From an optimization exercise on the open Yosys and OpenROAD flow, aimed at small area, a short achievable clock period and few clock cycles; shortcuts taken in it are not production practice.
Where RTL was checked, it was by simulation tests only, not by an equivalence proof against the original.
Not every run is shown, and edits may drop behaviour that the tests do not exercise.
Only the layout flow was run in run 6; the RTL was not checked for function there.
Power is estimated from default activity; no workload was simulated.

<file path="flow/design.v">
`timescale 1ns / 1ps
module multiplier(
	output [63:0] partial_product_0,
	output [63:0] partial_product_1,
	output [63:0] partial_product_2,
	output [63:0] partial_product_3,
	output [63:0] partial_product_4,
	output [63:0] partial_product_5,
	output [63:0] partial_product_6,
	output [63:0] partial_product_7,
	output [63:0] partial_product_8,
	output [63:0] partial_product_9,
	output [63:0] partial_product_10,
	output [63:0] partial_product_11,
	output [63:0] partial_product_12,
	output [63:0] partial_product_13,
	output [63:0] partial_product_14,
	output [63:0] partial_product_15,
	output [63:0] debug0,
	output [63:0] debug1,
	input [31:0] mul_a,
	input [31:0] mul_b,
	output [63:0] mul_res
);
assign mul_res = adder_sum;
assign partial_product_0 = partial_product[0];
assign partial_product_1 = partial_product[1];
assign partial_product_2 = partial_product[2];
assign partial_product_3 = partial_product[3];
assign partial_product_4 = partial_product[4];
assign partial_product_5 = partial_product[5];
assign partial_product_6 = partial_product[6];
assign partial_product_7 = partial_product[7];
assign partial_product_8 = partial_product[8];
assign partial_product_9 = partial_product[9];
assign partial_product_10 = partial_product[10];
assign partial_product_11 = partial_product[11];
assign partial_product_12 = partial_product[12];
assign partial_product_13 = partial_product[13];
assign partial_product_14 = partial_product[14];
assign partial_product_15 = partial_product[15];
assign debug0 = adder_a;
assign debug1 = adder_b;
wire [63:0] x = {{32{mul_a[31]}}, mul_a};
wire [32:0] y = {mul_b, 1'b0};
wire [63:0] partial_product[15:0];
wire [63:0] partial_product_ori[15:0];
genvar i;
generate
	for(i=0;i<16;i=i+1) begin : gen
		partial_product_generate inst(
			.x(x),
			.y(y[2*(i+1):2*i]),
			.product(partial_product_ori[i])
		);
	end
endgenerate
assign partial_product[0] = partial_product_ori[0];
assign partial_product[1] = {partial_product_ori[1][61:0], 2'b0};
assign partial_product[2] = {partial_product_ori[2][59:0], 4'b0};
assign partial_product[3] = {partial_product_ori[3][57:0], 6'b0};
assign partial_product[4] = {partial_product_ori[4][55:0], 8'b0};
assign partial_product[5] = {partial_product_ori[5][53:0], 10'b0};
assign partial_product[6] = {partial_product_ori[6][51:0], 12'b0};
assign partial_product[7] = {partial_product_ori[7][49:0], 14'b0};
assign partial_product[8] = {partial_product_ori[8][47:0], 16'b0};
assign partial_product[9] = {partial_product_ori[9][45:0], 18'b0};
assign partial_product[10] = {partial_product_ori[10][43:0], 20'b0};
assign partial_product[11] = {partial_product_ori[11][41:0], 22'b0};
assign partial_product[12] = {partial_product_ori[12][39:0], 24'b0};
assign partial_product[13] = {partial_product_ori[13][37:0], 26'b0};
assign partial_product[14] = {partial_product_ori[14][35:0], 28'b0};
assign partial_product[15] = {partial_product_ori[15][33:0], 30'b0};
wire [63:0] adder_a;
wire [64:0] adder_b;
wire [63:0] adder_sum;
assign adder_b[0] = 1'b0;
assign adder_sum = adder_a + adder_b[63:0];
wire[13:0] carries[64:0];
assign carries[0] = 14'b0;
generate
	for(i=0;i<64;i=i+1) begin : tree
		wallace_tree_16_2 inst(
			.in({partial_product[0][i],
				  partial_product[1][i],
				  partial_product[2][i],
				  partial_product[3][i],
				  partial_product[4][i],
				  partial_product[5][i],
				  partial_product[6][i],
				  partial_product[7][i],
				  partial_product[8][i],
				  partial_product[9][i],
				  partial_product[10][i],
				  partial_product[11][i],
				  partial_product[12][i],
				  partial_product[13][i],
				  partial_product[14][i],
				  partial_product[15][i]}
				),
			.c(adder_b[i+1]),
			.s(adder_a[i]),
			.cin(carries[i]),
			.cout(carries[i+1])
		);
	end
endgenerate
endmodule  
module wallace_tree_16_2(
	input [15:0] in,
	input [13:0] cin,
	output [13:0] cout,
	output c,
	output s
);
wire [4:0] layer0;
carry_save_adder adder0_0(
	.a(in[15]),
	.b(in[14]),
	.cin(in[13]),
	.cout(cout[0]),
	.s(layer0[4])
);
carry_save_adder adder0_1(
	.a(in[12]),
	.b(in[11]),
	.cin(in[10]),
	.cout(cout[1]),
	.s(layer0[3])
);
carry_save_adder adder0_2(
	.a(in[9]),
	.b(in[8]),
	.cin(in[7]),
	.cout(cout[2]),
	.s(layer0[2])
);
carry_save_adder adder0_3(
	.a(in[6]),
	.b(in[5]),
	.cin(in[4]),
	.cout(cout[3]),
	.s(layer0[1])
);
carry_save_adder adder0_4(
	.a(in[3]),
	.b(in[2]),
	.cin(in[1]),
	.cout(cout[4]),
	.s(layer0[0])
);
wire [3:0] layer1;
carry_save_adder adder1_0(
	.a(layer0[4]),
	.b(layer0[3]),
	.cin(layer0[2]),
	.cout(cout[5]),
	.s(layer1[3])
);
carry_save_adder adder1_1(
	.a(layer0[1]),
	.b(layer0[0]),
	.cin(in[0]),
	.cout(cout[6]),
	.s(layer1[2])
);
carry_save_adder adder1_2(
	.a(1'b0),
	.b(cin[4]),
	.cin(cin[3]),
	.cout(cout[7]),
	.s(layer1[1])
);
carry_save_adder adder1_3(
	.a(cin[2]),
	.b(cin[1]),
	.cin(cin[0]),
	.cout(cout[8]),
	.s(layer1[0])
);
wire [1:0] layer2;
carry_save_adder adder2_0(
	.a(layer1[3]),
	.b(layer1[2]),
	.cin(layer1[1]),
	.cout(cout[9]),
	.s(layer2[1])
);
carry_save_adder adder2_1(
	.a(layer1[0]),
	.b(cin[6]),
	.cin(cin[5]),
	.cout(cout[10]),
	.s(layer2[0])
);
wire [1:0] layer3;
carry_save_adder adder3_0(
	.a(layer2[1]),
	.b(layer2[0]),
	.cin(cin[10]),
	.cout(cout[11]),
	.s(layer3[1])
);
carry_save_adder adder3_1(
	.a(cin[9]),
	.b(cin[8]),
	.cin(cin[7]),
	.cout(cout[12]),
	.s(layer3[0])
);
wire layer4;
carry_save_adder adder4_0(
	.a(layer3[1]),
	.b(layer3[0]),
	.cin(cin[11]),
	.cout(cout[13]),
	.s(layer4)
);
carry_save_adder adder5_0(
	.a(layer4),
	.b(cin[13]),
	.cin(cin[12]),
	.cout(c),
	.s(s)
);
endmodule  
module carry_save_adder(
	input a,
	input b,
	input cin,
	output s,
	output cout
);
assign s = a ^ b ^ cin;
assign cout = (a & b) | (cin & (a | b));
endmodule  
module partial_product_generate(
	input [63:0] x,
	input [2:0] y,
	output [63:0] product
);
wire [63:0] minus_x = -x;
assign product = 0 & {64{y[2:0] == 3'b000}}
					| x & {64{y[2:0] == 3'b001}}
					| x & {64{y[2:0] == 3'b010}}
					| {x[62:0], 1'b0} & {64{y[2:0] == 3'b011}}
					| {minus_x[62:0], 1'b0} & {64{y[2:0] == 3'b100}}
					| minus_x & {64{y[2:0] == 3'b101}}
					| minus_x & {64{y[2:0] == 3'b110}}
					| 0 & {64{y[2:0] == 3'b111}}
					;
endmodule  
module divider(
	input clk,
	input reset_n,
	input ready_i,
	output valid_o,
	output [1:0] debug_state,
	output [62:0] debug_shift_reg,
	output [31:0] debug_divisor,
	input [31:0] dividend_i,
	input [31:0] divisor_i,
	output [31:0] quotient_o,
	output [31:0] remainder_o
);
assign valid_o = valid;
assign remainder_o = (sub_res[32] ? shift_reg[62:31] : sub_res[31:0]);
assign quotient_o = {shift_reg[30:0], ~sub_res[32]};
assign debug_state = state;
assign debug_shift_reg = shift_reg;
assign debug_divisor = divisor;
wire valid = (state == OUTPUT);
reg [4:0] counter;
reg [62:0] shift_reg;
reg [31:0] divisor;
reg [1:0] state;
parameter IDLE = 2'b00, 
			 READ_OP = 2'b01, 
			 COMPUTING = 2'b10,
			 OUTPUT = 2'b11;
always @(posedge clk)
begin
	if(reset_n == 0)
		state <= IDLE;
	else
		case(state)
			IDLE:
				if(ready_i)
					state <= READ_OP;
			READ_OP:
				state <= COMPUTING;
			COMPUTING:
				if(counter == 0)
					state <= OUTPUT;
			OUTPUT:
				state <= IDLE;
		endcase
end
always @(posedge clk)
begin
	if(state == READ_OP)
		divisor <= divisor_i;
end
always @(posedge clk)
begin
	counter <= {5{state == READ_OP}} & 5'b11110
				| {5{state == COMPUTING}} & (counter - 1)
				;
end
always @(posedge clk)
begin
	if(state == READ_OP)
		shift_reg <= {31'b0, dividend_i};	 
	else if(state == COMPUTING) begin
		shift_reg[0] <= ~sub_res[32];
		shift_reg[31:1] <= shift_reg[30:0];
		shift_reg[62:32] <= (sub_res[32] ? shift_reg[61:31] : sub_res[30:0]);
	end
end
wire [32:0] sub_res = {1'b0, shift_reg[62:31]} - {1'b0, divisor};
endmodule  
module dc_data_array(
  input clka,
  input [3:0] wea,
  input [3:0] addra,
  input [31:0] dina,
  output reg [31:0] douta
);
reg [31:0] mem [0:15];
integer b;
always @(posedge clka) begin
  douta <= mem[addra];
  for (b = 0; b < 4; b = b + 1)
    if (wea[b]) mem[addra][8*b +: 8] <= dina[8*b +: 8];
end
endmodule
module dc_tag_array(
  input clka,
  input wea,
  input [1:0] addra,
  input [25:0] dina,
  output reg [25:0] douta
);
reg [25:0] mem [0:3];
always @(posedge clka) begin
  if (wea) begin
    mem[addra] <= dina;
    douta <= dina;
  end else
    douta <= mem[addra];
end
endmodule
module dc_ws_array(
  input clka,
  input rst_n,
  input wea,
  input [1:0] addra,
  input dina,
  output reg douta
);
reg [3:0] mem;
always @(posedge clka) begin
  if (!rst_n) begin
    mem <= 4'b0;
    douta <= 1'b0;
  end else if (wea) begin
    mem[addra] <= dina;
    douta <= dina;
  end else
    douta <= mem[addra];
end
endmodule
module dc_lru_array(
  input clka,
  input rst_n,
  input wea,
  input [1:0] addra,
  input dina,
  input clkb,
  input [1:0] addrb,
  output reg doutb
);
reg [3:0] mem;
always @(posedge clka) begin
  if (!rst_n) begin
    mem <= 4'b0;
    doutb <= 1'b0;
  end else begin
    if (wea) mem[addra] <= dina;
    doutb <= mem[addrb];
  end
end
endmodule
module fairy_dc(
	input clk,
	input reset_n,
	input [31:0] dc_addr_i,
	input [31:0] dc_wdata_i,
	input [3:0] dc_cen_i,
	input dc_wr_i,
	output [31:0] dc_rdata_o,
	input [31:0] dc_addr_latch_i,
	input dc_en_i,
	input dc_lru_we_i,
	output dc_stall_o,
	output [31:0] debug_rdata0,
	output [31:0] debug_rdata1,
	output [31:0] debug_rtag0,
	output [31:0] debug_rtag1,
	output [31:0] debug_valid0,
	output [31:0] debug_valid1,
	output [31:0] debug_state,
	output [31:0] debug_miss,
	output [31:0] debug_counter,
	input [31:0] data_sram_rdata_i,
	output [31:0] data_sram_addr_o,
	output [3:0] data_sram_cen_o,
	output [31:0] data_sram_wdata_o,
	output data_sram_wr_o
);
assign dc_rdata_o = mux_data;
assign dc_stall_o = cache_miss | write_stall;
assign debug_rdata0 = rdata0;
assign debug_rdata1 = rdata1;
assign debug_rtag0 = {{6'b0}, rtag0};
assign debug_rtag1 = {{6'b0}, rtag1};
assign debug_valid0 = {32{valid0}};
assign debug_valid1 = {32{valid1}};
assign debug_state = {{29'b0}, state};
assign debug_miss = {32{cache_miss}};
assign debug_counter = {{30'b0}, counter};
wire [3:0] data_index_i = dc_addr_i[5:2];
wire [3:0] data_index_latch_i = dc_addr_latch_i[5:2];
wire [1:0] block_index_i = dc_addr_i[5:4];
wire [1:0] block_index_latch_i = dc_addr_latch_i[5:4];
wire [25:0] addr_tag_i = dc_addr_i[31:6];
wire [25:0] addr_tag_latch_i = dc_addr_latch_i[31:6];
wire cache_write = dc_wr_i;
wire [31:0] rdata0, rdata1;
wire [25:0] rtag0, rtag1;
wire rws0, rws1;
wire valid0 = rws0;
wire valid1 = rws1;
wire lru_bit;
reg [25:0] addr_tag;
always@(posedge clk)
begin
	if(reset_n == 0)
		addr_tag <= 0;
	else if(state == NORMAL || state == MISS)
		addr_tag <= {26{state == NORMAL}} & addr_tag_i
					|{26{state == MISS}} & addr_tag_latch_i
					;
end
wire hit0 = valid0 & (rtag0 == addr_tag);
wire hit1 = valid1 & (rtag1 == addr_tag);
wire cache_hit = hit0 | hit1;
wire cache_miss = dc_en_i & (~cache_hit | (state != NORMAL));
wire [31:0] mux_data = {32{hit0}} & rdata0
                    | {32{hit1}} & rdata1
                    ;
wire [3:0] data_index = {4{state == NORMAL}} & data_index_i
								|{4{state == REFILL || state == MISS}} & replace_data_index
								|{4{state == READ || state == WRITE}} & data_index_latch_i
								;
wire [1:0] block_index = cache_miss ? block_index_latch_i : block_index_i;
wire w0_we = w0_refill_we | w0_store_we;
wire w1_we = w1_refill_we | w1_store_we;
reg w0_refill_we, w1_refill_we;
always @(posedge clk)
begin
	if(reset_n == 0)
		w0_refill_we <= 0;
	else if(state == MISS || state == REFILL)
		w0_refill_we <= (state == MISS) & ((~valid0 & valid1) | ((valid0 ^~ valid1) & ~lru_bit))
				|(state == REFILL) & (counter != 0) & w0_refill_we
				;
end
always @(posedge clk)
begin
	if(reset_n == 0)
		w1_refill_we <= 0;
	else if(state == MISS || state == REFILL)
		w1_refill_we <= (state == MISS) & ((valid0 & ~valid1) | ((valid0 ^~ valid1) & lru_bit))
				|(state == REFILL) & (counter != 0) & w1_refill_we
				;
end
wire [31:0] wdata0 = {32{state == REFILL}} & mem_data
						| {32{state == WRITE}} & write_buffer
						;
wire [31:0] wdata1 = wdata0;
wire [25:0] wtag0 = addr_tag_latch_i;
wire [25:0] wtag1 = addr_tag_latch_i;
wire wws0 = 1'b1;
wire wws1 = 1'b1;
wire lru_we = ~cache_miss & dc_lru_we_i;
wire lru_wbit = hit0 ? 1'b1 : 1'b0;
dc_data_array darray_w0(
  .clka(clk),
  .wea({4{w0_refill_we}} | {4{w0_store_we}} & data_sram_cen),
  .addra(data_index),
  .dina(wdata0),
  .douta(rdata0)
);
dc_data_array darray_w1(
  .clka(clk),
  .wea({4{w1_refill_we}} | {4{w1_store_we}} & data_sram_cen),
  .addra(data_index),
  .dina(wdata1),
  .douta(rdata1)
);
dc_tag_array tarray_w0(
  .clka(clk),
  .wea(w0_refill_we),
  .addra(block_index),
  .dina(wtag0),
  .douta(rtag0)
);
dc_tag_array tarray_w1(
  .clka(clk),
  .wea(w1_refill_we),
  .addra(block_index),
  .dina(wtag1),
  .douta(rtag1)
);
dc_ws_array ws_array_w0(
  .rst_n(reset_n),
  .clka(clk),
  .wea(w0_refill_we),
  .addra(block_index),
  .dina(wws0),
  .douta(rws0)
);
dc_ws_array ws_array_w1(
  .rst_n(reset_n),
  .clka(clk),
  .wea(w1_refill_we),
  .addra(block_index),
  .dina(wws1),
  .douta(rws1)
);
dc_lru_array lru_array(
  .rst_n(reset_n),
	.clka(clk),
	.wea(lru_we),
	.addra(block_index_latch_i),
	.dina(lru_wbit),
	.clkb(clk),
	.addrb(block_index),
	.doutb(lru_bit)
);
parameter NORMAL = 3'b000,
			MISS = 3'b010,
			REFILL = 3'b011,
			READ = 3'b001,
			WRITE = 3'b100
			;
reg [2:0] state;
always@(posedge clk)
begin
	if(reset_n == 0)
		state <= NORMAL;
	else
		case(state)
			NORMAL:
				if(cache_miss)
					state <= MISS;
				else if(cache_write)
					state <= WRITE;
			MISS:
				state <= REFILL;
			REFILL:
				if(counter == 0)
					state <= READ;
			READ:
				state <= NORMAL;
			WRITE:
				state <= NORMAL;
		endcase
end
wire [31:0] mem_data = data_sram_rdata_i;
wire [3:0] replace_data_index = {4{counter == 0}} & {block_index_latch_i, 2'b11}
					| {4{counter == 1}} & {block_index_latch_i, 2'b00}
					| {4{counter == 2}} & {block_index_latch_i, 2'b01}
					| {4{counter == 3}} & {block_index_latch_i, 2'b10}
					;
reg [1:0] counter;
always@(posedge clk)
begin
	if(reset_n == 0)
		counter <= 0;
	else if(state == NORMAL && cache_miss == 1)
		counter <= 0;
	else if(state != NORMAL)
		counter <= counter + 1;
end
wire write_stall = state == WRITE;
wire w0_store_we = (state == WRITE) & hit0;
wire w1_store_we = (state == WRITE) & hit1;
reg [31:0] write_buffer;
always@(posedge clk)
begin
	if(reset_n == 0)
		write_buffer <= 0;
	else if(cache_write)
		write_buffer <= dc_wdata_i;
end
reg [3:0] data_sram_cen;
always @(posedge clk)
begin
	if(reset_n == 0)
		data_sram_cen <= 0;
	else
		data_sram_cen <= dc_cen_i;
end
wire [31:0] data_sram_addr = state == WRITE ? dc_addr_latch_i : {dc_addr_latch_i[31:4], counter, 2'b00};
assign data_sram_addr_o = data_sram_addr;
assign data_sram_cen_o = data_sram_cen;
assign data_sram_wdata_o = write_buffer;
assign data_sram_wr_o = state == WRITE;
endmodule  
`timescale 1ns / 1ps
module fairy_fetch_stage(
   input clk,
   input reset_n,
	input   [31:0]  inst_sram_rdata_i,
	output  [31:0]  inst_sram_addr_o,	
	output [31:0] inst_o,
	output [31:0] pc_o,
	output unaligned_addr_o,
	input exception_i,
	input eret_i,
	input [31:0] epc_i,	
	input [31:0] branch_target_i,
	input branch_valid_i,
	input stall_i
);
assign inst_o = bubble ? 0 : inst_sram_rdata_i;
assign inst_sram_addr_o = stall_i ? oldpc : pc;
assign pc_o = oldpc;
assign unaligned_addr_o = unaligned_addr;
wire clear = exception_i | eret_i | ~reset_n;
reg [31:0] pc;	 
reg bubble;
reg [31:0] oldpc;
reg unaligned_addr;
always @(posedge clk)
begin
	if(clear)
		unaligned_addr <= 0;
	else if(stall_i == 0)
		unaligned_addr <= (|inst_sram_addr_o[1:0]);
end
always @(posedge clk)
begin
	if(clear)
		oldpc <= 0;
	else if(stall_i == 0)
		oldpc <= pc;
end
always @(posedge clk)
begin
	if(reset_n == 0)
		pc <= 32'hbfc00000;
	else if(exception_i || eret_i)
		pc <= {32{exception_i}} & 32'hbfc00380
			| {32{eret_i}} & epc_i
			;
	else if(stall_i == 0)
		pc <= branch_valid_i ? branch_target_i : (pc+4);
end
always @(posedge clk)
begin
	if(clear)
		bubble <= 1;
	else
		bubble <= 0;
end
endmodule  
`timescale 1ns / 1ps
module fairy_decode_stage(
   input clk,
	input reset_n,
	input [4:0] reg_waddr_i,
	input [63:0] reg_wdata_i,
	input	reg_we_i,
	input [1:0] hilo_we_i,
	output [4:0] reg_waddr_o,
	output reg_we_o,
	output [1:0] hilo_we_o,
	input [4:0] conflict_addr0_i,
	input [4:0] conflict_addr1_i,
	input [1:0] conflict_hilo0_i,
	input [1:0] conflict_hilo1_i,
	input stall_i,
	output stall_o,
	input exception_i,
	input eret_i,
	output illegal_inst_o,
	output branch_valid_o,
	output [31:0] branch_target_o,
	output delayslot_o,
	output [31:0] op0_o,
	output [31:0] op1_o,
	input [31:0] pc_i,
	output [31:0] pc_o,
	input [31:0] inst_i,	
	output [31:0] inst_o,
	input unaligned_addr_i,
	output unaligned_addr_o,
	output [31:0] debug_reg_raddr0,
	output [31:0] debug_reg_raddr1,
	output [31:0] debug_imm_op,
	output [31:0] debug_reg_rdata1,
	output [31:0] debug_lo,
	output [31:0] debug_hi,
	output [31:0] debug_delayslot_mark,
	output [31:0]  regfile_00,
	output [31:0]  regfile_01,
	output [31:0]  regfile_02,
	output [31:0]  regfile_03,
	output [31:0]  regfile_04,
	output [31:0]  regfile_05,
	output [31:0]  regfile_06,
	output [31:0]  regfile_07,
	output [31:0]  regfile_08,
	output [31:0]  regfile_09,
	output [31:0]  regfile_10,
	output [31:0]  regfile_11,
	output [31:0]  regfile_12,
	output [31:0]  regfile_13,
	output [31:0]  regfile_14,
	output [31:0]  regfile_15,
	output [31:0]  regfile_16,
	output [31:0]  regfile_17,
	output [31:0]  regfile_18,
	output [31:0]  regfile_19,
	output [31:0]  regfile_20,
	output [31:0]  regfile_21,
	output [31:0]  regfile_22,
	output [31:0]  regfile_23,
	output [31:0]  regfile_24,
	output [31:0]  regfile_25,
	output [31:0]  regfile_26,
	output [31:0]  regfile_27,
	output [31:0]  regfile_28,
	output [31:0]  regfile_29,
	output [31:0]  regfile_30,
	output [31:0]  regfile_31
);
assign inst_o = inst;
assign op0_o = op0;
assign op1_o = op1;
assign pc_o = pc;
assign branch_target_o = branch_target;
assign branch_valid_o = branch_valid;
assign reg_waddr_o = reg_waddr;
assign reg_we_o = reg_we;
assign stall_o = stall | stall_i;
assign delayslot_o = delayslot;
assign hilo_we_o = hilo_we;
assign unaligned_addr_o = unaligned_addr;
assign illegal_inst_o = illegal_inst;
assign debug_reg_raddr0 = reg_raddr0;
assign debug_reg_raddr1 = reg_raddr1;
assign debug_imm_op = {32{imm_op}};
assign debug_reg_rdata1 = reg_rdata1;
assign debug_lo = lo;
assign debug_hi = hi;
assign debug_delayslot_mark = {32{delayslot_mark}};
wire clear = ~reset_n | exception_i | eret_i;
wire stall = conflict_stall & ~stall_i;
wire inst_op_rs = inst_ADDIU | inst_ADDI | inst_SLTI | inst_SLTIU
					| inst_ANDI | inst_ORI | inst_XORI
					| inst_LB | inst_LBU | inst_LH | inst_LHU | inst_LW
					| inst_BGEZ | inst_BGTZ | inst_BLEZ | inst_BLTZ
					| inst_JR
					| inst_BGEZAL | inst_BLTZAL | inst_JALR
					| inst_MTLO | inst_MTHI
					;
wire inst_op_rt = inst_SLL | inst_SRL | inst_SRA | inst_MTC0;
wire inst_op_rs_rt = inst_ADDU | inst_SUBU | inst_ADD | inst_SUB
						| inst_SLT | inst_SLTU | inst_SLLV | inst_SRLV | inst_SRAV
						| inst_AND | inst_OR | inst_XOR | inst_NOR
						| inst_SB | inst_SH | inst_SW
						| inst_BEQ | inst_BNE
						| inst_LWL | inst_LWR
						| inst_SWL | inst_SWR
						| inst_MULT | inst_DIVU
						;
wire conflict_stall = (inst_op_rs | inst_op_rs_rt) & (inst_i[25:21] == reg_waddr) & (|reg_waddr)
				| (inst_op_rs | inst_op_rs_rt) & (inst_i[25:21] == conflict_addr0_i) & (|conflict_addr0_i)
				| (inst_op_rs | inst_op_rs_rt) & (inst_i[25:21] == conflict_addr1_i) & (|conflict_addr1_i)
				| (inst_op_rt | inst_op_rs_rt) & (inst_i[20:16] == reg_waddr) & (|reg_waddr)
				| (inst_op_rt | inst_op_rs_rt) & (inst_i[20:16] == conflict_addr0_i) & (|conflict_addr0_i)
				| (inst_op_rt | inst_op_rs_rt) & (inst_i[20:16] == conflict_addr1_i) & (|conflict_addr1_i)
				| inst_MFHI & conflict_hilo0_i[1]
				| inst_MFHI & conflict_hilo1_i[1]
				| inst_MFHI & hilo_we[1]
				| inst_MFLO & conflict_hilo0_i[0]
				| inst_MFLO & conflict_hilo1_i[0]
				| inst_MFLO & hilo_we[0]
				;
wire inst_MTC0 = inst_i[31:21] == 11'b01000000100 &&
						inst_i[10:3] == 8'b00000000;
wire inst_ADDU = inst_i[31:26] == 6'b000000 && inst_i[10:6] == 5'b00000
						&& inst_i[5:0] == 6'b100001;
wire inst_ADDIU = inst_i[31:26] == 6'b001001;
wire inst_SUBU = inst_i[31:26] == 6'b000000 && inst_i[10:6] == 5'b00000
						&& inst_i[5:0] == 6'b100011;
wire inst_ADD = inst_i[31:26] == 6'b000000 && inst_i[10:6] == 5'b00000
						&& inst_i[5:0] == 6'b100000;
wire inst_ADDI = inst_i[31:26] == 6'b001000;
wire inst_SUB = inst_i[31:26] == 6'b000000 && inst_i[10:6] == 5'b00000
						&& inst_i[5:0] == 6'b100010;
wire inst_SLT = inst_i[31:26] == 6'b000000 && inst_i[10:6] == 5'b00000
						&& inst_i[5:0] == 6'b101010;
wire inst_SLTI = inst_i[31:26] == 6'b001010;
wire inst_SLTIU = inst_i[31:26] == 6'b001011;
wire inst_SLTU = inst_i[31:26] == 6'b000000 && inst_i[10:6] == 5'b00000
						&& inst_i[5:0] == 6'b101011;
wire slt_op = inst_SLT | inst_SLTI | inst_SLTIU | inst_SLTU;
wire add_op = inst_ADDU | inst_ADDIU | inst_ADD | inst_ADDI;
wire sub_op = inst_SUBU | inst_SUB;
wire inst_LB = inst_i[31:26] == 6'b100000;
wire inst_LBU = inst_i[31:26] == 6'b100100;
wire inst_LH = inst_i[31:26] == 6'b100001;
wire inst_LHU = inst_i[31:26] == 6'b100101;
wire inst_LW = inst_i[31:26] == 6'b100011;
wire inst_SB = inst_i[31:26] == 6'b101000;
wire inst_SH = inst_i[31:26] == 6'b101001;
wire inst_SW = inst_i[31:26] == 6'b101011;
wire inst_LWL = inst_i[31:26] == 6'b100010;
wire inst_LWR = inst_i[31:26] == 6'b100110;
wire inst_SWL = inst_i[31:26] == 6'b101010;
wire inst_SWR = inst_i[31:26] == 6'b101110;
wire mem_op = mem_load_op | mem_store_op;
wire mem_load_op = inst_LB | inst_LBU | inst_LH | inst_LHU | inst_LW |
						inst_LWL | inst_LWR
						;
wire mem_store_op = inst_SB | inst_SH | inst_SW |
						inst_SWL | inst_SWR
						;
wire inst_BEQ = inst_i[31:26] == 6'b000100;
wire inst_BNE = inst_i[31:26] == 6'b000101;
wire inst_BGEZ = inst_i[31:26] == 6'b000001 && inst_i[20:16] == 5'b00001;
wire inst_BGTZ = inst_i[31:26] == 6'b000111 && inst_i[20:16] == 5'b00000;
wire inst_BLEZ = inst_i[31:26] == 6'b000110 && inst_i[20:16] == 5'b00000;
wire inst_BLTZ = inst_i[31:26] == 6'b000001 && inst_i[20:16] == 5'b00000;
wire inst_J = inst_i[31:26] == 6'b000010;
wire inst_JR = inst_i[31:26] == 6'b000000 && inst_i[20:11] == 10'b0000000000
					&& inst_i[5:0] == 6'b001000;
wire inst_BGEZAL = inst_i[31:26] == 6'b000001 && inst_i[20:16] == 5'b10001;
wire inst_BLTZAL = inst_i[31:26] == 6'b000001 && inst_i[20:16] == 5'b10000;
wire inst_JAL = inst_i[31:26] == 6'b000011;
wire inst_JALR = inst_i[31:26] == 6'b000000 && inst_i[20:16] == 5'b00000
					&& inst_i[5:0] == 6'b001001;					
wire branch_op = inst_BEQ | inst_BNE | inst_BGEZ | inst_BGTZ
					| inst_BLEZ | inst_BLTZ
					| inst_BGEZAL | inst_BLTZAL
					;
wire jump_op = inst_J | inst_JR
					| inst_JAL | inst_JALR
					;
wire branch_valid = (inst_BEQ & (branch_a == branch_b))
					| (inst_BNE & ~(branch_a == branch_b))
					| ((inst_BGEZ | inst_BGEZAL) & ~branch_a[31])
					| (inst_BGTZ & ~branch_a[31] & (|branch_a))
					| (inst_BLEZ & (branch_a[31] | ~(|branch_a)))
					| ((inst_BLTZ | inst_BLTZAL) & branch_a[31])
					| jump_op
					;
wire [31:0] branch_target = {32{branch_op}} & (pc_i + 4 + {{14{inst_i[15]}}, inst_i[15:0], 2'b00})
									| {32{inst_J | inst_JAL}} & {pc_i[31:28], inst_i[25:0], 2'b00}
									| {32{inst_JR | inst_JALR}} & branch_a
									;
wire [31:0] branch_a = reg_rdata0;
wire [31:0] branch_b = reg_rdata1;
wire inst_MFLO = inst_i[31:16] == 16'b0 && inst_i[10:6] == 5'b00000
					&& inst_i[5:0] == 6'b010010;
wire inst_MFHI = inst_i[31:16] == 16'b0 && inst_i[10:6] == 5'b00000
					&& inst_i[5:0] == 6'b010000;
wire inst_MTLO = inst_i[31:26] == 6'b0 && inst_i[20:6] == 15'b0
					&& inst_i[5:0] == 6'b010011;
wire inst_MTHI = inst_i[31:26] == 6'b0 && inst_i[20:6] == 15'b0
					&& inst_i[5:0] == 6'b010001;
wire hilo_op = inst_MFLO | inst_MFHI | inst_MTLO | inst_MTHI;
wire inst_SLL = inst_i[31:26] == 6'b000000 && inst_i[25:21] == 5'b00000
						&& inst_i[5:0] == 6'b000000;
wire inst_SLLV = inst_i[31:26] == 6'b000000 && inst_i[10:6] == 5'b00000
						&& inst_i[5:0] == 6'b000100;
wire inst_SRL = inst_i[31:26] == 6'b000000 && inst_i[25:21] == 5'b00000
						&& inst_i[5:0] == 6'b000010;
wire inst_SRLV = inst_i[31:26] == 6'b000000 && inst_i[10:6] == 5'b00000
						&& inst_i[5:0] == 6'b000110;
wire inst_SRA = inst_i[31:26] == 6'b000000 && inst_i[25:21] == 5'b00000
						&& inst_i[5:0] == 6'b000011;
wire inst_SRAV = inst_i[31:26] == 6'b000000 && inst_i[10:6] == 5'b00000
						&& inst_i[5:0] == 6'b000111;
wire shift_op = inst_SLL | inst_SLLV | inst_SRL | inst_SRLV | inst_SRA | inst_SRAV;
wire inst_AND = inst_i[31:26] == 6'b000000 && inst_i[10:6] == 5'b00000
						&& inst_i[5:0] == 6'b100100;
wire inst_ANDI = inst_i[31:26] == 6'b001100;
wire inst_OR = inst_i[31:26] == 6'b000000 && inst_i[10:6] == 5'b00000
						&& inst_i[5:0] == 6'b100101;
wire inst_ORI = inst_i[31:26] == 6'b001101;
wire inst_XOR = inst_i[31:26] == 6'b000000 && inst_i[10:6] == 5'b00000
						&& inst_i[5:0] == 6'b100110;
wire inst_XORI = inst_i[31:26] == 6'b001110;
wire inst_NOR = inst_i[31:26] == 6'b000000 && inst_i[10:6] == 5'b00000
						&& inst_i[5:0] == 6'b100111;
wire logic_op = inst_AND | inst_ANDI | inst_OR | inst_ORI | inst_XOR
						| inst_XORI | inst_NOR;
wire inst_LUI = inst_i[31:26] == 6'b001111 && inst_i[25:21] == 5'b00000;
wire inst_MULT = inst_i[31:26] == 6'b000000 && inst_i[15:6] == 10'b0000000000
					&& inst_i[5:0] == 6'b011000;
wire inst_DIVU = inst_i[31:26] == 6'b000000 && inst_i[15:6] == 10'b0000000000
					&& inst_i[5:0] == 6'b011011;
wire [4:0] reg_raddr0, reg_raddr1;
wire [31:0] reg_rdata0, reg_rdata1;
assign reg_raddr0 = inst_i[25:21];	 
assign reg_raddr1 = inst_i[20:16];	 
reg [31:0] inst;
reg [31:0] op0, op1;
reg [31:0] pc;
reg [4:0] reg_waddr;
reg reg_we;
reg [31:0] hi;
reg [31:0] lo;
reg delayslot_mark;
reg delayslot;
reg [1:0] hilo_we;
reg unaligned_addr;
reg illegal_inst;
always @(posedge clk)
begin
	if(clear || stall)
		illegal_inst <= 0;
	else if(stall_i == 0)
		illegal_inst <= ~(
					add_op | sub_op | slt_op |
					mem_op | branch_op | jump_op |
					hilo_op |
					inst_MTC0 | inst_MFC0 |
					shift_op | logic_op | inst_LUI
					| inst_MULT | inst_DIVU
					);
end
always @(posedge clk)
begin
	if(clear || stall)
		unaligned_addr <= 0;
	else if(stall_i == 0)
		unaligned_addr <= unaligned_addr_i;
end
always @(posedge clk)
begin
	if(clear || stall)
		hilo_we <= 0;
	else if(stall_i == 0) begin
		hilo_we[1] <= inst_MTHI | inst_MULT | inst_DIVU;
		hilo_we[0] <= inst_MTLO | inst_MULT | inst_DIVU;
	end
end
always @(posedge clk)
begin
	if(clear || stall)
		delayslot <= 0;
	else if(stall_i == 0)
		delayslot <= delayslot_mark;
end
always @(posedge clk)
begin
	if(clear)
		delayslot_mark <= 0;
	else if(stall || stall_i)
		delayslot_mark <= delayslot_mark;
	else
		delayslot_mark <= branch_op | jump_op;
end
always @(posedge clk)
begin
	if(reset_n == 0)
		hi <= 32'b0;
	else if(hilo_we_i[1])
		hi <= reg_wdata_i[63:32];
end
always @(posedge clk)
begin
	if(reset_n == 0)
		lo <= 32'b0;
	else if(hilo_we_i[0])
		lo <= reg_wdata_i[31:0];
end
always @(posedge clk)
begin
	if(clear || stall)
		reg_we <= 0;
	else if(stall_i == 0)
		reg_we <= (|inst_i) & 
					(add_op | sub_op | slt_op | shift_op
					| logic_op | inst_LUI
					| mem_load_op
					| link_op
					| inst_MFC0
					| inst_MFLO | inst_MFHI)
					;
end
wire link_op = inst_BGEZAL | inst_BLTZAL | inst_JAL | inst_JALR;
wire imm_op = inst_ADDIU | inst_ADDI | inst_SLTI | inst_SLTIU
				| inst_ANDI | inst_ORI | inst_XORI
				| inst_LUI
				| mem_load_op
				;
wire inst_MFC0 = inst_i[31:21] == 11'b01000000000 &&
						inst_i[10:3] == 8'b00000000;
wire rt_op = imm_op | inst_MFC0;
always @(posedge clk)
begin
	if(clear || stall)
		reg_waddr <= 32'b0;
	else if(stall_i == 0)
		reg_waddr <= rt_op ? inst_i[20:16] :
					link_op ? 5'd31 : inst_i[15:11];
end
always @(posedge clk)
begin
	if(clear || stall)
		inst <= 32'b0;
	else if(stall_i == 0)
		inst <= inst_i;
end
always @(posedge clk)
begin
	if(clear || stall)
		op0 <= 32'b0;
	else if(stall_i == 0)
		op0 <= reg_rdata0;
end
always @(posedge clk)
begin
	if(clear || stall)
		op1 <= 32'b0;
	else if(stall_i == 0)
		op1 <= {32{inst_MFLO}} & lo
				|{32{inst_MFHI}} & hi
				|{32{inst_MTLO | inst_MTHI}} & reg_rdata0
				|{32{~inst_MFLO & ~inst_MFHI}} & reg_rdata1;
end
always @(posedge clk)
begin
	if(clear || stall)
		pc <= 32'b0;
	else if(stall_i == 0)
		pc <= pc_i;
end
rf2r1w u0_rf(
	.clock(clk),
	.raddr0(reg_raddr0),
	.rdata0(reg_rdata0),
	.raddr1(reg_raddr1),
	.rdata1(reg_rdata1),
	.we(reg_we_i),
	.waddr(reg_waddr_i),
	.wdata(reg_wdata_i[31:0]),
	.regfile_00(regfile_00),
	.regfile_01(regfile_01),
	.regfile_02(regfile_02),
	.regfile_03(regfile_03),
	.regfile_04(regfile_04),
	.regfile_05(regfile_05),
	.regfile_06(regfile_06),
	.regfile_07(regfile_07),
	.regfile_08(regfile_08),
	.regfile_09(regfile_09),
	.regfile_10(regfile_10),
	.regfile_11(regfile_11),
	.regfile_12(regfile_12),
	.regfile_13(regfile_13),
	.regfile_14(regfile_14),
	.regfile_15(regfile_15),
	.regfile_16(regfile_16),
	.regfile_17(regfile_17),
	.regfile_18(regfile_18),
	.regfile_19(regfile_19),
	.regfile_20(regfile_20),
	.regfile_21(regfile_21),
	.regfile_22(regfile_22),
	.regfile_23(regfile_23),
	.regfile_24(regfile_24),
	.regfile_25(regfile_25),
	.regfile_26(regfile_26),
	.regfile_27(regfile_27),
	.regfile_28(regfile_28),
	.regfile_29(regfile_29),
	.regfile_30(regfile_30),
	.regfile_31(regfile_31)
);
endmodule  
module rf2r1w(
	clock,
	raddr0, rdata0,
	raddr1, rdata1,
	we, waddr, wdata,
	regfile_00,
	regfile_01,
	regfile_02,
	regfile_03,
	regfile_04,
	regfile_05,
	regfile_06,
	regfile_07,
	regfile_08,
	regfile_09,
	regfile_10,
	regfile_11,
	regfile_12,
	regfile_13,
	regfile_14,
	regfile_15,
	regfile_16,
	regfile_17,
	regfile_18,
	regfile_19,
	regfile_20,
	regfile_21,
	regfile_22,
	regfile_23,
	regfile_24,
	regfile_25,
	regfile_26,
	regfile_27,
	regfile_28,
	regfile_29,
	regfile_30,
	regfile_31
);
input           clock;
input   [ 4:0]  raddr0;
output  [31:0]  rdata0;
input   [ 4:0]  raddr1;
output  [31:0]  rdata1;
input           we;
input   [ 4:0]  waddr;
input   [31:0]  wdata;
output [31:0]  regfile_00;
output [31:0]  regfile_01;
output [31:0]  regfile_02;
output [31:0]  regfile_03;
output [31:0]  regfile_04;
output [31:0]  regfile_05;
output [31:0]  regfile_06;
output [31:0]  regfile_07;
output [31:0]  regfile_08;
output [31:0]  regfile_09;
output [31:0]  regfile_10;
output [31:0]  regfile_11;
output [31:0]  regfile_12;
output [31:0]  regfile_13;
output [31:0]  regfile_14;
output [31:0]  regfile_15;
output [31:0]  regfile_16;
output [31:0]  regfile_17;
output [31:0]  regfile_18;
output [31:0]  regfile_19;
output [31:0]  regfile_20;
output [31:0]  regfile_21;
output [31:0]  regfile_22;
output [31:0]  regfile_23;
output [31:0]  regfile_24;
output [31:0]  regfile_25;
output [31:0]  regfile_26;
output [31:0]  regfile_27;
output [31:0]  regfile_28;
output [31:0]  regfile_29;
output [31:0]  regfile_30;
output [31:0]  regfile_31;
reg [31:0] regfile[31:0];
always @(posedge clock)
begin
	if (we) begin
		regfile[waddr] <= wdata;
	end
	regfile[0] <= 32'b0;
end
assign rdata0 = raddr0 == 5'b0 ? 0 : regfile[raddr0];
assign rdata1 = raddr1 == 5'b0 ? 0 : regfile[raddr1];
assign regfile_00 = regfile[0];
assign regfile_01 = regfile[1];
assign regfile_02 = regfile[2];
assign regfile_03 = regfile[3];
assign regfile_04 = regfile[4];
assign regfile_05 = regfile[5];
assign regfile_06 = regfile[6];
assign regfile_07 = regfile[7];
assign regfile_08 = regfile[8];
assign regfile_09 = regfile[9];
assign regfile_10 = regfile[10];
assign regfile_11 = regfile[11];
assign regfile_12 = regfile[12];
assign regfile_13 = regfile[13];
assign regfile_14 = regfile[14];
assign regfile_15 = regfile[15];
assign regfile_16 = regfile[16];
assign regfile_17 = regfile[17];
assign regfile_18 = regfile[18];
assign regfile_19 = regfile[19];
assign regfile_20 = regfile[20];
assign regfile_21 = regfile[21];
assign regfile_22 = regfile[22];
assign regfile_23 = regfile[23];
assign regfile_24 = regfile[24];
assign regfile_25 = regfile[25];
assign regfile_26 = regfile[26];
assign regfile_27 = regfile[27];
assign regfile_28 = regfile[28];
assign regfile_29 = regfile[29];
assign regfile_30 = regfile[30];
assign regfile_31 = regfile[31];
endmodule  
`timescale 1ns / 1ps
module fairy_exe_stage(
   input clk,
   input reset_n,
	input [31:0] op0_i,
	input [31:0] op1_i,
	output [63:0] data_o,
	input eret_i,
	input exception_i,
	output overflow_o,
	input stall_i,
	output stall_o,
	output [31:0] debug_adder_a,
	output [31:0] debug_adder_b,
	output [31:0] debug_imm_op,
	output [31:0] debug_adder_b0,
	output [31:0] debug_shift_emptybit,
	output [31:0] debug_adder_sum,
	input [1:0] hilo_we_i,
	output [1:0] hilo_we_o,
	input unaligned_addr_i,
	output unaligned_addr_o,
	input illegal_inst_i,
	output illegal_inst_o,
	input [31:0] pc_i,
	output [31:0] pc_o,
	output [31:0] op1_o,
	input [31:0] inst_i,
	output [31:0] inst_o,
	input [4:0] reg_waddr_i,
	output [4:0] reg_waddr_o,
	input reg_we_i,
	output reg_we_o,
	input delayslot_i,
	output delayslot_o
);
assign data_o = data;
assign inst_o = inst;
assign pc_o = pc;
assign overflow_o = overflow;
assign op1_o = op1;
assign reg_waddr_o = reg_waddr;
assign reg_we_o = reg_we;
assign delayslot_o = delayslot;
assign hilo_we_o = hilo_we;
assign unaligned_addr_o = unaligned_addr;
assign illegal_inst_o = illegal_inst;
assign stall_o = stall | stall_i;
assign debug_adder_a = adder_a;
assign debug_adder_b = adder_b;
assign debug_imm_op = {32{imm_op}};
assign debug_adder_b0 = adder_b0;
assign debug_shift_emptybit = {32{shift_emptybit}};
assign debug_adder_sum = adder_sum;
wire reset = ~reset_n | exception_i | eret_i;
wire stall = div_stall & ~stall_i;
reg [31:0] inst;
reg [63:0] data;
reg overflow;
reg [31:0] pc;
reg [31:0] op1;
reg [4:0] reg_waddr;
reg [1:0] reg_we;
reg delayslot;
reg [1:0] hilo_we;
reg unaligned_addr;
reg illegal_inst;
always @(posedge clk)
begin
	if(reset || stall)
		illegal_inst <= 0;
	else if(stall_i == 0)
		illegal_inst <= illegal_inst_i;
end
always @(posedge clk)
begin
	if(reset || stall)
		unaligned_addr <= 0;
	else if(stall_i == 0)
		unaligned_addr <= unaligned_addr_i;
end
always @(posedge clk)
begin
	if(reset || stall)
		hilo_we <= 0;
	else if(stall_i == 0)
		hilo_we <= hilo_we_i;
end
always @(posedge clk)
begin
	if(reset || stall)
		delayslot <= 0;
	else if(stall_i == 0)
		delayslot <= delayslot_i;
end
always @(posedge clk)
begin
	if(reset || stall)
		reg_we <= 0;
	else if(stall_i == 0)
		reg_we <= reg_we_i;
end
always @(posedge clk)
begin
	if(reset || stall)
		reg_waddr <= 0;
	else if(stall_i == 0)
		reg_waddr <= reg_waddr_i;
end
always @(posedge clk)
begin
	if(reset || stall)
		op1 <= 0;
	else if(stall_i == 0)
		op1 <= op1_i;
end
always @(posedge clk)
begin
	if(reset || stall)
		pc <= 0;
	else if(stall_i == 0)
		pc <= pc_i;
end
always @(posedge clk)
begin
	if(reset || stall)
		inst <= 0;
	else if(stall_i == 0)
		inst <= inst_i;
end
wire [63:0] result = {63'b0, lt} & {64{slt_op}}
					| {32'b0, adder_sum} & {64{add_op | sub_op | mem_op | link_op}}
					| {32'b0, shift_result} & {64{shift_op}}
					| {32'b0, logic_result} & {64{logic_op}}
					| {32'b0, lui_result} & {64{inst_LUI}}
					| {32'b0, op1_i} & {64{inst_MTC0}}
					| mul_result & {64{inst_MULT}}
					| {div_r, div_q} & {64{inst_DIVU}}
					;
always @(posedge clk)
begin
	if(reset || stall)
		data <= 0;
	else if(stall_i == 0)
		data <= result;
end
always @(posedge clk)
begin
	if(reset || stall)
		overflow <= 0;
	else if(stall_i == 0)
		overflow <= adder_overflow & overflow_op;
end
wire inst_SLT = inst_i[31:26] == 6'b000000 && inst_i[10:6] == 5'b00000
						&& inst_i[5:0] == 6'b101010;
wire inst_SLTI = inst_i[31:26] == 6'b001010;
wire inst_SLTIU = inst_i[31:26] == 6'b001011;
wire inst_SLTU = inst_i[31:26] == 6'b000000 && inst_i[10:6] == 5'b00000
						&& inst_i[5:0] == 6'b101011;
wire slt_op = slts_op | sltu_op;
wire slts_op = inst_SLT | inst_SLTI;
wire sltu_op = inst_SLTIU | inst_SLTU;
wire lt;		 
assign lt = sltu_op & (		 
				(~adder_a[31] & adder_b0[31])
				| ((adder_a[31] ^~ adder_b0[31]) & adder_sum[31])
			)
			| slts_op & (		 
				(adder_a[31] ^~ adder_b0[31]) & adder_sum[31]		 
				| (adder_a[31] ^ adder_b0[31]) & (adder_a[31] ? 1'b1 : 1'b0)	 
			);
wire inst_ADDU = inst_i[31:26] == 6'b000000 && inst_i[10:6] == 5'b00000
						&& inst_i[5:0] == 6'b100001;
wire inst_ADDIU = inst_i[31:26] == 6'b001001;
wire inst_SUBU = inst_i[31:26] == 6'b000000 && inst_i[10:6] == 5'b00000
						&& inst_i[5:0] == 6'b100011;
wire inst_ADD = inst_i[31:26] == 6'b000000 && inst_i[10:6] == 5'b00000
						&& inst_i[5:0] == 6'b100000;
wire inst_ADDI = inst_i[31:26] == 6'b001000;
wire inst_SUB = inst_i[31:26] == 6'b000000 && inst_i[10:6] == 5'b00000
						&& inst_i[5:0] == 6'b100010;
wire overflow_op = inst_ADD | inst_ADDI | inst_SUB;
wire add_op = inst_ADDU | inst_ADDIU | inst_ADD | inst_ADDI;
wire imm_op = inst_ADDIU | inst_ADDI 
				| inst_SLTI | inst_SLTIU
				| inst_ANDI | inst_ORI | inst_XORI
				| inst_LUI
				| mem_op
				;
wire sub_op = inst_SUBU | inst_SUB;
wire [31:0] adder_a, adder_b, adder_sum, adder_b0;
wire adder_c0;
wire adder_overflow = (~adder_a[31] & ~adder_b[31] & adder_sum[31])
							| (adder_a[31] & adder_b[31] & ~adder_sum[31]);
wire carry_op = sub_op | slt_op;
assign adder_a = link_op ? pc_i : op0_i;
assign adder_b0 = imm_op ? {{16{inst_i[15]}},inst_i[15:0]} : op1_i;
assign adder_b = {32{sub_op | slt_op}} & ~adder_b0
					| {32{add_op | mem_op}} & adder_b0
					| {32{link_op}} & 32'd8
					;
assign adder_c0 = carry_op ? 1'b1 : 1'b0;
assign adder_sum = adder_a + adder_b + {31'b0, adder_c0};
wire inst_SLL = inst_i[31:26] == 6'b000000 && inst_i[25:21] == 5'b00000
						&& inst_i[5:0] == 6'b000000;
wire inst_SLLV = inst_i[31:26] == 6'b000000 && inst_i[10:6] == 5'b00000
						&& inst_i[5:0] == 6'b000100;
wire inst_SRL = inst_i[31:26] == 6'b000000 && inst_i[25:21] == 5'b00000
						&& inst_i[5:0] == 6'b000010;
wire inst_SRLV = inst_i[31:26] == 6'b000000 && inst_i[10:6] == 5'b00000
						&& inst_i[5:0] == 6'b000110;
wire inst_SRA = inst_i[31:26] == 6'b000000 && inst_i[25:21] == 5'b00000
						&& inst_i[5:0] == 6'b000011;
wire inst_SRAV = inst_i[31:26] == 6'b000000 && inst_i[10:6] == 5'b00000
						&& inst_i[5:0] == 6'b000111;
wire [31:0] shift_result;
wire shift_op = inst_SLL | inst_SRL | inst_SRA | shift_var_op;
wire shift_var_op = inst_SLLV | inst_SRLV | inst_SRAV;
wire shift_logic = inst_SLL | inst_SLLV | inst_SRL | inst_SRLV;
wire shift_emptybit = shift_logic ? 1'b0 : shift_operand[31];
wire shift_left = inst_SLL | inst_SLLV;
wire [31:0] shift_operand = op1_i;	 
wire [4:0] shift_count = shift_var_op ? op0_i[4:0] : inst_i[10:6];	 
wire [31:0] shift_arith = $signed(shift_operand) >>> shift_count;
assign shift_result = shift_left ? (shift_operand << shift_count)
					: shift_logic ? (shift_operand >> shift_count)
					: shift_arith;
wire inst_AND = inst_i[31:26] == 6'b000000 && inst_i[10:6] == 5'b00000
						&& inst_i[5:0] == 6'b100100;
wire inst_ANDI = inst_i[31:26] == 6'b001100;
wire inst_OR = inst_i[31:26] == 6'b000000 && inst_i[10:6] == 5'b00000
						&& inst_i[5:0] == 6'b100101;
wire inst_ORI = inst_i[31:26] == 6'b001101;
wire inst_XOR = inst_i[31:26] == 6'b000000 && inst_i[10:6] == 5'b00000
						&& inst_i[5:0] == 6'b100110;
wire inst_XORI = inst_i[31:26] == 6'b001110;
wire inst_NOR = inst_i[31:26] == 6'b000000 && inst_i[10:6] == 5'b00000
						&& inst_i[5:0] == 6'b100111;
wire inst_LUI = inst_i[31:26] == 6'b001111 && inst_i[25:21] == 5'b00000;
wire logic_op = inst_AND | inst_ANDI | inst_OR | inst_ORI | inst_XOR
						| inst_XORI | inst_NOR;
wire [31:0] logic_a, logic_b, logic_result;
assign logic_a = op0_i;
assign logic_b = imm_op ? {16'b0,inst_i[15:0]} : op1_i;
assign logic_result = (logic_a & logic_b) & {32{inst_AND | inst_ANDI}}
							|(logic_a | logic_b) & {32{inst_OR | inst_ORI}}
							|(logic_a ^ logic_b) & {32{inst_XOR | inst_XORI}}
							|~(logic_a | logic_b) & {32{inst_NOR}};
wire [31:0] lui_result = {inst_i[15:0], 16'b0};
wire inst_LB = inst_i[31:26] == 6'b100000;
wire inst_LBU = inst_i[31:26] == 6'b100100;
wire inst_LH = inst_i[31:26] == 6'b100001;
wire inst_LHU = inst_i[31:26] == 6'b100101;
wire inst_LW = inst_i[31:26] == 6'b100011;
wire inst_SB = inst_i[31:26] == 6'b101000;
wire inst_SH = inst_i[31:26] == 6'b101001;
wire inst_SW = inst_i[31:26] == 6'b101011;
wire inst_LWL = inst_i[31:26] == 6'b100010;
wire inst_LWR = inst_i[31:26] == 6'b100110;
wire inst_SWL = inst_i[31:26] == 6'b101010;
wire inst_SWR = inst_i[31:26] == 6'b101110;
wire mem_op = mem_load_op | mem_store_op;
wire mem_load_op = inst_LB | inst_LBU | inst_LH | inst_LHU | inst_LW |
					inst_LWL | inst_LWR
					;
wire mem_store_op = inst_SB | inst_SH | inst_SW |
					inst_SWL | inst_SWR
					;
wire inst_BGEZAL = inst_i[31:26] == 6'b000001 && inst_i[20:16] == 5'b10001;
wire inst_BLTZAL = inst_i[31:26] == 6'b000001 && inst_i[20:16] == 5'b10000;
wire inst_JAL = inst_i[31:26] == 6'b000011;
wire inst_JALR = inst_i[31:26] == 6'b000000 && inst_i[20:16] == 5'b00000
					&& inst_i[5:0] == 6'b001001;
wire link_op = inst_BGEZAL | inst_BLTZAL | inst_JAL | inst_JALR;
wire inst_MTC0 = inst_i[31:21] == 11'b01000000100 &&
						inst_i[10:3] == 8'b00000000;
wire inst_MULT = inst_i[31:26] == 6'b000000 && inst_i[15:6] == 10'b0000000000
					&& inst_i[5:0] == 6'b011000;
wire [63:0] mul_result;
multiplier mul32(
	.mul_a(op0_i),
	.mul_b(op1_i),
	.mul_res(mul_result)
);
wire inst_DIVU = inst_i[31:26] == 6'b000000 && inst_i[15:6] == 10'b0000000000
					&& inst_i[5:0] == 6'b011011;
wire [31:0] div_q, div_r;
wire div_valid;
wire div_stall = inst_DIVU & ~div_valid;
wire [31:0] div_x = op0_i;
wire [31:0] div_y = op1_i;
divider div32(
	.clk(clk),
	.reset_n(reset_n),
	.ready_i(inst_DIVU),
	.valid_o(div_valid),
	.dividend_i(div_x),
	.divisor_i(div_y),
	.quotient_o(div_q),
	.remainder_o(div_r)
);
endmodule  
`timescale 1ns / 1ps
module fairy_mem_stage(
   input clk,
   input reset_n,
	input [31:0] data_sram_rdata_i,
	output [31:0] data_sram_addr_o,
	output [3:0] data_sram_cen_o,
	output [31:0] data_sram_wdata_o,
	output data_sram_wr_o,
	input [31:0] op1_i,
	input illegal_inst_i,
	output illegal_inst_o,
	input [1:0] hilo_we_i,
	output [1:0] hilo_we_o,
	input [63:0] data_i,
	output [63:0] data_o,
   input [31:0] inst_i,
	output [31:0] inst_o,
	input [31:0] pc_i,
	output [31:0] pc_o,
	input overflow_i,
	output overflow_o,
	input unaligned_addr_i,
	output unaligned_addr_o,
	input [4:0] reg_waddr_i,
	output [4:0] reg_waddr_o,
	input reg_we_i,
	output reg_we_o,
	input delayslot_i,
	output delayslot_o,
	output [31:0] debug_load_data,
	output [31:0] debug_data,
	output [31:0] debug_dc_rdata0,
	output [31:0] debug_dc_rdata1,
	output [31:0] debug_dc_rtag0,
	output [31:0] debug_dc_rtag1,
	output [31:0] debug_dc_valid0,
	output [31:0] debug_dc_valid1,
	output [31:0] debug_dc_state,
	output [31:0] debug_dc_miss,
	output [31:0] debug_dc_counter,
	output [31:0] debug_inst,
	output stall_o,
	input exception_i,
	input eret_i
);
wire [31:0] mem_rdata = dc_rdata;
assign inst_o = stall ? 0 : inst;
assign pc_o = stall ? 0 : pc;
assign overflow_o = stall ? 0 : overflow;
assign unaligned_addr_o = stall ? 0 : unaligned_addr;
assign data_o = {64{mem_load_next_op}} & {32'b0, load_data}
					|{64{stall}} & 0
					|{64{~mem_load_next_op & ~stall}} & data;
assign reg_waddr_o = stall ? 0 : reg_waddr;
assign reg_we_o = stall ? 0 : reg_we;
assign delayslot_o = stall ? 0 : delayslot;
assign hilo_we_o = stall ? 0 : hilo_we;
assign illegal_inst_o = stall ? 0 : illegal_inst;
assign stall_o = stall;
assign debug_load_data = load_data;
assign debug_data = data;
assign debug_inst = inst;
wire reset = ~reset_n | exception_i | eret_i;
wire stall = dc_stall;
reg [31:0] inst;
reg [63:0] data;
reg [31:0] pc;
reg overflow;
reg [4:0] reg_waddr;
reg reg_we;
reg delayslot;
reg [1:0] hilo_we;
reg unaligned_addr;
reg illegal_inst;
reg [31:0] op1;
always @(posedge clk)
begin
	if(reset)
		op1 <= 0;
	else if(stall == 0)
		op1 <= op1_i;
end
always @(posedge clk)
begin
	if(reset)
		illegal_inst <= 0;
	else if(stall == 0)
		illegal_inst <= illegal_inst_i;
end
always @(posedge clk)
begin
	if(reset)
		unaligned_addr <= 0;
	else if(stall == 0)
		unaligned_addr <= (inst_LH & data_i[0])
							|	(inst_LHU & data_i[0])
							|	(inst_SH & data_i[0])
							|	(inst_LW & (|data_i[1:0]))
							|	(inst_SW & (|data_i[1:0]))
							|	unaligned_addr_i
							;
end
always @(posedge clk)
begin
	if(reset)
		hilo_we <= 0;
	else if(stall == 0)
		hilo_we <= hilo_we_i;
end
always @(posedge clk)
begin
	if(reset)
		delayslot <= 0;
	else if(stall == 0)
		delayslot <= delayslot_i;
end
always @(posedge clk)
begin
	if(reset)
		reg_we <= 0;
	else if(stall == 0)
		reg_we <= reg_we_i;
end
always @(posedge clk)
begin
	if(reset)
		reg_waddr <= 0;
	else if(stall == 0)
		reg_waddr <= reg_waddr_i;
end
always @(posedge clk)
begin
	if(reset)
		overflow <= 0;
	else if(stall == 0)
		overflow <= overflow_i;
end
always @(posedge clk)
begin
	if(reset)
		pc <= 0;
	else if(stall == 0)
		pc <= pc_i;
end
always @(posedge clk)
begin
	if(reset)
		inst <= 0;
	else if(stall == 0)
		inst <= inst_i;
end
always @(posedge clk)
begin
	if(reset)
		data <= 0;
	else if(stall == 0)
		data <= {64{inst_MFHI | inst_MFLO}} & {32'b0, op1_i}
				| {64{inst_MTHI}} & {op1_i, 32'b0}
				| {64{inst_MTLO}} & {32'b0, op1_i}
				| {64{~inst_MFLO & ~inst_MFHI & ~inst_MTLO & ~inst_MTHI}} & data_i;
end
wire inst_LB = inst_i[31:26] == 6'b100000;
wire inst_LBU = inst_i[31:26] == 6'b100100;
wire inst_LH = inst_i[31:26] == 6'b100001;
wire inst_LHU = inst_i[31:26] == 6'b100101;
wire inst_LW = inst_i[31:26] == 6'b100011;
wire inst_LB_next = inst[31:26] == 6'b100000;
wire inst_LBU_next = inst[31:26] == 6'b100100;
wire inst_LH_next = inst[31:26] == 6'b100001;
wire inst_LHU_next = inst[31:26] == 6'b100101;
wire inst_LW_next = inst[31:26] == 6'b100011;
wire inst_SB = inst_i[31:26] == 6'b101000;
wire inst_SH = inst_i[31:26] == 6'b101001;
wire inst_SW = inst_i[31:26] == 6'b101011;
wire inst_LWL = inst_i[31:26] == 6'b100010;
wire inst_LWR = inst_i[31:26] == 6'b100110;
wire inst_LWL_next = inst[31:26] == 6'b100010;
wire inst_LWR_next = inst[31:26] == 6'b100110;
wire inst_SWL = inst_i[31:26] == 6'b101010;
wire inst_SWR = inst_i[31:26] == 6'b101110;
wire mem_load_next_op = inst_LB_next | inst_LBU_next | inst_LH_next
							| inst_LHU_next | inst_LW_next
							| inst_LWL_next | inst_LWR_next
							;
wire mem_load_op = inst_LB | inst_LBU | inst_LH
							| inst_LHU | inst_LW
							| inst_LWL | inst_LWR
							;
wire mem_store_op = inst_SB | inst_SH | inst_SW |
						inst_SWL | inst_SWR
						;
wire [31:0] load_data = ({32{inst_LB_next}} & {32{data[1:0] == 2'b00}} & {{28{mem_rdata[7]}}, mem_rdata[7:0]})
							|({32{inst_LB_next}} & {32{data[1:0] == 2'b01}} & {{28{mem_rdata[15]}}, mem_rdata[15:8]})
							|({32{inst_LB_next}} & {32{data[1:0] == 2'b10}} & {{28{mem_rdata[23]}}, mem_rdata[23:16]})
							|({32{inst_LB_next}} & {32{data[1:0] == 2'b11}} & {{28{mem_rdata[31]}}, mem_rdata[31:24]})
							|({32{inst_LBU_next}} & {32{data[1:0] == 2'b00}} & {28'b0, mem_rdata[7:0]})
							|({32{inst_LBU_next}} & {32{data[1:0] == 2'b01}} & {28'b0, mem_rdata[15:8]})
							|({32{inst_LBU_next}} & {32{data[1:0] == 2'b10}} & {28'b0, mem_rdata[23:16]})
							|({32{inst_LBU_next}} & {32{data[1:0] == 2'b11}} & {28'b0, mem_rdata[31:24]})
							|({32{inst_LH_next}} & {32{data[1] == 0}} & {{16{mem_rdata[15]}}, mem_rdata[15:0]})
							|({32{inst_LH_next}} & {32{data[1] == 1}} & {{16{mem_rdata[31]}}, mem_rdata[31:16]})
							|({32{inst_LHU_next}} & {32{data[1] == 0}} & {16'b0, mem_rdata[15:0]})
							|({32{inst_LHU_next}} & {32{data[1] == 1}} & {16'b0, mem_rdata[31:16]})
							|({32{inst_LW_next}} & mem_rdata)
							|({32{inst_LWL_next}} & {32{data[1:0] == 2'b00}} & {mem_rdata[7:0], op1[23:0]})
							|({32{inst_LWL_next}} & {32{data[1:0] == 2'b01}} & {mem_rdata[15:0], op1[15:0]})
							|({32{inst_LWL_next}} & {32{data[1:0] == 2'b10}} & {mem_rdata[23:0], op1[7:0]})
							|({32{inst_LWL_next}} & {32{data[1:0] == 2'b11}} & mem_rdata)
							|({32{inst_LWR_next}} & {32{data[1:0] == 2'b00}} & mem_rdata)
							|({32{inst_LWR_next}} & {32{data[1:0] == 2'b01}} & {op1[31:24], mem_rdata[31:8]})
							|({32{inst_LWR_next}} & {32{data[1:0] == 2'b10}} & {op1[31:16], mem_rdata[31:16]})
							|({32{inst_LWR_next}} & {32{data[1:0] == 2'b11}} & {op1[31:8], mem_rdata[31:24]})
							;
wire [3:0] mem_cen = {4{inst_SB}} & {4{data_i[1:0] == 2'b00}} & 4'b0001
							| {4{inst_SB}} & {4{data_i[1:0] == 2'b01}} & 4'b0010
							| {4{inst_SB}} & {4{data_i[1:0] == 2'b10}} & 4'b0100
							| {4{inst_SB}} & {4{data_i[1:0] == 2'b11}} & 4'b1000
							| {4{inst_SH}} & {4{data_i[1] == 0}} & 4'b0011
							| {4{inst_SH}} & {4{data_i[1] == 1}} & 4'b1100
							| {4{inst_SW}} & 4'b1111
							| {4{inst_SWL}} & {4{data_i[1:0] == 2'b00}} & 4'b0001
							| {4{inst_SWL}} & {4{data_i[1:0] == 2'b01}} & 4'b0011
							| {4{inst_SWL}} & {4{data_i[1:0] == 2'b10}} & 4'b0111
							| {4{inst_SWL}} & {4{data_i[1:0] == 2'b11}} & 4'b1111
							| {4{inst_SWR}} & {4{data_i[1:0] == 2'b00}} & 4'b1111
							| {4{inst_SWR}} & {4{data_i[1:0] == 2'b01}} & 4'b1110
							| {4{inst_SWR}} & {4{data_i[1:0] == 2'b10}} & 4'b1100
							| {4{inst_SWR}} & {4{data_i[1:0] == 2'b11}} & 4'b1000
							;
wire mem_wr = ~(exception_i | unaligned_addr_store) & mem_store_op;
wire [31:0] mem_wdata = {32{inst_SB}} & {4{op1_i[7:0]}}
								|{32{inst_SH}} & {2{op1_i[15:0]}}
								|{32{inst_SW}} & op1_i[31:0]
								|{32{inst_SWL & (data_i[1:0] == 2'b00)}} & {24'b0, op1_i[31:24]}
								|{32{inst_SWL & (data_i[1:0] == 2'b01)}} & {16'b0, op1_i[31:16]}
								|{32{inst_SWL & (data_i[1:0] == 2'b10)}} & {8'b0, op1_i[31:8]}
								|{32{inst_SWL & (data_i[1:0] == 2'b11)}} & op1_i[31:0]
								|{32{inst_SWR & (data_i[1:0] == 2'b00)}} & op1_i[31:0]
								|{32{inst_SWR & (data_i[1:0] == 2'b01)}} & {op1_i[23:0], 8'b0}
								|{32{inst_SWR & (data_i[1:0] == 2'b10)}} & {op1_i[15:0], 16'b0}
								|{32{inst_SWR & (data_i[1:0] == 2'b11)}} & {op1_i[7:0], 24'b0}
								;
wire unaligned_addr_store = (inst_SH & data_i[0])
							|	(inst_SW & (|data_i[1:0]))
							;
wire inst_MFLO = inst_i[31:16] == 16'b0 && inst_i[10:6] == 5'b00000
					&& inst_i[5:0] == 6'b010010;
wire inst_MFHI = inst_i[31:16] == 16'b0 && inst_i[10:6] == 5'b00000
					&& inst_i[5:0] == 6'b010000;
wire inst_MTHI = inst_i[31:26] == 6'b0 && inst_i[20:6] == 15'b0
					&& inst_i[5:0] == 6'b010001;
wire inst_MTLO = inst_i[31:26] == 6'b0 && inst_i[20:6] == 15'b0
					&& inst_i[5:0] == 6'b010011;
wire [31:0] dc_addr = data_i[31:0];
wire [31:0] dc_rdata;
wire [31:0] dc_wdata = mem_wdata;
wire [3:0] dc_cen = mem_cen;
wire dc_wr = mem_wr;
wire dc_stall;
wire dc_en = mem_load_next_op;
wire dc_lru_we = mem_load_next_op;
fairy_dc data_cache(
	.clk(clk),
	.reset_n(reset_n),
	.dc_addr_i(dc_addr),
	.dc_rdata_o(dc_rdata),
	.dc_wdata_i(dc_wdata),
	.dc_cen_i(dc_cen),
	.dc_wr_i(dc_wr),
	.dc_addr_latch_i(data),
	.dc_en_i(dc_en),
	.dc_stall_o(dc_stall),
	.dc_lru_we_i(dc_lru_we),
	.debug_rdata0(debug_dc_rdata0),
	.debug_rdata1(debug_dc_rdata1),
	.debug_rtag0(debug_dc_rtag0),
	.debug_rtag1(debug_dc_rtag1),
	.debug_valid0(debug_dc_valid0),
	.debug_valid1(debug_dc_valid1),
	.debug_state(debug_dc_state),
	.debug_miss(debug_dc_miss),
	.debug_counter(debug_dc_counter),
	.data_sram_rdata_i(data_sram_rdata_i),
	.data_sram_addr_o(data_sram_addr_o),
	.data_sram_cen_o(data_sram_cen_o),
	.data_sram_wdata_o(data_sram_wdata_o),
	.data_sram_wr_o(data_sram_wr_o)
);
endmodule  
`timescale 1ns / 1ps
module fairy_writeback_stage(
	input clk,
	input reset_n,
	input [1:0] hilo_we_i,
	output [1:0] hilo_we_o,
	input overflow_i,
	input unaligned_addr_i,
	input delayslot_i,
	input illegal_inst_i,
	output [31:0] epc_o,
	output exception_o,
	output eret_o,
   input [63:0] data_i,
   input [31:0] inst_i,
	input [31:0] pc_i,
	output [31:0] debug_mfc0_data,
	output [31:0] debug_cp0_cause_value,
	output reg_we_o,
	input [4:0] reg_waddr_i,
	input reg_we_i,
	output [63:0] reg_wdata_o,
	output [4:0] reg_waddr_o
 );
wire [31:0] inst = inst_i;
wire overflow = overflow_i;
wire unaligned_addr = unaligned_addr_i;
assign reg_wdata_o = inst_MFC0 ? {32'b0, mfc0_data} : data_i;
assign reg_waddr_o = reg_waddr_i;
assign reg_we_o = ~exception & reg_we_i;
assign exception_o = exception;
assign epc_o = cp0_epc;
assign eret_o = inst_ERET;
assign hilo_we_o = hilo_we_i;
assign debug_mfc0_data = mfc0_data;
assign debug_cp0_cause_value = cp0_cause_value;
wire inst_LB = inst_i[31:26] == 6'b100000;
wire inst_LBU = inst_i[31:26] == 6'b100100;
wire inst_LH = inst_i[31:26] == 6'b100001;
wire inst_LHU = inst_i[31:26] == 6'b100101;
wire inst_LW = inst_i[31:26] == 6'b100011;
wire inst_SB = inst_i[31:26] == 6'b101000;
wire inst_SH = inst_i[31:26] == 6'b101001;
wire inst_SW = inst_i[31:26] == 6'b101011;
wire mem_load_op = inst_LB | inst_LBU | inst_LH | inst_LHU | inst_LW;
wire mem_store_op = inst_SB | inst_SH | inst_SW;
wire inst_BREAK = inst_i[31:26] == 6'b000000 && inst_i[5:0] == 6'b001101;
wire inst_SYSCALL = inst_i[31:26] == 6'b000000 && inst_i[5:0] == 6'b001100;
wire inst_MFC0 = inst_i[31:21] == 11'b01000000000 &&
						inst_i[10:3] == 8'b00000000;
wire [31:0] mfc0_data = {32{inst_i[15:11] == 5'd14}} & cp0_epc
							| {32{inst_i[15:11] == 5'd12}} & cp0_status_value
							| {32{inst_i[15:11] == 5'd13}} & cp0_cause_value
							| {32{inst_i[15:11] == 5'd8}} & cp0_badvaddr
							| {32{inst_i[15:11] == 5'd9}} & cp0_count
							;
wire inst_MTC0 = inst_i[31:21] == 11'b01000000100 &&
						inst_i[10:3] == 8'b00000000;
wire inst_ERET = inst_i[31:0] == 32'h42000018;
wire illegal_inst = illegal_inst_i & 
					~inst_ERET & ~inst_BREAK & ~inst_SYSCALL
					;
wire exception = overflow | unaligned_addr
					| inst_BREAK | inst_SYSCALL
					| illegal_inst
					;
reg [31:0] cp0_epc;
always @(posedge clk)
begin
	if(reset_n == 0)
		cp0_epc <= 0;
	else if(exception)
		if(delayslot_i)
			cp0_epc <= pc_i - 4;
		else
			cp0_epc <= pc_i;
	else if(inst_MTC0 && inst_i[15:11] == 5'd14)
		cp0_epc <= data_i[31:0];
end
wire [31:0] cp0_status_value;
reg cp0_status_bev;
always @(posedge clk)
begin
	if(reset_n == 0)
		cp0_status_bev <= 0;
	else if(inst_MTC0 && inst_i[15:11] == 5'd12)
		cp0_status_bev <= data_i[22];
end
reg	cp0_status_exl;
always @(posedge clk)
begin
	if(reset_n == 0)
		cp0_status_exl <= 0;
	else if(exception || (inst_MTC0 && inst_i[15:11] == 5'd12) || inst_ERET)
		cp0_status_exl <= exception
							| (inst_MTC0 && inst_i[15:11] == 5'd12) & data_i[1]
							| ~inst_ERET
							;
end
assign cp0_status_value = {9'b0, cp0_status_bev, 20'b0, cp0_status_exl, 1'b0};
wire [31:0] cp0_cause_value;
reg [4:0] cp0_cause_exccode;
reg cp0_cause_bd;
always @(posedge clk)
begin
	if(reset_n == 0)
		cp0_cause_bd <= 0;
	else if((inst_MTC0 && inst_i[15:11] == 5'd13) || exception)
		cp0_cause_bd <= (inst_MTC0 && inst_i[15:11] == 5'd13) & data_i[31] 
							| delayslot_i;
end
always @(posedge clk)
begin
	if(reset_n == 0)
		cp0_cause_exccode <= 0;
	else if(overflow || unaligned_addr || inst_BREAK || inst_SYSCALL
			|| (inst_MTC0 && inst_i[15:11] == 5'd13)
			|| illegal_inst
			)
		cp0_cause_exccode <= {5{overflow}} & 5'd12
								| {5{unaligned_addr & mem_load_op}} & 5'd4
								| {5{unaligned_addr & mem_store_op}} & 5'd5
								| {5{unaligned_addr & ~mem_load_op & ~mem_store_op}} & 5'd4
								| {5{inst_BREAK}} & 5'd9
								| {5{inst_SYSCALL}} & 5'd8
								| {5{inst_MTC0 && inst_i[15:11] == 5'd13}} & data_i[6:2]
								| {5{illegal_inst}} & 5'd10
								;
end
assign cp0_cause_value = {cp0_cause_bd,24'b0, cp0_cause_exccode, 2'b0};
reg [31:0] cp0_badvaddr;
always @(posedge clk)
begin
	if(reset_n == 0)
		cp0_badvaddr <= 0;
	else if(unaligned_addr ||
		(inst_MTC0 && inst_i[15:11] == 5'd8))
		cp0_badvaddr <= data_i[31:0];
end
reg [31:0] cp0_count;
always @(posedge clk)
begin
	if(reset_n == 0)
		cp0_count <= 0;
	else if(inst_MTC0 && inst_i[15:11] == 5'd9)
		cp0_count <= data_i[31:0];
	else
		cp0_count <= cp0_count + cp0_count_step;
end
reg cp0_count_step;
always @(posedge clk)
begin
	if(reset_n == 0)
		cp0_count_step <= 0;
	else
		cp0_count_step <= ~cp0_count_step;
end
endmodule  
module fairy_top(
	aclk,
	areset_n,
	inst_sram_cen,
	inst_sram_wr,
	inst_sram_addr,
	inst_sram_wdata,
	inst_sram_ack,
	inst_sram_rrdy,
	inst_sram_rdata,
	data_sram_cen,
	data_sram_wr,
	data_sram_addr,
	data_sram_wdata,
	data_sram_ack,
	data_sram_rrdy,
	data_sram_rdata,
	regfile_00,
   regfile_01,
   regfile_02,
   regfile_03,
   regfile_04,
	regfile_05,
	regfile_06,
	regfile_07,
	regfile_08,
	regfile_09,
	regfile_10,
	regfile_11,
	regfile_12,
	regfile_13,
	regfile_14,
	regfile_15,
	regfile_16,
	regfile_17,
	regfile_18,
	regfile_19,
	regfile_20,
	regfile_21,
	regfile_22,
	regfile_23,
	regfile_24,
	regfile_25,
	regfile_26,
	regfile_27,
	regfile_28,
	regfile_29,
	regfile_30,
	regfile_31,
	ex_pc,
	rs_valid
);
input           aclk;
input           areset_n;
output  [ 3:0]  inst_sram_cen;
output  [31:0]  inst_sram_wdata;
input   [31:0]  inst_sram_rdata;
output          inst_sram_wr;
output  [31:0]  inst_sram_addr;
input           inst_sram_ack;		 
input           inst_sram_rrdy;		 
output  [ 3:0]  data_sram_cen;
output  [31:0]  data_sram_wdata;
input   [31:0]  data_sram_rdata;
output          data_sram_wr;
output  [31:0]  data_sram_addr;
input           data_sram_ack;		 
input           data_sram_rrdy;		 
output [31:0]  regfile_00;
output [31:0]  regfile_01;
output [31:0]  regfile_02;
output [31:0]  regfile_03;
output [31:0]  regfile_04;
output [31:0]  regfile_05;
output [31:0]  regfile_06;
output [31:0]  regfile_07;
output [31:0]  regfile_08;
output [31:0]  regfile_09;
output [31:0]  regfile_10;
output [31:0]  regfile_11;
output [31:0]  regfile_12;
output [31:0]  regfile_13;
output [31:0]  regfile_14;
output [31:0]  regfile_15;
output [31:0]  regfile_16;
output [31:0]  regfile_17;
output [31:0]  regfile_18;
output [31:0]  regfile_19;
output [31:0]  regfile_20;
output [31:0]  regfile_21;
output [31:0]  regfile_22;
output [31:0]  regfile_23;
output [31:0]  regfile_24;
output [31:0]  regfile_25;
output [31:0]  regfile_26;
output [31:0]  regfile_27;
output [31:0]  regfile_28;
output [31:0]  regfile_29;
output [31:0]  regfile_30;
output [31:0]  regfile_31;
output [31:0]  ex_pc;
output rs_valid;
assign inst_sram_cen = 4'b0000;
assign inst_sram_wr = 0;
wire wb_exception;
wire [31:0] decode_branch_target;
wire decode_branch_valid;
wire fetch_stall;
wire wb_eret;
wire [31:0] wb_epc;
wire [31:0] fetch_inst;
wire [31:0] fetch_pc;
wire fetch_unaligned_addr;
fairy_fetch_stage fetch_stage(
	.clk(aclk),
	.reset_n(areset_n),
	.inst_sram_rdata_i(inst_sram_rdata),
	.inst_sram_addr_o(inst_sram_addr),
	.exception_i(wb_exception),
	.stall_i(fetch_stall),
	.eret_i(wb_eret),
	.epc_i(wb_epc),
	.branch_target_i(decode_branch_target),
	.branch_valid_i(decode_branch_valid),
	.inst_o(fetch_inst),
	.pc_o(fetch_pc),
	.unaligned_addr_o(fetch_unaligned_addr)
);
wire [31:0] decode_op0, decode_op1;
wire [31:0] decode_inst;
wire [31:0] decode_pc;
wire wb_reg_we;
wire [63:0] wb_reg_wdata;
wire [4:0] wb_reg_waddr;
wire [4:0] decode_reg_waddr;
wire [4:0] exe_reg_waddr;
wire [4:0] mem_reg_waddr;
wire decode_reg_we;
wire decode_delayslot;
wire [1:0] wb_hilo_we;
wire [1:0] exe_hilo_we;
wire [1:0] mem_hilo_we;
wire [1:0] decode_hilo_we;
wire decode_unaligned_addr;
wire decode_illegal_inst;
wire decode_stall;
wire [31:0] debug_decode_delayslot_mark;
wire [31:0] debug_decode_hi;
wire [31:0] debug_decode_lo;
fairy_decode_stage decode_stage(
	.clk(aclk),
	.reset_n(areset_n),
	.inst_i(fetch_inst),
	.reg_we_i(wb_reg_we),
	.reg_waddr_i(wb_reg_waddr),
	.reg_wdata_i(wb_reg_wdata),
	.illegal_inst_o(decode_illegal_inst),
	.exception_i(wb_exception),
	.branch_target_o(decode_branch_target),
	.branch_valid_o(decode_branch_valid),
	.pc_i(fetch_pc),
	.pc_o(decode_pc),
	.eret_i(wb_eret),
	.unaligned_addr_i(fetch_unaligned_addr),
	.unaligned_addr_o(decode_unaligned_addr),
	.hilo_we_i(wb_hilo_we),
	.hilo_we_o(decode_hilo_we),
	.op0_o(decode_op0),
	.op1_o(decode_op1),
	.inst_o(decode_inst),
	.stall_i(decode_stall),
	.stall_o(fetch_stall),
	.conflict_addr0_i(exe_reg_waddr),
	.conflict_addr1_i(mem_reg_waddr),
	.conflict_hilo0_i(exe_hilo_we),
	.conflict_hilo1_i(mem_hilo_we),
	.reg_waddr_o(decode_reg_waddr),
	.reg_we_o(decode_reg_we),
	.delayslot_o(decode_delayslot),
	.debug_delayslot_mark(debug_decode_delayslot_mark),
	.debug_hi(debug_decode_hi),
	.debug_lo(debug_decode_lo),
	.regfile_00(regfile_00),
	.regfile_01(regfile_01),
	.regfile_02(regfile_02),
	.regfile_03(regfile_03),
	.regfile_04(regfile_04),
	.regfile_05(regfile_05),
	.regfile_06(regfile_06),
	.regfile_07(regfile_07),
	.regfile_08(regfile_08),
	.regfile_09(regfile_09),
	.regfile_10(regfile_10),
	.regfile_11(regfile_11),
	.regfile_12(regfile_12),
	.regfile_13(regfile_13),
	.regfile_14(regfile_14),
	.regfile_15(regfile_15),
	.regfile_16(regfile_16),
	.regfile_31(regfile_31)
);
wire [63:0] exe_data;
wire [31:0] exe_inst;
wire [31:0] exe_pc;
wire [31:0] exe_op1;
wire exe_overflow;
wire exe_reg_we;
wire exe_delayslot;
wire exe_unaligned_addr;
wire exe_illegal_inst;
wire [31:0] debug_exe_adder_sum;
wire exe_stall;
fairy_exe_stage exe_stage(
	.clk(aclk),
	.reset_n(areset_n),
	.op0_i(decode_op0),
	.op1_i(decode_op1),
	.inst_i(decode_inst),
	.pc_i(decode_pc),
	.exception_i(wb_exception),
	.delayslot_i(decode_delayslot),
	.eret_i(wb_eret),
	.stall_o(decode_stall),
	.stall_i(exe_stall),
	.unaligned_addr_i(decode_unaligned_addr),
	.unaligned_addr_o(exe_unaligned_addr),
	.illegal_inst_i(decode_illegal_inst),
	.illegal_inst_o(exe_illegal_inst),
	.debug_adder_sum(debug_exe_adder_sum),
	.hilo_we_i(decode_hilo_we),
	.hilo_we_o(exe_hilo_we),
	.reg_waddr_i(decode_reg_waddr),
	.reg_we_i(decode_reg_we),
	.reg_waddr_o(exe_reg_waddr),
	.reg_we_o(exe_reg_we),
	.pc_o(exe_pc),
	.data_o(exe_data),
	.inst_o(exe_inst),
	.overflow_o(exe_overflow),
	.op1_o(exe_op1),
	.delayslot_o(exe_delayslot)
);
wire [31:0] mem_inst;
wire [63:0] mem_data;
wire [31:0] mem_pc;
wire mem_overflow;
wire mem_unaligned_addr;
wire mem_reg_we;
wire mem_delayslot;
wire mem_illegal_inst;
wire [31:0] debug_mem_dc_rdata0, debug_mem_dc_rdata1;
wire [31:0] debug_mem_dc_rtag0, debug_mem_dc_rtag1;
wire [31:0] debug_mem_dc_valid0, debug_mem_dc_valid1;
wire [31:0] debug_mem_dc_state, debug_mem_dc_miss;
wire [31:0] debug_mem_dc_counter;
wire [31:0] debug_mem_inst;
fairy_mem_stage mem_stage(
	.clk(aclk),
	.reset_n(areset_n),
	.data_i(exe_data),
	.inst_i(exe_inst),
	.pc_i(exe_pc),
	.op1_i(exe_op1),
	.overflow_i(exe_overflow),
	.exception_i(wb_exception),
	.delayslot_i(exe_delayslot),
	.unaligned_addr_o(mem_unaligned_addr),
	.eret_i(wb_eret),
	.unaligned_addr_i(exe_unaligned_addr),
	.stall_o(exe_stall),
	.hilo_we_i(exe_hilo_we),
	.hilo_we_o(mem_hilo_we),
	.illegal_inst_i(exe_illegal_inst),
	.illegal_inst_o(mem_illegal_inst),
	.reg_waddr_i(exe_reg_waddr),
	.reg_we_i(exe_reg_we),
	.reg_waddr_o(mem_reg_waddr),
	.reg_we_o(mem_reg_we),
	.data_sram_cen_o(data_sram_cen),
	.data_sram_wdata_o(data_sram_wdata),
	.data_sram_wr_o(data_sram_wr),
	.data_sram_rdata_i(data_sram_rdata),
	.data_sram_addr_o(data_sram_addr),
	.debug_dc_rdata0(debug_mem_dc_rdata0),
	.debug_dc_rdata1(debug_mem_dc_rdata1),
	.debug_dc_rtag0(debug_mem_dc_rtag0),
	.debug_dc_rtag1(debug_mem_dc_rtag1),
	.debug_dc_valid0(debug_mem_dc_valid0),
	.debug_dc_valid1(debug_mem_dc_valid1),
	.debug_dc_state(debug_mem_dc_state),
	.debug_dc_miss(debug_mem_dc_miss),
	.debug_dc_counter(debug_mem_dc_counter),
	.debug_inst(debug_mem_inst),
	.inst_o(mem_inst),
	.data_o(mem_data),
	.pc_o(mem_pc),
	.overflow_o(mem_overflow),
	.delayslot_o(mem_delayslot)
);
wire [31:0] debug_wb_mfc0_data;
wire [31:0] debug_wb_cp0_cause_value;
fairy_writeback_stage wb_stage(
	.clk(aclk),
	.reset_n(areset_n),
	.data_i(mem_data),
	.inst_i(mem_inst),
	.pc_i(mem_pc),
	.overflow_i(mem_overflow),
	.unaligned_addr_i(mem_unaligned_addr),
	.reg_waddr_i(mem_reg_waddr),
	.reg_we_i(mem_reg_we),
	.delayslot_i(mem_delayslot),
	.hilo_we_i(mem_hilo_we),
	.hilo_we_o(wb_hilo_we),
	.illegal_inst_i(mem_illegal_inst),
	.debug_mfc0_data(debug_wb_mfc0_data),
	.debug_cp0_cause_value(debug_wb_cp0_cause_value),
	.reg_we_o(wb_reg_we),
	.reg_wdata_o(wb_reg_wdata),
	.reg_waddr_o(wb_reg_waddr),
	.exception_o(wb_exception),
	.epc_o(wb_epc),
	.eret_o(wb_eret)
);
assign regfile_17 = mem_inst;
assign regfile_18 = exe_inst;
assign regfile_19 = decode_inst;
assign regfile_20 = debug_mem_inst;
assign regfile_21 = mem_data;
assign regfile_22 = debug_mem_dc_counter;
assign regfile_23 = debug_mem_dc_rdata0;
assign regfile_24 = debug_mem_dc_rdata1;
assign regfile_25 = debug_mem_dc_rtag0;
assign regfile_26 = debug_mem_dc_rtag1;
assign regfile_27 = debug_mem_dc_valid0;
assign regfile_28 = debug_mem_dc_valid1;
assign regfile_29 = debug_mem_dc_state;
assign regfile_30 = debug_mem_dc_miss;
endmodule  
module fairy_core(
	input         clk,
	input         resetn,
	output [31:0] inst_sram_addr,
	input  [31:0] inst_sram_rdata,
	output [ 3:0] data_sram_cen,
	output        data_sram_wr,
	output [31:0] data_sram_addr,
	output [31:0] data_sram_wdata,
	input  [31:0] data_sram_rdata
);
fairy_top fairy(
	.aclk            (clk),
	.areset_n        (resetn),
	.inst_sram_cen   (),
	.inst_sram_wr    (),
	.inst_sram_addr  (inst_sram_addr),
	.inst_sram_wdata (),
	.inst_sram_ack   (1'b1),
	.inst_sram_rrdy  (1'b1),
	.inst_sram_rdata (inst_sram_rdata),
	.data_sram_cen   (data_sram_cen),
	.data_sram_wr    (data_sram_wr),
	.data_sram_addr  (data_sram_addr),
	.data_sram_wdata (data_sram_wdata),
	.data_sram_ack   (1'b1),
	.data_sram_rrdy  (1'b1),
	.data_sram_rdata (data_sram_rdata),
	.regfile_00(), .regfile_01(), .regfile_02(), .regfile_03(),
	.regfile_04(), .regfile_05(), .regfile_06(), .regfile_07(),
	.regfile_08(), .regfile_09(), .regfile_10(), .regfile_11(),
	.regfile_12(), .regfile_13(), .regfile_14(), .regfile_15(),
	.regfile_16(), .regfile_17(), .regfile_18(), .regfile_19(),
	.regfile_20(), .regfile_21(), .regfile_22(), .regfile_23(),
	.regfile_24(), .regfile_25(), .regfile_26(), .regfile_27(),
	.regfile_28(), .regfile_29(), .regfile_30(), .regfile_31(),
	.ex_pc(),
	.rs_valid()
);
endmodule
</file>
<file path="flow/run.sh">
#!/bin/bash
# synth_recipe.tcl (not shown) runs the flow's synth.tcl, then flattens the netlist and writes it again
# the make line also repeats each setting of config.mk as NAME=value (left out here)
make -C /OpenROAD-flow-scripts/flow DESIGN_CONFIG=/design/flow/config.mk WORK_HOME=/design/flow/orfs CLKGATE_MAP_FILE= SYNTH_SCRIPT=/design/flow/synth_recipe.tcl finish
</file>
<file path="flow/config.mk">
export PLATFORM = sky130hd
export DESIGN_NAME = fairy_core
export DESIGN_NICKNAME = fairy_core
export VERILOG_FILES = /design/flow/design.v
export SDC_FILE = /design/flow/constraint.sdc
export NUM_CORES = 4
export LEC_CHECK = 0
export CAP_MARGIN = 20
export CORE_MARGIN = 2
export CORE_UTILIZATION = 25
export GPL_ROUTABILITY_DRIVEN = 1
export PLACE_DENSITY = 0.5
export SLEW_MARGIN = 20
</file>
<file path="flow/constraint.sdc">
create_clock -name core_clock -period 15.0 [get_ports {clk}]
set_input_delay 3.0000 -clock core_clock [delete_from_list [all_inputs] [get_ports {clk}]]
set_output_delay 3.0000 -clock core_clock [all_outputs]
set_load 0.01 [all_outputs]
</file>
==> flow_summary.ini, run 1 <==
[logic_synthesis]
ys.flop_type = edfxtp_1
synth-warning-count = 14
ys_async_sr_fraction = 0
synthAdderAreaFrac = 0.0895
ys_seq_area_frac = 0.441
synthMuxAreaShare = 0.0949
synth_cell_type_count = 106
synth_top_family_by_area = compound AO/OA/AOI/OAI gates
synth-simple-area-share = 0.109
synth_cells = 19300
synthXorXnorAreaFrac = 0.0276
synth_area_um2 = 197000
synth_compound_area_frac = 0.182

[power_and_ir_drop]
switchingPower_w = 0.0240
seq_power_share = 0.210
power_frac_comb = 0.609
vdd_drop_max_v = 0.000650
p_clk_frac = 0.181
p_sw_frac = 0.493
p_per_area_nw_per_um2 = 217

[timing]
setup_viol = 0
min_period_over_period = 0.859
fin_skew_ns = 0.120
tns_ns = 0
worstMarginPinSlew_ns = 1.37
slew_viol_final = 0
rsz0062_at_grt = no
hold_viol = 0
fin_crit_ns = 12.89
max_clock_freq_mhz = 77.6
setup_ws_ns = 2.11

[worst_setup_path]
reg2reg_depth = 37
start_kind = flip-flop
required_ns = 15.84
r2r_slack_ns = 2.11
slowest_delay_ns = 0.96
critPathSlowestCell = o311ai_0
cp.arrival_ns = 13.73
path_class = reg2reg
path_max_fanout = 32

[floorplanning]
dieArea_um2 = 794000
fp.coreArea_um2 = 784000
die_w_um = 891
io_pins = 167
initial_utilization = 0.251
dieHeight_um = 891

[finish]
largest_register_ffs = 992
syn2layout_area_growth_pct = 13.7
reg_top3 = fairy.decode_stage.u0_rf.regfile x992, fairy.mem_stage.data_cache.darray_w0.mem x512, fairy.mem_stage.data_cache.darray_w1.mem x512
layout.nets = 19900
regMostFlops = fairy.decode_stage.u0_rf.regfile
fin_util = 0.285

[route]
drt_first_pass_iters = 9
ant_nets = 0
avgRoutedWirePerCell_um = 32.9
drt_wl_total_um = 975000
via_per_inst = 5.68
drtIter0Drc = 25400
post-route-drc-count = 0
dr_total_vias = 168000

[placement]
io_buffer_count = 166
placed_area_um2 = 212000
dp_hpwl_um = 668000
place_congestion = 0.998
place_ws_ns = 2.45

[job]
max_cap_viol_count = 0

[grt]
gr-total-overflow = 0
grt_max_degree = 176
grt_pass1_vias = 159000
antenna_found_initial = 102
grt_pass1_wl_um = 1330000
grt_util_all_layers = 0.234

[run_status]
status = complete, no violations

[clocking]
cts_buffers = 339
holdBufCountCts = 0
root_buffer = clkbuf_16
cts_tree = done
post_cts_resized = 0
post_cts_buffers = 0

[hold_path]
hold_depth = 1
Testbench counts for the RTL of run 1, summed over its fixed seeds: cycles 70,260.
-- run 1: area by class of cell --
cell class / count / area [µm²]
fill: 81700 / 560000
multi-input combinational: 13300 / 101000
sequential: 3195 / 87000
tap: 10500 / 13100
clock buffer: 437 / 9270
timing repair buffer: 885 / 7480
inverter: 1089 / 4100
clock inverter: 177 / 2030
antenna: 55 / 138
-- run 1: cells by family (layout without fill, tap and decap cells) --
family                     count (synthesis)  in the layout
muxes                                   1317           1317
xor gates and xnor gates                 618            618
DFF                                     3195           3195
adders and majority gates               1025           1025
and+or+nand+nor                         4935           4935
buffers and inverters                   2830           2588
other                                      0             55
AOI/OAI and AO/OA                       5414           5414
-- run 1: path summary, 6_finish.rpt --
check / start / endpoint
worst min register to register: fairy.wb_stage.cp0_count_step / fairy.wb_stage.cp0_count_step
worst min-delay path: fairy.wb_stage.cp0_count_step / fairy.wb_stage.cp0_count_step
worst max register to register: fairy.decode_stage.op0[4] / fairy.exe_stage.data[59]
worst max-delay path: fairy.decode_stage.op0[4] / fairy.exe_stage.data[59]
-- run 1: critical path, delay by kind of cell (launching register included) --
family | cells | cell delay, ns
AOI/OAI and AO/OA | 10 | 3.72
xor gates and xnor gates | 2 | 0.75
adders and majority gates | 7 | 3.64
buffers and inverters | 7 | 1.79
DFF | 1 | 0.30
and+or+nand+nor | 11 | 2.47
-- run 1: per-layer routing --
layer  share of wire  track usage
met1            0.39        0.305
met2            0.42        0.349
met3            0.11       0.0623
met4           0.073        0.141
met5         0.00028            0
-- run 1: through the flow --
step	instances	hold WS (ns)	power [W]
floorplan	19300	0.389	0.0277
global placement	28900	0.399	0.0388
detailed placement	28900	0.402	0.0386
CTS	29500	0.408	0.0477
global route	29600	0.426	0.0511
finish	29600	0.408	0.0486
-- run 1: Yosys cell counts, types with 132 or more instances --
| cell type | count | share of area |
|---|---|---|
| edfxtp_1 | 2288 | 0.35 |
| nand2_1 | 2084 | 0.040 |
| nor2_1 | 1618 | 0.031 |
| a21oi_1 | 1438 | 0.037 |
| clkbuf_1 | 1256 | 0.024 |
| inv_1 | 1050 | 0.020 |
| o21ai_0 | 1016 | 0.026 |
| dfxtp_1 | 907 | 0.092 |
| mux2i_1 | 734 | 0.037 |
| fa_1 | 638 | 0.065 |
| xnor2_1 | 511 | 0.023 |
| mux4_2 | 419 | 0.048 |
| ha_1 | 387 | 0.025 |
| a211oi_1 | 350 | 0.013 |
| a221oi_1 | 339 | 0.015 |
| o22ai_1 | 275 | 0.0087 |
| o211ai_1 | 260 | 0.0099 |
| buf_1 | 258 | 0.0049 |
| a31oi_1 | 257 | 0.0082 |
| nor3_1 | 229 | 0.0058 |
| a21o_1 | 207 | 0.0079 |
| a22oi_1 | 205 | 0.0078 |
| nand3_1 | 199 | 0.0051 |
| o221ai_1 | 198 | 0.0088 |
| buf_2 | 167 | 0.0042 |
| mux2_2 | 157 | 0.0090 |
| nor2b_1 | 133 | 0.0042 |
| a22o_1 | 132 | 0.0059 |
-- run 1: power groups by stage --
stage               clock, W  sequential, W  combinational, W
finish               0.00882         0.0102            0.0296
global route         0.00923         0.0102            0.0317
CTS                  0.00893         0.0102            0.0286
detailed placement         0         0.0104            0.0282
global placement           0         0.0104            0.0285
floorplan                  0         0.0100            0.0177
Fig. 1: run 1, placement density heat map
The die is cut into 22 by 22 equal tiles; dark blue is low, red is high, 0 to 100% covered.
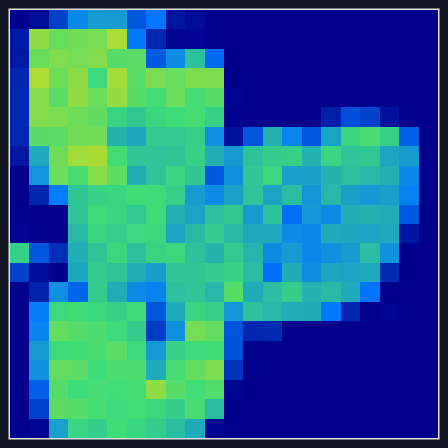
34% of the tiles are nearly empty. The mean over all tiles is 27%. The fullest tile reaches 65%. The emptiest ninth of the die: south-east. The densest ninth of the die: north-west.

Fig. 2: run 1, cell classes on the final placement
Fill, decap, tap and diode cells in grey.
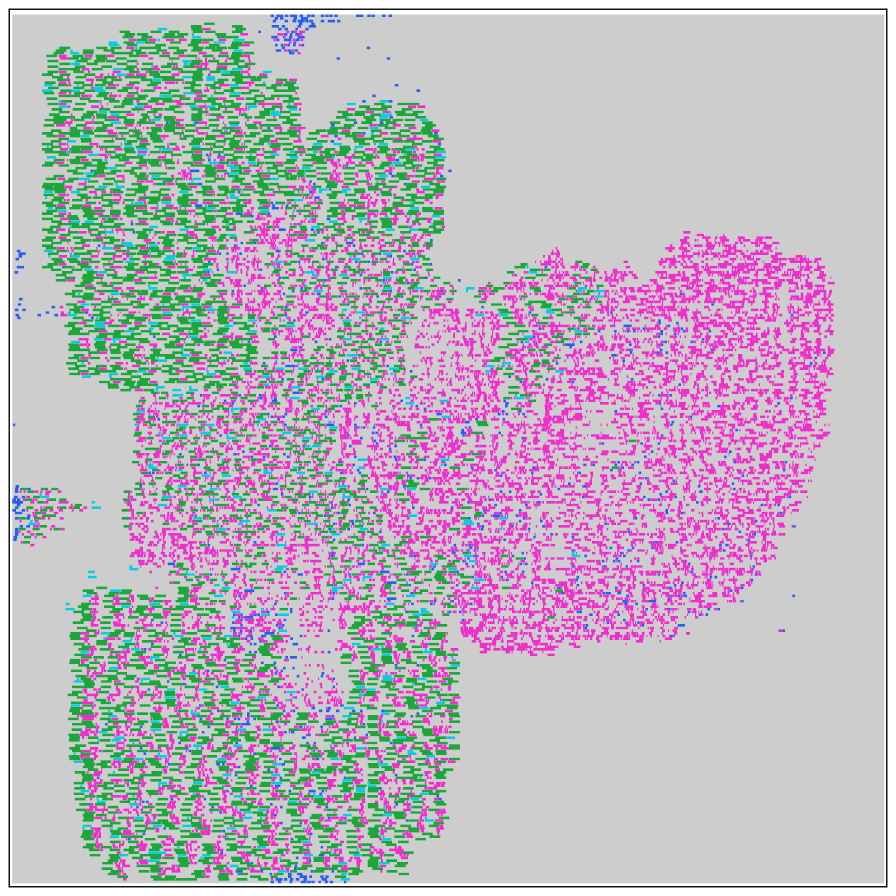
Magenta stands for remaining logic cells, cells 14,398, share of their area 50%. Blue stands for remaining buffers and delay cells, cells 885, share of their area 3.6%. Green stands for registers, cells 3,195, share of their area 41%. Cyan stands for clock drivers and dummy loads, cells 614, share of their area 5.4%.
fraction of area in registers: 0.389
# rows: 325
final instance area: 224,000 µm²

Fig. 3: run 1, placement view
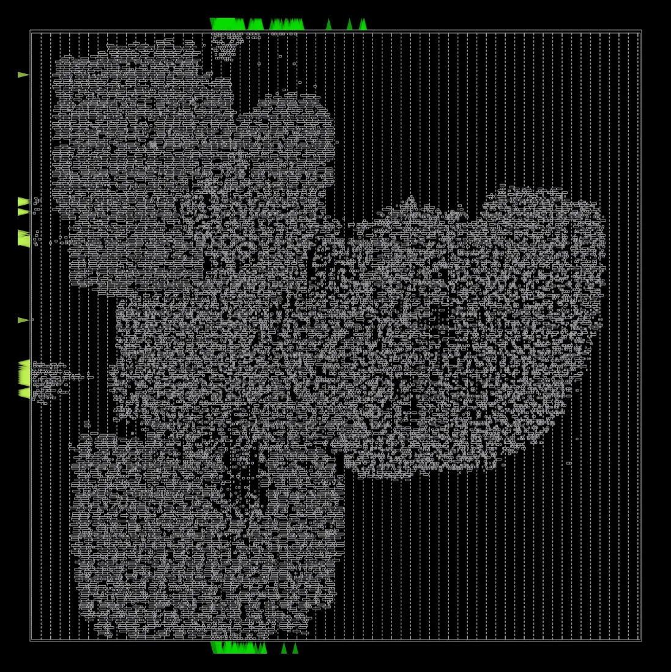
tap cells: 10,500
Filler cells: 81,700

==> run 2: a larger rewrite; changed files in full <==
==> flow/design.v <==
module fairy_mdu(
	input         clk,
	input         resetn,
	input         start,      
	input         isdiv,
	input  [31:0] opa,        
	input  [31:0] opb,        
	input         wr_hi,      
	input         wr_lo,      
	output        busy,
	output [31:0] hi,
	output [31:0] lo
);
reg [31:0] hi_r, lo_r, m_r;
reg        busy_r, div_r, bprev;
reg [3:0]  cnt;
assign busy = busy_r;
assign hi = hi_r;
assign lo = lo_r;
function [34:0] booth;
	input [2:0] bits;
	input [31:0] m;
	reg [34:0] ms;
	begin
		ms = {{3{m[31]}}, m};
		case (bits)
			3'b001, 3'b010: booth = ms;
			3'b011:         booth = ms << 1;
			3'b100:         booth = -(ms << 1);
			3'b101, 3'b110: booth = -ms;
			default:        booth = 35'd0;
		endcase
	end
endfunction
wire [34:0] p0 = booth({lo_r[1:0], bprev}, m_r);
wire [34:0] p1 = booth(lo_r[3:1], m_r);
wire [35:0] macc = {{4{hi_r[31]}}, hi_r} + {p0[34], p0} + {p1[33:0], 2'b00};
wire [33:0] d1 = {1'b0, hi_r, lo_r[31]} - {2'b0, m_r};
wire [31:0] r1 = d1[33] ? {hi_r[30:0], lo_r[31]} : d1[31:0];
wire [33:0] d2 = {1'b0, r1, lo_r[30]} - {2'b0, m_r};
wire [31:0] r2 = d2[33] ? {r1[30:0], lo_r[30]} : d2[31:0];
always @(posedge clk) begin
	if (!resetn) begin
		busy_r <= 1'b0;
	end else if (start) begin
		busy_r <= 1'b1;
	end else if (busy_r && cnt == (div_r ? 4'd15 : 4'd7)) begin
		busy_r <= 1'b0;
	end
end
always @(posedge clk) begin
	if (start) begin
		cnt   <= 4'd0;
		div_r <= isdiv;
		m_r   <= opb;
		lo_r  <= opa;
		hi_r  <= 32'd0;
		bprev <= 1'b0;
	end else if (busy_r) begin
		cnt <= cnt + 4'd1;
		if (div_r) begin
			hi_r <= r2;
			lo_r <= {lo_r[29:0], ~d1[33], ~d2[33]};
		end else begin
			hi_r  <= macc[35:4];
			lo_r  <= {macc[3:0], lo_r[31:4]};
			bprev <= lo_r[3];
		end
	end else begin
		if (wr_hi) hi_r <= opa;
		if (wr_lo) lo_r <= opa;
	end
end
endmodule
module fairy_rf(
	input         clk,
	input  [4:0]  ra0,
	output [31:0] rd0,
	input  [4:0]  ra1,
	output [31:0] rd1,
	input         we,
	input  [4:0]  wa,
	input  [3:0]  wbe,
	input  [31:0] wd
);
reg [31:0] r [1:31];
wire [1023:0] flat;
assign flat[31:0] = 32'd0;
genvar i, b;
generate
	for (i = 1; i < 32; i = i + 1) begin : g_reg
		for (b = 0; b < 4; b = b + 1) begin : g_byte
			always @(posedge clk)
				if (we && wa == i && wbe[b])
					r[i][8*b+7:8*b] <= wd[8*b+7:8*b];
		end
		assign flat[32*i+31:32*i] = r[i];
	end
endgenerate
assign rd0 = flat[32*ra0 +: 32];
assign rd1 = flat[32*ra1 +: 32];
endmodule
module fairy_core(
	input         clk,
	input         resetn,
	output [31:0] inst_sram_addr,
	input  [31:0] inst_sram_rdata,
	output [ 3:0] data_sram_cen,
	output        data_sram_wr,
	output [31:0] data_sram_addr,
	output [31:0] data_sram_wdata,
	input  [31:0] data_sram_rdata
);
reg [31:2] pc;           
reg [31:0] ir, sk;       
reg        ir_v, sk_v;
reg [31:2] pc_d;         
reg        rep;          
reg        kill;         
assign inst_sram_addr = {pc, 2'b00};
wire a_v = ~rep & ~kill;
reg        e_we, e_load, e_st, e_md, e_isdiv, e_mthi, e_mtlo, e_mem;
reg [4:0]  e_rd;
reg [2:0]  e_ldt, e_stt;
reg [1:0]  e_sel, e_lop, e_sop;
reg        e_sub, e_sgn, e_fwdA, e_fwdB;
reg [31:0] e_A, e_B;
reg [15:0] e_imm;
reg        m_we, m_load, m_wr;
reg [4:0]  m_rd;
reg [2:0]  m_ldt;
reg [31:0] m_res, m_wdata;
reg [3:0]  m_cen;
reg        w_we, w_load;
reg [4:0]  w_rd;
reg [2:0]  w_ldt;
reg [31:0] w_res;
reg        x_we, x_load;
reg [4:0]  x_rd;
reg [2:0]  x_ldt;
reg [1:0]  x_a;
reg [31:0] x_val;
assign data_sram_addr  = m_res;
assign data_sram_wdata = m_wdata;
assign data_sram_cen   = m_cen;
assign data_sram_wr    = m_wr;
wire [5:0] op = ir[31:26];
wire [4:0] rs = ir[25:21];
wire [4:0] rt = ir[20:16];
wire [4:0] rdf = ir[15:11];
wire [4:0] sa = ir[10:6];
wire [5:0] fn = ir[5:0];
wire [15:0] imm = ir[15:0];
wire sp = (op == 6'h00);
wire i_sll  = sp & (fn == 6'h00);
wire i_srl  = sp & (fn == 6'h02);
wire i_sra  = sp & (fn == 6'h03);
wire i_sllv = sp & (fn == 6'h04);
wire i_srlv = sp & (fn == 6'h06);
wire i_srav = sp & (fn == 6'h07);
wire i_mfhi = sp & (fn == 6'h10);
wire i_mthi = sp & (fn == 6'h11);
wire i_mflo = sp & (fn == 6'h12);
wire i_mtlo = sp & (fn == 6'h13);
wire i_mult = sp & (fn == 6'h18);
wire i_divu = sp & (fn == 6'h1b);
wire i_addu = sp & (fn == 6'h21);
wire i_subu = sp & (fn == 6'h23);
wire i_and  = sp & (fn == 6'h24);
wire i_or   = sp & (fn == 6'h25);
wire i_xor  = sp & (fn == 6'h26);
wire i_nor  = sp & (fn == 6'h27);
wire i_slt  = sp & (fn == 6'h2a);
wire i_sltu = sp & (fn == 6'h2b);
wire i_regimm = (op == 6'h01);
wire i_bltz   = i_regimm & (rt[0] == 1'b0);
wire i_bgez   = i_regimm & (rt[0] == 1'b1);
wire i_bal    = i_regimm & rt[4];
wire i_j      = (op == 6'h02);
wire i_jal    = (op == 6'h03);
wire i_beq    = (op == 6'h04);
wire i_bne    = (op == 6'h05);
wire i_blez   = (op == 6'h06);
wire i_bgtz   = (op == 6'h07);
wire i_addiu  = (op == 6'h09);
wire i_slti   = (op == 6'h0a);
wire i_sltiu  = (op == 6'h0b);
wire i_andi   = (op == 6'h0c);
wire i_ori    = (op == 6'h0d);
wire i_xori   = (op == 6'h0e);
wire i_lui    = (op == 6'h0f);
wire i_load   = (op[5:3] == 3'b100);
wire i_store  = (op[5:3] == 3'b101);
wire shift_imm = i_sll | i_srl | i_sra;
wire shift_var = i_sllv | i_srlv | i_srav;
wire r_alu = i_addu | i_subu | i_and | i_or | i_xor | i_nor | i_slt | i_sltu
           | shift_imm | shift_var;
wire i_alu = i_addiu | i_slti | i_sltiu | i_andi | i_ori | i_xori | i_lui;
wire link  = i_jal | i_bal;
wire is_br = i_regimm | i_beq | i_bne | i_blez | i_bgtz;
wire is_hl = i_mfhi | i_mflo | i_mthi | i_mtlo | i_mult | i_divu;
wire uses_rs = (r_alu & ~shift_imm) | (i_alu & ~i_lui) | i_load | i_store
             | is_br | i_mult | i_divu | i_mthi | i_mtlo;
wire uses_rt = r_alu | i_store | i_beq | i_bne | i_mult | i_divu;
wire need_d_rt = i_beq | i_bne;
wire has_dest = r_alu | i_alu | i_load | link | i_mfhi | i_mflo;
wire [4:0] dest = link ? 5'd31 : (i_alu | i_load) ? rt : rdf;
wire d_we = has_dest & (dest != 5'd0);
wire [31:0] rf0, rf1;
wire [31:0] x_wval;
wire [3:0]  x_be;
fairy_rf rf(
	.clk(clk),
	.ra0(rs), .rd0(rf0),
	.ra1(rt), .rd1(rf1),
	.we(x_we), .wa(x_rd), .wbe(x_be), .wd(x_wval)
);
wire x_part = x_load & (x_ldt == 3'd5 || x_ldt == 3'd6);
wire hE0 = e_we & (e_rd == rs), hM0 = m_we & (m_rd == rs);
wire hW0 = w_we & (w_rd == rs), hX0 = x_we & (x_rd == rs);
wire hE1 = e_we & (e_rd == rt), hM1 = m_we & (m_rd == rt);
wire hW1 = w_we & (w_rd == rt), hX1 = x_we & (x_rd == rt);
wire st0 = uses_rs & (hE0 ? (e_load | is_br) : hM0 ? m_load : hW0 ? w_load : hX0 & x_part);
wire st1 = uses_rt & (hE1 ? (e_load | need_d_rt) : hM1 ? m_load : hW1 ? w_load : hX1 & x_part);
wire [31:0] v0 = hM0 ? m_res : hW0 ? w_res : hX0 ? x_wval : rf0;
wire [31:0] v1 = hM1 ? m_res : hW1 ? w_res : hX1 ? x_wval : rf1;
wire md_busy;
wire [31:0] hi, lo;
wire st_hl = is_hl & (md_busy | e_md | e_mthi | e_mtlo);
wire stall = ir_v & (st0 | st1 | st_hl);
wire issue = ir_v & ~stall;
wire eq   = (v0 == v1);
wire neg  = v0[31];
wire zero = (v0 == 32'd0);
wire cond = (i_beq & eq) | (i_bne & ~eq) | (i_blez & (neg | zero))
          | (i_bgtz & ~neg & ~zero) | (i_bltz & neg) | (i_bgez & ~neg)
          | i_j | i_jal;
wire taken = issue & cond;
wire [31:2] pc_d4 = pc_d + 30'd1;
wire [31:2] br_target = (i_j | i_jal) ? {pc_d4[31:28], ir[25:0]}
                                       : pc_d4 + {{14{imm[15]}}, imm};
wire sk_next = stall & (sk_v | a_v);
always @(posedge clk) begin
	if (!resetn) begin
		pc   <= 30'h2ff00000;    
		ir_v <= 1'b0;
		sk_v <= 1'b0;
		rep  <= 1'b1;
		kill <= 1'b0;
	end else begin
		if (taken)
			pc <= br_target;
		else if (!sk_next)
			pc <= pc + 30'd1;
		rep  <= sk_next;
		kill <= taken;
		sk_v <= sk_next;
		if (!stall) begin
			ir_v <= sk_v | a_v;
		end
	end
end
always @(posedge clk) begin
	if (!stall) begin
		ir   <= sk_v ? sk : inst_sram_rdata;
		pc_d <= pc - 30'd1;
	end
	if (stall & ~sk_v)
		sk <= inst_sram_rdata;
end
wire [31:0] pc_d8 = {pc_d + 30'd2, 2'b00};
wire [31:0] immx = i_lui ? {imm, 16'd0}
                 : (i_andi | i_ori | i_xori) ? {16'd0, imm}
                 : {{16{imm[15]}}, imm};
always @(posedge clk) begin
	if (!resetn || !issue) begin
		e_we   <= 1'b0;
		e_load <= 1'b0;
		e_st   <= 1'b0;
		e_md   <= 1'b0;
		e_mthi <= 1'b0;
		e_mtlo <= 1'b0;
	end else begin
		e_we   <= d_we;
		e_load <= i_load;
		e_st   <= i_store;
		e_md   <= i_mult | i_divu;
		e_mthi <= i_mthi;
		e_mtlo <= i_mtlo;
	end
end
always @(posedge clk) begin
	e_rd    <= dest;
	e_isdiv <= i_divu;
	e_mem   <= i_load | i_store;
	e_ldt   <= (op[2:0] == 3'b000) ? 3'd0 :    
	           (op[2:0] == 3'b100) ? 3'd1 :    
	           (op[2:0] == 3'b001) ? 3'd2 :    
	           (op[2:0] == 3'b101) ? 3'd3 :    
	           (op[2:0] == 3'b010) ? 3'd5 :    
	           (op[2:0] == 3'b110) ? 3'd6 :    
	                                 3'd4;     
	e_stt   <= (op[2:0] == 3'b000) ? 3'd0 :    
	           (op[2:0] == 3'b001) ? 3'd1 :    
	           (op[2:0] == 3'b010) ? 3'd3 :    
	           (op[2:0] == 3'b110) ? 3'd4 :    
	                                 3'd2;     
	e_sel   <= (i_slt | i_sltu | i_slti | i_sltiu) ? 2'd1 :
	           (i_and | i_or | i_xor | i_nor | i_andi | i_ori | i_xori) ? 2'd2 :
	           (shift_imm | shift_var) ? 2'd3 : 2'd0;
	e_sub   <= i_subu | i_slt | i_sltu | i_slti | i_sltiu;
	e_sgn   <= i_slt | i_slti;
	e_lop   <= (i_and | i_andi) ? 2'd0 : (i_or | i_ori) ? 2'd1 :
	           (i_xor | i_xori) ? 2'd2 : 2'd3;
	e_sop   <= (i_sll | i_sllv) ? 2'd0 : (i_srl | i_srlv) ? 2'd1 : 2'd2;
	e_imm   <= imm;
	e_fwdA  <= hE0 & ~(link | shift_imm | i_mfhi | i_mflo | i_lui);
	e_fwdB  <= hE1 & (r_alu | i_store | i_mult | i_divu);
	e_A     <= link ? pc_d8 :
	           shift_imm ? {27'd0, sa} :
	           i_mfhi ? hi :
	           i_mflo ? lo :
	           i_lui ? 32'd0 : v0;
	e_B     <= i_alu ? immx :
	           (link | i_mfhi | i_mflo) ? 32'd0 : v1;
end
wire [31:0] A = e_fwdA ? m_res : e_A;
wire [31:0] B = e_fwdB ? m_res : e_B;
wire [31:0] bx = e_mem ? {{16{e_imm[15]}}, e_imm} : B;
wire [32:0] sum = {e_sgn & A[31], A} + ({e_sgn & bx[31], bx} ^ {33{e_sub}}) + {32'd0, e_sub};
reg [31:0] lres;
always @(*) begin
	case (e_lop)
		2'd0: lres = A & B;
		2'd1: lres = A | B;
		2'd2: lres = A ^ B;
		default: lres = ~(A | B);
	endcase
end
wire [4:0] shamt = A[4:0];
wire sleft = (e_sop == 2'd0);
wire [31:0] brev, sres;
genvar k;
generate for (k = 0; k < 32; k = k + 1) begin : g_rev
	assign brev[k] = B[31-k];
	assign sres[k] = sleft ? sext[31-k] : sext[k];
end endgenerate
wire [31:0] sin = sleft ? brev : B;
wire sfill = (e_sop == 2'd2) & B[31];
wire [63:0] sext = {{32{sfill}}, sin} >> shamt;
reg [31:0] res;
always @(*) begin
	case (e_sel)
		2'd0: res = sum[31:0];
		2'd1: res = {31'd0, sum[32]};
		2'd2: res = lres;
		default: res = sres;
	endcase
end
wire [1:0] ea = sum[1:0];
reg [31:0] wdata;
reg [3:0]  cen;
always @(*) begin
	case (e_stt)
		3'd0: begin wdata = {4{B[7:0]}};  cen = 4'b0001 << ea; end
		3'd1: begin wdata = {2{B[15:0]}}; cen = ea[1] ? 4'b1100 : 4'b0011; end
		3'd3: begin wdata = B >> (8 * (3 - ea)); cen = 4'b1111 >> (3 - ea); end
		3'd4: begin wdata = B << (8 * ea);       cen = 4'b1111 << ea; end
		default: begin wdata = B; cen = 4'b1111; end
	endcase
end
fairy_mdu mdu(
	.clk(clk), .resetn(resetn),
	.start(e_md), .isdiv(e_isdiv),
	.opa(A), .opb(B),
	.wr_hi(e_mthi), .wr_lo(e_mtlo),
	.busy(md_busy), .hi(hi), .lo(lo)
);
always @(posedge clk) begin
	if (!resetn) begin
		m_we <= 1'b0; m_load <= 1'b0; m_wr <= 1'b0;
		w_we <= 1'b0; w_load <= 1'b0;
		x_we <= 1'b0; x_load <= 1'b0;
	end else begin
		m_we <= e_we; m_load <= e_load; m_wr <= e_st;
		w_we <= m_we; w_load <= m_load;
		x_we <= w_we; x_load <= w_load;
	end
end
always @(posedge clk) begin
	m_rd <= e_rd; m_ldt <= e_ldt; m_res <= res; m_wdata <= wdata; m_cen <= cen;
	w_rd <= m_rd; w_ldt <= m_ldt; w_res <= m_res;
	x_rd <= w_rd; x_ldt <= w_ldt; x_a <= w_res[1:0];
	x_val <= w_load ? data_sram_rdata : w_res;
end
wire [1:0] rot = (x_ldt == 3'd5) ? x_a + 2'd1 : x_a;
wire [31:0] xr = {x_val, x_val} >> (8 * rot);
reg [31:0] lval;
always @(*) begin
	case (x_ldt)
		3'd0: lval = {{24{xr[7]}}, xr[7:0]};
		3'd1: lval = {24'd0, xr[7:0]};
		3'd2: lval = {{16{xr[15]}}, xr[15:0]};
		3'd3: lval = {16'd0, xr[15:0]};
		default: lval = xr;
	endcase
end
assign x_wval = x_load ? lval : x_val;
assign x_be = ~x_load ? 4'b1111 :
              (x_ldt == 3'd5) ? (4'b1111 << (3 - x_a)) :
              (x_ldt == 3'd6) ? (4'b1111 >> x_a) : 4'b1111;
endmodule
Fig. 4: run 2, cell classes on the final placement
Drawn at 1 px/µm. Fill, decap, tap and diode cells in grey.
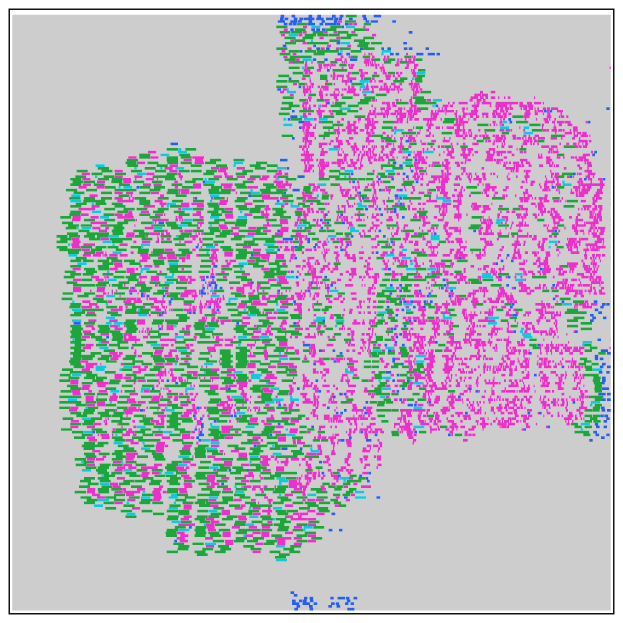
Blue stands for remaining buffers and delay cells, cells 447, share of their area 4.0%. Green stands for registers, cells 1,497, share of their area 43%. Cyan stands for clock drivers and dummy loads, cells 320, share of their area 5.9%. Magenta stands for remaining logic cells, cells 5,741, share of their area 47%.
# rows: 219
Core Area: 356,000 µm²
Post-Route Utilization: 0.289

Fig. 5: run 2, close-up of the layout
Region (126, 126) to (176, 176) µm. Cells in grey, sequential cells in the stronger grey; small squares are vias.
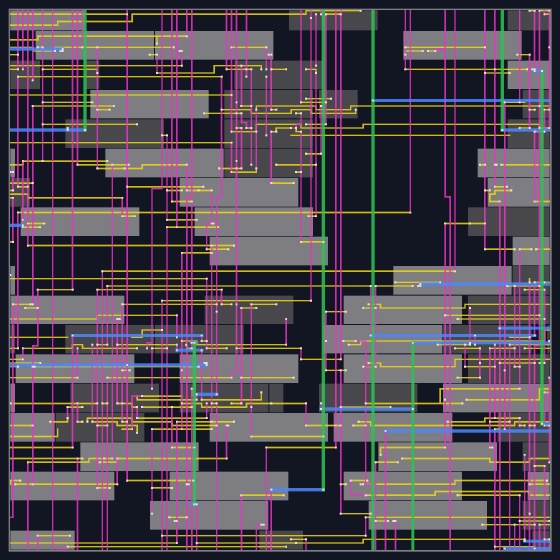
Yellow stands for M1. Blue stands for M3. Green stands for M4. Magenta stands for M2.
53 logic cells have their middle in the window. Sequential cells in the window: 30. Netlist names of flops here include rf.r (30). Most frequent: edfxtp_1 (30), mux4_2 (14), clkbuf_16 (3).

Fig. 6: run 2, placement view
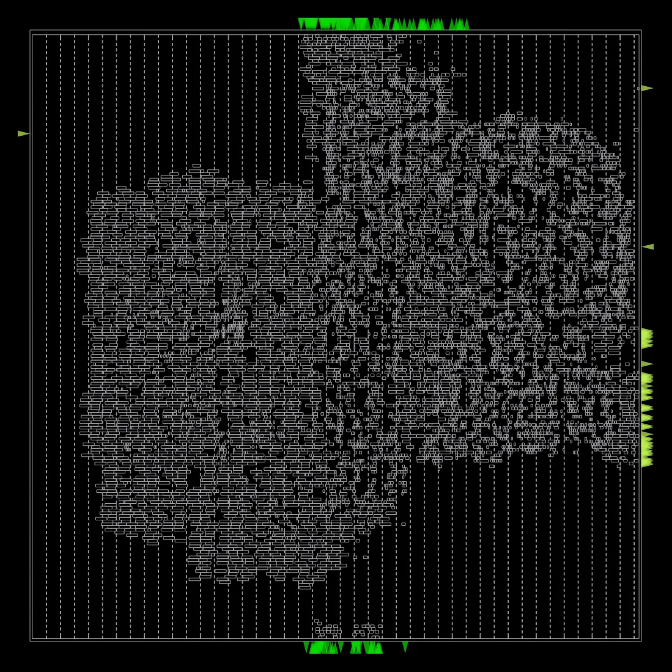
fraction of area in registers: 0.402
tap cells: 4,751
Filler cells: 36,400

==> run 2 against run 1 <==
  * Worst hold slack got worse by 0.087 ns
  * Total power decreased by 73%
  * Global-route usage decreased by 2.6 points
  * Maximum frequency increased by 38%
  * Worst setup slack improved by 3.6 ns
  * Highest routed layer unchanged
==> flow_summary.ini, run 2 <==
[route]
ant_nets = 0
drt_first_pass_iters = 7
drt_wl_total_um = 392000
dr_total_vias = 70300
drtIter0Drc = 8458
avgRoutedWirePerCell_um = 30.7
via_per_inst = 5.51
post-route-drc-count = 0

[clocking]
cts_tree = done
cts_buffers = 175
holdBufCountCts = 0
clkTransAtPathRegs_ns = 0.06
post_cts_resized = 0
htree_levels = 4
post_cts_buffers = 0
root_buffer = clkbuf_16
cts.sinks = 1497

[timing]
max_clock_freq_mhz = 107
tns_ns = 0
rsz0062_at_grt = no
fin_skew_ns = 0.0974
min_period_over_period = 0.620
hold_viol = 0
hold_slack_ns = 0.321
slew_viol_final = 0
relSlewSlack = 0.163
fin_crit_ns = 9.31
worstMarginPinSlew_ns = 1.25
setup_viol = 0

[grt]
busiest_layer = met2
grt_pass1_vias = 68400
gr-total-overflow = 0
grtUsageMet3 = 0.0418
grt_pass1_wl_um = 542000
use_met1 = 0.258
met2_usage = 0.335
antenna_found_initial = 22
grt_util_all_layers = 0.208
grt_max_degree = 90

[logic_synthesis]
synth_area_um2 = 89700
synth_cells = 7807
ys_async_sr_fraction = 0
ys_top_cells_by_count = edfxtp_1 (1,151), nand2_1 (660), nor2_1 (565), mux4_2 (511), o21ai_0 (494)
yosysTopAreaCell = edfxtp_1
ys.flop_type = edfxtp_1
synth.most_common_cell = edfxtp_1
yosys-top-cells-area = edfxtp_1 (39%), mux4_2 (13%), dfxtp_1 (7.7%)
ys_seq_area_frac = 0.462
synth_top_area_frac = 0.385
synth_cell_type_count = 97
synth-warning-count = 4

[placement]
place_congestion = 0.950
dp_hpwl_um = 284000
io_buffer_count = 164

[run_status]
status = complete, no violations

[power_and_ir_drop]
total_power_w = 0.0131
vdd_drop_max_v = 0.0000901
p_per_area_nw_per_um2 = 127

[worst_setup_path]
cp.arrival_ns = 9.97
critPathSlowestCell = buf_4
start_kind = flip-flop
required_ns = 15.66
path_max_fanout = 42
critical-path-top-delay-family = compound AO/OA/AOI/OAI gates
path_buf_inv = 3
slowest_delay_ns = 0.56
path_class = reg2reg

[finish]
syn2layout_area_growth_pct = 15.0
largest_register_ffs = 992
layout.nets = 8198
regMostFlops = rf.r
mostFrequentLayoutCell = edfxtp_1

[floorplanning]
dieArea_um2 = 364000
io_pins = 167
die_w_um = 603
initial_utilization = 0.252
dieHeight_um = 603

[job]
max_cap_viol_count = 0
Testbench counts for the RTL of run 2, summed over its fixed seeds: cycles 40,064.
run 2: through the flow:
stage / instances / setup WS [ns] / instance area [µm²]
after floorplan: 7808 / 7.17 / 89700
final: 12800 / 5.69 / 103000
after global placement: 12400 / 5.76 / 97200
after global routing: 12800 / 5.16 / 103000
after detailed placement: 12400 / 5.95 / 97300
after CTS: 12700 / 5.89 / 103000
run 2: logic make-up (layout without fill, tap and decap cells):
logic type,after synthesis,after routing,share of synthesized area
other,1,16,0.0000418
DFF,1497,1497,0.462
xor gates and xnor gates,375,375,0.0368
and+or+nand+nor,1891,1891,0.0958
adders and majority gates,270,270,0.0408
muxes,985,985,0.183
buffers and inverters,864,1061,0.0403
AOI/OAI and AO/OA,1924,1924,0.140
run 2: routing by layer:
layer	vias to the layer above	wire length (µm)
met5	-	115
met2	3575	181000
met4	14	27200
li1	30000	-
met3	893	31600
met1	35800	153000
run 2: layout make-up:
type | count | area (µm²)
inverter | 294 | 1100
timing repair buffer | 447 | 3890
clock inverter | 100 | 1010
sequential | 1497 | 41500
antenna | 14 | 35.0
multi-input combinational | 5447 | 45000
tap | 4751 | 5940
fill | 36400 | 253000
clock buffer | 220 | 4710
run 2: final timing paths:
| kind | depth (start not counted) | to | slack [ns] | start |
|---|---|---|---|---|
| max | 28 | mdu.hi_r[3] | 5.69 | mdu.m_r[1] |
| min | 0 | x_ldt[0] | 0.32 | w_ldt[0] |
| max reg2reg | 28 | mdu.hi_r[3] | 5.69 | mdu.m_r[1] |
| min reg2reg | 0 | x_ldt[0] | 0.32 | w_ldt[0] |
run 2: where the power goes:
group          leakage, nW  total, W  switching, W  internal [W]
Combinational         20.2   0.00316       0.00211       0.00104
Clock                 2.80   0.00436       0.00185       0.00251
Sequential            13.3   0.00559      0.000480       0.00511
run 2: worst register-to-register path, delay by kind of cell (launching register included):
kind / cells / cell delay (ns)
mux: 2 / 0.83
buf+inv: 3 / 1.12
fa+ha+maj: 2 / 0.59
flops: 1 / 0.49
compound gates: 20 / 6.04
simple gates: 1 / 0.13
==> run 3: a larger rewrite; changed files in full <==
==> flow/design.v <==
module fairy_mdu(
	input         clk,
	input         resetn,
	input         start,      
	input         isdiv,
	input  [31:0] opa,        
	input  [31:0] opb,        
	input         wr_hi,      
	input         wr_lo,      
	output        busy,
	output [31:0] hi,
	output [31:0] lo
);
reg [31:0] hi_r, lo_r, m_r;
reg [33:0] m3_r;
reg        busy_r, div_r, prep;
reg        b_one, b_two, b_neg;    
reg [3:0]  cnt;
assign busy = busy_r;
assign hi = hi_r;
assign lo = lo_r;
wire [33:0] ms  = {{2{m_r[31]}}, m_r};
wire [33:0] mag = ({34{b_one}} & ms) | ({34{b_two}} & {ms[32:0], 1'b0});
wire [33:0] macc = {{2{hi_r[31]}}, hi_r} + (mag ^ {34{b_neg}}) + {33'd0, b_neg};
wire [34:0] dx = {1'b0, hi_r, lo_r[31:30]};
wire [34:0] t1 = dx - {3'b0, m_r};
wire [34:0] t2 = dx - {2'b0, m_r, 1'b0};
wire [34:0] t3 = dx - {1'b0, m3_r};
wire q1 = ~t1[34], q2 = ~t2[34], q3 = ~t3[34];
wire [31:0] rnext = q3 ? t3[31:0] : q2 ? t2[31:0] : q1 ? t1[31:0] : dx[31:0];
wire [1:0] qbits = q3 ? 2'd3 : q2 ? 2'd2 : q1 ? 2'd1 : 2'd0;
always @(posedge clk) begin
	if (!resetn) begin
		busy_r <= 1'b0;
	end else if (start) begin
		busy_r <= 1'b1;
	end else if (busy_r && !prep && cnt == 4'd15) begin
		busy_r <= 1'b0;
	end
end
always @(posedge clk) begin
	if (start) begin
		cnt   <= 4'd0;
		div_r <= isdiv;
		prep  <= isdiv;
		m_r   <= opb;
		lo_r  <= opa;
		hi_r  <= 32'd0;
		b_one <= opa[0];
		b_two <= opa[1] & ~opa[0];
		b_neg <= opa[1];
	end else if (busy_r) begin
		if (prep) begin
			prep <= 1'b0;
			m3_r <= {2'b0, m_r} + {1'b0, m_r, 1'b0};
		end else begin
			cnt <= cnt + 4'd1;
			if (div_r) begin
				hi_r <= rnext;
				lo_r <= {lo_r[29:0], qbits};
			end else begin
				hi_r  <= macc[33:2];
				lo_r  <= {macc[1:0], lo_r[31:2]};
				b_one <= lo_r[2] ^ lo_r[1];
				b_two <= (lo_r[3] & ~lo_r[2] & ~lo_r[1]) | (~lo_r[3] & lo_r[2] & lo_r[1]);
				b_neg <= lo_r[3] & ~(lo_r[2] & lo_r[1]);
			end
		end
	end else begin
		if (wr_hi) hi_r <= opa;
		if (wr_lo) lo_r <= opa;
	end
end
endmodule
module fairy_rf(
	input         clk,
	input  [31:1] sel0,
	output [31:0] rd0,
	input  [31:1] sel1,
	output [31:0] rd1,
	input         we,
	input  [4:0]  wa,
	input  [3:0]  wbe,
	input  [31:0] wd
);
reg [31:0] r [1:31];
wire [31:0] p0 [0:31];
wire [31:0] p1 [0:31];
assign p0[0] = 32'd0;
assign p1[0] = 32'd0;
genvar i, b;
generate
	for (i = 1; i < 32; i = i + 1) begin : g_reg
		for (b = 0; b < 4; b = b + 1) begin : g_byte
			always @(posedge clk)
				if (we && wa == i && wbe[b])
					r[i][8*b+7:8*b] <= wd[8*b+7:8*b];
		end
		assign p0[i] = p0[i-1] | ({32{sel0[i]}} & r[i]);
		assign p1[i] = p1[i-1] | ({32{sel1[i]}} & r[i]);
	end
endgenerate
assign rd0 = p0[31];
assign rd1 = p1[31];
endmodule
module fairy_core(
	input         clk,
	input         resetn,
	output [31:0] inst_sram_addr,
	input  [31:0] inst_sram_rdata,
	output [ 3:0] data_sram_cen,
	output        data_sram_wr,
	output [31:0] data_sram_addr,
	output [31:0] data_sram_wdata,
	input  [31:0] data_sram_rdata
);
reg [31:2] pc;           
reg [31:0] ir, sk;       
reg        ir_v, sk_v;
reg [31:2] pc_d;         
reg        rep;          
reg        kill;         
assign inst_sram_addr = {pc, 2'b00};
wire a_v = ~rep & ~kill;
reg        e_we, e_load, e_st, e_md, e_isdiv, e_mthi, e_mtlo;
reg [4:0]  e_rd;
reg [2:0]  e_ldt, e_stt;
reg [1:0]  e_sel, e_lop, e_sop;
reg        e_sub, e_sgn, e_fwdA, e_fwdB, e_fwdS;
reg [31:0] e_A, e_B, e_sd;
reg        m_we, m_load, m_wr;
reg [4:0]  m_rd;
reg [2:0]  m_ldt;
reg [31:0] m_res, m_wdata;
reg [3:0]  m_cen;
reg        w_we, w_load;
reg [4:0]  w_rd;
reg [2:0]  w_ldt;
reg [1:0]  w_rot;
reg [31:0] w_res;
reg        x_we, x_load;
reg [4:0]  x_rd;
reg [2:0]  x_ldt;
reg [1:0]  x_a;
reg [31:0] x_val;
assign data_sram_addr  = m_res;
assign data_sram_wdata = m_wdata;
assign data_sram_cen   = m_cen;
assign data_sram_wr    = m_wr;
wire [5:0] op = ir[31:26];
wire [4:0] rs = ir[25:21];
wire [4:0] rt = ir[20:16];
wire [4:0] rdf = ir[15:11];
wire [4:0] sa = ir[10:6];
wire [5:0] fn = ir[5:0];
wire [15:0] imm = ir[15:0];
wire sp = (op == 6'h00);
wire i_sll  = sp & (fn == 6'h00);
wire i_srl  = sp & (fn == 6'h02);
wire i_sra  = sp & (fn == 6'h03);
wire i_sllv = sp & (fn == 6'h04);
wire i_srlv = sp & (fn == 6'h06);
wire i_srav = sp & (fn == 6'h07);
wire i_mfhi = sp & (fn == 6'h10);
wire i_mthi = sp & (fn == 6'h11);
wire i_mflo = sp & (fn == 6'h12);
wire i_mtlo = sp & (fn == 6'h13);
wire i_mult = sp & (fn == 6'h18);
wire i_divu = sp & (fn == 6'h1b);
wire i_addu = sp & (fn == 6'h21);
wire i_subu = sp & (fn == 6'h23);
wire i_and  = sp & (fn == 6'h24);
wire i_or   = sp & (fn == 6'h25);
wire i_xor  = sp & (fn == 6'h26);
wire i_nor  = sp & (fn == 6'h27);
wire i_slt  = sp & (fn == 6'h2a);
wire i_sltu = sp & (fn == 6'h2b);
wire i_regimm = (op == 6'h01);
wire i_bltz   = i_regimm & (rt[0] == 1'b0);
wire i_bgez   = i_regimm & (rt[0] == 1'b1);
wire i_bal    = i_regimm & rt[4];
wire i_j      = (op == 6'h02);
wire i_jal    = (op == 6'h03);
wire i_beq    = (op == 6'h04);
wire i_bne    = (op == 6'h05);
wire i_blez   = (op == 6'h06);
wire i_bgtz   = (op == 6'h07);
wire i_addiu  = (op == 6'h09);
wire i_slti   = (op == 6'h0a);
wire i_sltiu  = (op == 6'h0b);
wire i_andi   = (op == 6'h0c);
wire i_ori    = (op == 6'h0d);
wire i_xori   = (op == 6'h0e);
wire i_lui    = (op == 6'h0f);
wire i_load   = (op[5:3] == 3'b100);
wire i_store  = (op[5:3] == 3'b101);
wire shift_imm = i_sll | i_srl | i_sra;
wire shift_var = i_sllv | i_srlv | i_srav;
wire r_alu = i_addu | i_subu | i_and | i_or | i_xor | i_nor | i_slt | i_sltu
           | shift_imm | shift_var;
wire i_alu = i_addiu | i_slti | i_sltiu | i_andi | i_ori | i_xori | i_lui;
wire link  = i_jal | i_bal;
wire is_br = i_regimm | i_beq | i_bne | i_blez | i_bgtz;
wire is_hl = i_mfhi | i_mflo | i_mthi | i_mtlo | i_mult | i_divu;
wire uses_rs = (r_alu & ~shift_imm) | (i_alu & ~i_lui) | i_load | i_store
             | is_br | i_mult | i_divu | i_mthi | i_mtlo;
wire uses_rt = r_alu | i_store | i_beq | i_bne | i_mult | i_divu;
wire need_d_rt = i_beq | i_bne;
wire has_dest = r_alu | i_alu | i_load | link | i_mfhi | i_mflo;
wire [4:0] dest = link ? 5'd31 : (i_alu | i_load) ? rt : rdf;
wire d_we = has_dest & (dest != 5'd0);
wire [31:0] rf0, rf1;
wire [31:0] x_wval;
wire [3:0]  x_be;
fairy_rf rf(
	.clk(clk),
	.sel0(sel0), .rd0(rf0),
	.sel1(sel1), .rd1(rf1),
	.we(x_we), .wa(x_rd), .wbe(x_be), .wd(x_wval)
);
wire x_part = x_load & (x_ldt == 3'd5 || x_ldt == 3'd6);
reg hE0, hM0, hW0, hX0, hE1, hM1, hW1, hX1;
reg [31:1] sel0, sel1;    
wire st0 = uses_rs & (hE0 ? (e_load | is_br) : hM0 ? m_load : hW0 ? w_load : hX0 & x_part);
wire st1 = uses_rt & (hE1 ? (e_load | need_d_rt) : hM1 ? m_load : hW1 ? w_load : hX1 & x_part);
wire [31:0] v0 = hM0 ? m_res : hW0 ? w_res : hX0 ? x_wval : rf0;
wire [31:0] v1 = hM1 ? m_res : hW1 ? w_res : hX1 ? x_wval : rf1;
wire md_busy;
wire [31:0] hi, lo;
wire st_hl = is_hl & (md_busy | e_md | e_mthi | e_mtlo);
wire stall = ir_v & (st0 | st1 | st_hl);
wire issue = ir_v & ~stall;
wire eq   = (v0 == v1);
wire neg  = v0[31];
wire zero = (v0 == 32'd0);
wire cond = (i_beq & eq) | (i_bne & ~eq) | (i_blez & (neg | zero))
          | (i_bgtz & ~neg & ~zero) | (i_bltz & neg) | (i_bgez & ~neg)
          | i_j | i_jal;
wire taken = issue & cond;
wire [31:2] pc_d4 = pc_d + 30'd1;
wire [31:2] br_target = (i_j | i_jal) ? {pc_d4[31:28], ir[25:0]}
                                       : pc_d4 + {{14{imm[15]}}, imm};
wire sk_next = stall & (sk_v | a_v);
always @(posedge clk) begin
	if (!resetn) begin
		pc   <= 30'h2ff00000;    
		ir_v <= 1'b0;
		sk_v <= 1'b0;
		rep  <= 1'b1;
		kill <= 1'b0;
	end else begin
		if (taken)
			pc <= br_target;
		else if (!sk_next)
			pc <= pc + 30'd1;
		rep  <= sk_next;
		kill <= taken;
		sk_v <= sk_next;
		if (!stall) begin
			ir_v <= sk_v | a_v;
		end
	end
end
wire [31:0] nx = sk_v ? sk : inst_sram_rdata;    
wire [4:0] nrs = nx[25:21];
wire [4:0] nrt = nx[20:16];
wire iss_we = issue & d_we;
always @(posedge clk) begin
	if (!stall) begin
		ir   <= nx;
		pc_d <= pc - 30'd1;
		sel0 <= (32'd1 << nrs) >> 1;
		sel1 <= (32'd1 << nrt) >> 1;
		hE0 <= iss_we & (dest == nrs);
		hM0 <= e_we & (e_rd == nrs);
		hW0 <= m_we & (m_rd == nrs);
		hX0 <= w_we & (w_rd == nrs);
		hE1 <= iss_we & (dest == nrt);
		hM1 <= e_we & (e_rd == nrt);
		hW1 <= m_we & (m_rd == nrt);
		hX1 <= w_we & (w_rd == nrt);
	end else begin
		hE0 <= 1'b0; hM0 <= hE0; hW0 <= hM0; hX0 <= hW0;
		hE1 <= 1'b0; hM1 <= hE1; hW1 <= hM1; hX1 <= hW1;
	end
	if (!sk_v)
		sk <= inst_sram_rdata;
end
wire [31:0] pc_d8 = {pc_d + 30'd2, 2'b00};
wire [31:0] immx = i_lui ? {imm, 16'd0}
                 : (i_andi | i_ori | i_xori) ? {16'd0, imm}
                 : {{16{imm[15]}}, imm};
always @(posedge clk) begin
	if (!resetn || !issue) begin
		e_we   <= 1'b0;
		e_load <= 1'b0;
		e_st   <= 1'b0;
		e_md   <= 1'b0;
		e_mthi <= 1'b0;
		e_mtlo <= 1'b0;
	end else begin
		e_we   <= d_we;
		e_load <= i_load;
		e_st   <= i_store;
		e_md   <= i_mult | i_divu;
		e_mthi <= i_mthi;
		e_mtlo <= i_mtlo;
	end
end
always @(posedge clk) begin
	e_rd    <= dest;
	e_isdiv <= i_divu;
	e_ldt   <= (op[2:0] == 3'b000) ? 3'd0 :    
	           (op[2:0] == 3'b100) ? 3'd1 :    
	           (op[2:0] == 3'b001) ? 3'd2 :    
	           (op[2:0] == 3'b101) ? 3'd3 :    
	           (op[2:0] == 3'b010) ? 3'd5 :    
	           (op[2:0] == 3'b110) ? 3'd6 :    
	                                 3'd4;     
	e_stt   <= (op[2:0] == 3'b000) ? 3'd0 :    
	           (op[2:0] == 3'b001) ? 3'd1 :    
	           (op[2:0] == 3'b010) ? 3'd3 :    
	           (op[2:0] == 3'b110) ? 3'd4 :    
	                                 3'd2;     
	e_sel   <= (i_slt | i_sltu | i_slti | i_sltiu) ? 2'd1 :
	           (i_and | i_or | i_xor | i_nor | i_andi | i_ori | i_xori) ? 2'd2 :
	           (shift_imm | shift_var) ? 2'd3 : 2'd0;
	e_sub   <= i_subu | i_slt | i_sltu | i_slti | i_sltiu;
	e_sgn   <= i_slt | i_slti;
	e_lop   <= (i_and | i_andi) ? 2'd0 : (i_or | i_ori) ? 2'd1 :
	           (i_xor | i_xori) ? 2'd2 : 2'd3;
	e_sop   <= (i_sll | i_sllv) ? 2'd0 : (i_srl | i_srlv) ? 2'd1 : 2'd2;
	e_fwdA  <= hE0 & ~(link | shift_imm | i_mfhi | i_mflo | i_lui);
	e_fwdB  <= hE1 & (r_alu | i_mult | i_divu);
	e_fwdS  <= hE1 & i_store;
	e_sd    <= v1;
	e_A     <= link ? pc_d8 :
	           shift_imm ? {27'd0, sa} :
	           i_mfhi ? hi :
	           i_mflo ? lo :
	           i_lui ? 32'd0 : v0;
	e_B     <= (i_alu | i_load | i_store) ? immx :
	           (link | i_mfhi | i_mflo) ? 32'd0 : v1;
end
wire [31:0] A = e_fwdA ? m_res : e_A;
wire [31:0] B = e_fwdB ? m_res : e_B;
wire [31:0] bx = B;
wire [31:0] SD = e_fwdS ? m_res : e_sd;
wire [32:0] sum = {e_sgn & A[31], A} + ({e_sgn & bx[31], bx} ^ {33{e_sub}}) + {32'd0, e_sub};
reg [31:0] lres;
always @(*) begin
	case (e_lop)
		2'd0: lres = A & B;
		2'd1: lres = A | B;
		2'd2: lres = A ^ B;
		default: lres = ~(A | B);
	endcase
end
wire [4:0] shamt = A[4:0];
wire sleft = (e_sop == 2'd0);
wire [31:0] brev, sres;
genvar k;
generate for (k = 0; k < 32; k = k + 1) begin : g_rev
	assign brev[k] = B[31-k];
	assign sres[k] = sleft ? sext[31-k] : sext[k];
end endgenerate
wire [31:0] sin = sleft ? brev : B;
wire sfill = (e_sop == 2'd2) & B[31];
wire [63:0] sext = {{32{sfill}}, sin} >> shamt;
reg [31:0] res;
always @(*) begin
	case (e_sel)
		2'd0: res = sum[31:0];
		2'd1: res = {31'd0, sum[32]};
		2'd2: res = lres;
		default: res = sres;
	endcase
end
wire [1:0] ea = sum[1:0];
reg [31:0] wdata;
reg [3:0]  cen;
always @(*) begin
	case (e_stt)
		3'd0: begin wdata = {4{SD[7:0]}};  cen = 4'b0001 << ea; end
		3'd1: begin wdata = {2{SD[15:0]}}; cen = ea[1] ? 4'b1100 : 4'b0011; end
		3'd3: begin wdata = SD >> (8 * (3 - ea)); cen = 4'b1111 >> (3 - ea); end
		3'd4: begin wdata = SD << (8 * ea);       cen = 4'b1111 << ea; end
		default: begin wdata = SD; cen = 4'b1111; end
	endcase
end
fairy_mdu mdu(
	.clk(clk), .resetn(resetn),
	.start(e_md), .isdiv(e_isdiv),
	.opa(A), .opb(B),
	.wr_hi(e_mthi), .wr_lo(e_mtlo),
	.busy(md_busy), .hi(hi), .lo(lo)
);
always @(posedge clk) begin
	if (!resetn) begin
		m_we <= 1'b0; m_load <= 1'b0; m_wr <= 1'b0;
		w_we <= 1'b0; w_load <= 1'b0;
		x_we <= 1'b0; x_load <= 1'b0;
	end else begin
		m_we <= e_we; m_load <= e_load; m_wr <= e_st;
		w_we <= m_we; w_load <= m_load;
		x_we <= w_we; x_load <= w_load;
	end
end
always @(posedge clk) begin
	m_rd <= e_rd; m_ldt <= e_ldt; m_res <= res; m_wdata <= wdata; m_cen <= cen;
	w_rd <= m_rd; w_ldt <= m_ldt; w_res <= m_res;
	w_rot <= (m_ldt == 3'd5) ? m_res[1:0] + 2'd1 : m_res[1:0];
	x_rd <= w_rd; x_ldt <= w_ldt; x_a <= w_res[1:0];
	x_val <= w_load ? ({data_sram_rdata, data_sram_rdata} >> (8 * w_rot)) : w_res;
end
wire [31:0] xr = x_val;
reg [31:0] lval;
always @(*) begin
	case (x_ldt)
		3'd0: lval = {{24{xr[7]}}, xr[7:0]};
		3'd1: lval = {24'd0, xr[7:0]};
		3'd2: lval = {{16{xr[15]}}, xr[15:0]};
		3'd3: lval = {16'd0, xr[15:0]};
		default: lval = xr;
	endcase
end
assign x_wval = x_load ? lval : x_val;
assign x_be = ~x_load ? 4'b1111 :
              (x_ldt == 3'd5) ? (4'b1111 << (3 - x_a)) :
              (x_ldt == 3'd6) ? (4'b1111 >> x_a) : 4'b1111;
endmodule
Fig. 7: run 3, close-up of the layout
Region (124, 124) to (174, 174) µm. Cells in grey, sequential cells in the stronger grey; small squares are vias.
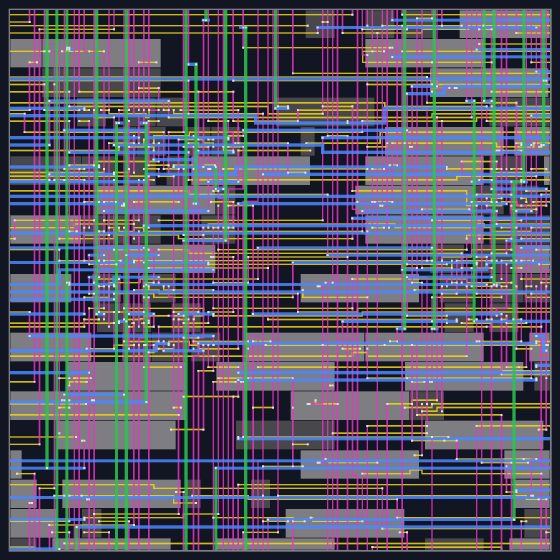
Green stands for M4. Blue stands for M3. Magenta stands for M2. Yellow stands for M1.
Sequential cells in the window: 27. 76 logic cells have their middle in the window. Netlist names of flops here include rf.r (27). Most frequent: edfxtp_1 (27), a22oi_1 (14), a22o_1 (6).

Fig. 8: run 3, placement view
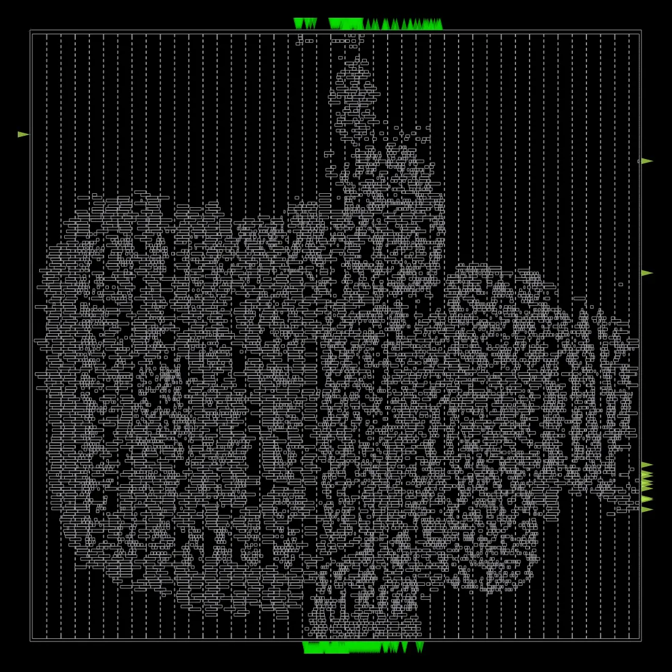
Core Area: 346,000 µm²
fraction of area in registers: 0.443
final std cells w/o fill: 13,000
tap cells: 4,578

Fig. 9: run 3, cell classes on the final placement
Drawn at 1 px/µm. Fill, decap, tap and diode cells in grey.
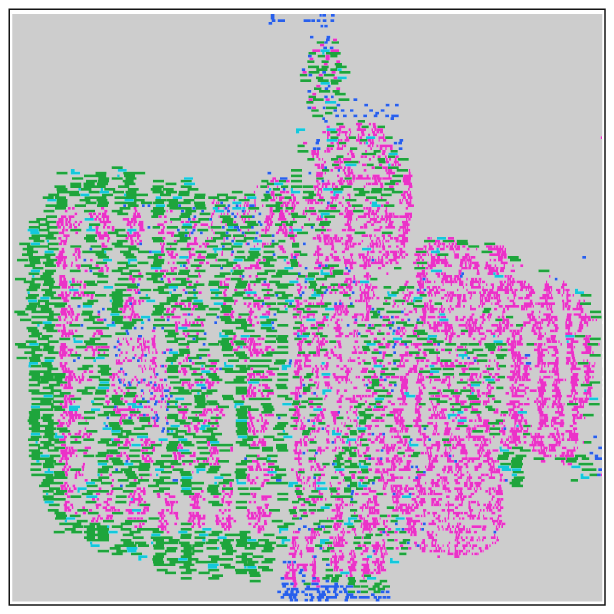
Blue stands for remaining buffers and delay cells, cells 437, share of their area 3.9%. Green stands for registers, cells 1,622, share of their area 47%. Magenta stands for remaining logic cells, cells 5,987, share of their area 43%. Cyan stands for clock drivers and dummy loads, cells 334, share of their area 6.4%.

==> run 3 against run 2 <==
  * Utilization increased by 0.17 points
  * Still clean
  * Global-route usage increased by 3.4 points
  * Combinational power decreased by 3%
==> flow_summary.ini, run 3 <==
[run_status]
status = complete, no violations

[logic_synthesis]
ys.flop_type = edfxtp_1
synth_cells = 8143
synth.most_common_cell = edfxtp_1
yosys-top-cells-area = edfxtp_1 (42%), dfxtp_1 (9.3%), a22oi_1 (5.1%)
yosysTopAreaCell = edfxtp_1
ys_top_cells_by_count = edfxtp_1 (1,219), a22oi_1 (586), nor2_1 (581), nand2_1 (553), a21oi_1 (468)
synth-warning-count = 4
syn_area_per_cell_um2 = 10.7
synth_edf_count = 1219
synth_top_area_frac = 0.420
ys_seq_area_frac = 0.513
synth_cell_type_count = 89
ys_async_sr_fraction = 0
ys_seq_elements = 1622
synth_area_um2 = 87100

[power_and_ir_drop]
p_leak_nw = 36.3
vdd_drop_max_v = 0.0000867
p_per_area_nw_per_um2 = 136

[worst_setup_path]
path_buf_inv = 2
r2r-end = pc[12]
cp.arrival_ns = 7.52
reg2reg_depth = 15
start_kind = flip-flop
critical-path-top-delay-family = compound AO/OA/AOI/OAI gates
r2r_slack_ns = 8.22
reg2reg_from = sel0[15]
path_class = reg2reg
required_ns = 15.75
crit_chain = buf_4 -> a22o_1 -> a221oi_1 -> nand3_1 -> or4_1 -> a222oi_1 -> nand4_1 -> or4_1 -> a2111oi_4 -> a211oi_1 -> a211oi_2 -> a21o_1 -> buf_4 -> mux2i_1 -> a311o_1
critPathSlowestCell = a222oi_1
path_max_fanout = 47
worstSetupEndpointType = flip-flop
slowest_delay_ns = 0.89

[timing]
setup_ws_ns = 8.22
slew_viol_final = 0
relSlewSlack = 0.153
min_period_over_period = 0.452
max_clock_freq_mhz = 148
rsz0062_at_grt = no
hold_viol = 0
fin_skew_ns = 0.108
fin_crit_ns = 6.78
setup_viol = 0
hold_slack_ns = 0.335
worstMarginPinSlew_ns = 1.27
tns_ns = 0

[grt]
gr-total-overflow = 0
grt_util_all_layers = 0.242
antenna_found_initial = 30
grt_pass1_wl_um = 605000
grt_pass1_vias = 73400
grt_max_degree = 95

[clocking]
clkTransAtPathRegs_ns = 0.06
htree_levels = 4
post_cts_resized = 0
holdBufCountCts = 0
root_buffer = clkbuf_16
post_cts_buffers = 0
cts_buffers = 186
cts.sinks = 1622
clockBufferDepth = 4
insertion_delay_ns = 0.95
cts_tree = done

[hold_path]
hold_depth = 0
hp-start = e_ldt[1]
min_path_type = reg2reg
min_to = m_ldt[1]

[route]
via_per_inst = 5.97
drt_first_pass_iters = 11
ant_nets = 0
drt_wl_total_um = 449000
drtIter0Drc = 13200
avgRoutedWirePerCell_um = 34.6
dr_total_vias = 77500
post-route-drc-count = 0

[job]
max_cap_viol_count = 0

[placement]
placed_cells = 12600
io_buffer_count = 164
dp_hpwl_um = 301000
place_ws_ns = 8.30
place_congestion = 0.986

[finish]
layout.nets = 8600
fin_util = 0.291
largest_register_ffs = 992
fillerInstances = 35600
syn2layout_area_growth_pct = 15.9
regMostFlops = rf.r
reg_top3 = rf.r x992, mdu.m3_r x34
drive_above_1_share = 0.100
mostFrequentLayoutCell = edfxtp_1
final_cell_mix = edfxtp_1 (1,219), a22oi_1 (586), nand2_1 (551)

[floorplanning]
initial_utilization = 0.251
rows = 216
dieHeight_um = 594
io_pins = 167
die_w_um = 594
dieArea_um2 = 353000
Testbench counts for the RTL of run 3, summed over its fixed seeds: cycles 41,327.
==> run 3: routing by layer <==
layer / part of all wire / track usage / vias up / wire length, µm
met5: 0.00072 / 0.00122 / - / 323
met3: 0.11 / 0.0711 / 1696 / 50800
met2: 0.45 / 0.388 / 5974 / 201000
met1: 0.36 / 0.285 / 38100 / 163000
li1: - / - / 31700 / -
met4: 0.076 / 0.148 / 40 / 33900
==> run 3: through the flow <==
step / total power [W] / cell area, µm²
global placement: 0.00901 / 94700
CTS: 0.0136 / 101000
finish: 0.0137 / 101000
floorplan: 0.00743 / 87100
detailed placement: 0.00903 / 94700
global route: 0.0141 / 101000
==> run 3: kinds of logic after synthesis <==
| family | after synthesis | share of synthesized area |
|---|---|---|
| adder cells (fa/ha/maj) | 300 | 0.0437 |
| flip-flops | 1622 | 0.513 |
| AO/OA/AOI/OAI | 2560 | 0.208 |
| buffers and inverters | 811 | 0.0360 |
| other | 1 | 0.0000431 |
| XOR/XNOR | 406 | 0.0408 |
| AND/OR/NAND/NOR | 2054 | 0.112 |
| multiplexers | 389 | 0.0464 |
==> run 3: worst max path at each step <==
stage,from,slack [ns],to,cells past startpoint
after floorplan,ir[29],9.58,ir[0],10
after global routing,sel0[15],8.18,pc[12],15
after global placement,hW0,8.29,pc[29],12
final,sel0[15],8.22,pc[12],15
after detailed placement,hW0,8.30,pc[29],12
after CTS,hW0,8.24,pc[29],12
==> run 3: final cells by class <==
class                           count  area (µm²)  share of cell area
Antenna cell                        9        22.5            0.000223
Clock buffer                      227        4950              0.0491
Clock inverter                    107        1090              0.0108
Inverter                          276        1040              0.0103
Multi-Input combinational cell   5711       39600               0.393
Sequential cell                  1622       44700               0.443
Tap cell                         4578        5730              0.0568
Timing Repair Buffer              437        3720              0.0369
==> run 3: worst register-to-register path: stages, from the launching register on <==
cell	delay [ns]
edfxtp_1	0.86
buf_4	0.60
a22o_1	0.34
a221oi_1	0.22
nand3_1	0.11
or4_1	0.67
a222oi_1	0.89
nand4_1	0.22
or4_1	0.61
a2111oi_4	0.44
a211oi_1	0.11
a211oi_2	0.43
a21o_1	0.20
buf_4	0.43
mux2i_1	0.17
a311o_1	0.33
==> run 3: where the power goes <==
| group | total (W) | leakage, nW | internal [W] | switching, W |
|---|---|---|---|---|
| logic | 0.00306 | 18.7 | 0.000964 | 0.00209 |
| clock network | 0.00463 | 2.94 | 0.00260 | 0.00203 |
| registers | 0.00603 | 14.6 | 0.00550 | 0.000529 |
## Run 4: what changed since run 3
--- a/flow/design.v
+++ b/flow/design.v
@@ -222,8 +222,8 @@
 reg hE0, hM0, hW0, hX0, hE1, hM1, hW1, hX1;
 reg [31:1] sel0, sel1;    
-wire st0 = uses_rs & (hE0 ? (e_load | is_br) : hM0 ? m_load : hW0 ? w_load : hX0 & x_part);
-wire st1 = uses_rt & (hE1 ? (e_load | need_d_rt) : hM1 ? m_load : hW1 ? w_load : hX1 & x_part);
-wire [31:0] v0 = hM0 ? m_res : hW0 ? w_res : hX0 ? x_wval : rf0;
-wire [31:0] v1 = hM1 ? m_res : hW1 ? w_res : hX1 ? x_wval : rf1;
+wire st0 = uses_rs & ((hE0 & (e_load | is_br)) | (hM0 & m_load) | (hW0 & w_load) | (hX0 & x_part));
+wire st1 = uses_rt & ((hE1 & (e_load | need_d_rt)) | (hM1 & m_load) | (hW1 & w_load) | (hX1 & x_part));
+wire [31:0] v0 = ({32{hM0}} & m_res) | ({32{hW0}} & w_res) | ({32{hX0}} & x_wval) | rf0;
+wire [31:0] v1 = ({32{hM1}} & m_res) | ({32{hW1}} & w_res) | ({32{hX1}} & x_wval) | rf1;
 wire md_busy;
 wire [31:0] hi, lo;
@@ -266,19 +266,19 @@
 wire [4:0] nrt = nx[20:16];
 wire iss_we = issue & d_we;
+wire nE0 = iss_we & (dest == nrs), nM0 = e_we & (e_rd == nrs);
+wire nW0 = m_we & (m_rd == nrs),   nX0 = w_we & (w_rd == nrs);
+wire nE1 = iss_we & (dest == nrt), nM1 = e_we & (e_rd == nrt);
+wire nW1 = m_we & (m_rd == nrt),   nX1 = w_we & (w_rd == nrt);
 always @(posedge clk) begin
 	if (!stall) begin
 		ir   <= nx;
 		pc_d <= pc - 30'd1;
-		sel0 <= (32'd1 << nrs) >> 1;
-		sel1 <= (32'd1 << nrt) >> 1;
-		hE0 <= iss_we & (dest == nrs);
-		hM0 <= e_we & (e_rd == nrs);
-		hW0 <= m_we & (m_rd == nrs);
-		hX0 <= w_we & (w_rd == nrs);
-		hE1 <= iss_we & (dest == nrt);
-		hM1 <= e_we & (e_rd == nrt);
-		hW1 <= m_we & (m_rd == nrt);
-		hX1 <= w_we & (w_rd == nrt);
+		sel0 <= ((32'd1 << nrs) >> 1) & {31{~(nE0 | nM0 | nW0 | nX0)}};
+		sel1 <= ((32'd1 << nrt) >> 1) & {31{~(nE1 | nM1 | nW1 | nX1)}};
+		hE0 <= nE0; hM0 <= nM0 & ~nE0; hW0 <= nW0 & ~nE0 & ~nM0; hX0 <= nX0 & ~nE0 & ~nM0 & ~nW0;
+		hE1 <= nE1; hM1 <= nM1 & ~nE1; hW1 <= nW1 & ~nE1 & ~nM1; hX1 <= nX1 & ~nE1 & ~nM1 & ~nW1;
 	end else begin
+		sel0 <= ((32'd1 << rs) >> 1) & {31{~(hE0 | hM0 | hW0)}};
+		sel1 <= ((32'd1 << rt) >> 1) & {31{~(hE1 | hM1 | hW1)}};
 		hE0 <= 1'b0; hM0 <= hE0; hW0 <= hM0; hX0 <= hW0;
 		hE1 <= 1'b0; hM1 <= hE1; hW1 <= hM1; hX1 <= hW1;
--- a/flow/config.mk
+++ b/flow/config.mk
@@ -6,8 +6,8 @@
 export NUM_CORES = 4
 export LEC_CHECK = 0
-export CAP_MARGIN = 20
+export CAP_MARGIN = 60
 export CORE_MARGIN = 2
 export CORE_UTILIZATION = 25
 export GPL_ROUTABILITY_DRIVEN = 1
 export PLACE_DENSITY = 0.5
-export SLEW_MARGIN = 20
+export SLEW_MARGIN = 60
Fig. 10: run 4, close-up of the layout
Region (123, 123) to (173, 173) µm. Cells in grey, sequential cells in the stronger grey; small squares are vias.
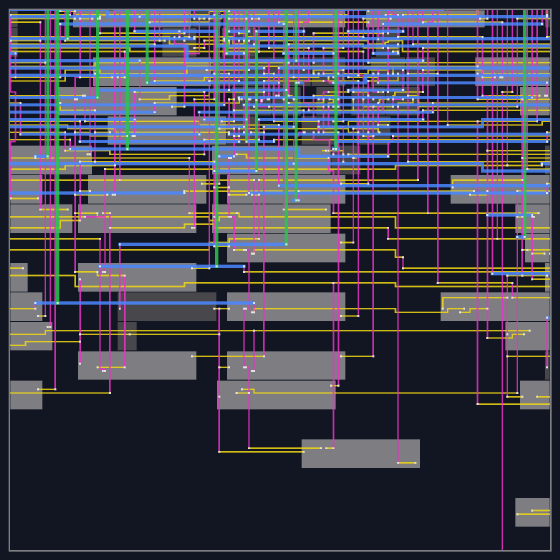
Green stands for M4. Yellow stands for M1. Blue stands for M3. Magenta stands for M2.
42 logic cells have their middle in the window. Most frequent: edfxtp_1 (23). Netlist names of flops here include rf.r (23). Sequential cells in the window: 23.

Fig. 11: run 4, placement density heat map
Drawn at 0.5 px/µm. The die is cut into 30 by 30 equal tiles; dark blue is low, red is high, 0 to 100% covered.
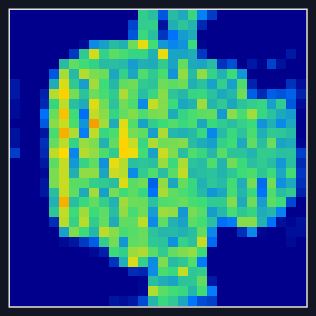
The emptiest ninth of the die: south-east. The mean over all tiles is 28%. The fullest tile reaches 82%.
Post-Route Utilization: 0.299
Initial Utilization: 0.251
Core Area: 345,000 µm²

Fig. 12: run 4, cell classes on the final placement
Drawn at 1 px/µm. Fill, decap, tap and diode cells in grey.
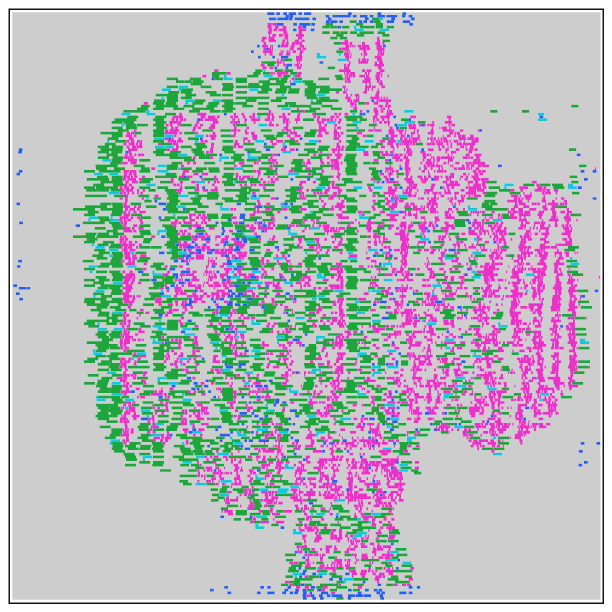
Cyan stands for clock drivers and dummy loads, cells 331, share of their area 6.1%. Magenta stands for remaining logic cells, cells 5,966, share of their area 43%. Blue stands for remaining buffers and delay cells, cells 509, share of their area 5.1%. Green stands for registers, cells 1,622, share of their area 45%.

==> run 4 against run 3 <==
  * Still clean on timing, DRC and antenna
  * Wire length grew 4.1%
  * Critical path depth shrank 1
  * Design area grew 2.5%
  * Register-to-register slack gained 0.95 ns
  * Clock-buffer cell count shrank 6
  * Combinational power grew 3%
  * Die area shrank 0.59%
  * Cell count grew 0.53%
  * Worst setup slack gained 0.95 ns
  * Clock skew shrank 0.042 ns
  * First-iteration DRC count grew 4.3%
  * Maximum frequency grew 16%
  * Critical endpoint is now pc[2]
  * Largest cell class unchanged
  * Largest power group unchanged
==> flow_summary.ini, run 4 <==
[finish]
syn2layout_area_growth_pct = 19.5
layout.nets = 8645
drive_above_1_share = 0.141
reg_top3 = rf.r x992, mdu.m3_r x34
regMostFlops = rf.r
mostFrequentLayoutCell = edfxtp_1
largest_register_ffs = 992
final_cell_mix = edfxtp_1 (1,157), a22oi_1 (593), nand2_1 (557)
fillerInstances = 35100
regArea_um2 = 44300
multi_input_area_um2 = 41400

[route]
post-route-drc-count = 0
drt_first_pass_iters = 14
drtIter0Drc = 13800
via_per_inst = 6.10
ant_nets = 0
avgRoutedWirePerCell_um = 35.9
drt_wl_total_um = 467000
dr_total_vias = 79600

[timing]
worstMarginPinSlew_ns = 0.763
min_period_over_period = 0.388
slew_viol_final = 0
fin_skew_ns = 0.0658
max_clock_freq_mhz = 172
setup_viol = 0
rsz0062_at_grt = no
relSlewSlack = 0.491
tns_ns = 0
hold_viol = 0
fin_crit_ns = 5.83

[logic_synthesis]
synth_area_um2 = 86600
synth.most_common_cell = edfxtp_1
synth_top_area_frac = 0.401
ys_top_cells_by_count = edfxtp_1 (1,157), nor2_1 (595), a22oi_1 (593), nand2_1 (572), dfxtp_1 (465)
syn_area_per_cell_um2 = 10.7
synth_cell_type_count = 93
yosysTopAreaCell = edfxtp_1
ys_seq_area_frac = 0.509
ys_async_sr_fraction = 0
yosys-top-cells-area = edfxtp_1 (40%), dfxtp_1 (11%), a22oi_1 (5.1%)
ys.flop_type = edfxtp_1
synth_edf_count = 1157
ys_seq_elements = 1622
synth-warning-count = 4
synth_cells = 8119

[worst_setup_path]
worstSetupEndpointType = flip-flop
start_kind = flip-flop
path_class = reg2reg
path_max_fanout = 71
cp.arrival_ns = 6.60
required_ns = 15.78

[floorplanning]
die_w_um = 592
rows = 216
io_pins = 167
dieHeight_um = 592
dieArea_um2 = 351000

[power_and_ir_drop]
p_per_area_nw_per_um2 = 132
vdd_drop_max_v = 0.0000863
total_power_w = 0.0137
p_leak_nw = 36.8

[clocking]
post_cts_buffers = 0
clockBufferDepth = 4
insertion_delay_ns = 0.93
clkTransAtPathRegs_ns = 0.06
htree_levels = 4
root_buffer = clkbuf_16
cts_tree = done
post_cts_resized = 0
cts_buffers = 180
holdBufCountCts = 0
cts.sinks = 1622

[grt]
antenna_found_initial = 32
gr-total-overflow = 0
grt_util_all_layers = 0.256
grt_max_degree = 72
grt_pass1_vias = 74800
grt_pass1_wl_um = 628000

[placement]
dp_hpwl_um = 320000
io_buffer_count = 164
place_congestion = 1.01

[run_status]
status = complete, no violations

[job]
max_cap_viol_count = 0

[hold_path]
min_path_type = reg2reg
Testbench counts for the RTL of run 4, summed over its fixed seeds: cycles 41,327.
[run 4: cell count changes after synthesis, moves of 26 or more]
cell | before | now
nand3_1 | 276 | 203
xnor2_1 | 283 | 254
dfxtp_1 | 403 | 465
nand4_1 | 149 | 183
edfxtp_1 | 1219 | 1157
a21oi_1 | 468 | 427
nor3_1 | 106 | 80
xor2_1 | 123 | 162
o22ai_1 | 73 | 114
nor4_1 | 29 | 55
o22a_1 | 32 | 2
[run 4: final timing paths]
path | start | cells after the start | end | slack [ns]
setup reg to reg | sel0[28] | 14 | pc[2] | 9.17
hold reg to reg | w_ldt[1] | 0 | x_ldt[1] | 0.33
hold / removal | w_ldt[1] | 0 | x_ldt[1] | 0.33
setup / recovery | sel0[28] | 14 | pc[2] | 9.17
[run 4: routing by layer]
metal  global-route usage  vias to the layer above  part of all wire
li1                     -                    31900                 -
met1                0.289                    38600              0.34
met2                0.390                     6837              0.43
met3               0.0943                     2210              0.13
met4                0.200                       10              0.10
met5              0.00352                        -           0.00044
[run 4: worst max-delay path, stage by stage (launching register included)]
cell	delay, ns
dfxtp_2	0.51
buf_6	0.39
a22o_1	0.27
a221oi_1	0.27
nand4_1	0.26
or4_1	0.91
xor2_1	0.30
nor4_1	0.35
nand4_1	0.40
nor3_1	0.62
mux2i_1	0.23
a31oi_4	0.23
buf_6	0.46
a211oi_1	0.11
a2111oi_2	0.36
[run 4: logic make-up (layout without fill, tap and decap cells)]
family / Yosys count / in the layout / synth area share
AO/OA/AOI/OAI: 2597 / 2597 / 0.214
XOR/XNOR: 416 / 416 / 0.0421
adder cells (fa/ha/maj): 300 / 300 / 0.0440
buffers and inverters: 779 / 1087 / 0.0346
flip-flops: 1622 / 1622 / 0.509
multiplexers: 390 / 390 / 0.0471
other: 1 / 32 / 0.0000433
AND/OR/NAND/NOR: 2014 / 2014 / 0.110
[run 4: where the power goes]
part	internal [W]	total, W	switching, W
Sequential	0.00546	0.00594	0.000478
Clock	0.00256	0.00459	0.00203
Combinational	0.000987	0.00315	0.00216
Total	0.00901	0.0137	0.00466
[run 4: cell type report]
type / instances / area share
Antenna cell: 30 / 0.000726
Clock buffer: 221 / 0.0469
Inverter: 247 / 0.00900
Timing Repair Buffer: 509 / 0.0485
Sequential cell: 1622 / 0.429
Multi-Input combinational cell: 5719 / 0.400
Tap cell: 4578 / 0.0554
Clock inverter: 110 / 0.0103
[run 4: per-stage QoR]
stage          instances  area [µm²]  setup slack, ns  hold slack, ns  utilization
2_1_floorplan       8120       86600             9.75           0.310            -
3_3_place_gp       12600       94300             8.46           0.313        0.273
3_5_place_dp       12700       97000             8.91           0.312        0.281
4_1_cts            13000      103000             9.47           0.329        0.298
5_1_grt            13000      103000             9.25           0.338        0.299
6_report           13000      103000             9.17           0.332        0.299
## Run 5: what changed since run 4
--- a/flow/config.mk
+++ b/flow/config.mk
@@ -6,8 +6,8 @@
 export NUM_CORES = 4
 export LEC_CHECK = 0
-export CAP_MARGIN = 60
+export CAP_MARGIN = 20
 export CORE_MARGIN = 2
 export CORE_UTILIZATION = 25
 export GPL_ROUTABILITY_DRIVEN = 1
 export PLACE_DENSITY = 0.5
-export SLEW_MARGIN = 60
+export SLEW_MARGIN = 20
Fig. 13: run 5, placement density heat map
Drawn at 0.5 px/µm. The die is cut into 30 by 30 equal tiles; dark blue is low, red is high, 0 to 100% covered.
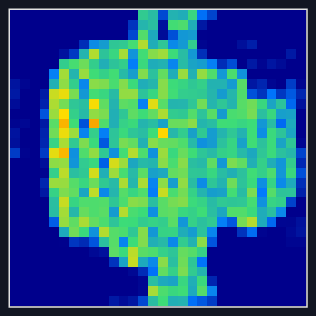
0.40% of the tiles are over 75% full. The emptiest ninth of the die: south-east. The fullest tile reaches 81%. The densest ninth of the die: centre. The mean over all tiles is 27%.
Post-Route Utilization: 0.291

Fig. 14: run 5, close-up of the layout
Region (123, 123) to (173, 173) µm. Cells in grey, sequential cells in the stronger grey; small squares are vias.
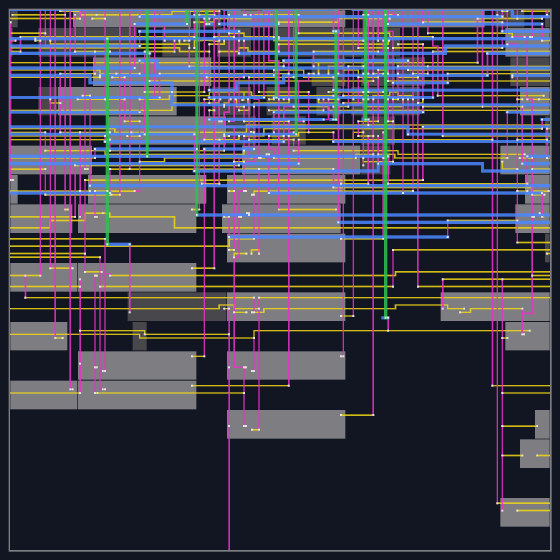
Yellow stands for M1. Magenta stands for M2. Green stands for M4. Blue stands for M3.
Netlist names of flops here include rf.r (23), sel0 (1). Sequential cells in the window: 24. Most frequent: edfxtp_1 (23). 46 logic cells have their middle in the window.

Fig. 15: run 5, placement view
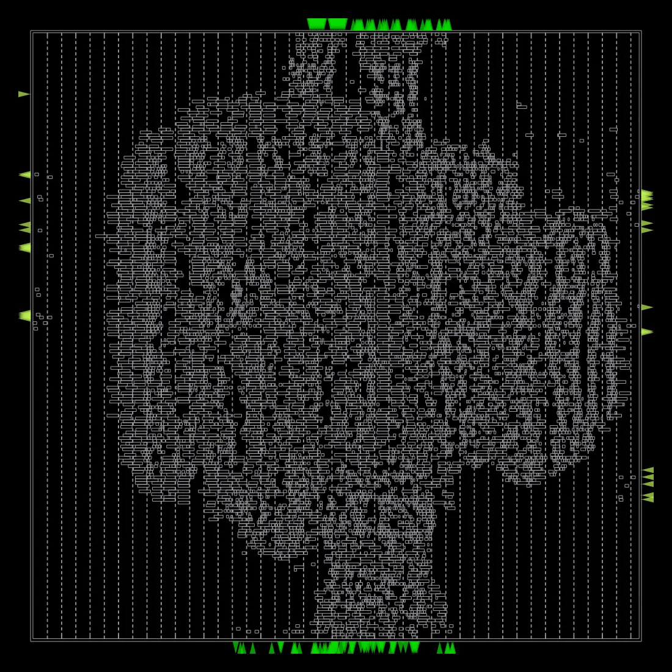
fraction of area in registers: 0.440
Filler cells: 35,500
seq_cells: 1,622

==> run 5 against run 4 <==
  * Still clean
  * Combinational power is 4% lower
  * Sequential power about the same
  * Utilization down 0.84 points
  * Synthesized cell count stayed put
  * Flip-flop and latch count is the same
  * Global-route usage is 0.077 points lower
  * Wire length shrank 0.16%
  * Sequential share of layout area up 1.2 points
  * Critical path type unchanged
  * Highest routed layer unchanged
==> flow_summary.ini, run 5 <==
[logic_synthesis]
ys_top_cells_by_count = edfxtp_1 (1,157), nor2_1 (595), a22oi_1 (593), nand2_1 (572), dfxtp_1 (465)
synth_cells = 8119
ys_seq_area_frac = 0.509
syn_area_per_cell_um2 = 10.7
yosysTopAreaCell = edfxtp_1
ys.flop_type = edfxtp_1
synth_area_um2 = 86600
ys_seq_elements = 1622
ys_async_sr_fraction = 0
synth.most_common_cell = edfxtp_1
synth_top_area_frac = 0.401
synth_edf_count = 1157

[timing]
worstMarginPinSlew_ns = 1.32
min_period_over_period = 0.435
setup_viol = 0
fin_crit_ns = 6.52
setup_ws_ns = 8.48
tns_ns = 0
slew_viol_final = 0
fin_skew_ns = 0.115
rsz0062_at_grt = no
max_clock_freq_mhz = 153
relSlewSlack = 0.122

[clocking]
insertion_delay_ns = 0.94
cts_buffers = 184
root_buffer = clkbuf_16
post_cts_buffers = 0
clkTransAtPathRegs_ns = 0.06
post_cts_resized = 0
clockBufferDepth = 4
htree_levels = 4
cts_tree = done
holdBufCountCts = 0
cts.sinks = 1622

[power_and_ir_drop]
seq_power_share = 0.437
p_sw_frac = 0.339
p_int_w = 0.00898
p_leak_nw = 35.8
switchingPower_w = 0.00461
p_per_area_nw_per_um2 = 135
vdd_drop_max_v = 0.0000832
p_clk_frac = 0.340
power_frac_comb = 0.223

[route]
post-route-drc-count = 0
dr_total_vias = 79200
drt_wl_total_um = 467000
drt_first_pass_iters = 12
drtIter0Drc = 14200
met1Wirelength_um = 161000
ant_nets = 0
highest_layer = met5
via_per_inst = 6.12
avgRoutedWirePerCell_um = 36.0
met3_length_um = 61100
dr_wl_met2_um = 199000

[grt]
grt_pass1_wl_um = 625000
grt_util_all_layers = 0.255
grt_pass1_vias = 74500
grt_max_degree = 88
gr-total-overflow = 0
antenna_found_initial = 48

[finish]
layout.nets = 8540
drive_above_1_share = 0.110
largest_register_ffs = 992
mostFrequentLayoutCell = edfxtp_1
regMostFlops = rf.r
syn2layout_area_growth_pct = 16.1
reg_top3 = rf.r x992, mdu.m3_r x34
final_cells = 13000
final_cell_mix = edfxtp_1 (1,157), a22oi_1 (593), nand2_1 (572)

[worst_setup_path]
cp.arrival_ns = 7.25
worstSetupEndpointType = flip-flop
required_ns = 15.74

[floorplanning]
dieHeight_um = 592
io_pins = 167
die_w_um = 592
rows = 216
initial_utilization = 0.251

[placement]
placed_cells = 12600
io_buffer_count = 164
dp_hpwl_um = 310000
place_ws_ns = 8.56

[job]
max_cap_viol_count = 0

[run_status]
status = complete, no violations

[hold_path]
min_path_type = reg2reg
## run 5: cell count changes in the layout (fill, tap and decap cells not counted), moves of 21 or more
cell and delta:
mux2i_2 -21, nor2_2 +80, buf_4 +22, buf_8 -33, diode_2 +27, nor2_4 -95, mux2i_1 +36, buf_6 -81
## run 5: cells by family (layout without fill, tap and decap cells)
group,count (synthesis),in the layout,synth area share
and+or+nand+nor,2014,2014,0.110
adders and majority gates,300,300,0.0440
DFF,1622,1622,0.509
buffers and inverters,779,977,0.0346
xor gates and xnor gates,416,416,0.0421
other,1,59,0.0000433
AOI/OAI and AO/OA,2597,2597,0.214
muxes,390,390,0.0471
## run 5: power by group through the flow
| stage | sequential (W) | combinational [W] | clock (W) |
|---|---|---|---|
| final | 0.00594 | 0.00303 | 0.00462 |
| after global routing | 0.00596 | 0.00316 | 0.00480 |
| after CTS | 0.00592 | 0.00292 | 0.00463 |
| after detailed placement | 0.00601 | 0.00290 | 0 |
| after global placement | 0.00601 | 0.00288 | 0 |
| after floorplan | 0.00579 | 0.00152 | 0 |
## run 5: metal layers
metal / track usage / up-vias
met5: 0.00284 / -
met4: 0.192 / 18
met3: 0.0978 / 2159
met2: 0.388 / 6885
met1: 0.290 / 38500
li1: - / 31700
## run 5: final cells by class
cell class,count,area (µm²),share of cell area
antenna,57,143,0.00142
clock buffer,240,5050,0.0503
clock inverter,90,887,0.00883
inverter,247,927,0.00922
multi-input combinational,5719,40100,0.399
sequential,1622,44300,0.440
tap,4578,5730,0.0570
timing repair buffer,400,3440,0.0342
## run 5: worst max-delay path, stage by stage (launching register included)
cell and delay (ns):
dfxtp_1 0.38, nand2b_1 0.13, buf_4 0.52, or3_1 0.20
buf_4 0.40, nand2_1 0.65, a211o_1 0.62, xor2_1 0.21
nor4_1 0.95, nand2_1 0.13, nor3_1 0.52, mux2i_1 0.21
a31oi_4 0.21, buf_4 0.62, o211ai_1 0.21, a211o_1 0.31
## run 5: through the flow
stage | area [µm²] | hold WS, ns | util | total power [W]
5_1_grt | 100000 | 0.333 | 0.291 | 0.0139
2_1_floorplan | 86600 | 0.310 | - | 0.00730
6_report | 101000 | 0.328 | 0.291 | 0.0136
3_3_place_gp | 94300 | 0.313 | 0.273 | 0.00889
4_1_cts | 100000 | 0.326 | 0.290 | 0.0135
3_5_place_dp | 94300 | 0.313 | 0.273 | 0.00891
## run 5: path summary, 6_finish.rpt
kind	start	depth (start not counted)	end	slack, ns
worst max-delay path	x_ldt[2]	15	pc[28]	8.48
worst min-delay path	e_ldt[2]	0	m_ldt[2]	0.33
worst max register to register	x_ldt[2]	15	pc[28]	8.48
worst min register to register	e_ldt[2]	0	m_ldt[2]	0.33
## Run 6: what changed since run 5
--- a/flow/design.v
+++ b/flow/design.v
@@ -129,4 +129,6 @@
 reg        e_sub, e_sgn, e_fwdA, e_fwdB, e_fwdS;
 reg [31:0] e_A, e_B, e_sd;
+reg [4:0]  e_sa;         
+reg        e_fwdSA;
 reg        m_we, m_load, m_wr;
 reg [4:0]  m_rd;
@@ -139,8 +141,8 @@
 reg [1:0]  w_rot;
 reg [31:0] w_res;
-reg        x_we, x_load;
+reg        x_we;
 reg [4:0]  x_rd;
-reg [2:0]  x_ldt;
-reg [1:0]  x_a;
+reg [3:0]  x_be;
+reg        x_part;
 reg [31:0] x_val;
 assign data_sram_addr  = m_res;
@@ -212,5 +214,4 @@
 wire [31:0] rf0, rf1;
 wire [31:0] x_wval;
-wire [3:0]  x_be;
 fairy_rf rf(
 	.clk(clk),
@@ -219,8 +220,9 @@
 	.we(x_we), .wa(x_rd), .wbe(x_be), .wd(x_wval)
 );
-wire x_part = x_load & (x_ldt == 3'd5 || x_ldt == 3'd6);
 reg hE0, hM0, hW0, hX0, hE1, hM1, hW1, hX1;
 reg [31:1] sel0, sel1;    
-wire st0 = uses_rs & ((hE0 & (e_load | is_br)) | (hM0 & m_load) | (hW0 & w_load) | (hX0 & x_part));
+wire e_add = (e_sel == 2'd0) & ~e_load;
+wire fast0 = (i_beq | i_bne) & ~hE1 & e_add;
+wire st0 = uses_rs & ((hE0 & (e_load | (is_br & ~fast0))) | (hM0 & m_load) | (hW0 & w_load) | (hX0 & x_part));
 wire st1 = uses_rt & ((hE1 & (e_load | need_d_rt)) | (hM1 & m_load) | (hW1 & w_load) | (hX1 & x_part));
 wire [31:0] v0 = ({32{hM0}} & m_res) | ({32{hW0}} & w_res) | ({32{hX0}} & x_wval) | rf0;
@@ -228,8 +230,14 @@
 wire md_busy;
 wire [31:0] hi, lo;
-wire st_hl = is_hl & (md_busy | e_md | e_mthi | e_mtlo);
+wire st_hl = ((i_mfhi | i_mflo) & (md_busy | e_md | e_mthi | e_mtlo))
+           | ((i_mthi | i_mtlo) & (md_busy | e_md));
 wire stall = ir_v & (st0 | st1 | st_hl);
 wire issue = ir_v & ~stall;
-wire eq   = (v0 == v1);
+wire [31:0] fa = e_fwdA ? m_res : e_A;
+wire [31:0] fb = (e_fwdB ? m_res : e_B) ^ {32{e_sub}};
+wire [31:0] fc = fa ^ fb ^ v1;
+wire [31:0] fo = (fa & fb) | (fa & fc) | (fb & fc);
+wire eq_sum = (fc[0] == e_sub) & (fc[31:1] == fo[30:0]);
+wire eq   = hE0 ? eq_sum : (v0 == v1);
 wire neg  = v0[31];
 wire zero = (v0 == 32'd0);
@@ -241,4 +249,8 @@
 wire [31:2] br_target = (i_j | i_jal) ? {pc_d4[31:28], ir[25:0]}
                                        : pc_d4 + {{14{imm[15]}}, imm};
+reg  ir_j;
+wire a_jump = a_v & (inst_sram_rdata[31:27] == 5'b00001);
+wire [31:2] a_tgt = {pc[31:28], inst_sram_rdata[25:0]};
+wire redirect = taken & ~ir_j & ~(is_br & (imm == 16'd1));
 wire sk_next = stall & (sk_v | a_v);
 always @(posedge clk) begin
@@ -250,10 +262,10 @@
 		kill <= 1'b0;
 	end else begin
-		if (taken)
+		if (redirect)
 			pc <= br_target;
 		else if (!sk_next)
-			pc <= pc + 30'd1;
+			pc <= a_jump ? a_tgt : pc + 30'd1;
 		rep  <= sk_next;
-		kill <= taken;
+		kill <= redirect;
 		sk_v <= sk_next;
 		if (!stall) begin
@@ -262,4 +274,7 @@
 	end
 end
+always @(posedge clk)
+	if (!stall)
+		ir_j <= ~sk_v & a_jump;
 wire [31:0] nx = sk_v ? sk : inst_sram_rdata;    
 wire [4:0] nrs = nx[25:21];
@@ -335,6 +350,7 @@
 	e_fwdS  <= hE1 & i_store;
 	e_sd    <= v1;
+	e_sa    <= shift_imm ? sa : v0[4:0];
+	e_fwdSA <= hE0 & shift_var;
 	e_A     <= link ? pc_d8 :
-	           shift_imm ? {27'd0, sa} :
 	           i_mfhi ? hi :
 	           i_mflo ? lo :
@@ -357,5 +373,5 @@
 	endcase
 end
-wire [4:0] shamt = A[4:0];
+wire [4:0] shamt = e_fwdSA ? m_res[4:0] : e_sa;
 wire sleft = (e_sop == 2'd0);
 wire [31:0] brev, sres;
@@ -400,9 +416,9 @@
 		m_we <= 1'b0; m_load <= 1'b0; m_wr <= 1'b0;
 		w_we <= 1'b0; w_load <= 1'b0;
-		x_we <= 1'b0; x_load <= 1'b0;
+		x_we <= 1'b0;
 	end else begin
 		m_we <= e_we; m_load <= e_load; m_wr <= e_st;
 		w_we <= m_we; w_load <= m_load;
-		x_we <= w_we; x_load <= w_load;
+		x_we <= w_we;
 	end
 end
@@ -411,11 +427,15 @@
 	w_rd <= m_rd; w_ldt <= m_ldt; w_res <= m_res;
 	w_rot <= (m_ldt == 3'd5) ? m_res[1:0] + 2'd1 : m_res[1:0];
-	x_rd <= w_rd; x_ldt <= w_ldt; x_a <= w_res[1:0];
-	x_val <= w_load ? ({data_sram_rdata, data_sram_rdata} >> (8 * w_rot)) : w_res;
+	x_rd  <= w_rd;
+	x_val <= w_load ? lval : w_res;
+	x_be  <= ~w_load ? 4'b1111 :
+	         (w_ldt == 3'd5) ? (4'b1111 << (3 - w_res[1:0])) :
+	         (w_ldt == 3'd6) ? (4'b1111 >> w_res[1:0]) : 4'b1111;
+	x_part <= w_load & (w_ldt == 3'd5 || w_ldt == 3'd6);
 end
-wire [31:0] xr = x_val;
+wire [31:0] xr = {data_sram_rdata, data_sram_rdata} >> (8 * w_rot);
 reg [31:0] lval;
 always @(*) begin
-	case (x_ldt)
+	case (w_ldt)
 		3'd0: lval = {{24{xr[7]}}, xr[7:0]};
 		3'd1: lval = {24'd0, xr[7:0]};
@@ -425,7 +445,4 @@
 	endcase
 end
-assign x_wval = x_load ? lval : x_val;
-assign x_be = ~x_load ? 4'b1111 :
-              (x_ldt == 3'd5) ? (4'b1111 << (3 - x_a)) :
-              (x_ldt == 3'd6) ? (4'b1111 >> x_a) : 4'b1111;
+assign x_wval = x_val;
 endmodule
==> flow/flow/run.sh (new file) <==
#!/bin/bash
# Layout: the standard flow (standard synthesis, floorplan, placement,
# CTS, routing) unchanged, except that the buffers ORFS puts on the input and
# output ports (buffer_ports) are sky130_fd_sc_hd__buf_4 cells.
set -euo pipefail
export BUFFER_PORTS_ARGS="-buffer_cell sky130_fd_sc_hd__buf_4"
bash standard.sh > standard.log 2>&1
==> flow/standard.sh (new file) <==
#!/bin/bash
# synth_recipe.tcl (not shown) runs the flow's synth.tcl, then flattens the netlist and writes it again
# the make line also repeats each setting of config.mk as NAME=value (left out here)
make -C /OpenROAD-flow-scripts/flow DESIGN_CONFIG=/design/flow/config.mk WORK_HOME=/design/flow/orfs CLKGATE_MAP_FILE= SYNTH_SCRIPT=/design/flow/synth_recipe.tcl "${@:-finish}"
--- a/flow/config.mk
+++ b/flow/config.mk
@@ -6,8 +6,8 @@
 export NUM_CORES = 4
 export LEC_CHECK = 0
-export CAP_MARGIN = 20
+export CAP_MARGIN = 60
 export CORE_MARGIN = 2
 export CORE_UTILIZATION = 25
 export GPL_ROUTABILITY_DRIVEN = 1
 export PLACE_DENSITY = 0.5
-export SLEW_MARGIN = 20
+export SLEW_MARGIN = 60
removed: flow/run.sh
Fig. 16: run 6, the metal 4 layer
Drawn at 1 px/µm. Supply wires on this layer in grey.
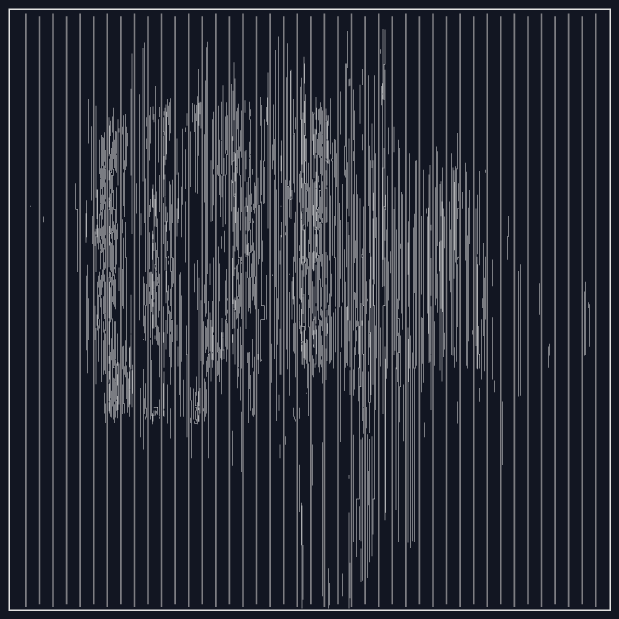
468 nets have wire on it. The longest straight run is 283 µm. The wires run mostly vertical. The layer holds 9.4% of the routed length. The layer carries 45.1 mm of wire.

Fig. 17: run 6, cell classes on the final placement
Drawn at 1 px/µm. Fill, decap, tap and diode cells in grey.
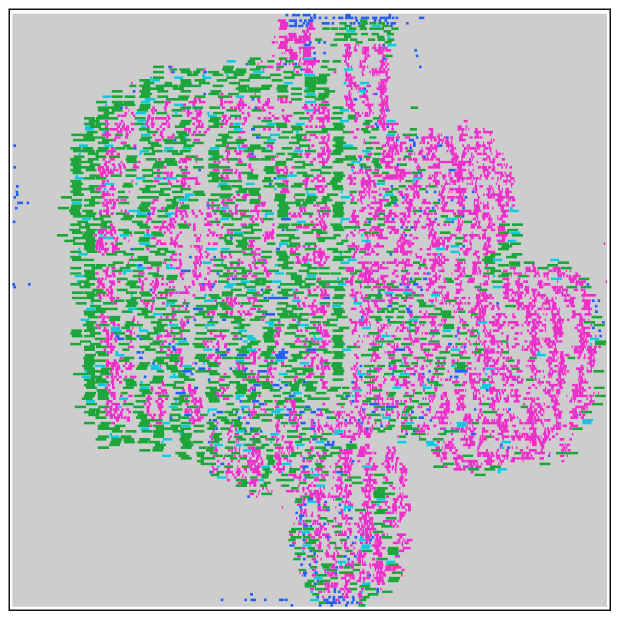
Cyan stands for clock drivers and dummy loads, cells 344, share of their area 6.4%. Magenta stands for remaining logic cells, cells 6,031, share of their area 44%. Green stands for registers, cells 1,628, share of their area 45%. Blue stands for remaining buffers and delay cells, cells 426, share of their area 4.0%.

Fig. 18: run 6, placement density heat map
Drawn at 0.5 px/µm. The die is cut into 30 by 30 equal tiles; dark blue is low, red is high, 0 to 100% covered.
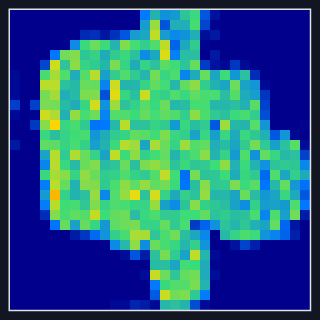
0.20% of the tiles are over 75% full. The mean over all tiles is 27%. 38% of the tiles are nearly empty. The fullest tile reaches 79%. The densest ninth of the die: centre.

==> run 6 against run 5 <==
  * Via count up 1.5%
  * Die area up 2.4%
  * Utilization is 0.34 points higher
  * Synthesized cell count rose by 1.1%
  * First-iteration DRC count shrank 4.3%
  * Clock-buffer cell count up 10
  * Clock power grew 4%
  * Total power rose by 4.0%
  * Synthesized area increased by 2.4%
  * Design area increased by 3.3%
  * Flip-flop and latch count up 6
==> flow_summary.ini, run 6 <==
[worst_setup_path]
start_kind = flip-flop
required_ns = 15.72
worstSetupEndpointType = flip-flop
critPathSlowestCell = dfxtp_4
path_class = reg2reg
path_max_fanout = 39
crit_chain = buf_4 -> a22o_1 -> a221oi_1 -> nand4_1 -> or3_1 -> inv_1 -> fa_1 -> xor2_1 -> nand4_1 -> nor4_1 -> a31oi_2 -> o211ai_1 -> o21ai_1 -> o21ai_4 -> buf_4 -> buf_12 -> a2bb2oi_1 -> a21oi_1

[floorplanning]
dieArea_um2 = 359000
dieHeight_um = 599
io_pins = 167
rows = 218
die_w_um = 599

[finish]
layout.nets = 8672
final_cells = 13200
multi_input_area_um2 = 42200
reg_top3 = rf.r x992, mdu.m3_r x34
final_cell_mix = edfxtp_1 (1,158), nand2_1 (485), nor2_1 (478)
mostFrequentLayoutCell = edfxtp_1
regArea_um2 = 44500

[logic_synthesis]
synth_cell_type_count = 94
synth.most_common_cell = edfxtp_1
yosysTopAreaCell = edfxtp_1
synth_top_area_frac = 0.392
ys_seq_area_frac = 0.498
synth_cells = 8206
syn_area_per_cell_um2 = 10.8
ys_seq_elements = 1628
yosys-top-cells-area = edfxtp_1 (39%), dfxtp_1 (11%), ha_1 (4.2%)
synth-warning-count = 4
synth_area_um2 = 88600

[clocking]
holdBufCountCts = 0
cts_buffers = 187
htree_levels = 4
cts_tree = done
insertion_delay_ns = 0.95

[timing]
max_clock_freq_mhz = 176
tns_ns = 0
min_period_over_period = 0.379
relSlewSlack = 0.520
setup_viol = 0
fin_skew_ns = 0.113
worstMarginPinSlew_ns = 0.713
hold_slack_ns = 0.328

[placement]
io_buffer_count = 164
place_congestion = 0.997
dp_hpwl_um = 322000

[power_and_ir_drop]
p_leak_nw = 36.6
p_per_area_nw_per_um2 = 136
total_power_w = 0.0141

[hold_path]
min_path_type = reg2reg

[route]
via_per_inst = 6.10
drtIter0Drc = 13600
ant_nets = 0
drt_wl_total_um = 479000
drt_first_pass_iters = 8
dr_total_vias = 80400

[run_status]
status = complete, no violations

[grt]
grt_util_all_layers = 0.256
grt_max_degree = 97
gr-total-overflow = 0

[job]
max_cap_viol_count = 0
run 6: changes by cell type in the layout (fill, tap and decap cells not counted), moves of 63 or more:
cell	delta
a22oi_1	-221
mux2i_1	-113
nand2_1	-87
a221oi_1	+161
and2_2	+123
buf_4	+116
a22o_1	+160
clkdlybuf4s50_1	-163
o211ai_1	+63
nor2_2	-86
run 6: final timing paths:
| path | from | end | slack [ns] | cells past startpoint |
|---|---|---|---|---|
| setup / recovery | sel1[3] | pc[11] | 9.31 | 18 |
| hold / removal | e_ldt[2] | m_ldt[2] | 0.33 | 0 |
| setup reg to reg | sel1[3] | pc[11] | 9.31 | 18 |
| hold reg to reg | e_ldt[2] | m_ldt[2] | 0.33 | 0 |
run 6: area by class of cell:
cell class / count / share of cell area
tap: 4730 / 0.0570
antenna: 27 / 0.000651
sequential: 1628 / 0.428
clock inverter: 94 / 0.0101
clock buffer: 250 / 0.0500
timing repair buffer: 426 / 0.0378
multi-input combinational: 5768 / 0.407
inverter: 263 / 0.00952
run 6: logic make-up after synthesis:
kind of cell	Yosys count	share of synthesized area
AOI/OAI and AO/OA	2670	0.217
DFF	1628	0.498
buffers and inverters	811	0.0373
xor gates and xnor gates	457	0.0452
and+or+nand+nor	2001	0.110
other	1	0.0000423
adders and majority gates	332	0.0501
muxes	306	0.0423
run 6: critical path: cells and delay by family, from the launching register on:
family	cells	cell delay, ns
compound gates	8	1.53
buf+inv	4	1.25
simple gates	4	1.13
flops	1	0.78
fa+ha+maj	1	0.58
xor+xnor	1	0.16
run 6: per-layer routing:
layer / up-vias / GRT usage / part of all wire
li1: 32100 / - / -
met1: 39500 / 0.293 / 0.35
met2: 6739 / 0.390 / 0.43
met3: 2076 / 0.0919 / 0.13
met4: 16 / 0.193 / 0.094
met5: - / 0 / 0.00043
run 6: report_power, final:
group          total (W)  leakage (nW)  internal (W)  switching (W)
Sequential       0.00607          14.5       0.00549       0.000584
Clock            0.00481          3.02       0.00273        0.00208
Combinational    0.00325          19.1       0.00102        0.00223
run 6: per-stage QoR:
step | area [µm²] | setup WS, ns | utilization
2_1_floorplan | 88600 | 9.93 | -
5_1_grt | 104000 | 9.25 | 0.294
3_5_place_dp | 97000 | 9.44 | 0.275
6_report | 104000 | 9.31 | 0.294
3_3_place_gp | 95300 | 9.26 | 0.270
4_1_cts | 103000 | 9.62 | 0.293
## Run 7: what changed since run 6
--- a/flow/design.v
+++ b/flow/design.v
@@ -224,6 +224,7 @@
 wire e_add = (e_sel == 2'd0) & ~e_load;
 wire fast0 = (i_beq | i_bne) & ~hE1 & e_add;
+wire fast1 = (i_beq | i_bne) & ~hE0 & e_add;
 wire st0 = uses_rs & ((hE0 & (e_load | (is_br & ~fast0))) | (hM0 & m_load) | (hW0 & w_load) | (hX0 & x_part));
-wire st1 = uses_rt & ((hE1 & (e_load | need_d_rt)) | (hM1 & m_load) | (hW1 & w_load) | (hX1 & x_part));
+wire st1 = uses_rt & ((hE1 & (e_load | (need_d_rt & ~fast1))) | (hM1 & m_load) | (hW1 & w_load) | (hX1 & x_part));
 wire [31:0] v0 = ({32{hM0}} & m_res) | ({32{hW0}} & w_res) | ({32{hX0}} & x_wval) | rf0;
 wire [31:0] v1 = ({32{hM1}} & m_res) | ({32{hW1}} & w_res) | ({32{hX1}} & x_wval) | rf1;
@@ -236,8 +237,9 @@
 wire [31:0] fa = e_fwdA ? m_res : e_A;
 wire [31:0] fb = (e_fwdB ? m_res : e_B) ^ {32{e_sub}};
-wire [31:0] fc = fa ^ fb ^ v1;
+wire [31:0] fv = hE0 ? v1 : v0;
+wire [31:0] fc = fa ^ fb ^ fv;
 wire [31:0] fo = (fa & fb) | (fa & fc) | (fb & fc);
 wire eq_sum = (fc[0] == e_sub) & (fc[31:1] == fo[30:0]);
-wire eq   = hE0 ? eq_sum : (v0 == v1);
+wire eq   = (hE0 | hE1) ? eq_sum : (v0 == v1);
 wire neg  = v0[31];
 wire zero = (v0 == 32'd0);
==> flow/run.sh (new file) <==
#!/bin/bash
# synth_recipe.tcl (not shown) runs the flow's synth.tcl, then flattens the netlist and writes it again
# the make line also repeats each setting of config.mk as NAME=value (left out here)
make -C /OpenROAD-flow-scripts/flow DESIGN_CONFIG=/design/flow/config.mk WORK_HOME=/design/flow/orfs CLKGATE_MAP_FILE= SYNTH_SCRIPT=/design/flow/synth_recipe.tcl finish
removed: flow/flow/run.sh
removed: flow/standard.sh
Fig. 19: run 7, cell classes on the final placement
Drawn at 1 px/µm. Fill, decap, tap and diode cells in grey.
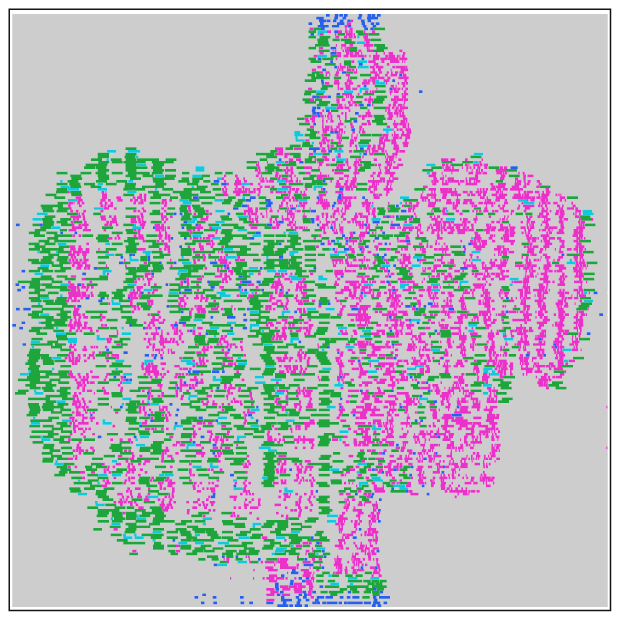
Blue stands for remaining buffers and delay cells, cells 459, share of their area 4.4%. Green stands for registers, cells 1,628, share of their area 45%. Cyan stands for clock drivers and dummy loads, cells 353, share of their area 6.6%. Magenta stands for remaining logic cells, cells 6,101, share of their area 44%.

Fig. 20: run 7, the metal 4 layer
Drawn at 1 px/µm. Supply wires on this layer in grey.
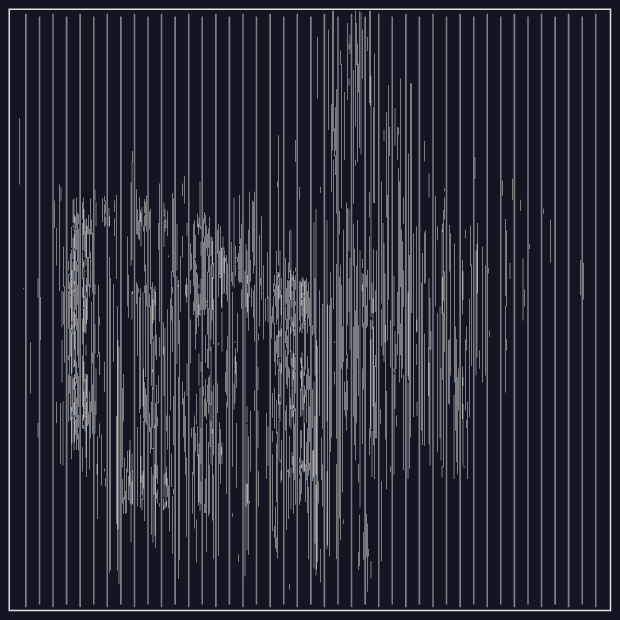
The layer holds 9.0% of the routed length. 475 nets have wire on it. The wires run mostly vertical. The longest straight run is 354 µm. The layer carries 43.8 mm of wire.
drt total wl: 484,000 µm
via count: 80,000

Fig. 21: run 7, placement density heat map
Drawn at 0.5 px/µm. The die is cut into 30 by 30 equal tiles; dark blue is low, red is high, 0 to 100% covered.
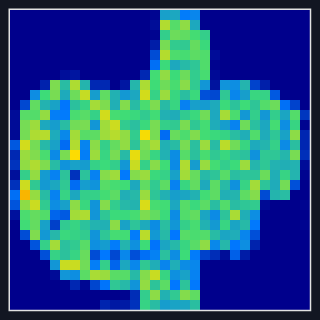
The densest ninth of the die: centre. 0.10% of the tiles are over 75% full. The fullest tile reaches 79%. 35% of the tiles are nearly empty. The mean over all tiles is 27%.

==> run 7 against run 6 <==
  * Still clean
  * Sequential share of layout area down 0.31 points
  * Non-clock buffer count up 33
  * Combinational power up 6%
  * Synthesized area about the same
  * Design area up 0.60%
  * Critical path type unchanged
==> flow_summary.ini, run 7 <==
[run_status]
status = complete, no violations

[worst_setup_path]
slowest_delay_ns = 0.60
start_kind = flip-flop
cpMostUsedCell = nand4_1
path_buf_inv = 1
path_class = reg2reg
required_ns = 15.75
worstSetupEndpointType = flip-flop
critical-path-top-delay-family = simple AND/OR/NAND/NOR gates
critPathSlowestCell = nand4_1

[hold_path]
min_path_type = reg2reg

[floorplanning]
io_pins = 167
rows = 218
dieHeight_um = 600
fp.coreArea_um2 = 353000
initial_utilization = 0.251
dieArea_um2 = 360000

[finish]
regMostFlops = rf.r
final_cells = 13300
fin_area_um2 = 104000
reg_top3 = rf.r x992, mdu.m3_r x34
syn2layout_area_growth_pct = 17.8
fin_util = 0.296
drive_above_1_share = 0.142
final_cell_mix = edfxtp_1 (1,158), a22oi_1 (1,053), nand2_1 (543)
largest_register_ffs = 992
layout.nets = 8779

[route]
ant_nets = 0
post-route-drc-count = 0
avgRoutedWirePerCell_um = 36.4
drtIter0Drc = 13900

[power_and_ir_drop]
p_sw_frac = 0.343
power_frac_comb = 0.238
p_int_w = 0.00948
p_clk_frac = 0.344
seq_power_share = 0.417
p_leak_nw = 36.0

[logic_synthesis]
yosys-top-cells-area = edfxtp_1 (39%), dfxtp_1 (11%), a22oi_1 (8.9%)
ys.flop_type = edfxtp_1
synth_top_area_frac = 0.392
ys_async_sr_fraction = 0
synth.most_common_cell = edfxtp_1
ys_top_cells_by_count = edfxtp_1 (1,158), a22oi_1 (1,053), nand2_1 (554), nor2_1 (481), dfxtp_1 (470)
synth_edf_count = 1158
syn_area_per_cell_um2 = 10.7
ys_seq_elements = 1628
synth_cells = 8257
synth_cell_type_count = 89

[timing]
fin_skew_ns = 0.125
fin_crit_ns = 5.95
tns_ns = 0
min_period_over_period = 0.396
worstMarginPinSlew_ns = 0.720
hold_viol = 0
max_clock_freq_mhz = 168
rsz0062_at_grt = no
slew_viol_final = 0

[clocking]
post_cts_buffers = 0
holdBufCountCts = 0
cts_tree = done
post_cts_resized = 0
cts_buffers = 191
root_buffer = clkbuf_16
insertion_delay_ns = 0.97
clockBufferDepth = 4
clkTransAtPathRegs_ns = 0.07
cts.sinks = 1628

[grt]
grt_max_degree = 91
gr-total-overflow = 0
grt_util_all_layers = 0.258
antenna_found_initial = 17
grt_pass1_vias = 75600
grt_pass1_wl_um = 645000

[placement]
placed_cells = 12900
placed_area_um2 = 97500
io_buffer_count = 164
dp_hpwl_um = 329000
Testbench counts for the RTL of run 7, summed over its fixed seeds: cycles 37,960.
run 7: cell types whose count changed after synthesis, sizes merged, moves of 35 or more:
cell / delta
a22oi: +688
a22o: -361
a221oi: -316
nand4: +114
o211ai: -75
nand3: -69
nand2: +59
nor4: +58
or3: -57
mux2: +35
run 7: power groups by stage:
stage | logic (W) | registers (W) | clock network (W)
3_5_place_dp | 0.00326 | 0.00608 | 0
3_3_place_gp | 0.00316 | 0.00607 | 0
4_1_cts | 0.00328 | 0.00599 | 0.00500
5_1_grt | 0.00358 | 0.00604 | 0.00516
2_1_floorplan | 0.00155 | 0.00595 | 0
6_report | 0.00344 | 0.00602 | 0.00497
run 7: through the flow:
stage	hold slack [ns]	worst slack [ns]
3_3_place_gp	0.317	8.05
3_5_place_dp	0.321	8.83
5_1_grt	0.334	9.02
4_1_cts	0.331	9.37
6_report	0.328	9.05
2_1_floorplan	0.310	10.06
run 7: metal layers:
| metal | share of wire | up-vias | global-route usage |
|---|---|---|---|
| li1 | - | 32200 | - |
| met1 | 0.36 | 39300 | 0.304 |
| met2 | 0.43 | 6525 | 0.390 |
| met3 | 0.12 | 1960 | 0.0869 |
| met4 | 0.091 | 8 | 0.188 |
| met5 | 0.00046 | - | 0.00521 |
run 7: cell type report:
class                           instances  area (µm²)
Fill cell                           36100      248000
Sequential cell                      1628       44400
Multi-Input combinational cell       5842       42300
Tap cell                             4730        5920
Clock buffer                          251        5370
Timing Repair Buffer                  459        4320
Clock inverter                        102        1180
Inverter                              259         975
Antenna cell                           15        37.5
run 7: final timing paths:
path	start	endpoint	slack, ns	cells after the start
max reg2reg	sel0[15]	pc[6]	9.05	16
min reg2reg	e_ldt[2]	m_ldt[2]	0.33	0
max	sel0[15]	pc[6]	9.05	16
min	e_ldt[2]	m_ldt[2]	0.33	0
run 7: worst register-to-register path, cell delays in order, from the launching register on:
cell and delay (ns):
dfxtp_4 0.45, buf_4 0.45, a22oi_1 0.30, nand4_1 0.13, nor4_1 0.35, nand4_1 0.60, mux2i_1 0.43, fa_1 0.48
xnor2_1 0.16, nor4_2 0.51, nand4_1 0.18, nor3_2 0.44, nor3b_1 0.14, mux2i_1 0.20, a21o_4 0.50, a221oi_1 0.15
a211oi_1 0.31
run 7: cells by family (layout without fill, tap and decap cells):
kind of cell               after synthesis  count (layout)  share of synthesized area
xor gates and xnor gates               455             455                     0.0449
buffers and inverters                  788            1071                     0.0388
AOI/OAI and AO/OA                     2573            2573                      0.200
muxes                                  369             369                     0.0508
DFF                                   1628            1628                      0.498
adders and majority gates              332             332                     0.0500
other                                    1              17                  0.0000423
and+or+nand+nor                       2111            2111                      0.118
## Run 8: what changed since run 7
--- a/flow/design.v
+++ b/flow/design.v
@@ -223,8 +223,7 @@
 reg [31:1] sel0, sel1;    
 wire e_add = (e_sel == 2'd0) & ~e_load;
-wire fast0 = (i_beq | i_bne) & ~hE1 & e_add;
-wire fast1 = (i_beq | i_bne) & ~hE0 & e_add;
+wire fast0 = (i_beq | i_bne) & (rt == 5'd0) & e_add;
 wire st0 = uses_rs & ((hE0 & (e_load | (is_br & ~fast0))) | (hM0 & m_load) | (hW0 & w_load) | (hX0 & x_part));
-wire st1 = uses_rt & ((hE1 & (e_load | (need_d_rt & ~fast1))) | (hM1 & m_load) | (hW1 & w_load) | (hX1 & x_part));
+wire st1 = uses_rt & ((hE1 & (e_load | need_d_rt)) | (hM1 & m_load) | (hW1 & w_load) | (hX1 & x_part));
 wire [31:0] v0 = ({32{hM0}} & m_res) | ({32{hW0}} & w_res) | ({32{hX0}} & x_wval) | rf0;
 wire [31:0] v1 = ({32{hM1}} & m_res) | ({32{hW1}} & w_res) | ({32{hX1}} & x_wval) | rf1;
@@ -236,10 +235,9 @@
 wire issue = ir_v & ~stall;
 wire [31:0] fa = e_fwdA ? m_res : e_A;
-wire [31:0] fb = (e_fwdB ? m_res : e_B) ^ {32{e_sub}};
-wire [31:0] fv = hE0 ? v1 : v0;
-wire [31:0] fc = fa ^ fb ^ fv;
-wire [31:0] fo = (fa & fb) | (fa & fc) | (fb & fc);
+wire [31:0] fb = e_fwdB ? (m_res ^ {32{e_sub}}) : e_B;
+wire [31:0] fc = fa ^ fb;
+wire [31:0] fo = fa & fb | (fa | fb) & fc;
 wire eq_sum = (fc[0] == e_sub) & (fc[31:1] == fo[30:0]);
-wire eq   = (hE0 | hE1) ? eq_sum : (v0 == v1);
+wire eq   = hE0 ? eq_sum : (v0 == v1);
 wire neg  = v0[31];
 wire zero = (v0 == 32'd0);
@@ -304,4 +302,5 @@
 		sk <= inst_sram_rdata;
 end
+wire d_sub = i_subu | i_slt | i_sltu | i_slti | i_sltiu;
 wire [31:0] pc_d8 = {pc_d + 30'd2, 2'b00};
 wire [31:0] immx = i_lui ? {imm, 16'd0}
@@ -343,5 +342,5 @@
 	           (i_and | i_or | i_xor | i_nor | i_andi | i_ori | i_xori) ? 2'd2 :
 	           (shift_imm | shift_var) ? 2'd3 : 2'd0;
-	e_sub   <= i_subu | i_slt | i_sltu | i_slti | i_sltiu;
+	e_sub   <= d_sub;
 	e_sgn   <= i_slt | i_slti;
 	e_lop   <= (i_and | i_andi) ? 2'd0 : (i_or | i_ori) ? 2'd1 :
@@ -358,12 +357,12 @@
 	           i_mflo ? lo :
 	           i_lui ? 32'd0 : v0;
-	e_B     <= (i_alu | i_load | i_store) ? immx :
-	           (link | i_mfhi | i_mflo) ? 32'd0 : v1;
+	e_B     <= {32{d_sub}} ^ ((i_alu | i_load | i_store) ? immx :
+	           (link | i_mfhi | i_mflo) ? 32'd0 : v1);
 end
 wire [31:0] A = e_fwdA ? m_res : e_A;
-wire [31:0] B = e_fwdB ? m_res : e_B;
+wire [31:0] B = e_fwdB ? (m_res ^ {32{e_sub}}) : e_B;
 wire [31:0] bx = B;
 wire [31:0] SD = e_fwdS ? m_res : e_sd;
-wire [32:0] sum = {e_sgn & A[31], A} + ({e_sgn & bx[31], bx} ^ {33{e_sub}}) + {32'd0, e_sub};
+wire [32:0] sum = {e_sgn & A[31], A} + {e_sgn ? bx[31] : e_sub, bx} + {32'd0, e_sub};
 reg [31:0] lres;
 always @(*) begin
==> flow/flow/run.sh (new file) <==
#!/bin/bash
# Layout: the standard flow (standard synthesis, floorplan, placement,
# CTS, routing) unchanged, except that the buffers ORFS puts on the input and
# output ports (buffer_ports) are sky130_fd_sc_hd__buf_4 cells.
set -euo pipefail
export BUFFER_PORTS_ARGS="-buffer_cell sky130_fd_sc_hd__buf_4"
bash standard.sh > standard.log 2>&1
==> flow/standard.sh (new file) <==
#!/bin/bash
# synth_recipe.tcl (not shown) runs the flow's synth.tcl, then flattens the netlist and writes it again
# the make line also repeats each setting of config.mk as NAME=value (left out here)
make -C /OpenROAD-flow-scripts/flow DESIGN_CONFIG=/design/flow/config.mk WORK_HOME=/design/flow/orfs CLKGATE_MAP_FILE= SYNTH_SCRIPT=/design/flow/synth_recipe.tcl "${@:-finish}"
removed: flow/run.sh
Fig. 22: run 8, metal 1
Drawn at 1 px/µm. Supply wires on this layer in grey.
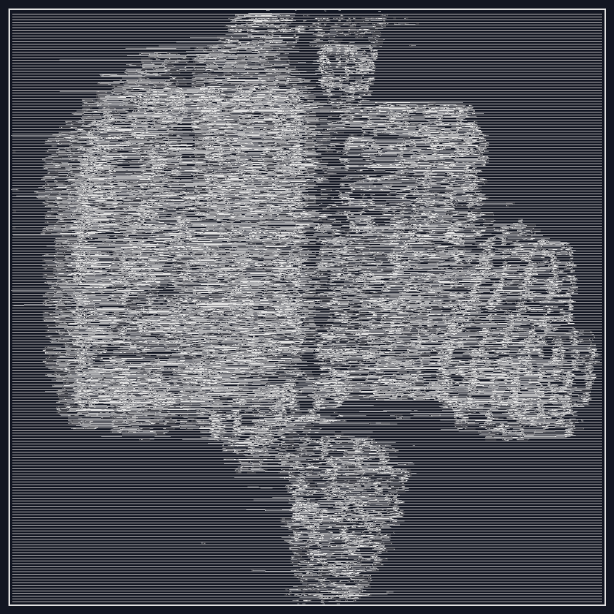
The layer holds 35% of the routed length. 8,206 nets have wire on it.

Fig. 23: run 8, placement density heat map
Drawn at 0.5 px/µm. The die is cut into 30 by 30 equal tiles; dark blue is low, red is high, 0 to 100% covered.
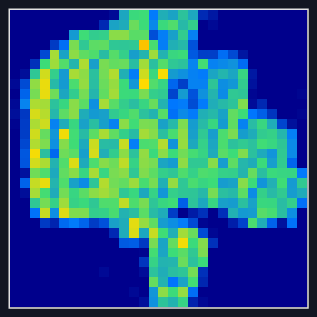
The fullest tile reaches 78%. The densest ninth of the die: centre. 0.20% of the tiles are over 75% full. 36% of the tiles are nearly empty. The mean over all tiles is 27%.

Fig. 24: run 8, placement view
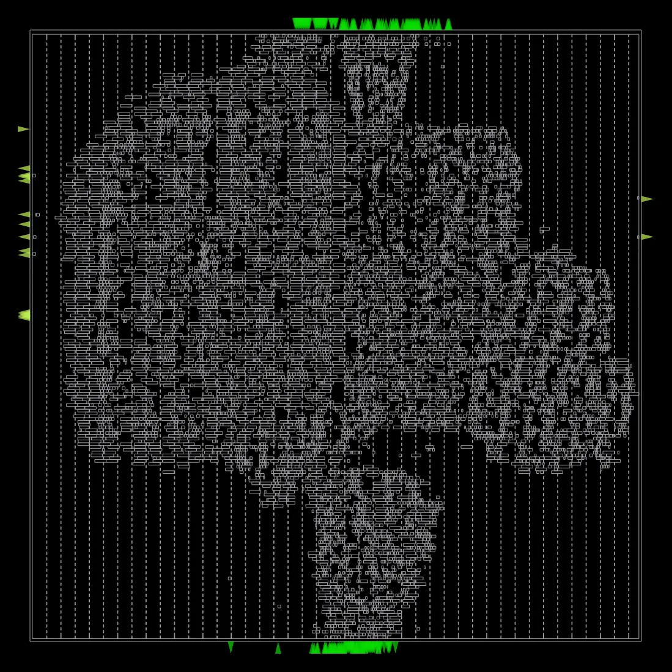
Filler cells: 35,500
# rows: 216

==> run 8 against run 7 <==
  * Still clean
  * Flip-flop and latch count is the same
  * Clock-buffer cell count shrank 7
  * Clock power shrank 2%
  * Worst setup slack gained 0.38 ns
  * Maximum frequency grew 6.9%
  * Clock skew shrank 0.0054 ns
  * Largest power group unchanged
==> flow_summary.ini, run 8 <==
[finish]
drive_above_1_share = 0.156
largest_register_ffs = 992
mostFrequentLayoutCell = edfxtp_1
layout.nets = 8596
reg_top3 = rf.r x992, mdu.m3_r x34
syn2layout_area_growth_pct = 17.2
final_cells = 13000
fin_area_um2 = 102000
final_cell_mix = edfxtp_1 (1,158), a22oi_1 (918), nand2_1 (563)
regMostFlops = rf.r

[placement]
placed_area_um2 = 95300
dp_hpwl_um = 317000
placed_cells = 12600
io_buffer_count = 164
place_congestion = 0.998

[worst_setup_path]
reg2reg_from = e_fwdB
path_max_fanout = 36
critPathLaunch = e_fwdB
r2r_slack_ns = 9.44
required_ns = 15.74
start_kind = flip-flop
worstSetupEndpointType = flip-flop
cp.arrival_ns = 6.30
r2r-end = pc[12]
reg2reg_depth = 15
path_class = reg2reg

[clocking]
insertion_delay_ns = 0.96
htree_levels = 4
clockBufferDepth = 4
cts.sinks = 1628
clkTransAtPathRegs_ns = 0.06
cts_tree = done
holdBufCountCts = 0
post_cts_buffers = 0
root_buffer = clkbuf_16
cts_buffers = 187
post_cts_resized = 0

[route]
ant_nets = 0
drtIter0Drc = 14000
drt_wl_total_um = 470000
dr_total_vias = 79800
drt_first_pass_iters = 13
via_per_inst = 6.13
avgRoutedWirePerCell_um = 36.1
post-route-drc-count = 0

[grt]
grt_pass1_wl_um = 630000
antenna_found_initial = 18
grt_pass1_vias = 75200
gr-total-overflow = 0
grt_max_degree = 95
grt_util_all_layers = 0.254

[logic_synthesis]
ys_seq_area_frac = 0.507
ys_top_cells_by_count = edfxtp_1 (1,158), a22oi_1 (918), nand2_1 (568), nor2_1 (510), dfxtp_1 (470)
synth_area_um2 = 87200
yosys-top-cells-area = edfxtp_1 (40%), dfxtp_1 (11%), a22oi_1 (7.9%)
synth.most_common_cell = edfxtp_1
ys_seq_elements = 1628
synth_top_area_frac = 0.399
synth_cell_type_count = 92
ys_async_sr_fraction = 0
synth-warning-count = 4
syn_area_per_cell_um2 = 10.7
yosysTopAreaCell = edfxtp_1
ys.flop_type = edfxtp_1
synth_cells = 8155
synth_edf_count = 1158

[floorplanning]
io_pins = 167
dieArea_um2 = 353000
dieHeight_um = 594
die_w_um = 594
fp.coreArea_um2 = 346000
initial_utilization = 0.252

[timing]
max_clock_freq_mhz = 180
fin_skew_ns = 0.119
slew_viol_final = 0
worstMarginPinSlew_ns = 0.708
tns_ns = 0
fin_crit_ns = 5.56
rsz0062_at_grt = no
setup_viol = 0
relSlewSlack = 0.528
hold_viol = 0
min_period_over_period = 0.371

[job]
max_cap_viol_count = 0

[power_and_ir_drop]
p_leak_nw = 35.8
vdd_drop_max_v = 0.000101
p_per_area_nw_per_um2 = 136

[hold_path]
min_path_type = reg2reg
hold_depth = 0
min_to = m_ldt[0]
hp-start = e_ldt[0]

[run_status]
status = complete, no violations
Testbench counts for the RTL of run 8, summed over its fixed seeds: cycles 37,966.
[run 8: where the power goes]
| part | total (W) | internal, W | switching [W] |
|---|---|---|---|
| clock network | 0.00487 | 0.00280 | 0.00207 |
| registers | 0.00625 | 0.00550 | 0.000747 |
| logic | 0.00280 | 0.000948 | 0.00185 |
[run 8: stage by stage]
stage	utilization	setup WS (ns)	hold WS, ns	power (W)
2_1_floorplan	-	10.11	0.310	0.00736
6_report	0.295	9.44	0.344	0.0139
3_3_place_gp	0.271	8.12	0.320	0.00889
5_1_grt	0.295	9.15	0.344	0.0142
3_5_place_dp	0.275	8.98	0.322	0.00898
4_1_cts	0.293	9.23	0.335	0.0138
[run 8: worst max-delay path: stages, from the launching register on]
cell and delay, ns:
dfxtp_4 0.67, buf_4 0.40, nor2_1 0.11, a21oi_2 0.30, fa_4 0.85, inv_2 0.36, nand3_1 0.11, nor4_1 0.21
nand4_1 0.44, nand3_1 0.27, a31oi_1 0.06, a41o_1 0.24, nor3_2 0.41, or2_2 0.56, o21ai_0 0.18, o21a_1 0.20
[run 8: kinds of logic after synthesis]
logic type | after synthesis | synth area share
other cells | 1 | 0.0000430
xor+xnor | 485 | 0.0487
compound gates | 2642 | 0.210
simple gates | 2050 | 0.115
buf+inv | 765 | 0.0340
flops | 1628 | 0.507
mux | 313 | 0.0460
fa+ha+maj | 271 | 0.0396
[run 8: area by class of cell]
class / instances / area (µm²)
Antenna cell: 26 / 65.1
Clock buffer: 244 / 5150
Clock inverter: 103 / 1200
Fill cell: 35500 / 244000
Inverter: 242 / 911
Multi-Input combinational cell: 5763 / 41000
Sequential cell: 1628 / 44500
Tap cell: 4578 / 5730
Timing Repair Buffer: 437 / 3640
[run 8: metal layers]
metal | up-vias | part of all wire | track usage
met5 | - | 0.00060 | 0.00622
met4 | 4 | 0.090 | 0.183
met3 | 2059 | 0.13 | 0.0953
met2 | 6831 | 0.43 | 0.388
met1 | 39000 | 0.35 | 0.290
li1 | 31900 | - | -
[run 8: worst max-delay path by stage]
stage	slack, ns	cells after the start	end
2_1_floorplan	10.11	11	sel1[24]
3_3_place_gp	8.12	15	pc[12]
3_5_place_dp	8.98	10	sel0[11]
4_1_cts	9.23	15	pc[12]
5_1_grt	9.15	15	pc[5]
6_report	9.44	15	pc[12]
## Run 9: what changed since run 8
--- a/flow/design.v
+++ b/flow/design.v
@@ -115,5 +115,8 @@
 	input  [31:0] data_sram_rdata
 );
-reg [31:2] pc;           
+reg [31:2] pc_seq;       
+reg [31:2] pc_tgt;       
+reg        take;         
+wire [31:2] pc = take ? pc_tgt : pc_seq;    
 reg [31:0] ir, sk;       
 reg        ir_v, sk_v;
@@ -130,4 +133,5 @@
 reg [31:0] e_A, e_B, e_sd;
 reg [4:0]  e_sa;         
+reg        e_zero;        
 reg        e_fwdSA;
 reg        m_we, m_load, m_wr;
@@ -222,6 +226,5 @@
 reg hE0, hM0, hW0, hX0, hE1, hM1, hW1, hX1;
 reg [31:1] sel0, sel1;    
-wire e_add = (e_sel == 2'd0) & ~e_load;
-wire fast0 = (i_beq | i_bne) & (rt == 5'd0) & e_add;
+wire fast0 = (i_beq | i_bne) & (rt == 5'd0) & (e_sel == 2'd0) & ~e_load & ~e_fwdA & ~e_fwdB;
 wire st0 = uses_rs & ((hE0 & (e_load | (is_br & ~fast0))) | (hM0 & m_load) | (hW0 & w_load) | (hX0 & x_part));
 wire st1 = uses_rt & ((hE1 & (e_load | need_d_rt)) | (hM1 & m_load) | (hW1 & w_load) | (hX1 & x_part));
@@ -234,10 +237,5 @@
 wire stall = ir_v & (st0 | st1 | st_hl);
 wire issue = ir_v & ~stall;
-wire [31:0] fa = e_fwdA ? m_res : e_A;
-wire [31:0] fb = e_fwdB ? (m_res ^ {32{e_sub}}) : e_B;
-wire [31:0] fc = fa ^ fb;
-wire [31:0] fo = fa & fb | (fa | fb) & fc;
-wire eq_sum = (fc[0] == e_sub) & (fc[31:1] == fo[30:0]);
-wire eq   = hE0 ? eq_sum : (v0 == v1);
+wire eq   = hE0 ? e_zero : (v0 == v1);
 wire neg  = v0[31];
 wire zero = (v0 == 32'd0);
@@ -254,16 +252,16 @@
 wire redirect = taken & ~ir_j & ~(is_br & (imm == 16'd1));
 wire sk_next = stall & (sk_v | a_v);
+wire [31:2] pc_inc = take ? pc_tgt + 30'd1 : pc_seq + 30'd1;
 always @(posedge clk) begin
 	if (!resetn) begin
-		pc   <= 30'h2ff00000;    
-		ir_v <= 1'b0;
-		sk_v <= 1'b0;
-		rep  <= 1'b1;
-		kill <= 1'b0;
+		pc_seq <= 30'h2ff00000;    
+		take   <= 1'b0;
+		ir_v   <= 1'b0;
+		sk_v   <= 1'b0;
+		rep    <= 1'b1;
+		kill   <= 1'b0;
 	end else begin
-		if (redirect)
-			pc <= br_target;
-		else if (!sk_next)
-			pc <= a_jump ? a_tgt : pc + 30'd1;
+		take   <= redirect;
+		pc_seq <= sk_next ? pc : a_jump ? a_tgt : pc_inc;
 		rep  <= sk_next;
 		kill <= redirect;
@@ -275,4 +273,6 @@
 end
 always @(posedge clk)
+	pc_tgt <= br_target;
+always @(posedge clk)
 	if (!stall)
 		ir_j <= ~sk_v & a_jump;
@@ -303,4 +303,13 @@
 end
 wire d_sub = i_subu | i_slt | i_sltu | i_slti | i_sltiu;
+wire [31:0] dA = link ? pc_d8 :
+                 i_mfhi ? hi :
+                 i_mflo ? lo :
+                 i_lui ? 32'd0 : v0;
+wire [31:0] dB = {32{d_sub}} ^ ((i_alu | i_load | i_store) ? immx :
+                 (link | i_mfhi | i_mflo) ? 32'd0 : v1);
+wire [31:0] zc = dA ^ dB;
+wire [31:0] zo = dA & dB | (dA | dB) & zc;
+wire d_zero = (zc[0] == d_sub) & (zc[31:1] == zo[30:0]);
 wire [31:0] pc_d8 = {pc_d + 30'd2, 2'b00};
 wire [31:0] immx = i_lui ? {imm, 16'd0}
@@ -353,10 +362,7 @@
 	e_sa    <= shift_imm ? sa : v0[4:0];
 	e_fwdSA <= hE0 & shift_var;
-	e_A     <= link ? pc_d8 :
-	           i_mfhi ? hi :
-	           i_mflo ? lo :
-	           i_lui ? 32'd0 : v0;
-	e_B     <= {32{d_sub}} ^ ((i_alu | i_load | i_store) ? immx :
-	           (link | i_mfhi | i_mflo) ? 32'd0 : v1);
+	e_A     <= dA;
+	e_B     <= dB;
+	e_zero  <= d_zero;
 end
 wire [31:0] A = e_fwdA ? m_res : e_A;
--- a/flow/config.mk
+++ b/flow/config.mk
@@ -9,4 +9,6 @@
 export CORE_MARGIN = 2
 export CORE_UTILIZATION = 25
+export CTS_CLUSTER_DIAMETER = 100
+export CTS_CLUSTER_SIZE = 22
 export GPL_ROUTABILITY_DRIVEN = 1
 export PLACE_DENSITY = 0.5
Fig. 25: run 9, close-up of the layout
Region (125, 125) to (175, 175) µm. Cells in grey, sequential cells in the stronger grey; small squares are vias.
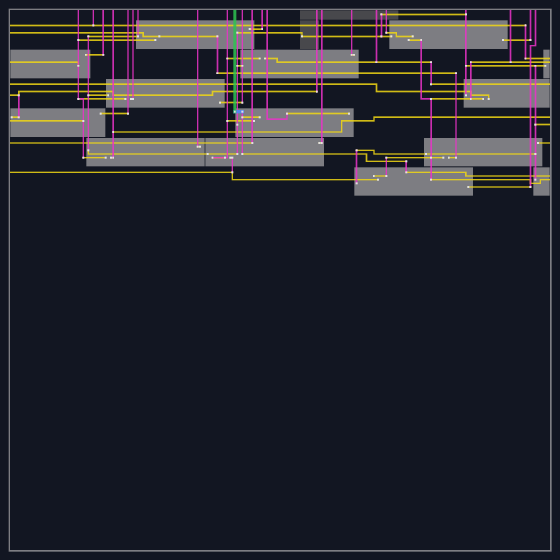
Green stands for M4. Magenta stands for M2. Blue stands for M3. Yellow stands for M1.
Netlist names of flops here include rf.r (12). 13 logic cells have their middle in the window. Most frequent: edfxtp_1 (12), clkinv_2 (1). Sequential cells in the window: 12.

Fig. 26: run 9, the metal 4 layer
Drawn at 1 px/µm. Supply wires on this layer in grey.
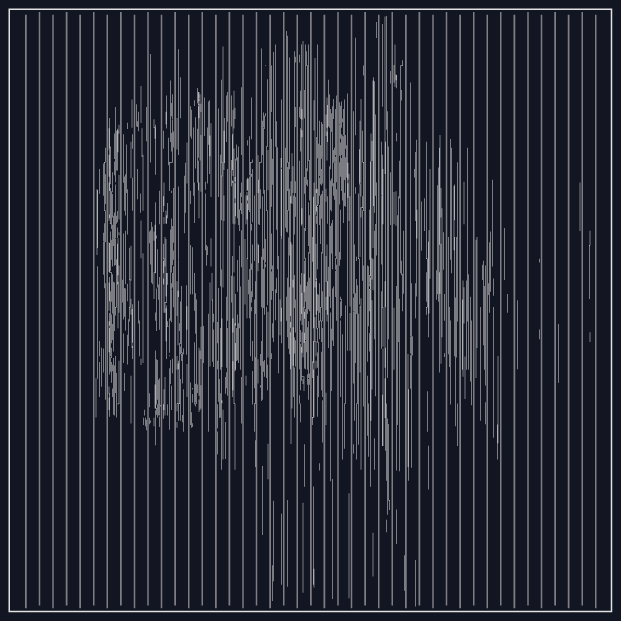
The layer holds 8.8% of the routed length. The wires run mostly vertical. The layer carries 41.5 mm of wire. 403 nets have wire on it. The longest straight run is 316 µm.

Fig. 27: run 9, placement density heat map
Drawn at 0.5 px/µm. The die is cut into 30 by 30 equal tiles; dark blue is low, red is high, 0 to 100% covered.
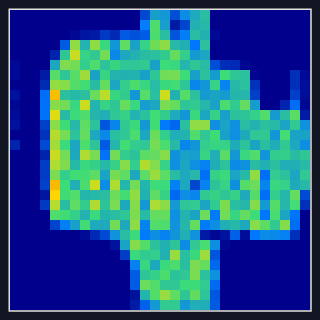
The emptiest ninth of the die: south-west. The fullest tile reaches 79%. 0.30% of the tiles are over 75% full.

==> run 9 against run 8 <==
  * Critical path depth is 11 lower
  * Largest cell class unchanged
  * Utilization decreased by 1.0 points
  * First-iteration DRC count is 6.5% lower
  * Non-clock buffer count decreased by 6
  * Combinational power increased by 5%
  * Largest power group unchanged
  * Still clean
==> flow_summary.ini, run 9 <==
[timing]
setup_viol = 0
slew_viol_final = 0
max_clock_freq_mhz = 176
worstMarginPinSlew_ns = 0.708
fin_skew_ns = 0.101
hold_viol = 0
rsz0062_at_grt = no
fin_crit_ns = 5.68
min_period_over_period = 0.379
tns_ns = 0

[worst_setup_path]
crit_path_end = inst_sram_addr[18]
path_max_fanout = 46
start_kind = flip-flop
path_class = reg2out
r2r-end = m_res[20]
r2r_slack_ns = 9.88
required_ns = 12.00
critPathLaunch = take
reg2reg_from = m_res[0]

[route]
post-route-drc-count = 0
avgRoutedWirePerCell_um = 35.9
via_per_inst = 6.01
drt_first_pass_iters = 7
ant_nets = 0
drtIter0Drc = 13000
dr_total_vias = 79200

[clocking]
holdBufCountCts = 0
htree_levels = 3
post_cts_resized = 0
cts.sinks = 1659
insertion_delay_ns = 0.95
post_cts_buffers = 0
clockBufferDepth = 4
cts_tree = done
clkTransAtPathRegs_ns = 0.10
root_buffer = clkbuf_16

[logic_synthesis]
synth_edf_count = 1158
ys_seq_area_frac = 0.503
yosys-top-cells-area = edfxtp_1 (39%), dfxtp_1 (11%), a22oi_1 (6.4%)
ys_seq_elements = 1659
yosysTopAreaCell = edfxtp_1
synth_area_um2 = 89000
synth.most_common_cell = edfxtp_1
syn_area_per_cell_um2 = 10.8
synth_cells = 8276
synth_cell_type_count = 108
ys.flop_type = edfxtp_1

[job]
max_cap_viol_count = 0

[hold_path]
min_path_type = reg2reg

[grt]
grt_pass1_vias = 75700
grt_pass1_wl_um = 636000
grt_max_degree = 96

[floorplanning]
fp.coreArea_um2 = 355000
die_w_um = 601
initial_utilization = 0.251
dieArea_um2 = 361000
rows = 219

[power_and_ir_drop]
seq_power_share = 0.508
vdd_drop_max_v = 0.0000924
p_clk_frac = 0.254
power_frac_comb = 0.238
p_sw_frac = 0.358
p_int_w = 0.00795
switchingPower_w = 0.00444
p_leak_nw = 35.3

[finish]
fin_util = 0.285
final_cell_mix = edfxtp_1 (1,158), a22oi_1 (758), nand2_1 (521)
mostFrequentLayoutCell = edfxtp_1
layout.nets = 8675
final_cells = 13200

[placement]
io_buffer_count = 164
placed_cells = 12900

[run_status]
status = complete, no violations
Testbench counts for the RTL of run 9, summed over its fixed seeds: cycles 37,966.
-- run 9: layer usage --
layer,up-vias,track usage,share of wire
met5,-,0,0.00014
met4,10,0.180,0.088
met3,1816,0.0703,0.11
met2,6097,0.393,0.44
met1,39200,0.292,0.36
li1,32000,-,-
-- run 9: critical path: stages (launching register included) --
cell	delay, ns
dfxtp_2	0.35
buf_6	0.39
mux2i_2	0.56
inv_1	0.19
buf_4	0.19
-- run 9: final cells by class --
cell class              count  area [µm²]
flip-flops and latches   1659       45100
clock inverters            30         384
clock buffers             155        2790
well taps                4751        5940
diodes                     23        57.6
fillers                 36800      254000
inverters                 336        1260
multi-input cells        5778       41800
repair buffers            431        3730
-- run 9: logic make-up after synthesis --
family,count (synthesis),synth area share
AOI/OAI and AO/OA,2614,0.207
xor gates and xnor gates,469,0.0461
adders and majority gates,301,0.0430
buffers and inverters,840,0.0365
DFF,1659,0.503
muxes,378,0.0525
other,1,0.0000421
and+or+nand+nor,2014,0.111
-- run 9: worst min path at each step --
stage | start | end | cells after the start
2_1_floorplan | e_ldt[0] | m_ldt[0] | 0
3_3_place_gp | e_ldt[2] | m_ldt[2] | 0
3_5_place_dp | e_ldt[2] | m_ldt[2] | 0
4_1_cts | e_ldt[2] | m_ldt[2] | 0
5_1_grt | e_ldt[2] | m_ldt[2] | 0
6_report | e_ldt[2] | m_ldt[2] | 0
-- run 9: power groups by stage --
stage | Sequential, W | Combinational (W) | Clock [W]
final | 0.00630 | 0.00295 | 0.00315
after global routing | 0.00632 | 0.00308 | 0.00331
after CTS | 0.00625 | 0.00286 | 0.00316
after detailed placement | 0.00636 | 0.00284 | 0
after global placement | 0.00634 | 0.00277 | 0
after floorplan | 0.00609 | 0.00144 | 0
-- run 9: per-stage QoR --
step,worst slack [ns],instance area (µm²),power (W),hold slack (ns)
global route,9.20,101000,0.0127,0.350
detailed placement,9.63,97500,0.00920,0.320
finish,9.32,101000,0.0124,0.343
CTS,9.22,101000,0.0123,0.343
global placement,9.11,96000,0.00911,0.322
floorplan,9.89,89000,0.00752,0.310
## Run 10: what changed since run 9
--- a/flow/design.v
+++ b/flow/design.v
@@ -82,6 +82,17 @@
 	input  [4:0]  wa,
 	input  [3:0]  wbe,
-	input  [31:0] wd
+	input  [31:0] wd,
+	input         wz,
+	output        z0,
+	output        zk0
 );
+reg [31:1] zf, zk;
+always @(posedge clk)
+	if (we && wa != 5'd0) begin
+		zf[wa] <= wz;
+		zk[wa] <= &wbe;
+	end
+assign z0  = |(sel0 & zf);
+assign zk0 = |(sel0 & zk);
 reg [31:0] r [1:31];
 wire [31:0] p0 [0:31];
@@ -115,8 +126,5 @@
 	input  [31:0] data_sram_rdata
 );
-reg [31:2] pc_seq;       
-reg [31:2] pc_tgt;       
-reg        take;         
-wire [31:2] pc = take ? pc_tgt : pc_seq;    
+reg [31:2] pc;           
 reg [31:0] ir, sk;       
 reg        ir_v, sk_v;
@@ -217,4 +225,5 @@
 wire d_we = has_dest & (dest != 5'd0);
 wire [31:0] rf0, rf1;
+wire rf_z0, rf_zk0;
 wire [31:0] x_wval;
 fairy_rf rf(
@@ -222,5 +231,6 @@
 	.sel0(sel0), .rd0(rf0),
 	.sel1(sel1), .rd1(rf1),
-	.we(x_we), .wa(x_rd), .wbe(x_be), .wd(x_wval)
+	.we(x_we), .wa(x_rd), .wbe(x_be), .wd(x_wval),
+	.wz(x_wval == 32'd0), .z0(rf_z0), .zk0(rf_zk0)
 );
 reg hE0, hM0, hW0, hX0, hE1, hM1, hW1, hX1;
@@ -235,9 +245,23 @@
 wire st_hl = ((i_mfhi | i_mflo) & (md_busy | e_md | e_mthi | e_mtlo))
            | ((i_mthi | i_mtlo) & (md_busy | e_md));
-wire stall = ir_v & (st0 | st1 | st_hl);
+wire beqz  = (i_beq | i_bne) & (rt == 5'd0);
+wire byp0  = hM0 | hW0 | hX0;
+wire zero0 = hM0 ? (m_res == 32'd0) : hW0 ? (w_res == 32'd0) : hX0 ? (x_wval == 32'd0) : rf_z0;
+wire zk0   = byp0 | rf_zk0;
+wire slow  = ((i_beq | i_bne) & (rt != 5'd0))
+           | (((beqz & ~hE0) | i_blez | i_bgtz) & ~zk0);
+reg  br2, eq_r, zero_r;
+wire st_br = slow & ~br2;
+wire st_other = st0 | st1 | st_hl;
+wire stall = ir_v & (st_other | st_br);
 wire issue = ir_v & ~stall;
-wire eq   = hE0 ? e_zero : (v0 == v1);
+always @(posedge clk) begin
+	br2    <= resetn & ir_v & st_br & ~st_other;
+	eq_r   <= (v0 == v1);
+	zero_r <= (v0 == 32'd0);
+end
 wire neg  = v0[31];
-wire zero = (v0 == 32'd0);
+wire eq   = br2 ? eq_r : hE0 ? e_zero : zero0;
+wire zero = br2 ? zero_r : zero0;
 wire cond = (i_beq & eq) | (i_bne & ~eq) | (i_blez & (neg | zero))
           | (i_bgtz & ~neg & ~zero) | (i_bltz & neg) | (i_bgez & ~neg)
@@ -252,16 +276,16 @@
 wire redirect = taken & ~ir_j & ~(is_br & (imm == 16'd1));
 wire sk_next = stall & (sk_v | a_v);
-wire [31:2] pc_inc = take ? pc_tgt + 30'd1 : pc_seq + 30'd1;
 always @(posedge clk) begin
 	if (!resetn) begin
-		pc_seq <= 30'h2ff00000;    
-		take   <= 1'b0;
-		ir_v   <= 1'b0;
-		sk_v   <= 1'b0;
-		rep    <= 1'b1;
-		kill   <= 1'b0;
+		pc   <= 30'h2ff00000;    
+		ir_v <= 1'b0;
+		sk_v <= 1'b0;
+		rep  <= 1'b1;
+		kill <= 1'b0;
 	end else begin
-		take   <= redirect;
-		pc_seq <= sk_next ? pc : a_jump ? a_tgt : pc_inc;
+		if (redirect)
+			pc <= br_target;
+		else if (!sk_next)
+			pc <= a_jump ? a_tgt : pc + 30'd1;
 		rep  <= sk_next;
 		kill <= redirect;
@@ -273,6 +297,4 @@
 end
 always @(posedge clk)
-	pc_tgt <= br_target;
-always @(posedge clk)
 	if (!stall)
 		ir_j <= ~sk_v & a_jump;
Fig. 28: run 10, close-up of the layout
Region (128, 128) to (178, 178) µm. Cells in grey, sequential cells in the stronger grey; small squares are vias.
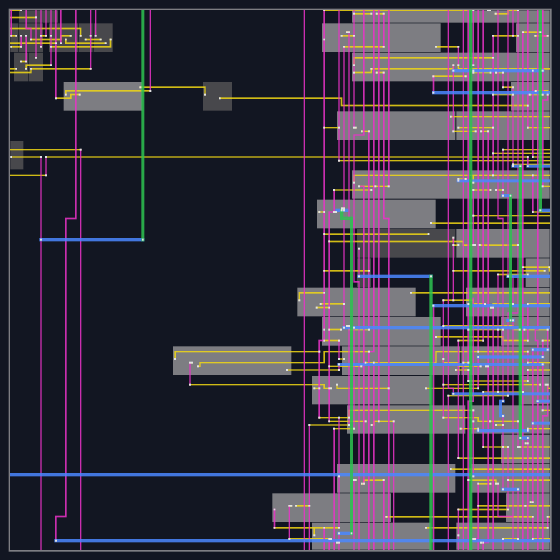
Yellow stands for M1. Magenta stands for M2. Green stands for M4. Blue stands for M3.
Netlist names of flops here include rf.r (23), m_res (1). 34 logic cells have their middle in the window. Most frequent: edfxtp_1 (23), nand2_1 (2). Sequential cells in the window: 24.

Fig. 29: run 10, the metal 4 layer
Drawn at 1 px/µm. Supply wires on this layer in grey.
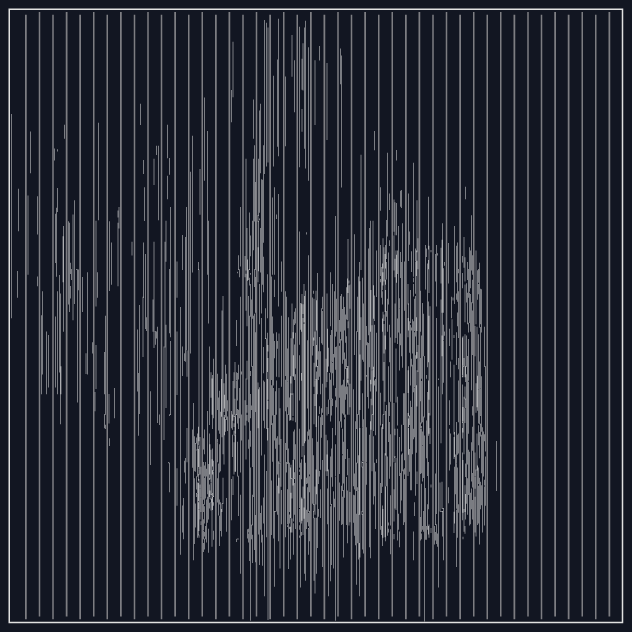
467 nets have wire on it. The layer holds 8.9% of the routed length. The layer carries 44.3 mm of wire.
drt total wl: 497,000 µm
via count: 84,100

Fig. 30: run 10, placement density heat map
Drawn at 0.5 px/µm. The die is cut into 31 by 31 equal tiles; dark blue is low, red is high, 0 to 100% covered.
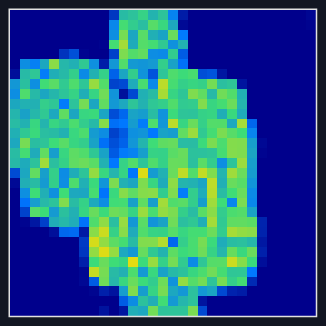
The emptiest ninth of the die: north-east. The mean over all tiles is 26%. The fullest tile reaches 72%. 38% of the tiles are nearly empty.
Core Area: 368,000 µm²
Initial Utilization: 0.251

==> run 10 against run 9 <==
  * Sequential share of layout area is 0.43 points lower
  * Via count is 6.2% higher
  * Non-clock buffer count is 83 higher
  * Combinational power is 45% higher
  * Synthesized cell count is 3.1% higher
  * Maximum frequency is 8.7% higher
==> flow_summary.ini, run 10 <==
[timing]
setup_viol = 0
relSlewSlack = 0.520
fin_skew_ns = 0.114
min_period_over_period = 0.348
rsz0062_at_grt = no
max_clock_freq_mhz = 191
worstMarginPinSlew_ns = 0.720
fin_crit_ns = 5.23
slew_viol_final = 0
tns_ns = 0

[clocking]
post_cts_buffers = 0
cts.sinks = 1694
post_cts_resized = 0
htree_levels = 3
cts_tree = done
insertion_delay_ns = 0.85
holdBufCountCts = 0
clockBufferDepth = 3
root_buffer = clkbuf_16
clkTransAtPathRegs_ns = 0.10

[logic_synthesis]
yosysTopAreaCell = edfxtp_1
yosys-top-cells-area = edfxtp_1 (40%), dfxtp_1 (10%), a22oi_1 (6.3%)
ys_top_cells_by_count = edfxtp_1 (1,220), a22oi_1 (775), nor2_1 (477), dfxtp_1 (474), nand2_1 (451)
synth_edf_count = 1220
syn_area_per_cell_um2 = 10.8
synth.most_common_cell = edfxtp_1
ys_seq_area_frac = 0.500
ys_seq_elements = 1694
synth_area_um2 = 92300
synth_top_area_frac = 0.397
synth-warning-count = 4
ys_async_sr_fraction = 0
ys.flop_type = edfxtp_1

[power_and_ir_drop]
p_leak_nw = 36.5
p_per_area_nw_per_um2 = 131
vdd_drop_max_v = 0.000111

[route]
post-route-drc-count = 0
avgRoutedWirePerCell_um = 36.7
drt_first_pass_iters = 8
drtIter0Drc = 14200

[placement]
dp_hpwl_um = 336000
place_congestion = 0.990
placed_cells = 13300
io_buffer_count = 164

[worst_setup_path]
cp.arrival_ns = 5.91
path_class = reg2reg
required_ns = 15.69
start_kind = flip-flop
crit_chain = buf_4 -> xnor2_1 -> a21oi_1 -> inv_1 -> fa_2 -> inv_1 -> fa_1 -> a21oi_1 -> o211ai_1 -> nor4_2 -> o31ai_2 -> a41oi_1 -> nor4b_1 -> o31ai_2 -> o31ai_2 -> xnor2_1 -> a21oi_1 -> o221ai_1
worstSetupEndpointType = flip-flop
slowest_delay_ns = 0.57
path_max_fanout = 34
critPathSlowestCell = nor4b_1

[hold_path]
min_path_type = reg2reg

[finish]
layout.nets = 8965
final_cells = 13500
syn2layout_area_growth_pct = 13.6
mostFrequentLayoutCell = edfxtp_1
final_cell_mix = edfxtp_1 (1,220), a22oi_1 (775), nor2_1 (459)
reg_top3 = rf.r x992, mdu.m3_r x34

[grt]
grt_pass1_vias = 77800
grt_pass1_wl_um = 662000
grt_max_degree = 78
antenna_found_initial = 31
gr-total-overflow = 0

[floorplanning]
rows = 223
die_w_um = 612
dieArea_um2 = 374000
io_pins = 167

[job]
max_cap_viol_count = 0

[run_status]
status = complete, no violations
Testbench counts for the RTL of run 10, summed over its fixed seeds: cycles 38,386.
==> run 10: cell type report <==
cell class,count,area (µm²)
Antenna cell,37,92.6
Clock buffer,159,2810
Clock inverter,29,472
Fill cell,38000,263000
Inverter,322,1210
Multi-Input combinational cell,5953,43700
Sequential cell,1694,46300
Tap cell,4837,6050
Timing Repair Buffer,514,4220
==> run 10: metal layers <==
metal	vias up	track usage	part of all wire
met1	41600	0.300	0.36
met4	18	0.180	0.089
li1	33300	-	-
met5	-	0.00439	0.00047
met3	2081	0.0822	0.12
met2	7131	0.385	0.43
==> run 10: power by group <==
part	total [W]	internal, W	switching, W
logic	0.00427	0.00138	0.00289
registers	0.00627	0.00571	0.000558
clock network	0.00323	0.00137	0.00186
total	0.0138	0.00847	0.00530
==> run 10: per-stage QoR <==
step                      hold WS (ns)  setup WS, ns  instance area [µm²]   util  power (W)
after floorplan                  0.310          8.92                92300      -    0.00827
after global placement           0.318          9.33                99700  0.271     0.0103
after detailed placement         0.320          9.60               101000  0.275     0.0104
after CTS                        0.344          9.83               105000  0.284     0.0136
after global routing             0.345          9.47               105000  0.285     0.0141
final                            0.334          9.77               105000  0.285     0.0138
==> run 10: cells by family (layout without fill, tap and decap cells) <==
| kind of cell | count (synthesis) | count (layout) | share of synthesized area |
|---|---|---|---|
| compound gates | 2646 | 2646 | 0.203 |
| simple gates | 2080 | 2080 | 0.113 |
| flops | 1694 | 1694 | 0.500 |
| buf+inv | 888 | 1024 | 0.0371 |
| xor+xnor | 479 | 479 | 0.0454 |
| mux | 432 | 432 | 0.0582 |
| fa+ha+maj | 314 | 314 | 0.0432 |
| other cells | 1 | 39 | 0.0000406 |
==> run 10: worst paths after layout <==
| path | startpoint | to | slack, ns | cells after the start |
|---|---|---|---|---|
| max reg2reg | e_sub | m_res[0] | 9.77 | 18 |
| min reg2reg | e_ldt[0] | m_ldt[0] | 0.33 | 0 |
| max | e_sub | m_res[0] | 9.77 | 18 |
| min | e_ldt[0] | m_ldt[0] | 0.33 | 0 |
==> run 10: critical path, delay by kind of cell (launching register included) <==
kind	cells	cell delay, ns
flip-flops	1	0.32
AO/OA/AOI/OAI	9	2.37
XOR/XNOR	2	0.32
buffers and inverters	3	0.77
AND/OR/NAND/NOR	2	0.70
adder cells (fa/ha/maj)	2	0.62
## Run 11: what changed since run 10
--- a/flow/design.v
+++ b/flow/design.v
@@ -139,4 +139,5 @@
 reg [1:0]  e_sel, e_lop, e_sop;
 reg        e_sub, e_sgn, e_fwdA, e_fwdB, e_fwdS;
+reg        e_fwdBp, e_fwdBn;    
 reg [31:0] e_A, e_B, e_sd;
 reg [4:0]  e_sa;         
@@ -380,4 +381,6 @@
 	e_fwdA  <= hE0 & ~(link | shift_imm | i_mfhi | i_mflo | i_lui);
 	e_fwdB  <= hE1 & (r_alu | i_mult | i_divu);
+	e_fwdBp <= hE1 & (r_alu | i_mult | i_divu) & ~d_sub;
+	e_fwdBn <= hE1 & (r_alu | i_mult | i_divu) & d_sub;
 	e_fwdS  <= hE1 & i_store;
 	e_sd    <= v1;
@@ -389,5 +392,5 @@
 end
 wire [31:0] A = e_fwdA ? m_res : e_A;
-wire [31:0] B = e_fwdB ? (m_res ^ {32{e_sub}}) : e_B;
+wire [31:0] B = ({32{e_fwdBp}} & m_res) | ({32{e_fwdBn}} & ~m_res) | ({32{~e_fwdB}} & e_B);
 wire [31:0] bx = B;
 wire [31:0] SD = e_fwdS ? m_res : e_sd;
Fig. 31: run 11, placement density heat map
Drawn at 0.5 px/µm. The die is cut into 31 by 31 equal tiles; dark blue is low, red is high, 0 to 100% covered.
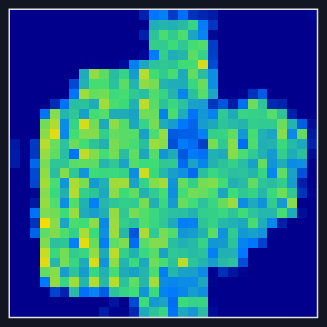
The mean over all tiles is 26%. The fullest tile reaches 74%. The densest ninth of the die: centre.

Fig. 32: run 11, cell classes on the final placement
Drawn at 1 px/µm. Fill, decap, tap and diode cells in grey.
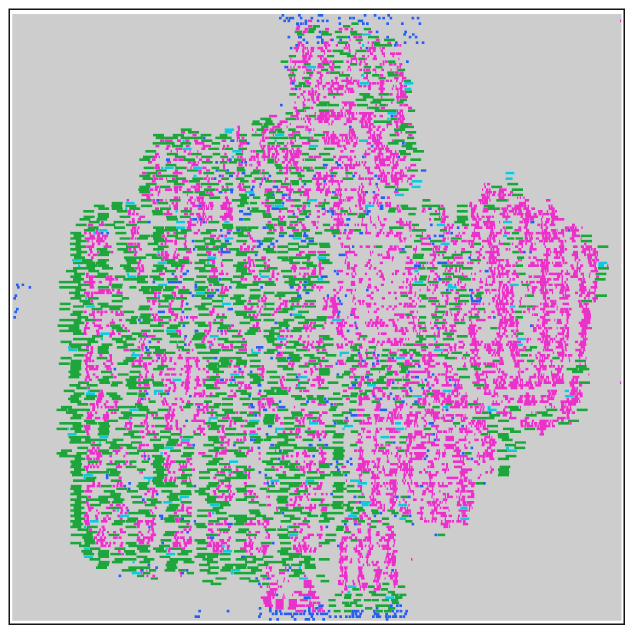
Green stands for registers, cells 1,696, share of their area 47%. Blue stands for remaining buffers and delay cells, cells 511, share of their area 4.3%. Magenta stands for remaining logic cells, cells 6,325, share of their area 46%. Cyan stands for clock drivers and dummy loads, cells 186, share of their area 3.3%.
fraction of area in registers: 0.439
# rows: 223
final instance area: 106,000 µm²

Fig. 33: run 11, close-up of the layout
Region (128, 128) to (178, 178) µm. Cells in grey, sequential cells in the stronger grey; small squares are vias.
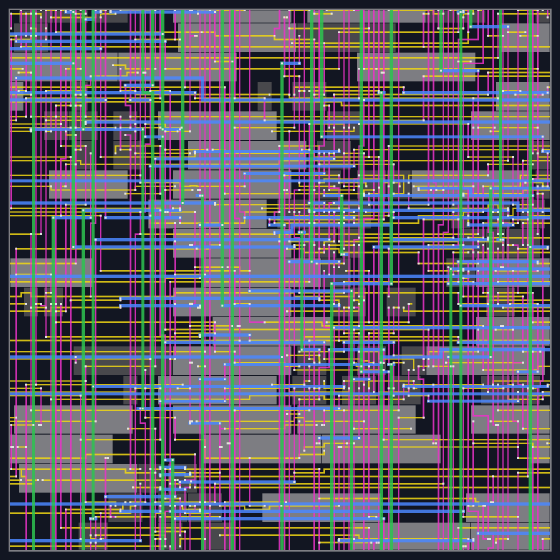
Green stands for M4. Yellow stands for M1. Magenta stands for M2. Blue stands for M3.
Most frequent: edfxtp_1 (31), a22oi_1 (16), a22o_1 (7). Netlist names of flops here include rf.r (31), x_val (2). Sequential cells in the window: 33. 85 logic cells have their middle in the window.

==> run 11 against run 10 <==
  * First-iteration DRC count shrank 3.2%
  * Design area grew 0.62%
  * Clock-buffer cell count shrank 1
  * Critical endpoint is now data_sram_addr[9]
  * Cell count grew 1.0%
  * Utilization grew 0.089 points
  * Worst hold slack gained 0.028 ns
  * Combinational power shrank 0.9%
  * Sequential share of layout area shrank 0.23 points
  * Still clean on timing, DRC and antenna
  * Sequential power shrank 2%
  * Critical path type is now reg2out
  * Register-to-register slack gained 0.26 ns
  * Die area grew 0.57%
  * Global-route usage shrank 0.12 points
==> flow_summary.ini, run 11 <==
[clocking]
clockBufferDepth = 4
htree_levels = 3
post_cts_buffers = 0
insertion_delay_ns = 0.96
root_buffer = clkbuf_16
clkTransAtPathRegs_ns = 0.09
post_cts_resized = 0
cts_tree = done
cts_buffers = 103
cts.sinks = 1696
holdBufCountCts = 0

[finish]
reg_top3 = rf.r x992, mdu.m3_r x34
drive_above_1_share = 0.149
regMostFlops = rf.r
layout.nets = 9017
syn2layout_area_growth_pct = 13.7
largest_register_ffs = 992
mostFrequentLayoutCell = edfxtp_1
regArea_um2 = 46400
multi_input_area_um2 = 44200
fillerInstances = 38200
final_cell_mix = edfxtp_1 (1,220), a22oi_1 (753), nor2_1 (521)

[worst_setup_path]
required_ns = 12.00
crit_chain = buf_4 -> buf_4
cp.arrival_ns = 2.15
start_kind = flip-flop
critPathSlowestCell = dfxtp_1
path_max_fanout = 6
path_class = reg2out
worstSetupEndpointType = output pin
path_buf_inv = 2
cpMostUsedCell = buf_4
slowest_delay_ns = 0.71
critical-path-top-delay-family = flip-flops

[power_and_ir_drop]
p_sw_frac = 0.380
p_leak_nw = 37.1
power_frac_comb = 0.311
vdd_drop_max_v = 0.0000997
p_per_area_nw_per_um2 = 129
p_clk_frac = 0.236
switchingPower_w = 0.00517
seq_power_share = 0.453
p_int_w = 0.00844

[timing]
setup_ws_ns = 9.85
max_clock_freq_mhz = 194
tns_ns = 0
min_period_over_period = 0.343
slew_viol_final = 0
hold_viol = 0
worstMarginPinSlew_ns = 0.702
relSlewSlack = 0.532
fin_skew_ns = 0.147
setup_viol = 0
rsz0062_at_grt = no
fin_crit_ns = 5.15

[grt]
grt_util_all_layers = 0.252
grt_pass1_wl_um = 663000
grt_max_degree = 67
antenna_found_initial = 23
gr-total-overflow = 0
grt_pass1_vias = 78900

[hold_path]
min_path_type = reg2reg

[route]
ant_nets = 0
drt_first_pass_iters = 9
drtIter0Drc = 13800
drt_wl_total_um = 493000
via_per_inst = 6.05
dr_total_vias = 82800
post-route-drc-count = 0
avgRoutedWirePerCell_um = 36.0

[logic_synthesis]
synthMuxAreaShare = 0.0588
synth_area_um2 = 92800
ys.flop_type = edfxtp_1
syn_area_per_cell_um2 = 10.8
yosys-top-cells-area = edfxtp_1 (39%), dfxtp_1 (10%), a22oi_1 (6.1%)
ys_seq_elements = 1696
synth_cell_type_count = 116
synthAdderAreaFrac = 0.0430
synth_top_family_by_area = compound AO/OA/AOI/OAI gates
ys_seq_area_frac = 0.497
synth-simple-area-share = 0.113
synth_top_area_frac = 0.395
synth.most_common_cell = edfxtp_1
synth_compound_area_frac = 0.206
yosysTopAreaCell = edfxtp_1
ys_async_sr_fraction = 0
synth_cells = 8606
synth-warning-count = 4
ys_top_cells_by_count = edfxtp_1 (1,220), a22oi_1 (753), nor2_1 (542), dfxtp_1 (476), nand2_1 (445)
synthXorXnorAreaFrac = 0.0433
synth_edf_count = 1220

[floorplanning]
dieHeight_um = 613
fp.coreArea_um2 = 369000
die_w_um = 613
dieArea_um2 = 376000
initial_utilization = 0.251
io_pins = 167

[job]
max_cap_viol_count = 0

[placement]
place_congestion = 0.992
dp_hpwl_um = 333000
io_buffer_count = 164
placed_area_um2 = 102000
place_ws_ns = 9.28

[run_status]
status = complete, no violations
Testbench counts for the RTL of run 11, summed over its fixed seeds: cycles 38,386.
[run 11: worst paths after layout]
check	from	to	cells past startpoint	slack, ns
min reg2reg	m_ldt[2]	w_ldt[2]	0	0.36
min	m_ldt[2]	w_ldt[2]	0	0.36
max reg2reg	m_res[0]	m_res[0]	19	10.03
max	m_res[9]	data_sram_addr[9]	2	9.85
[run 11: kinds of logic after synthesis]
family          count (synthesis)
simple gates                 2103
mux                           447
compound gates               2680
other cells                     1
xor+xnor                      459
buf+inv                       906
flops                        1696
fa+ha+maj                     314
[run 11: area by class of cell]
cell class / instances / area share
sequential: 1696 / 0.439
multi-input combinational: 6005 / 0.419
clock inverter: 28 / 0.00384
inverter: 320 / 0.0114
tap: 4950 / 0.0587
timing repair buffer: 511 / 0.0408
antenna: 18 / 0.000427
clock buffer: 158 / 0.0268
[run 11: power by group through the flow]
| stage | sequential, W | clock, W | combinational [W] |
|---|---|---|---|
| 6_report | 0.00617 | 0.00320 | 0.00423 |
| 5_1_grt | 0.00617 | 0.00338 | 0.00438 |
| 4_1_cts | 0.00615 | 0.00322 | 0.00408 |
| 3_5_place_dp | 0.00626 | 0 | 0.00405 |
| 3_3_place_gp | 0.00624 | 0 | 0.00394 |
| 2_1_floorplan | 0.00623 | 0 | 0.00195 |
[run 11: per-layer routing]
| layer | GRT usage | wire length (µm) | share of wire |
|---|---|---|---|
| met4 | 0.191 | 45600 | 0.093 |
| met5 | 0.00297 | 307 | 0.00062 |
| met2 | 0.395 | 218000 | 0.44 |
| met1 | 0.289 | 174000 | 0.35 |
| met3 | 0.0758 | 55200 | 0.11 |
[run 11: stage by stage]
stage / power (W) / util / hold WS (ns) / instances
2_1_floorplan: 0.00818 / - / 0.310 / 8607
3_3_place_gp: 0.0102 / 0.271 / 0.338 / 13400
3_5_place_dp: 0.0103 / 0.276 / 0.339 / 13500
4_1_cts: 0.0135 / 0.285 / 0.358 / 13700
5_1_grt: 0.0139 / 0.286 / 0.368 / 13700
6_report: 0.0136 / 0.286 / 0.362 / 13700
## Run 12: what changed since run 11
--- a/flow/config.mk
+++ b/flow/config.mk
@@ -8,8 +8,8 @@
 export CAP_MARGIN = 60
 export CORE_MARGIN = 2
-export CORE_UTILIZATION = 25
+export CORE_UTILIZATION = 30
 export CTS_CLUSTER_DIAMETER = 100
 export CTS_CLUSTER_SIZE = 22
 export GPL_ROUTABILITY_DRIVEN = 1
-export PLACE_DENSITY = 0.5
+export PLACE_DENSITY = 0.55
 export SLEW_MARGIN = 60
Fig. 34: run 12, cell classes on the final placement
Drawn at 1 px/µm. Fill, decap, tap and diode cells in grey.
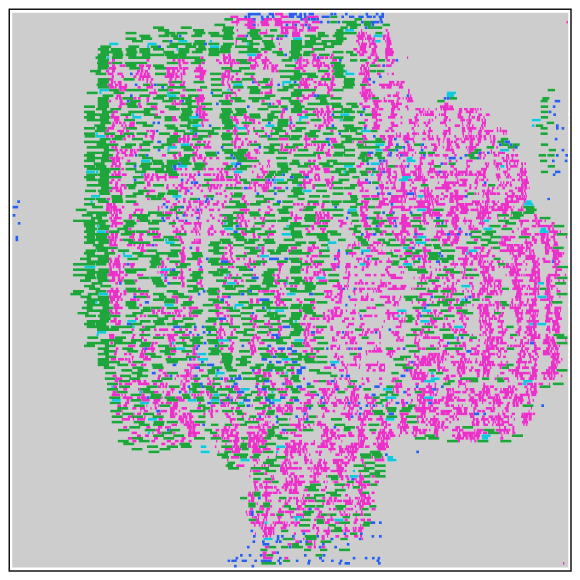
Cyan stands for clock drivers and dummy loads, cells 189, share of their area 3.3%. Magenta stands for remaining logic cells, cells 6,325, share of their area 46%. Blue stands for remaining buffers and delay cells, cells 502, share of their area 4.3%. Green stands for registers, cells 1,696, share of their area 47%.
fraction of area in registers: 0.444
# rows: 204
Post-Route Utilization: 0.339
Core Area: 308,000 µm²
final instance area: 104,000 µm²

Fig. 35: run 12, the metal 4 layer
Drawn at 1 px/µm. Supply wires on this layer in grey.
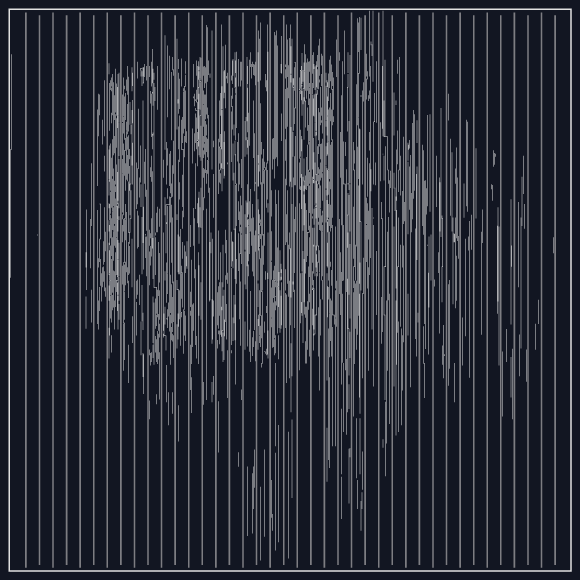
519 nets have wire on it. The longest straight run is 232 µm. The layer carries 46.4 mm of wire. The layer holds 9.7% of the routed length.
drt total wl: 479,000 µm
via count: 84,400

Fig. 36: run 12, placement view
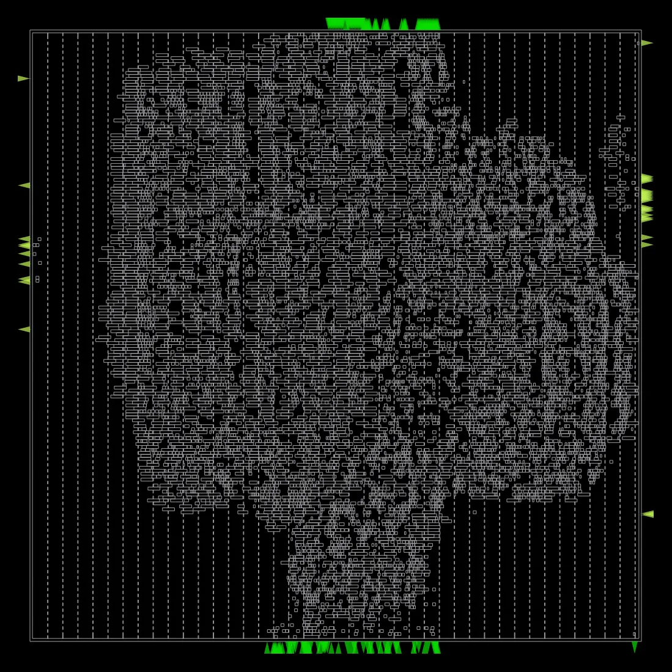
final std cells w/o fill: 12,900
seq_cells: 1,696
tap cells: 4,120

==> run 12 against run 11 <==
  * Register-to-register slack lost 0.19 ns
  * Total power barely moved
  * Maximum frequency down 0.22%
  * Clock-buffer cell count rose by 2
  * Critical path depth rose by 15
  * Cell count decreased by 6.0%
  * Clock skew decreased by 0.011 ns
  * First-iteration DRC count rose by 10%
  * Sequential share of layout area grew 0.45 points
  * Flip-flop and latch count is the same
  * Synthesized area did not move
  * Utilization increased by 5.3 points
  * Largest cell class unchanged
  * Largest power group unchanged
==> flow_summary.ini, run 12 <==
[finish]
layout.nets = 9005
final_cell_mix = edfxtp_1 (1,220), a22oi_1 (753), nor2_1 (518)
mostFrequentLayoutCell = edfxtp_1
regMostFlops = rf.r
syn2layout_area_growth_pct = 12.5
fillerInstances = 30800
largest_register_ffs = 992
drive_above_1_share = 0.147

[logic_synthesis]
ys_top_cells_by_count = edfxtp_1 (1,220), a22oi_1 (753), nor2_1 (542), dfxtp_1 (476), nand2_1 (445)
synth_cells = 8606
yosys-top-cells-area = edfxtp_1 (39%), dfxtp_1 (10%), a22oi_1 (6.1%)
ys_seq_area_frac = 0.497
synth_cell_type_count = 116
ys.flop_type = edfxtp_1
ys_async_sr_fraction = 0
yosysTopAreaCell = edfxtp_1
synth.most_common_cell = edfxtp_1
syn_area_per_cell_um2 = 10.8
synth_edf_count = 1220
synth_top_area_frac = 0.395
synth_area_um2 = 92800
ys_seq_elements = 1696
synth-warning-count = 4

[worst_setup_path]
worstSetupEndpointType = flip-flop
path_class = reg2reg
path_max_fanout = 33
crit_chain = buf_6 -> mux2i_2 -> inv_1 -> fa_1 -> inv_1 -> fa_2 -> nor2b_1 -> o21a_1 -> a311o_1 -> o21ai_1 -> o211ai_1 -> nand2_1 -> o211ai_1 -> a41oi_1 -> o21ai_0 -> xnor2_1 -> o31ai_1
required_ns = 15.71
critPathSlowestCell = a41oi_1
start_kind = flip-flop
cp.arrival_ns = 5.87
slowest_delay_ns = 0.51

[placement]
placed_cells = 12600
io_buffer_count = 164
place_congestion = 1.02
dp_hpwl_um = 321000

[timing]
fin_skew_ns = 0.135
setup_viol = 0
worstMarginPinSlew_ns = 0.760
fin_crit_ns = 5.16
max_clock_freq_mhz = 194
relSlewSlack = 0.493
min_period_over_period = 0.344
slew_viol_final = 0
tns_ns = 0
hold_slack_ns = 0.387
rsz0062_at_grt = no

[clocking]
root_buffer = clkbuf_16
cts_buffers = 100
cts_tree = done
clockBufferDepth = 3
htree_levels = 3
post_cts_resized = 0
clkTransAtPathRegs_ns = 0.10
post_cts_buffers = 0
cts.sinks = 1696
holdBufCountCts = 0
insertion_delay_ns = 0.86

[grt]
grt_max_degree = 98
grt_util_all_layers = 0.291
grt_pass1_vias = 79000
antenna_found_initial = 39
gr-total-overflow = 0

[power_and_ir_drop]
power_frac_comb = 0.318
p_clk_frac = 0.234
p_leak_nw = 37.0
p_per_area_nw_per_um2 = 130
p_sw_frac = 0.382
vdd_drop_max_v = 0.000120
seq_power_share = 0.448
switchingPower_w = 0.00520

[route]
post-route-drc-count = 0
avgRoutedWirePerCell_um = 37.2
drt_first_pass_iters = 10
drtIter0Drc = 15200
via_per_inst = 6.56
ant_nets = 0

[floorplanning]
die_w_um = 560
dieHeight_um = 560
io_pins = 167
initial_utilization = 0.301
dieArea_um2 = 314000

[hold_path]
min_path_type = reg2reg

[run_status]
status = complete, no violations
==> run 12: changes by cell type in the layout (fill, tap and decap cells not counted), sizes merged <==
cell    previous run  this run
buf              507       493
diode             18        29
clkbuf           161       168
clkinv            12        14
bufinv             2         1
==> run 12: cell type report <==
class | count | area [µm²] | share of cell area
Clock inverter | 29 | 452 | 0.00433
Clock buffer | 160 | 2820 | 0.0270
Tap cell | 4120 | 5150 | 0.0494
Multi-Input combinational cell | 6005 | 44100 | 0.423
Sequential cell | 1696 | 46300 | 0.444
Timing Repair Buffer | 502 | 4240 | 0.0406
Antenna cell | 29 | 72.6 | 0.000695
Inverter | 320 | 1200 | 0.0115
==> run 12: through the flow <==
step	power, W	cell area, µm²	worst slack, ns	utilization
CTS	0.0134	104000	9.86	0.337
floorplan	0.00818	92800	8.92	-
global placement	0.0101	99000	8.99	0.321
global route	0.0139	104000	9.44	0.338
finish	0.0136	104000	9.84	0.339
detailed placement	0.0103	101000	9.32	0.326
==> run 12: kinds of logic (layout without fill, tap and decap cells) <==
family	count (synthesis)	count (layout)	share of synthesized area
other	1	31	0.0000404
buffers and inverters	906	1011	0.0387
and+or+nand+nor	2103	2103	0.113
adders and majority gates	314	314	0.0430
AOI/OAI and AO/OA	2680	2680	0.206
DFF	1696	1696	0.497
xor gates and xnor gates	459	459	0.0433
muxes	447	447	0.0588
==> run 12: worst paths after layout <==
| path | from | endpoint | slack (ns) | cells after the start |
|---|---|---|---|---|
| worst max-delay path | e_fwdA | m_res[0] | 9.84 | 17 |
| worst min-delay path | m_ldt[1] | w_ldt[1] | 0.39 | 0 |
| worst max register to register | e_fwdA | m_res[0] | 9.84 | 17 |
| worst min register to register | m_ldt[1] | w_ldt[1] | 0.39 | 0 |
==> run 12: layer usage <==
layer / track usage / up-vias / share of wire
met5: 0.00136 / - / 0.00016
met4: 0.218 / 14 / 0.097
met3: 0.110 / 2406 / 0.13
met2: 0.437 / 7469 / 0.42
met1: 0.338 / 41100 / 0.35
li1: - / 33400 / -
==> run 12: critical path: cells and delay by family, from the launching register on <==
family	cells	cell delay (ns)
AOI/OAI and AO/OA	8	2.41
xor gates and xnor gates	1	0.16
adders and majority gates	2	0.67
buffers and inverters	3	0.72
DFF	1	0.33
muxes	1	0.49
and+or+nand+nor	2	0.21
==> run 12: power by group through the flow <==
stage	combinational, W	sequential [W]	clock (W)
finish	0.00433	0.00610	0.00319
global route	0.00448	0.00610	0.00334
CTS	0.00412	0.00608	0.00318
detailed placement	0.00410	0.00618	0
global placement	0.00398	0.00617	0
floorplan	0.00195	0.00623	0
## Run 13: what changed since run 12
--- a/flow/config.mk
+++ b/flow/config.mk
@@ -6,10 +6,10 @@
 export NUM_CORES = 4
 export LEC_CHECK = 0
-export CAP_MARGIN = 60
+export CAP_MARGIN = 75
 export CORE_MARGIN = 2
-export CORE_UTILIZATION = 30
+export CORE_UTILIZATION = 25
 export CTS_CLUSTER_DIAMETER = 100
 export CTS_CLUSTER_SIZE = 22
 export GPL_ROUTABILITY_DRIVEN = 1
-export PLACE_DENSITY = 0.55
-export SLEW_MARGIN = 60
+export PLACE_DENSITY = 0.5
+export SLEW_MARGIN = 75
Fig. 37: run 13, placement view
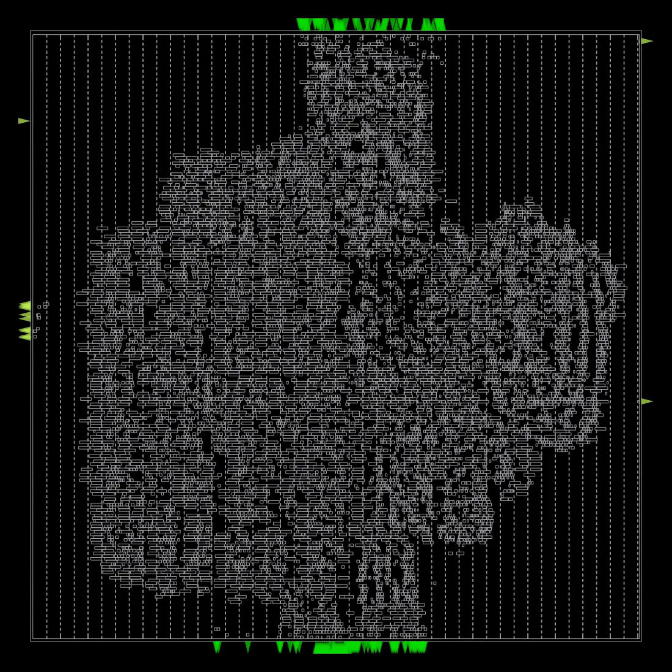
fraction of area in registers: 0.415
Core Area: 369,000 µm²
Post-Route Utilization: 0.303
tap cells: 4,950
final std cells w/o fill: 14,000

Fig. 38: run 13, close-up of the layout
Region (128, 128) to (178, 178) µm. Cells in grey, sequential cells in the stronger grey; small squares are vias.
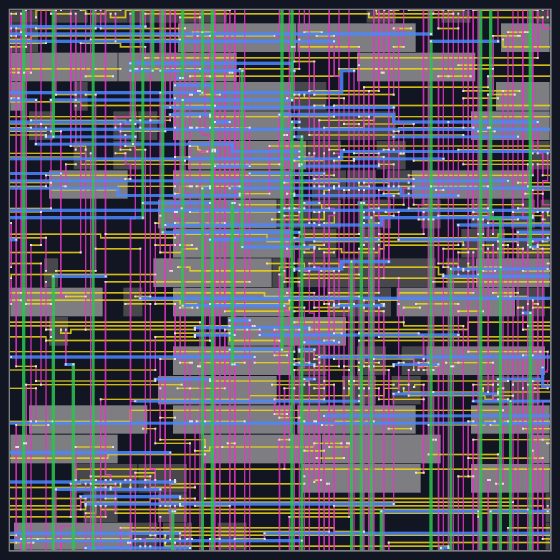
Magenta stands for M2. Yellow stands for M1. Blue stands for M3. Green stands for M4.
Netlist names of flops here include rf.r (31), x_val (2). Sequential cells in the window: 33. Most frequent: edfxtp_1 (31), a22oi_1 (16), a22o_1 (7). 85 logic cells have their middle in the window.

Fig. 39: run 13, placement density heat map
Drawn at 0.5 px/µm. The die is cut into 31 by 31 equal tiles; dark blue is low, red is high, 0 to 100% covered.
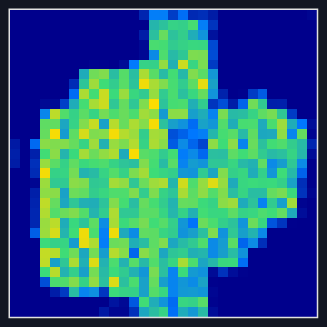
36% of the tiles are nearly empty. The mean over all tiles is 28%. The densest ninth of the die: centre. The fullest tile reaches 75%. The emptiest ninth of the die: north-east.

==> run 13 against run 12 <==
  * Still clean on timing, DRC and antenna
  * Sequential share of layout area decreased by 2.9 points
  * Clock power is 2% higher
  * Flip-flop and latch count unchanged
  * Wire length rose by 3.9%
  * Critical path type unchanged
  * Clock skew is 0.0015 ns lower
  * Register-to-register slack better by 0.07 ns
  * Largest power group unchanged
==> flow_summary.ini, run 13 <==
[finish]
layout.nets = 9371
syn2layout_area_growth_pct = 20.7
drive_above_1_share = 0.215
mostFrequentLayoutCell = edfxtp_1
reg_top3 = rf.r x992, mdu.m3_r x34
regMostFlops = rf.r
fillerInstances = 37700
final_cell_mix = edfxtp_1 (1,220), a22oi_1 (752), nor2_1 (480)
largest_register_ffs = 992

[route]
via_per_inst = 6.00
ant_nets = 0
drt_wl_total_um = 498000
post-route-drc-count = 0
drt_first_pass_iters = 9
avgRoutedWirePerCell_um = 35.5
drtIter0Drc = 13900

[clocking]
cts_buffers = 104
cts_tree = done
post_cts_resized = 0
insertion_delay_ns = 0.97
clockBufferDepth = 4
clkTransAtPathRegs_ns = 0.09
cts.sinks = 1696
holdBufCountCts = 0
root_buffer = clkbuf_16
htree_levels = 3
post_cts_buffers = 0

[worst_setup_path]
r2r-end = m_res[31]
slowest_delay_ns = 0.58
reg2reg_from = m_res[0]
critPathLaunch = m_res[0]
worst-path-stages = 18
crit_chain = buf_4 -> mux2i_1 -> a21boi_1 -> inv_1 -> fa_1 -> a21oi_1 -> o21bai_2 -> a2111oi_2 -> clkdlybuf4s50_1 -> o41ai_1 -> buf_4 -> a2111o_1 -> nand3_1 -> a31oi_1 -> a21o_1 -> a41o_1 -> xnor2_1 -> o31ai_1
path_max_fanout = 9
cpMostUsedCell = buf_4
worstSetupEndpointType = flip-flop
r2r_slack_ns = 9.91
path_class = reg2reg
start_kind = flip-flop
critical-path-top-delay-family = compound AO/OA/AOI/OAI gates
critPathSlowestCell = clkdlybuf4s50_1
path_buf_inv = 4
required_ns = 15.82

[logic_synthesis]
synth_cell_type_count = 116
yosysTopAreaCell = edfxtp_1
ys.flop_type = edfxtp_1
ys_seq_elements = 1696
ys_top_cells_by_count = edfxtp_1 (1,220), a22oi_1 (753), nor2_1 (542), dfxtp_1 (476), nand2_1 (445)
ys_seq_area_frac = 0.497
ys_async_sr_fraction = 0
synth.most_common_cell = edfxtp_1
synth_cells = 8606
synth-warning-count = 4
yosys-top-cells-area = edfxtp_1 (39%), dfxtp_1 (10%), a22oi_1 (6.1%)
synth_area_um2 = 92800
synth_top_area_frac = 0.395
synth_edf_count = 1220
syn_area_per_cell_um2 = 10.8

[floorplanning]
die_w_um = 613
dieArea_um2 = 376000
io_pins = 167
initial_utilization = 0.251
dieHeight_um = 613
rows = 223

[power_and_ir_drop]
vdd_drop_max_v = 0.0000897
p_leak_nw = 39.8
p_per_area_nw_per_um2 = 125

[timing]
slew_viol_final = 0
max_clock_freq_mhz = 196
tns_ns = 0
fin_skew_ns = 0.134
hold_viol = 0
rsz0062_at_grt = no
setup_viol = 0
min_period_over_period = 0.339

[grt]
gr-total-overflow = 0
grt_pass1_wl_um = 670000
antenna_found_initial = 25
grt_pass1_vias = 80700

[placement]
place_congestion = 0.992
dp_hpwl_um = 356000
io_buffer_count = 164

[job]
max_cap_viol_count = 0

[run_status]
status = complete, no violations

[hold_path]
hp-start = m_ldt[1]
min_to = w_ldt[1]
run 13: cell counts after synthesis:
No cell type changed its count.
run 13: cell type report:
cell class	instances	area, µm²	area share
repair buffers	864	8660	0.0772
flip-flops and latches	1696	46500	0.415
clock buffers	159	2900	0.0259
inverters	320	1220	0.0109
multi-input cells	6005	46200	0.412
well taps	4950	6190	0.0553
clock inverters	29	383	0.00342
diodes	14	35.0	0.000313
run 13: cells by family after synthesis:
kind of cell	count (synthesis)	synth area share
DFF	1696	0.497
AOI/OAI and AO/OA	2680	0.206
buffers and inverters	906	0.0387
muxes	447	0.0588
other	1	0.0000404
xor gates and xnor gates	459	0.0433
adders and majority gates	314	0.0430
and+or+nand+nor	2103	0.113
run 13: worst register-to-register path, cell delays in order (launching register included):
cell	delay [ns]
dfxtp_1	0.32
buf_4	0.31
mux2i_1	0.23
a21boi_1	0.29
inv_1	0.18
fa_1	0.48
a21oi_1	0.22
o21bai_2	0.13
a2111oi_2	0.38
clkdlybuf4s50_1	0.58
o41ai_1	0.08
buf_4	0.17
a2111o_1	0.46
nand3_1	0.13
a31oi_1	0.15
a21o_1	0.24
a41o_1	0.25
xnor2_1	0.13
o31ai_1	0.25
run 13: layer usage:
metal / part of all wire / track usage
met1: 0.35 / 0.294
met2: 0.44 / 0.399
met3: 0.11 / 0.0652
met4: 0.099 / 0.200
met5: 0.00029 / 0
run 13: per-stage QoR:
stage	hold slack [ns]	total power, W	instances	setup slack (ns)	cell area [µm²]
3_5_place_dp	0.334	0.0106	13800	9.45	108000
6_report	0.348	0.0140	14000	9.91	112000
2_1_floorplan	0.310	0.00818	8607	8.92	92800
5_1_grt	0.360	0.0143	14000	9.63	112000
3_3_place_gp	0.338	0.0102	13400	8.96	100000
4_1_cts	0.348	0.0137	14000	9.91	111000
run 13: how the worst max path moves through the flow:
stage / end
after floorplan: rf.zf[10]
after global placement: pc[31]
after detailed placement: sel1[13]
after CTS: m_res[31]
after global routing: m_res[31]
final: m_res[31]
run 13: power by group:
part	internal [W]	switching, W	leakage, nW
logic	0.00154	0.00306	23.1
clock network	0.00141	0.00183	1.58
registers	0.00571	0.000403	15.1

==> afterwards: timing with drivers on the ports <==
How much do the figures lean on ideal ports? The routed layouts below were timed once more, with nothing changed but the port constraints. Step 1, drivers: a clkbuf_16 drives clk and a buf_2 each remaining input, both assumed. Step 2 times the ports against the registers' clock, not the clock port: input delays grow and output delays shrink by t, the midpoint of the rising clock arrivals with the driver on. Three values: ideal ports, drivers, drivers and shift; two values: the first two.
| run | shift t [ns] | slack for setup (ns) | worst setup path at the end | worst slew at a driven data input, ns |
|---|---|---|---|---|
| run 1 | 1.108 | 2.115 / 2.115 / 2.115 | register to register | 0.17 |
| run 2 | 0.943 | 5.694 / 5.694 / 5.694 | register to register | 0.07 |
| run 3 | 0.970 | 8.224 / 8.224 / 8.224 | register to register | 0.13 |
| run 4 | 1.002 | 9.173 / 9.173 / 8.917 | input to register | 0.06 |
| run 5 | 0.992 | 8.482 / 8.482 / 8.480 | input to register | 0.07 |
| run 6 | 1.012 | 9.309 / 9.309 / 9.309 | register to register | 0.10 |
| run 7 | 1.010 | 9.054 / 9.054 / 8.735 | input to register | 0.09 |
| run 8 | 1.007 | 9.437 / 9.437 / 8.834 | input to register | 0.12 |
| run 9 | 1.028 | 9.316 / 9.195 / 9.544 | input to register | 0.05 |
| run 10 | 0.893 | 9.773 / 9.773 / 9.663 | input to register | 0.07 |
| run 11 | 1.001 | 9.854 / 9.745 / 9.382 | input to register | 0.08 |
| run 12 | 0.902 | 9.842 / 9.842 / 9.499 | input to register | 0.14 |
| run 13 | 1.006 | 9.908 / 9.893 / 9.345 | input to register | 0.08 |
After both steps setup and hold are still met in every run listed. For run 8, which loses most, drivers alone change the setup slack by 0.000 ns; drivers and shift together by -0.603 ns.
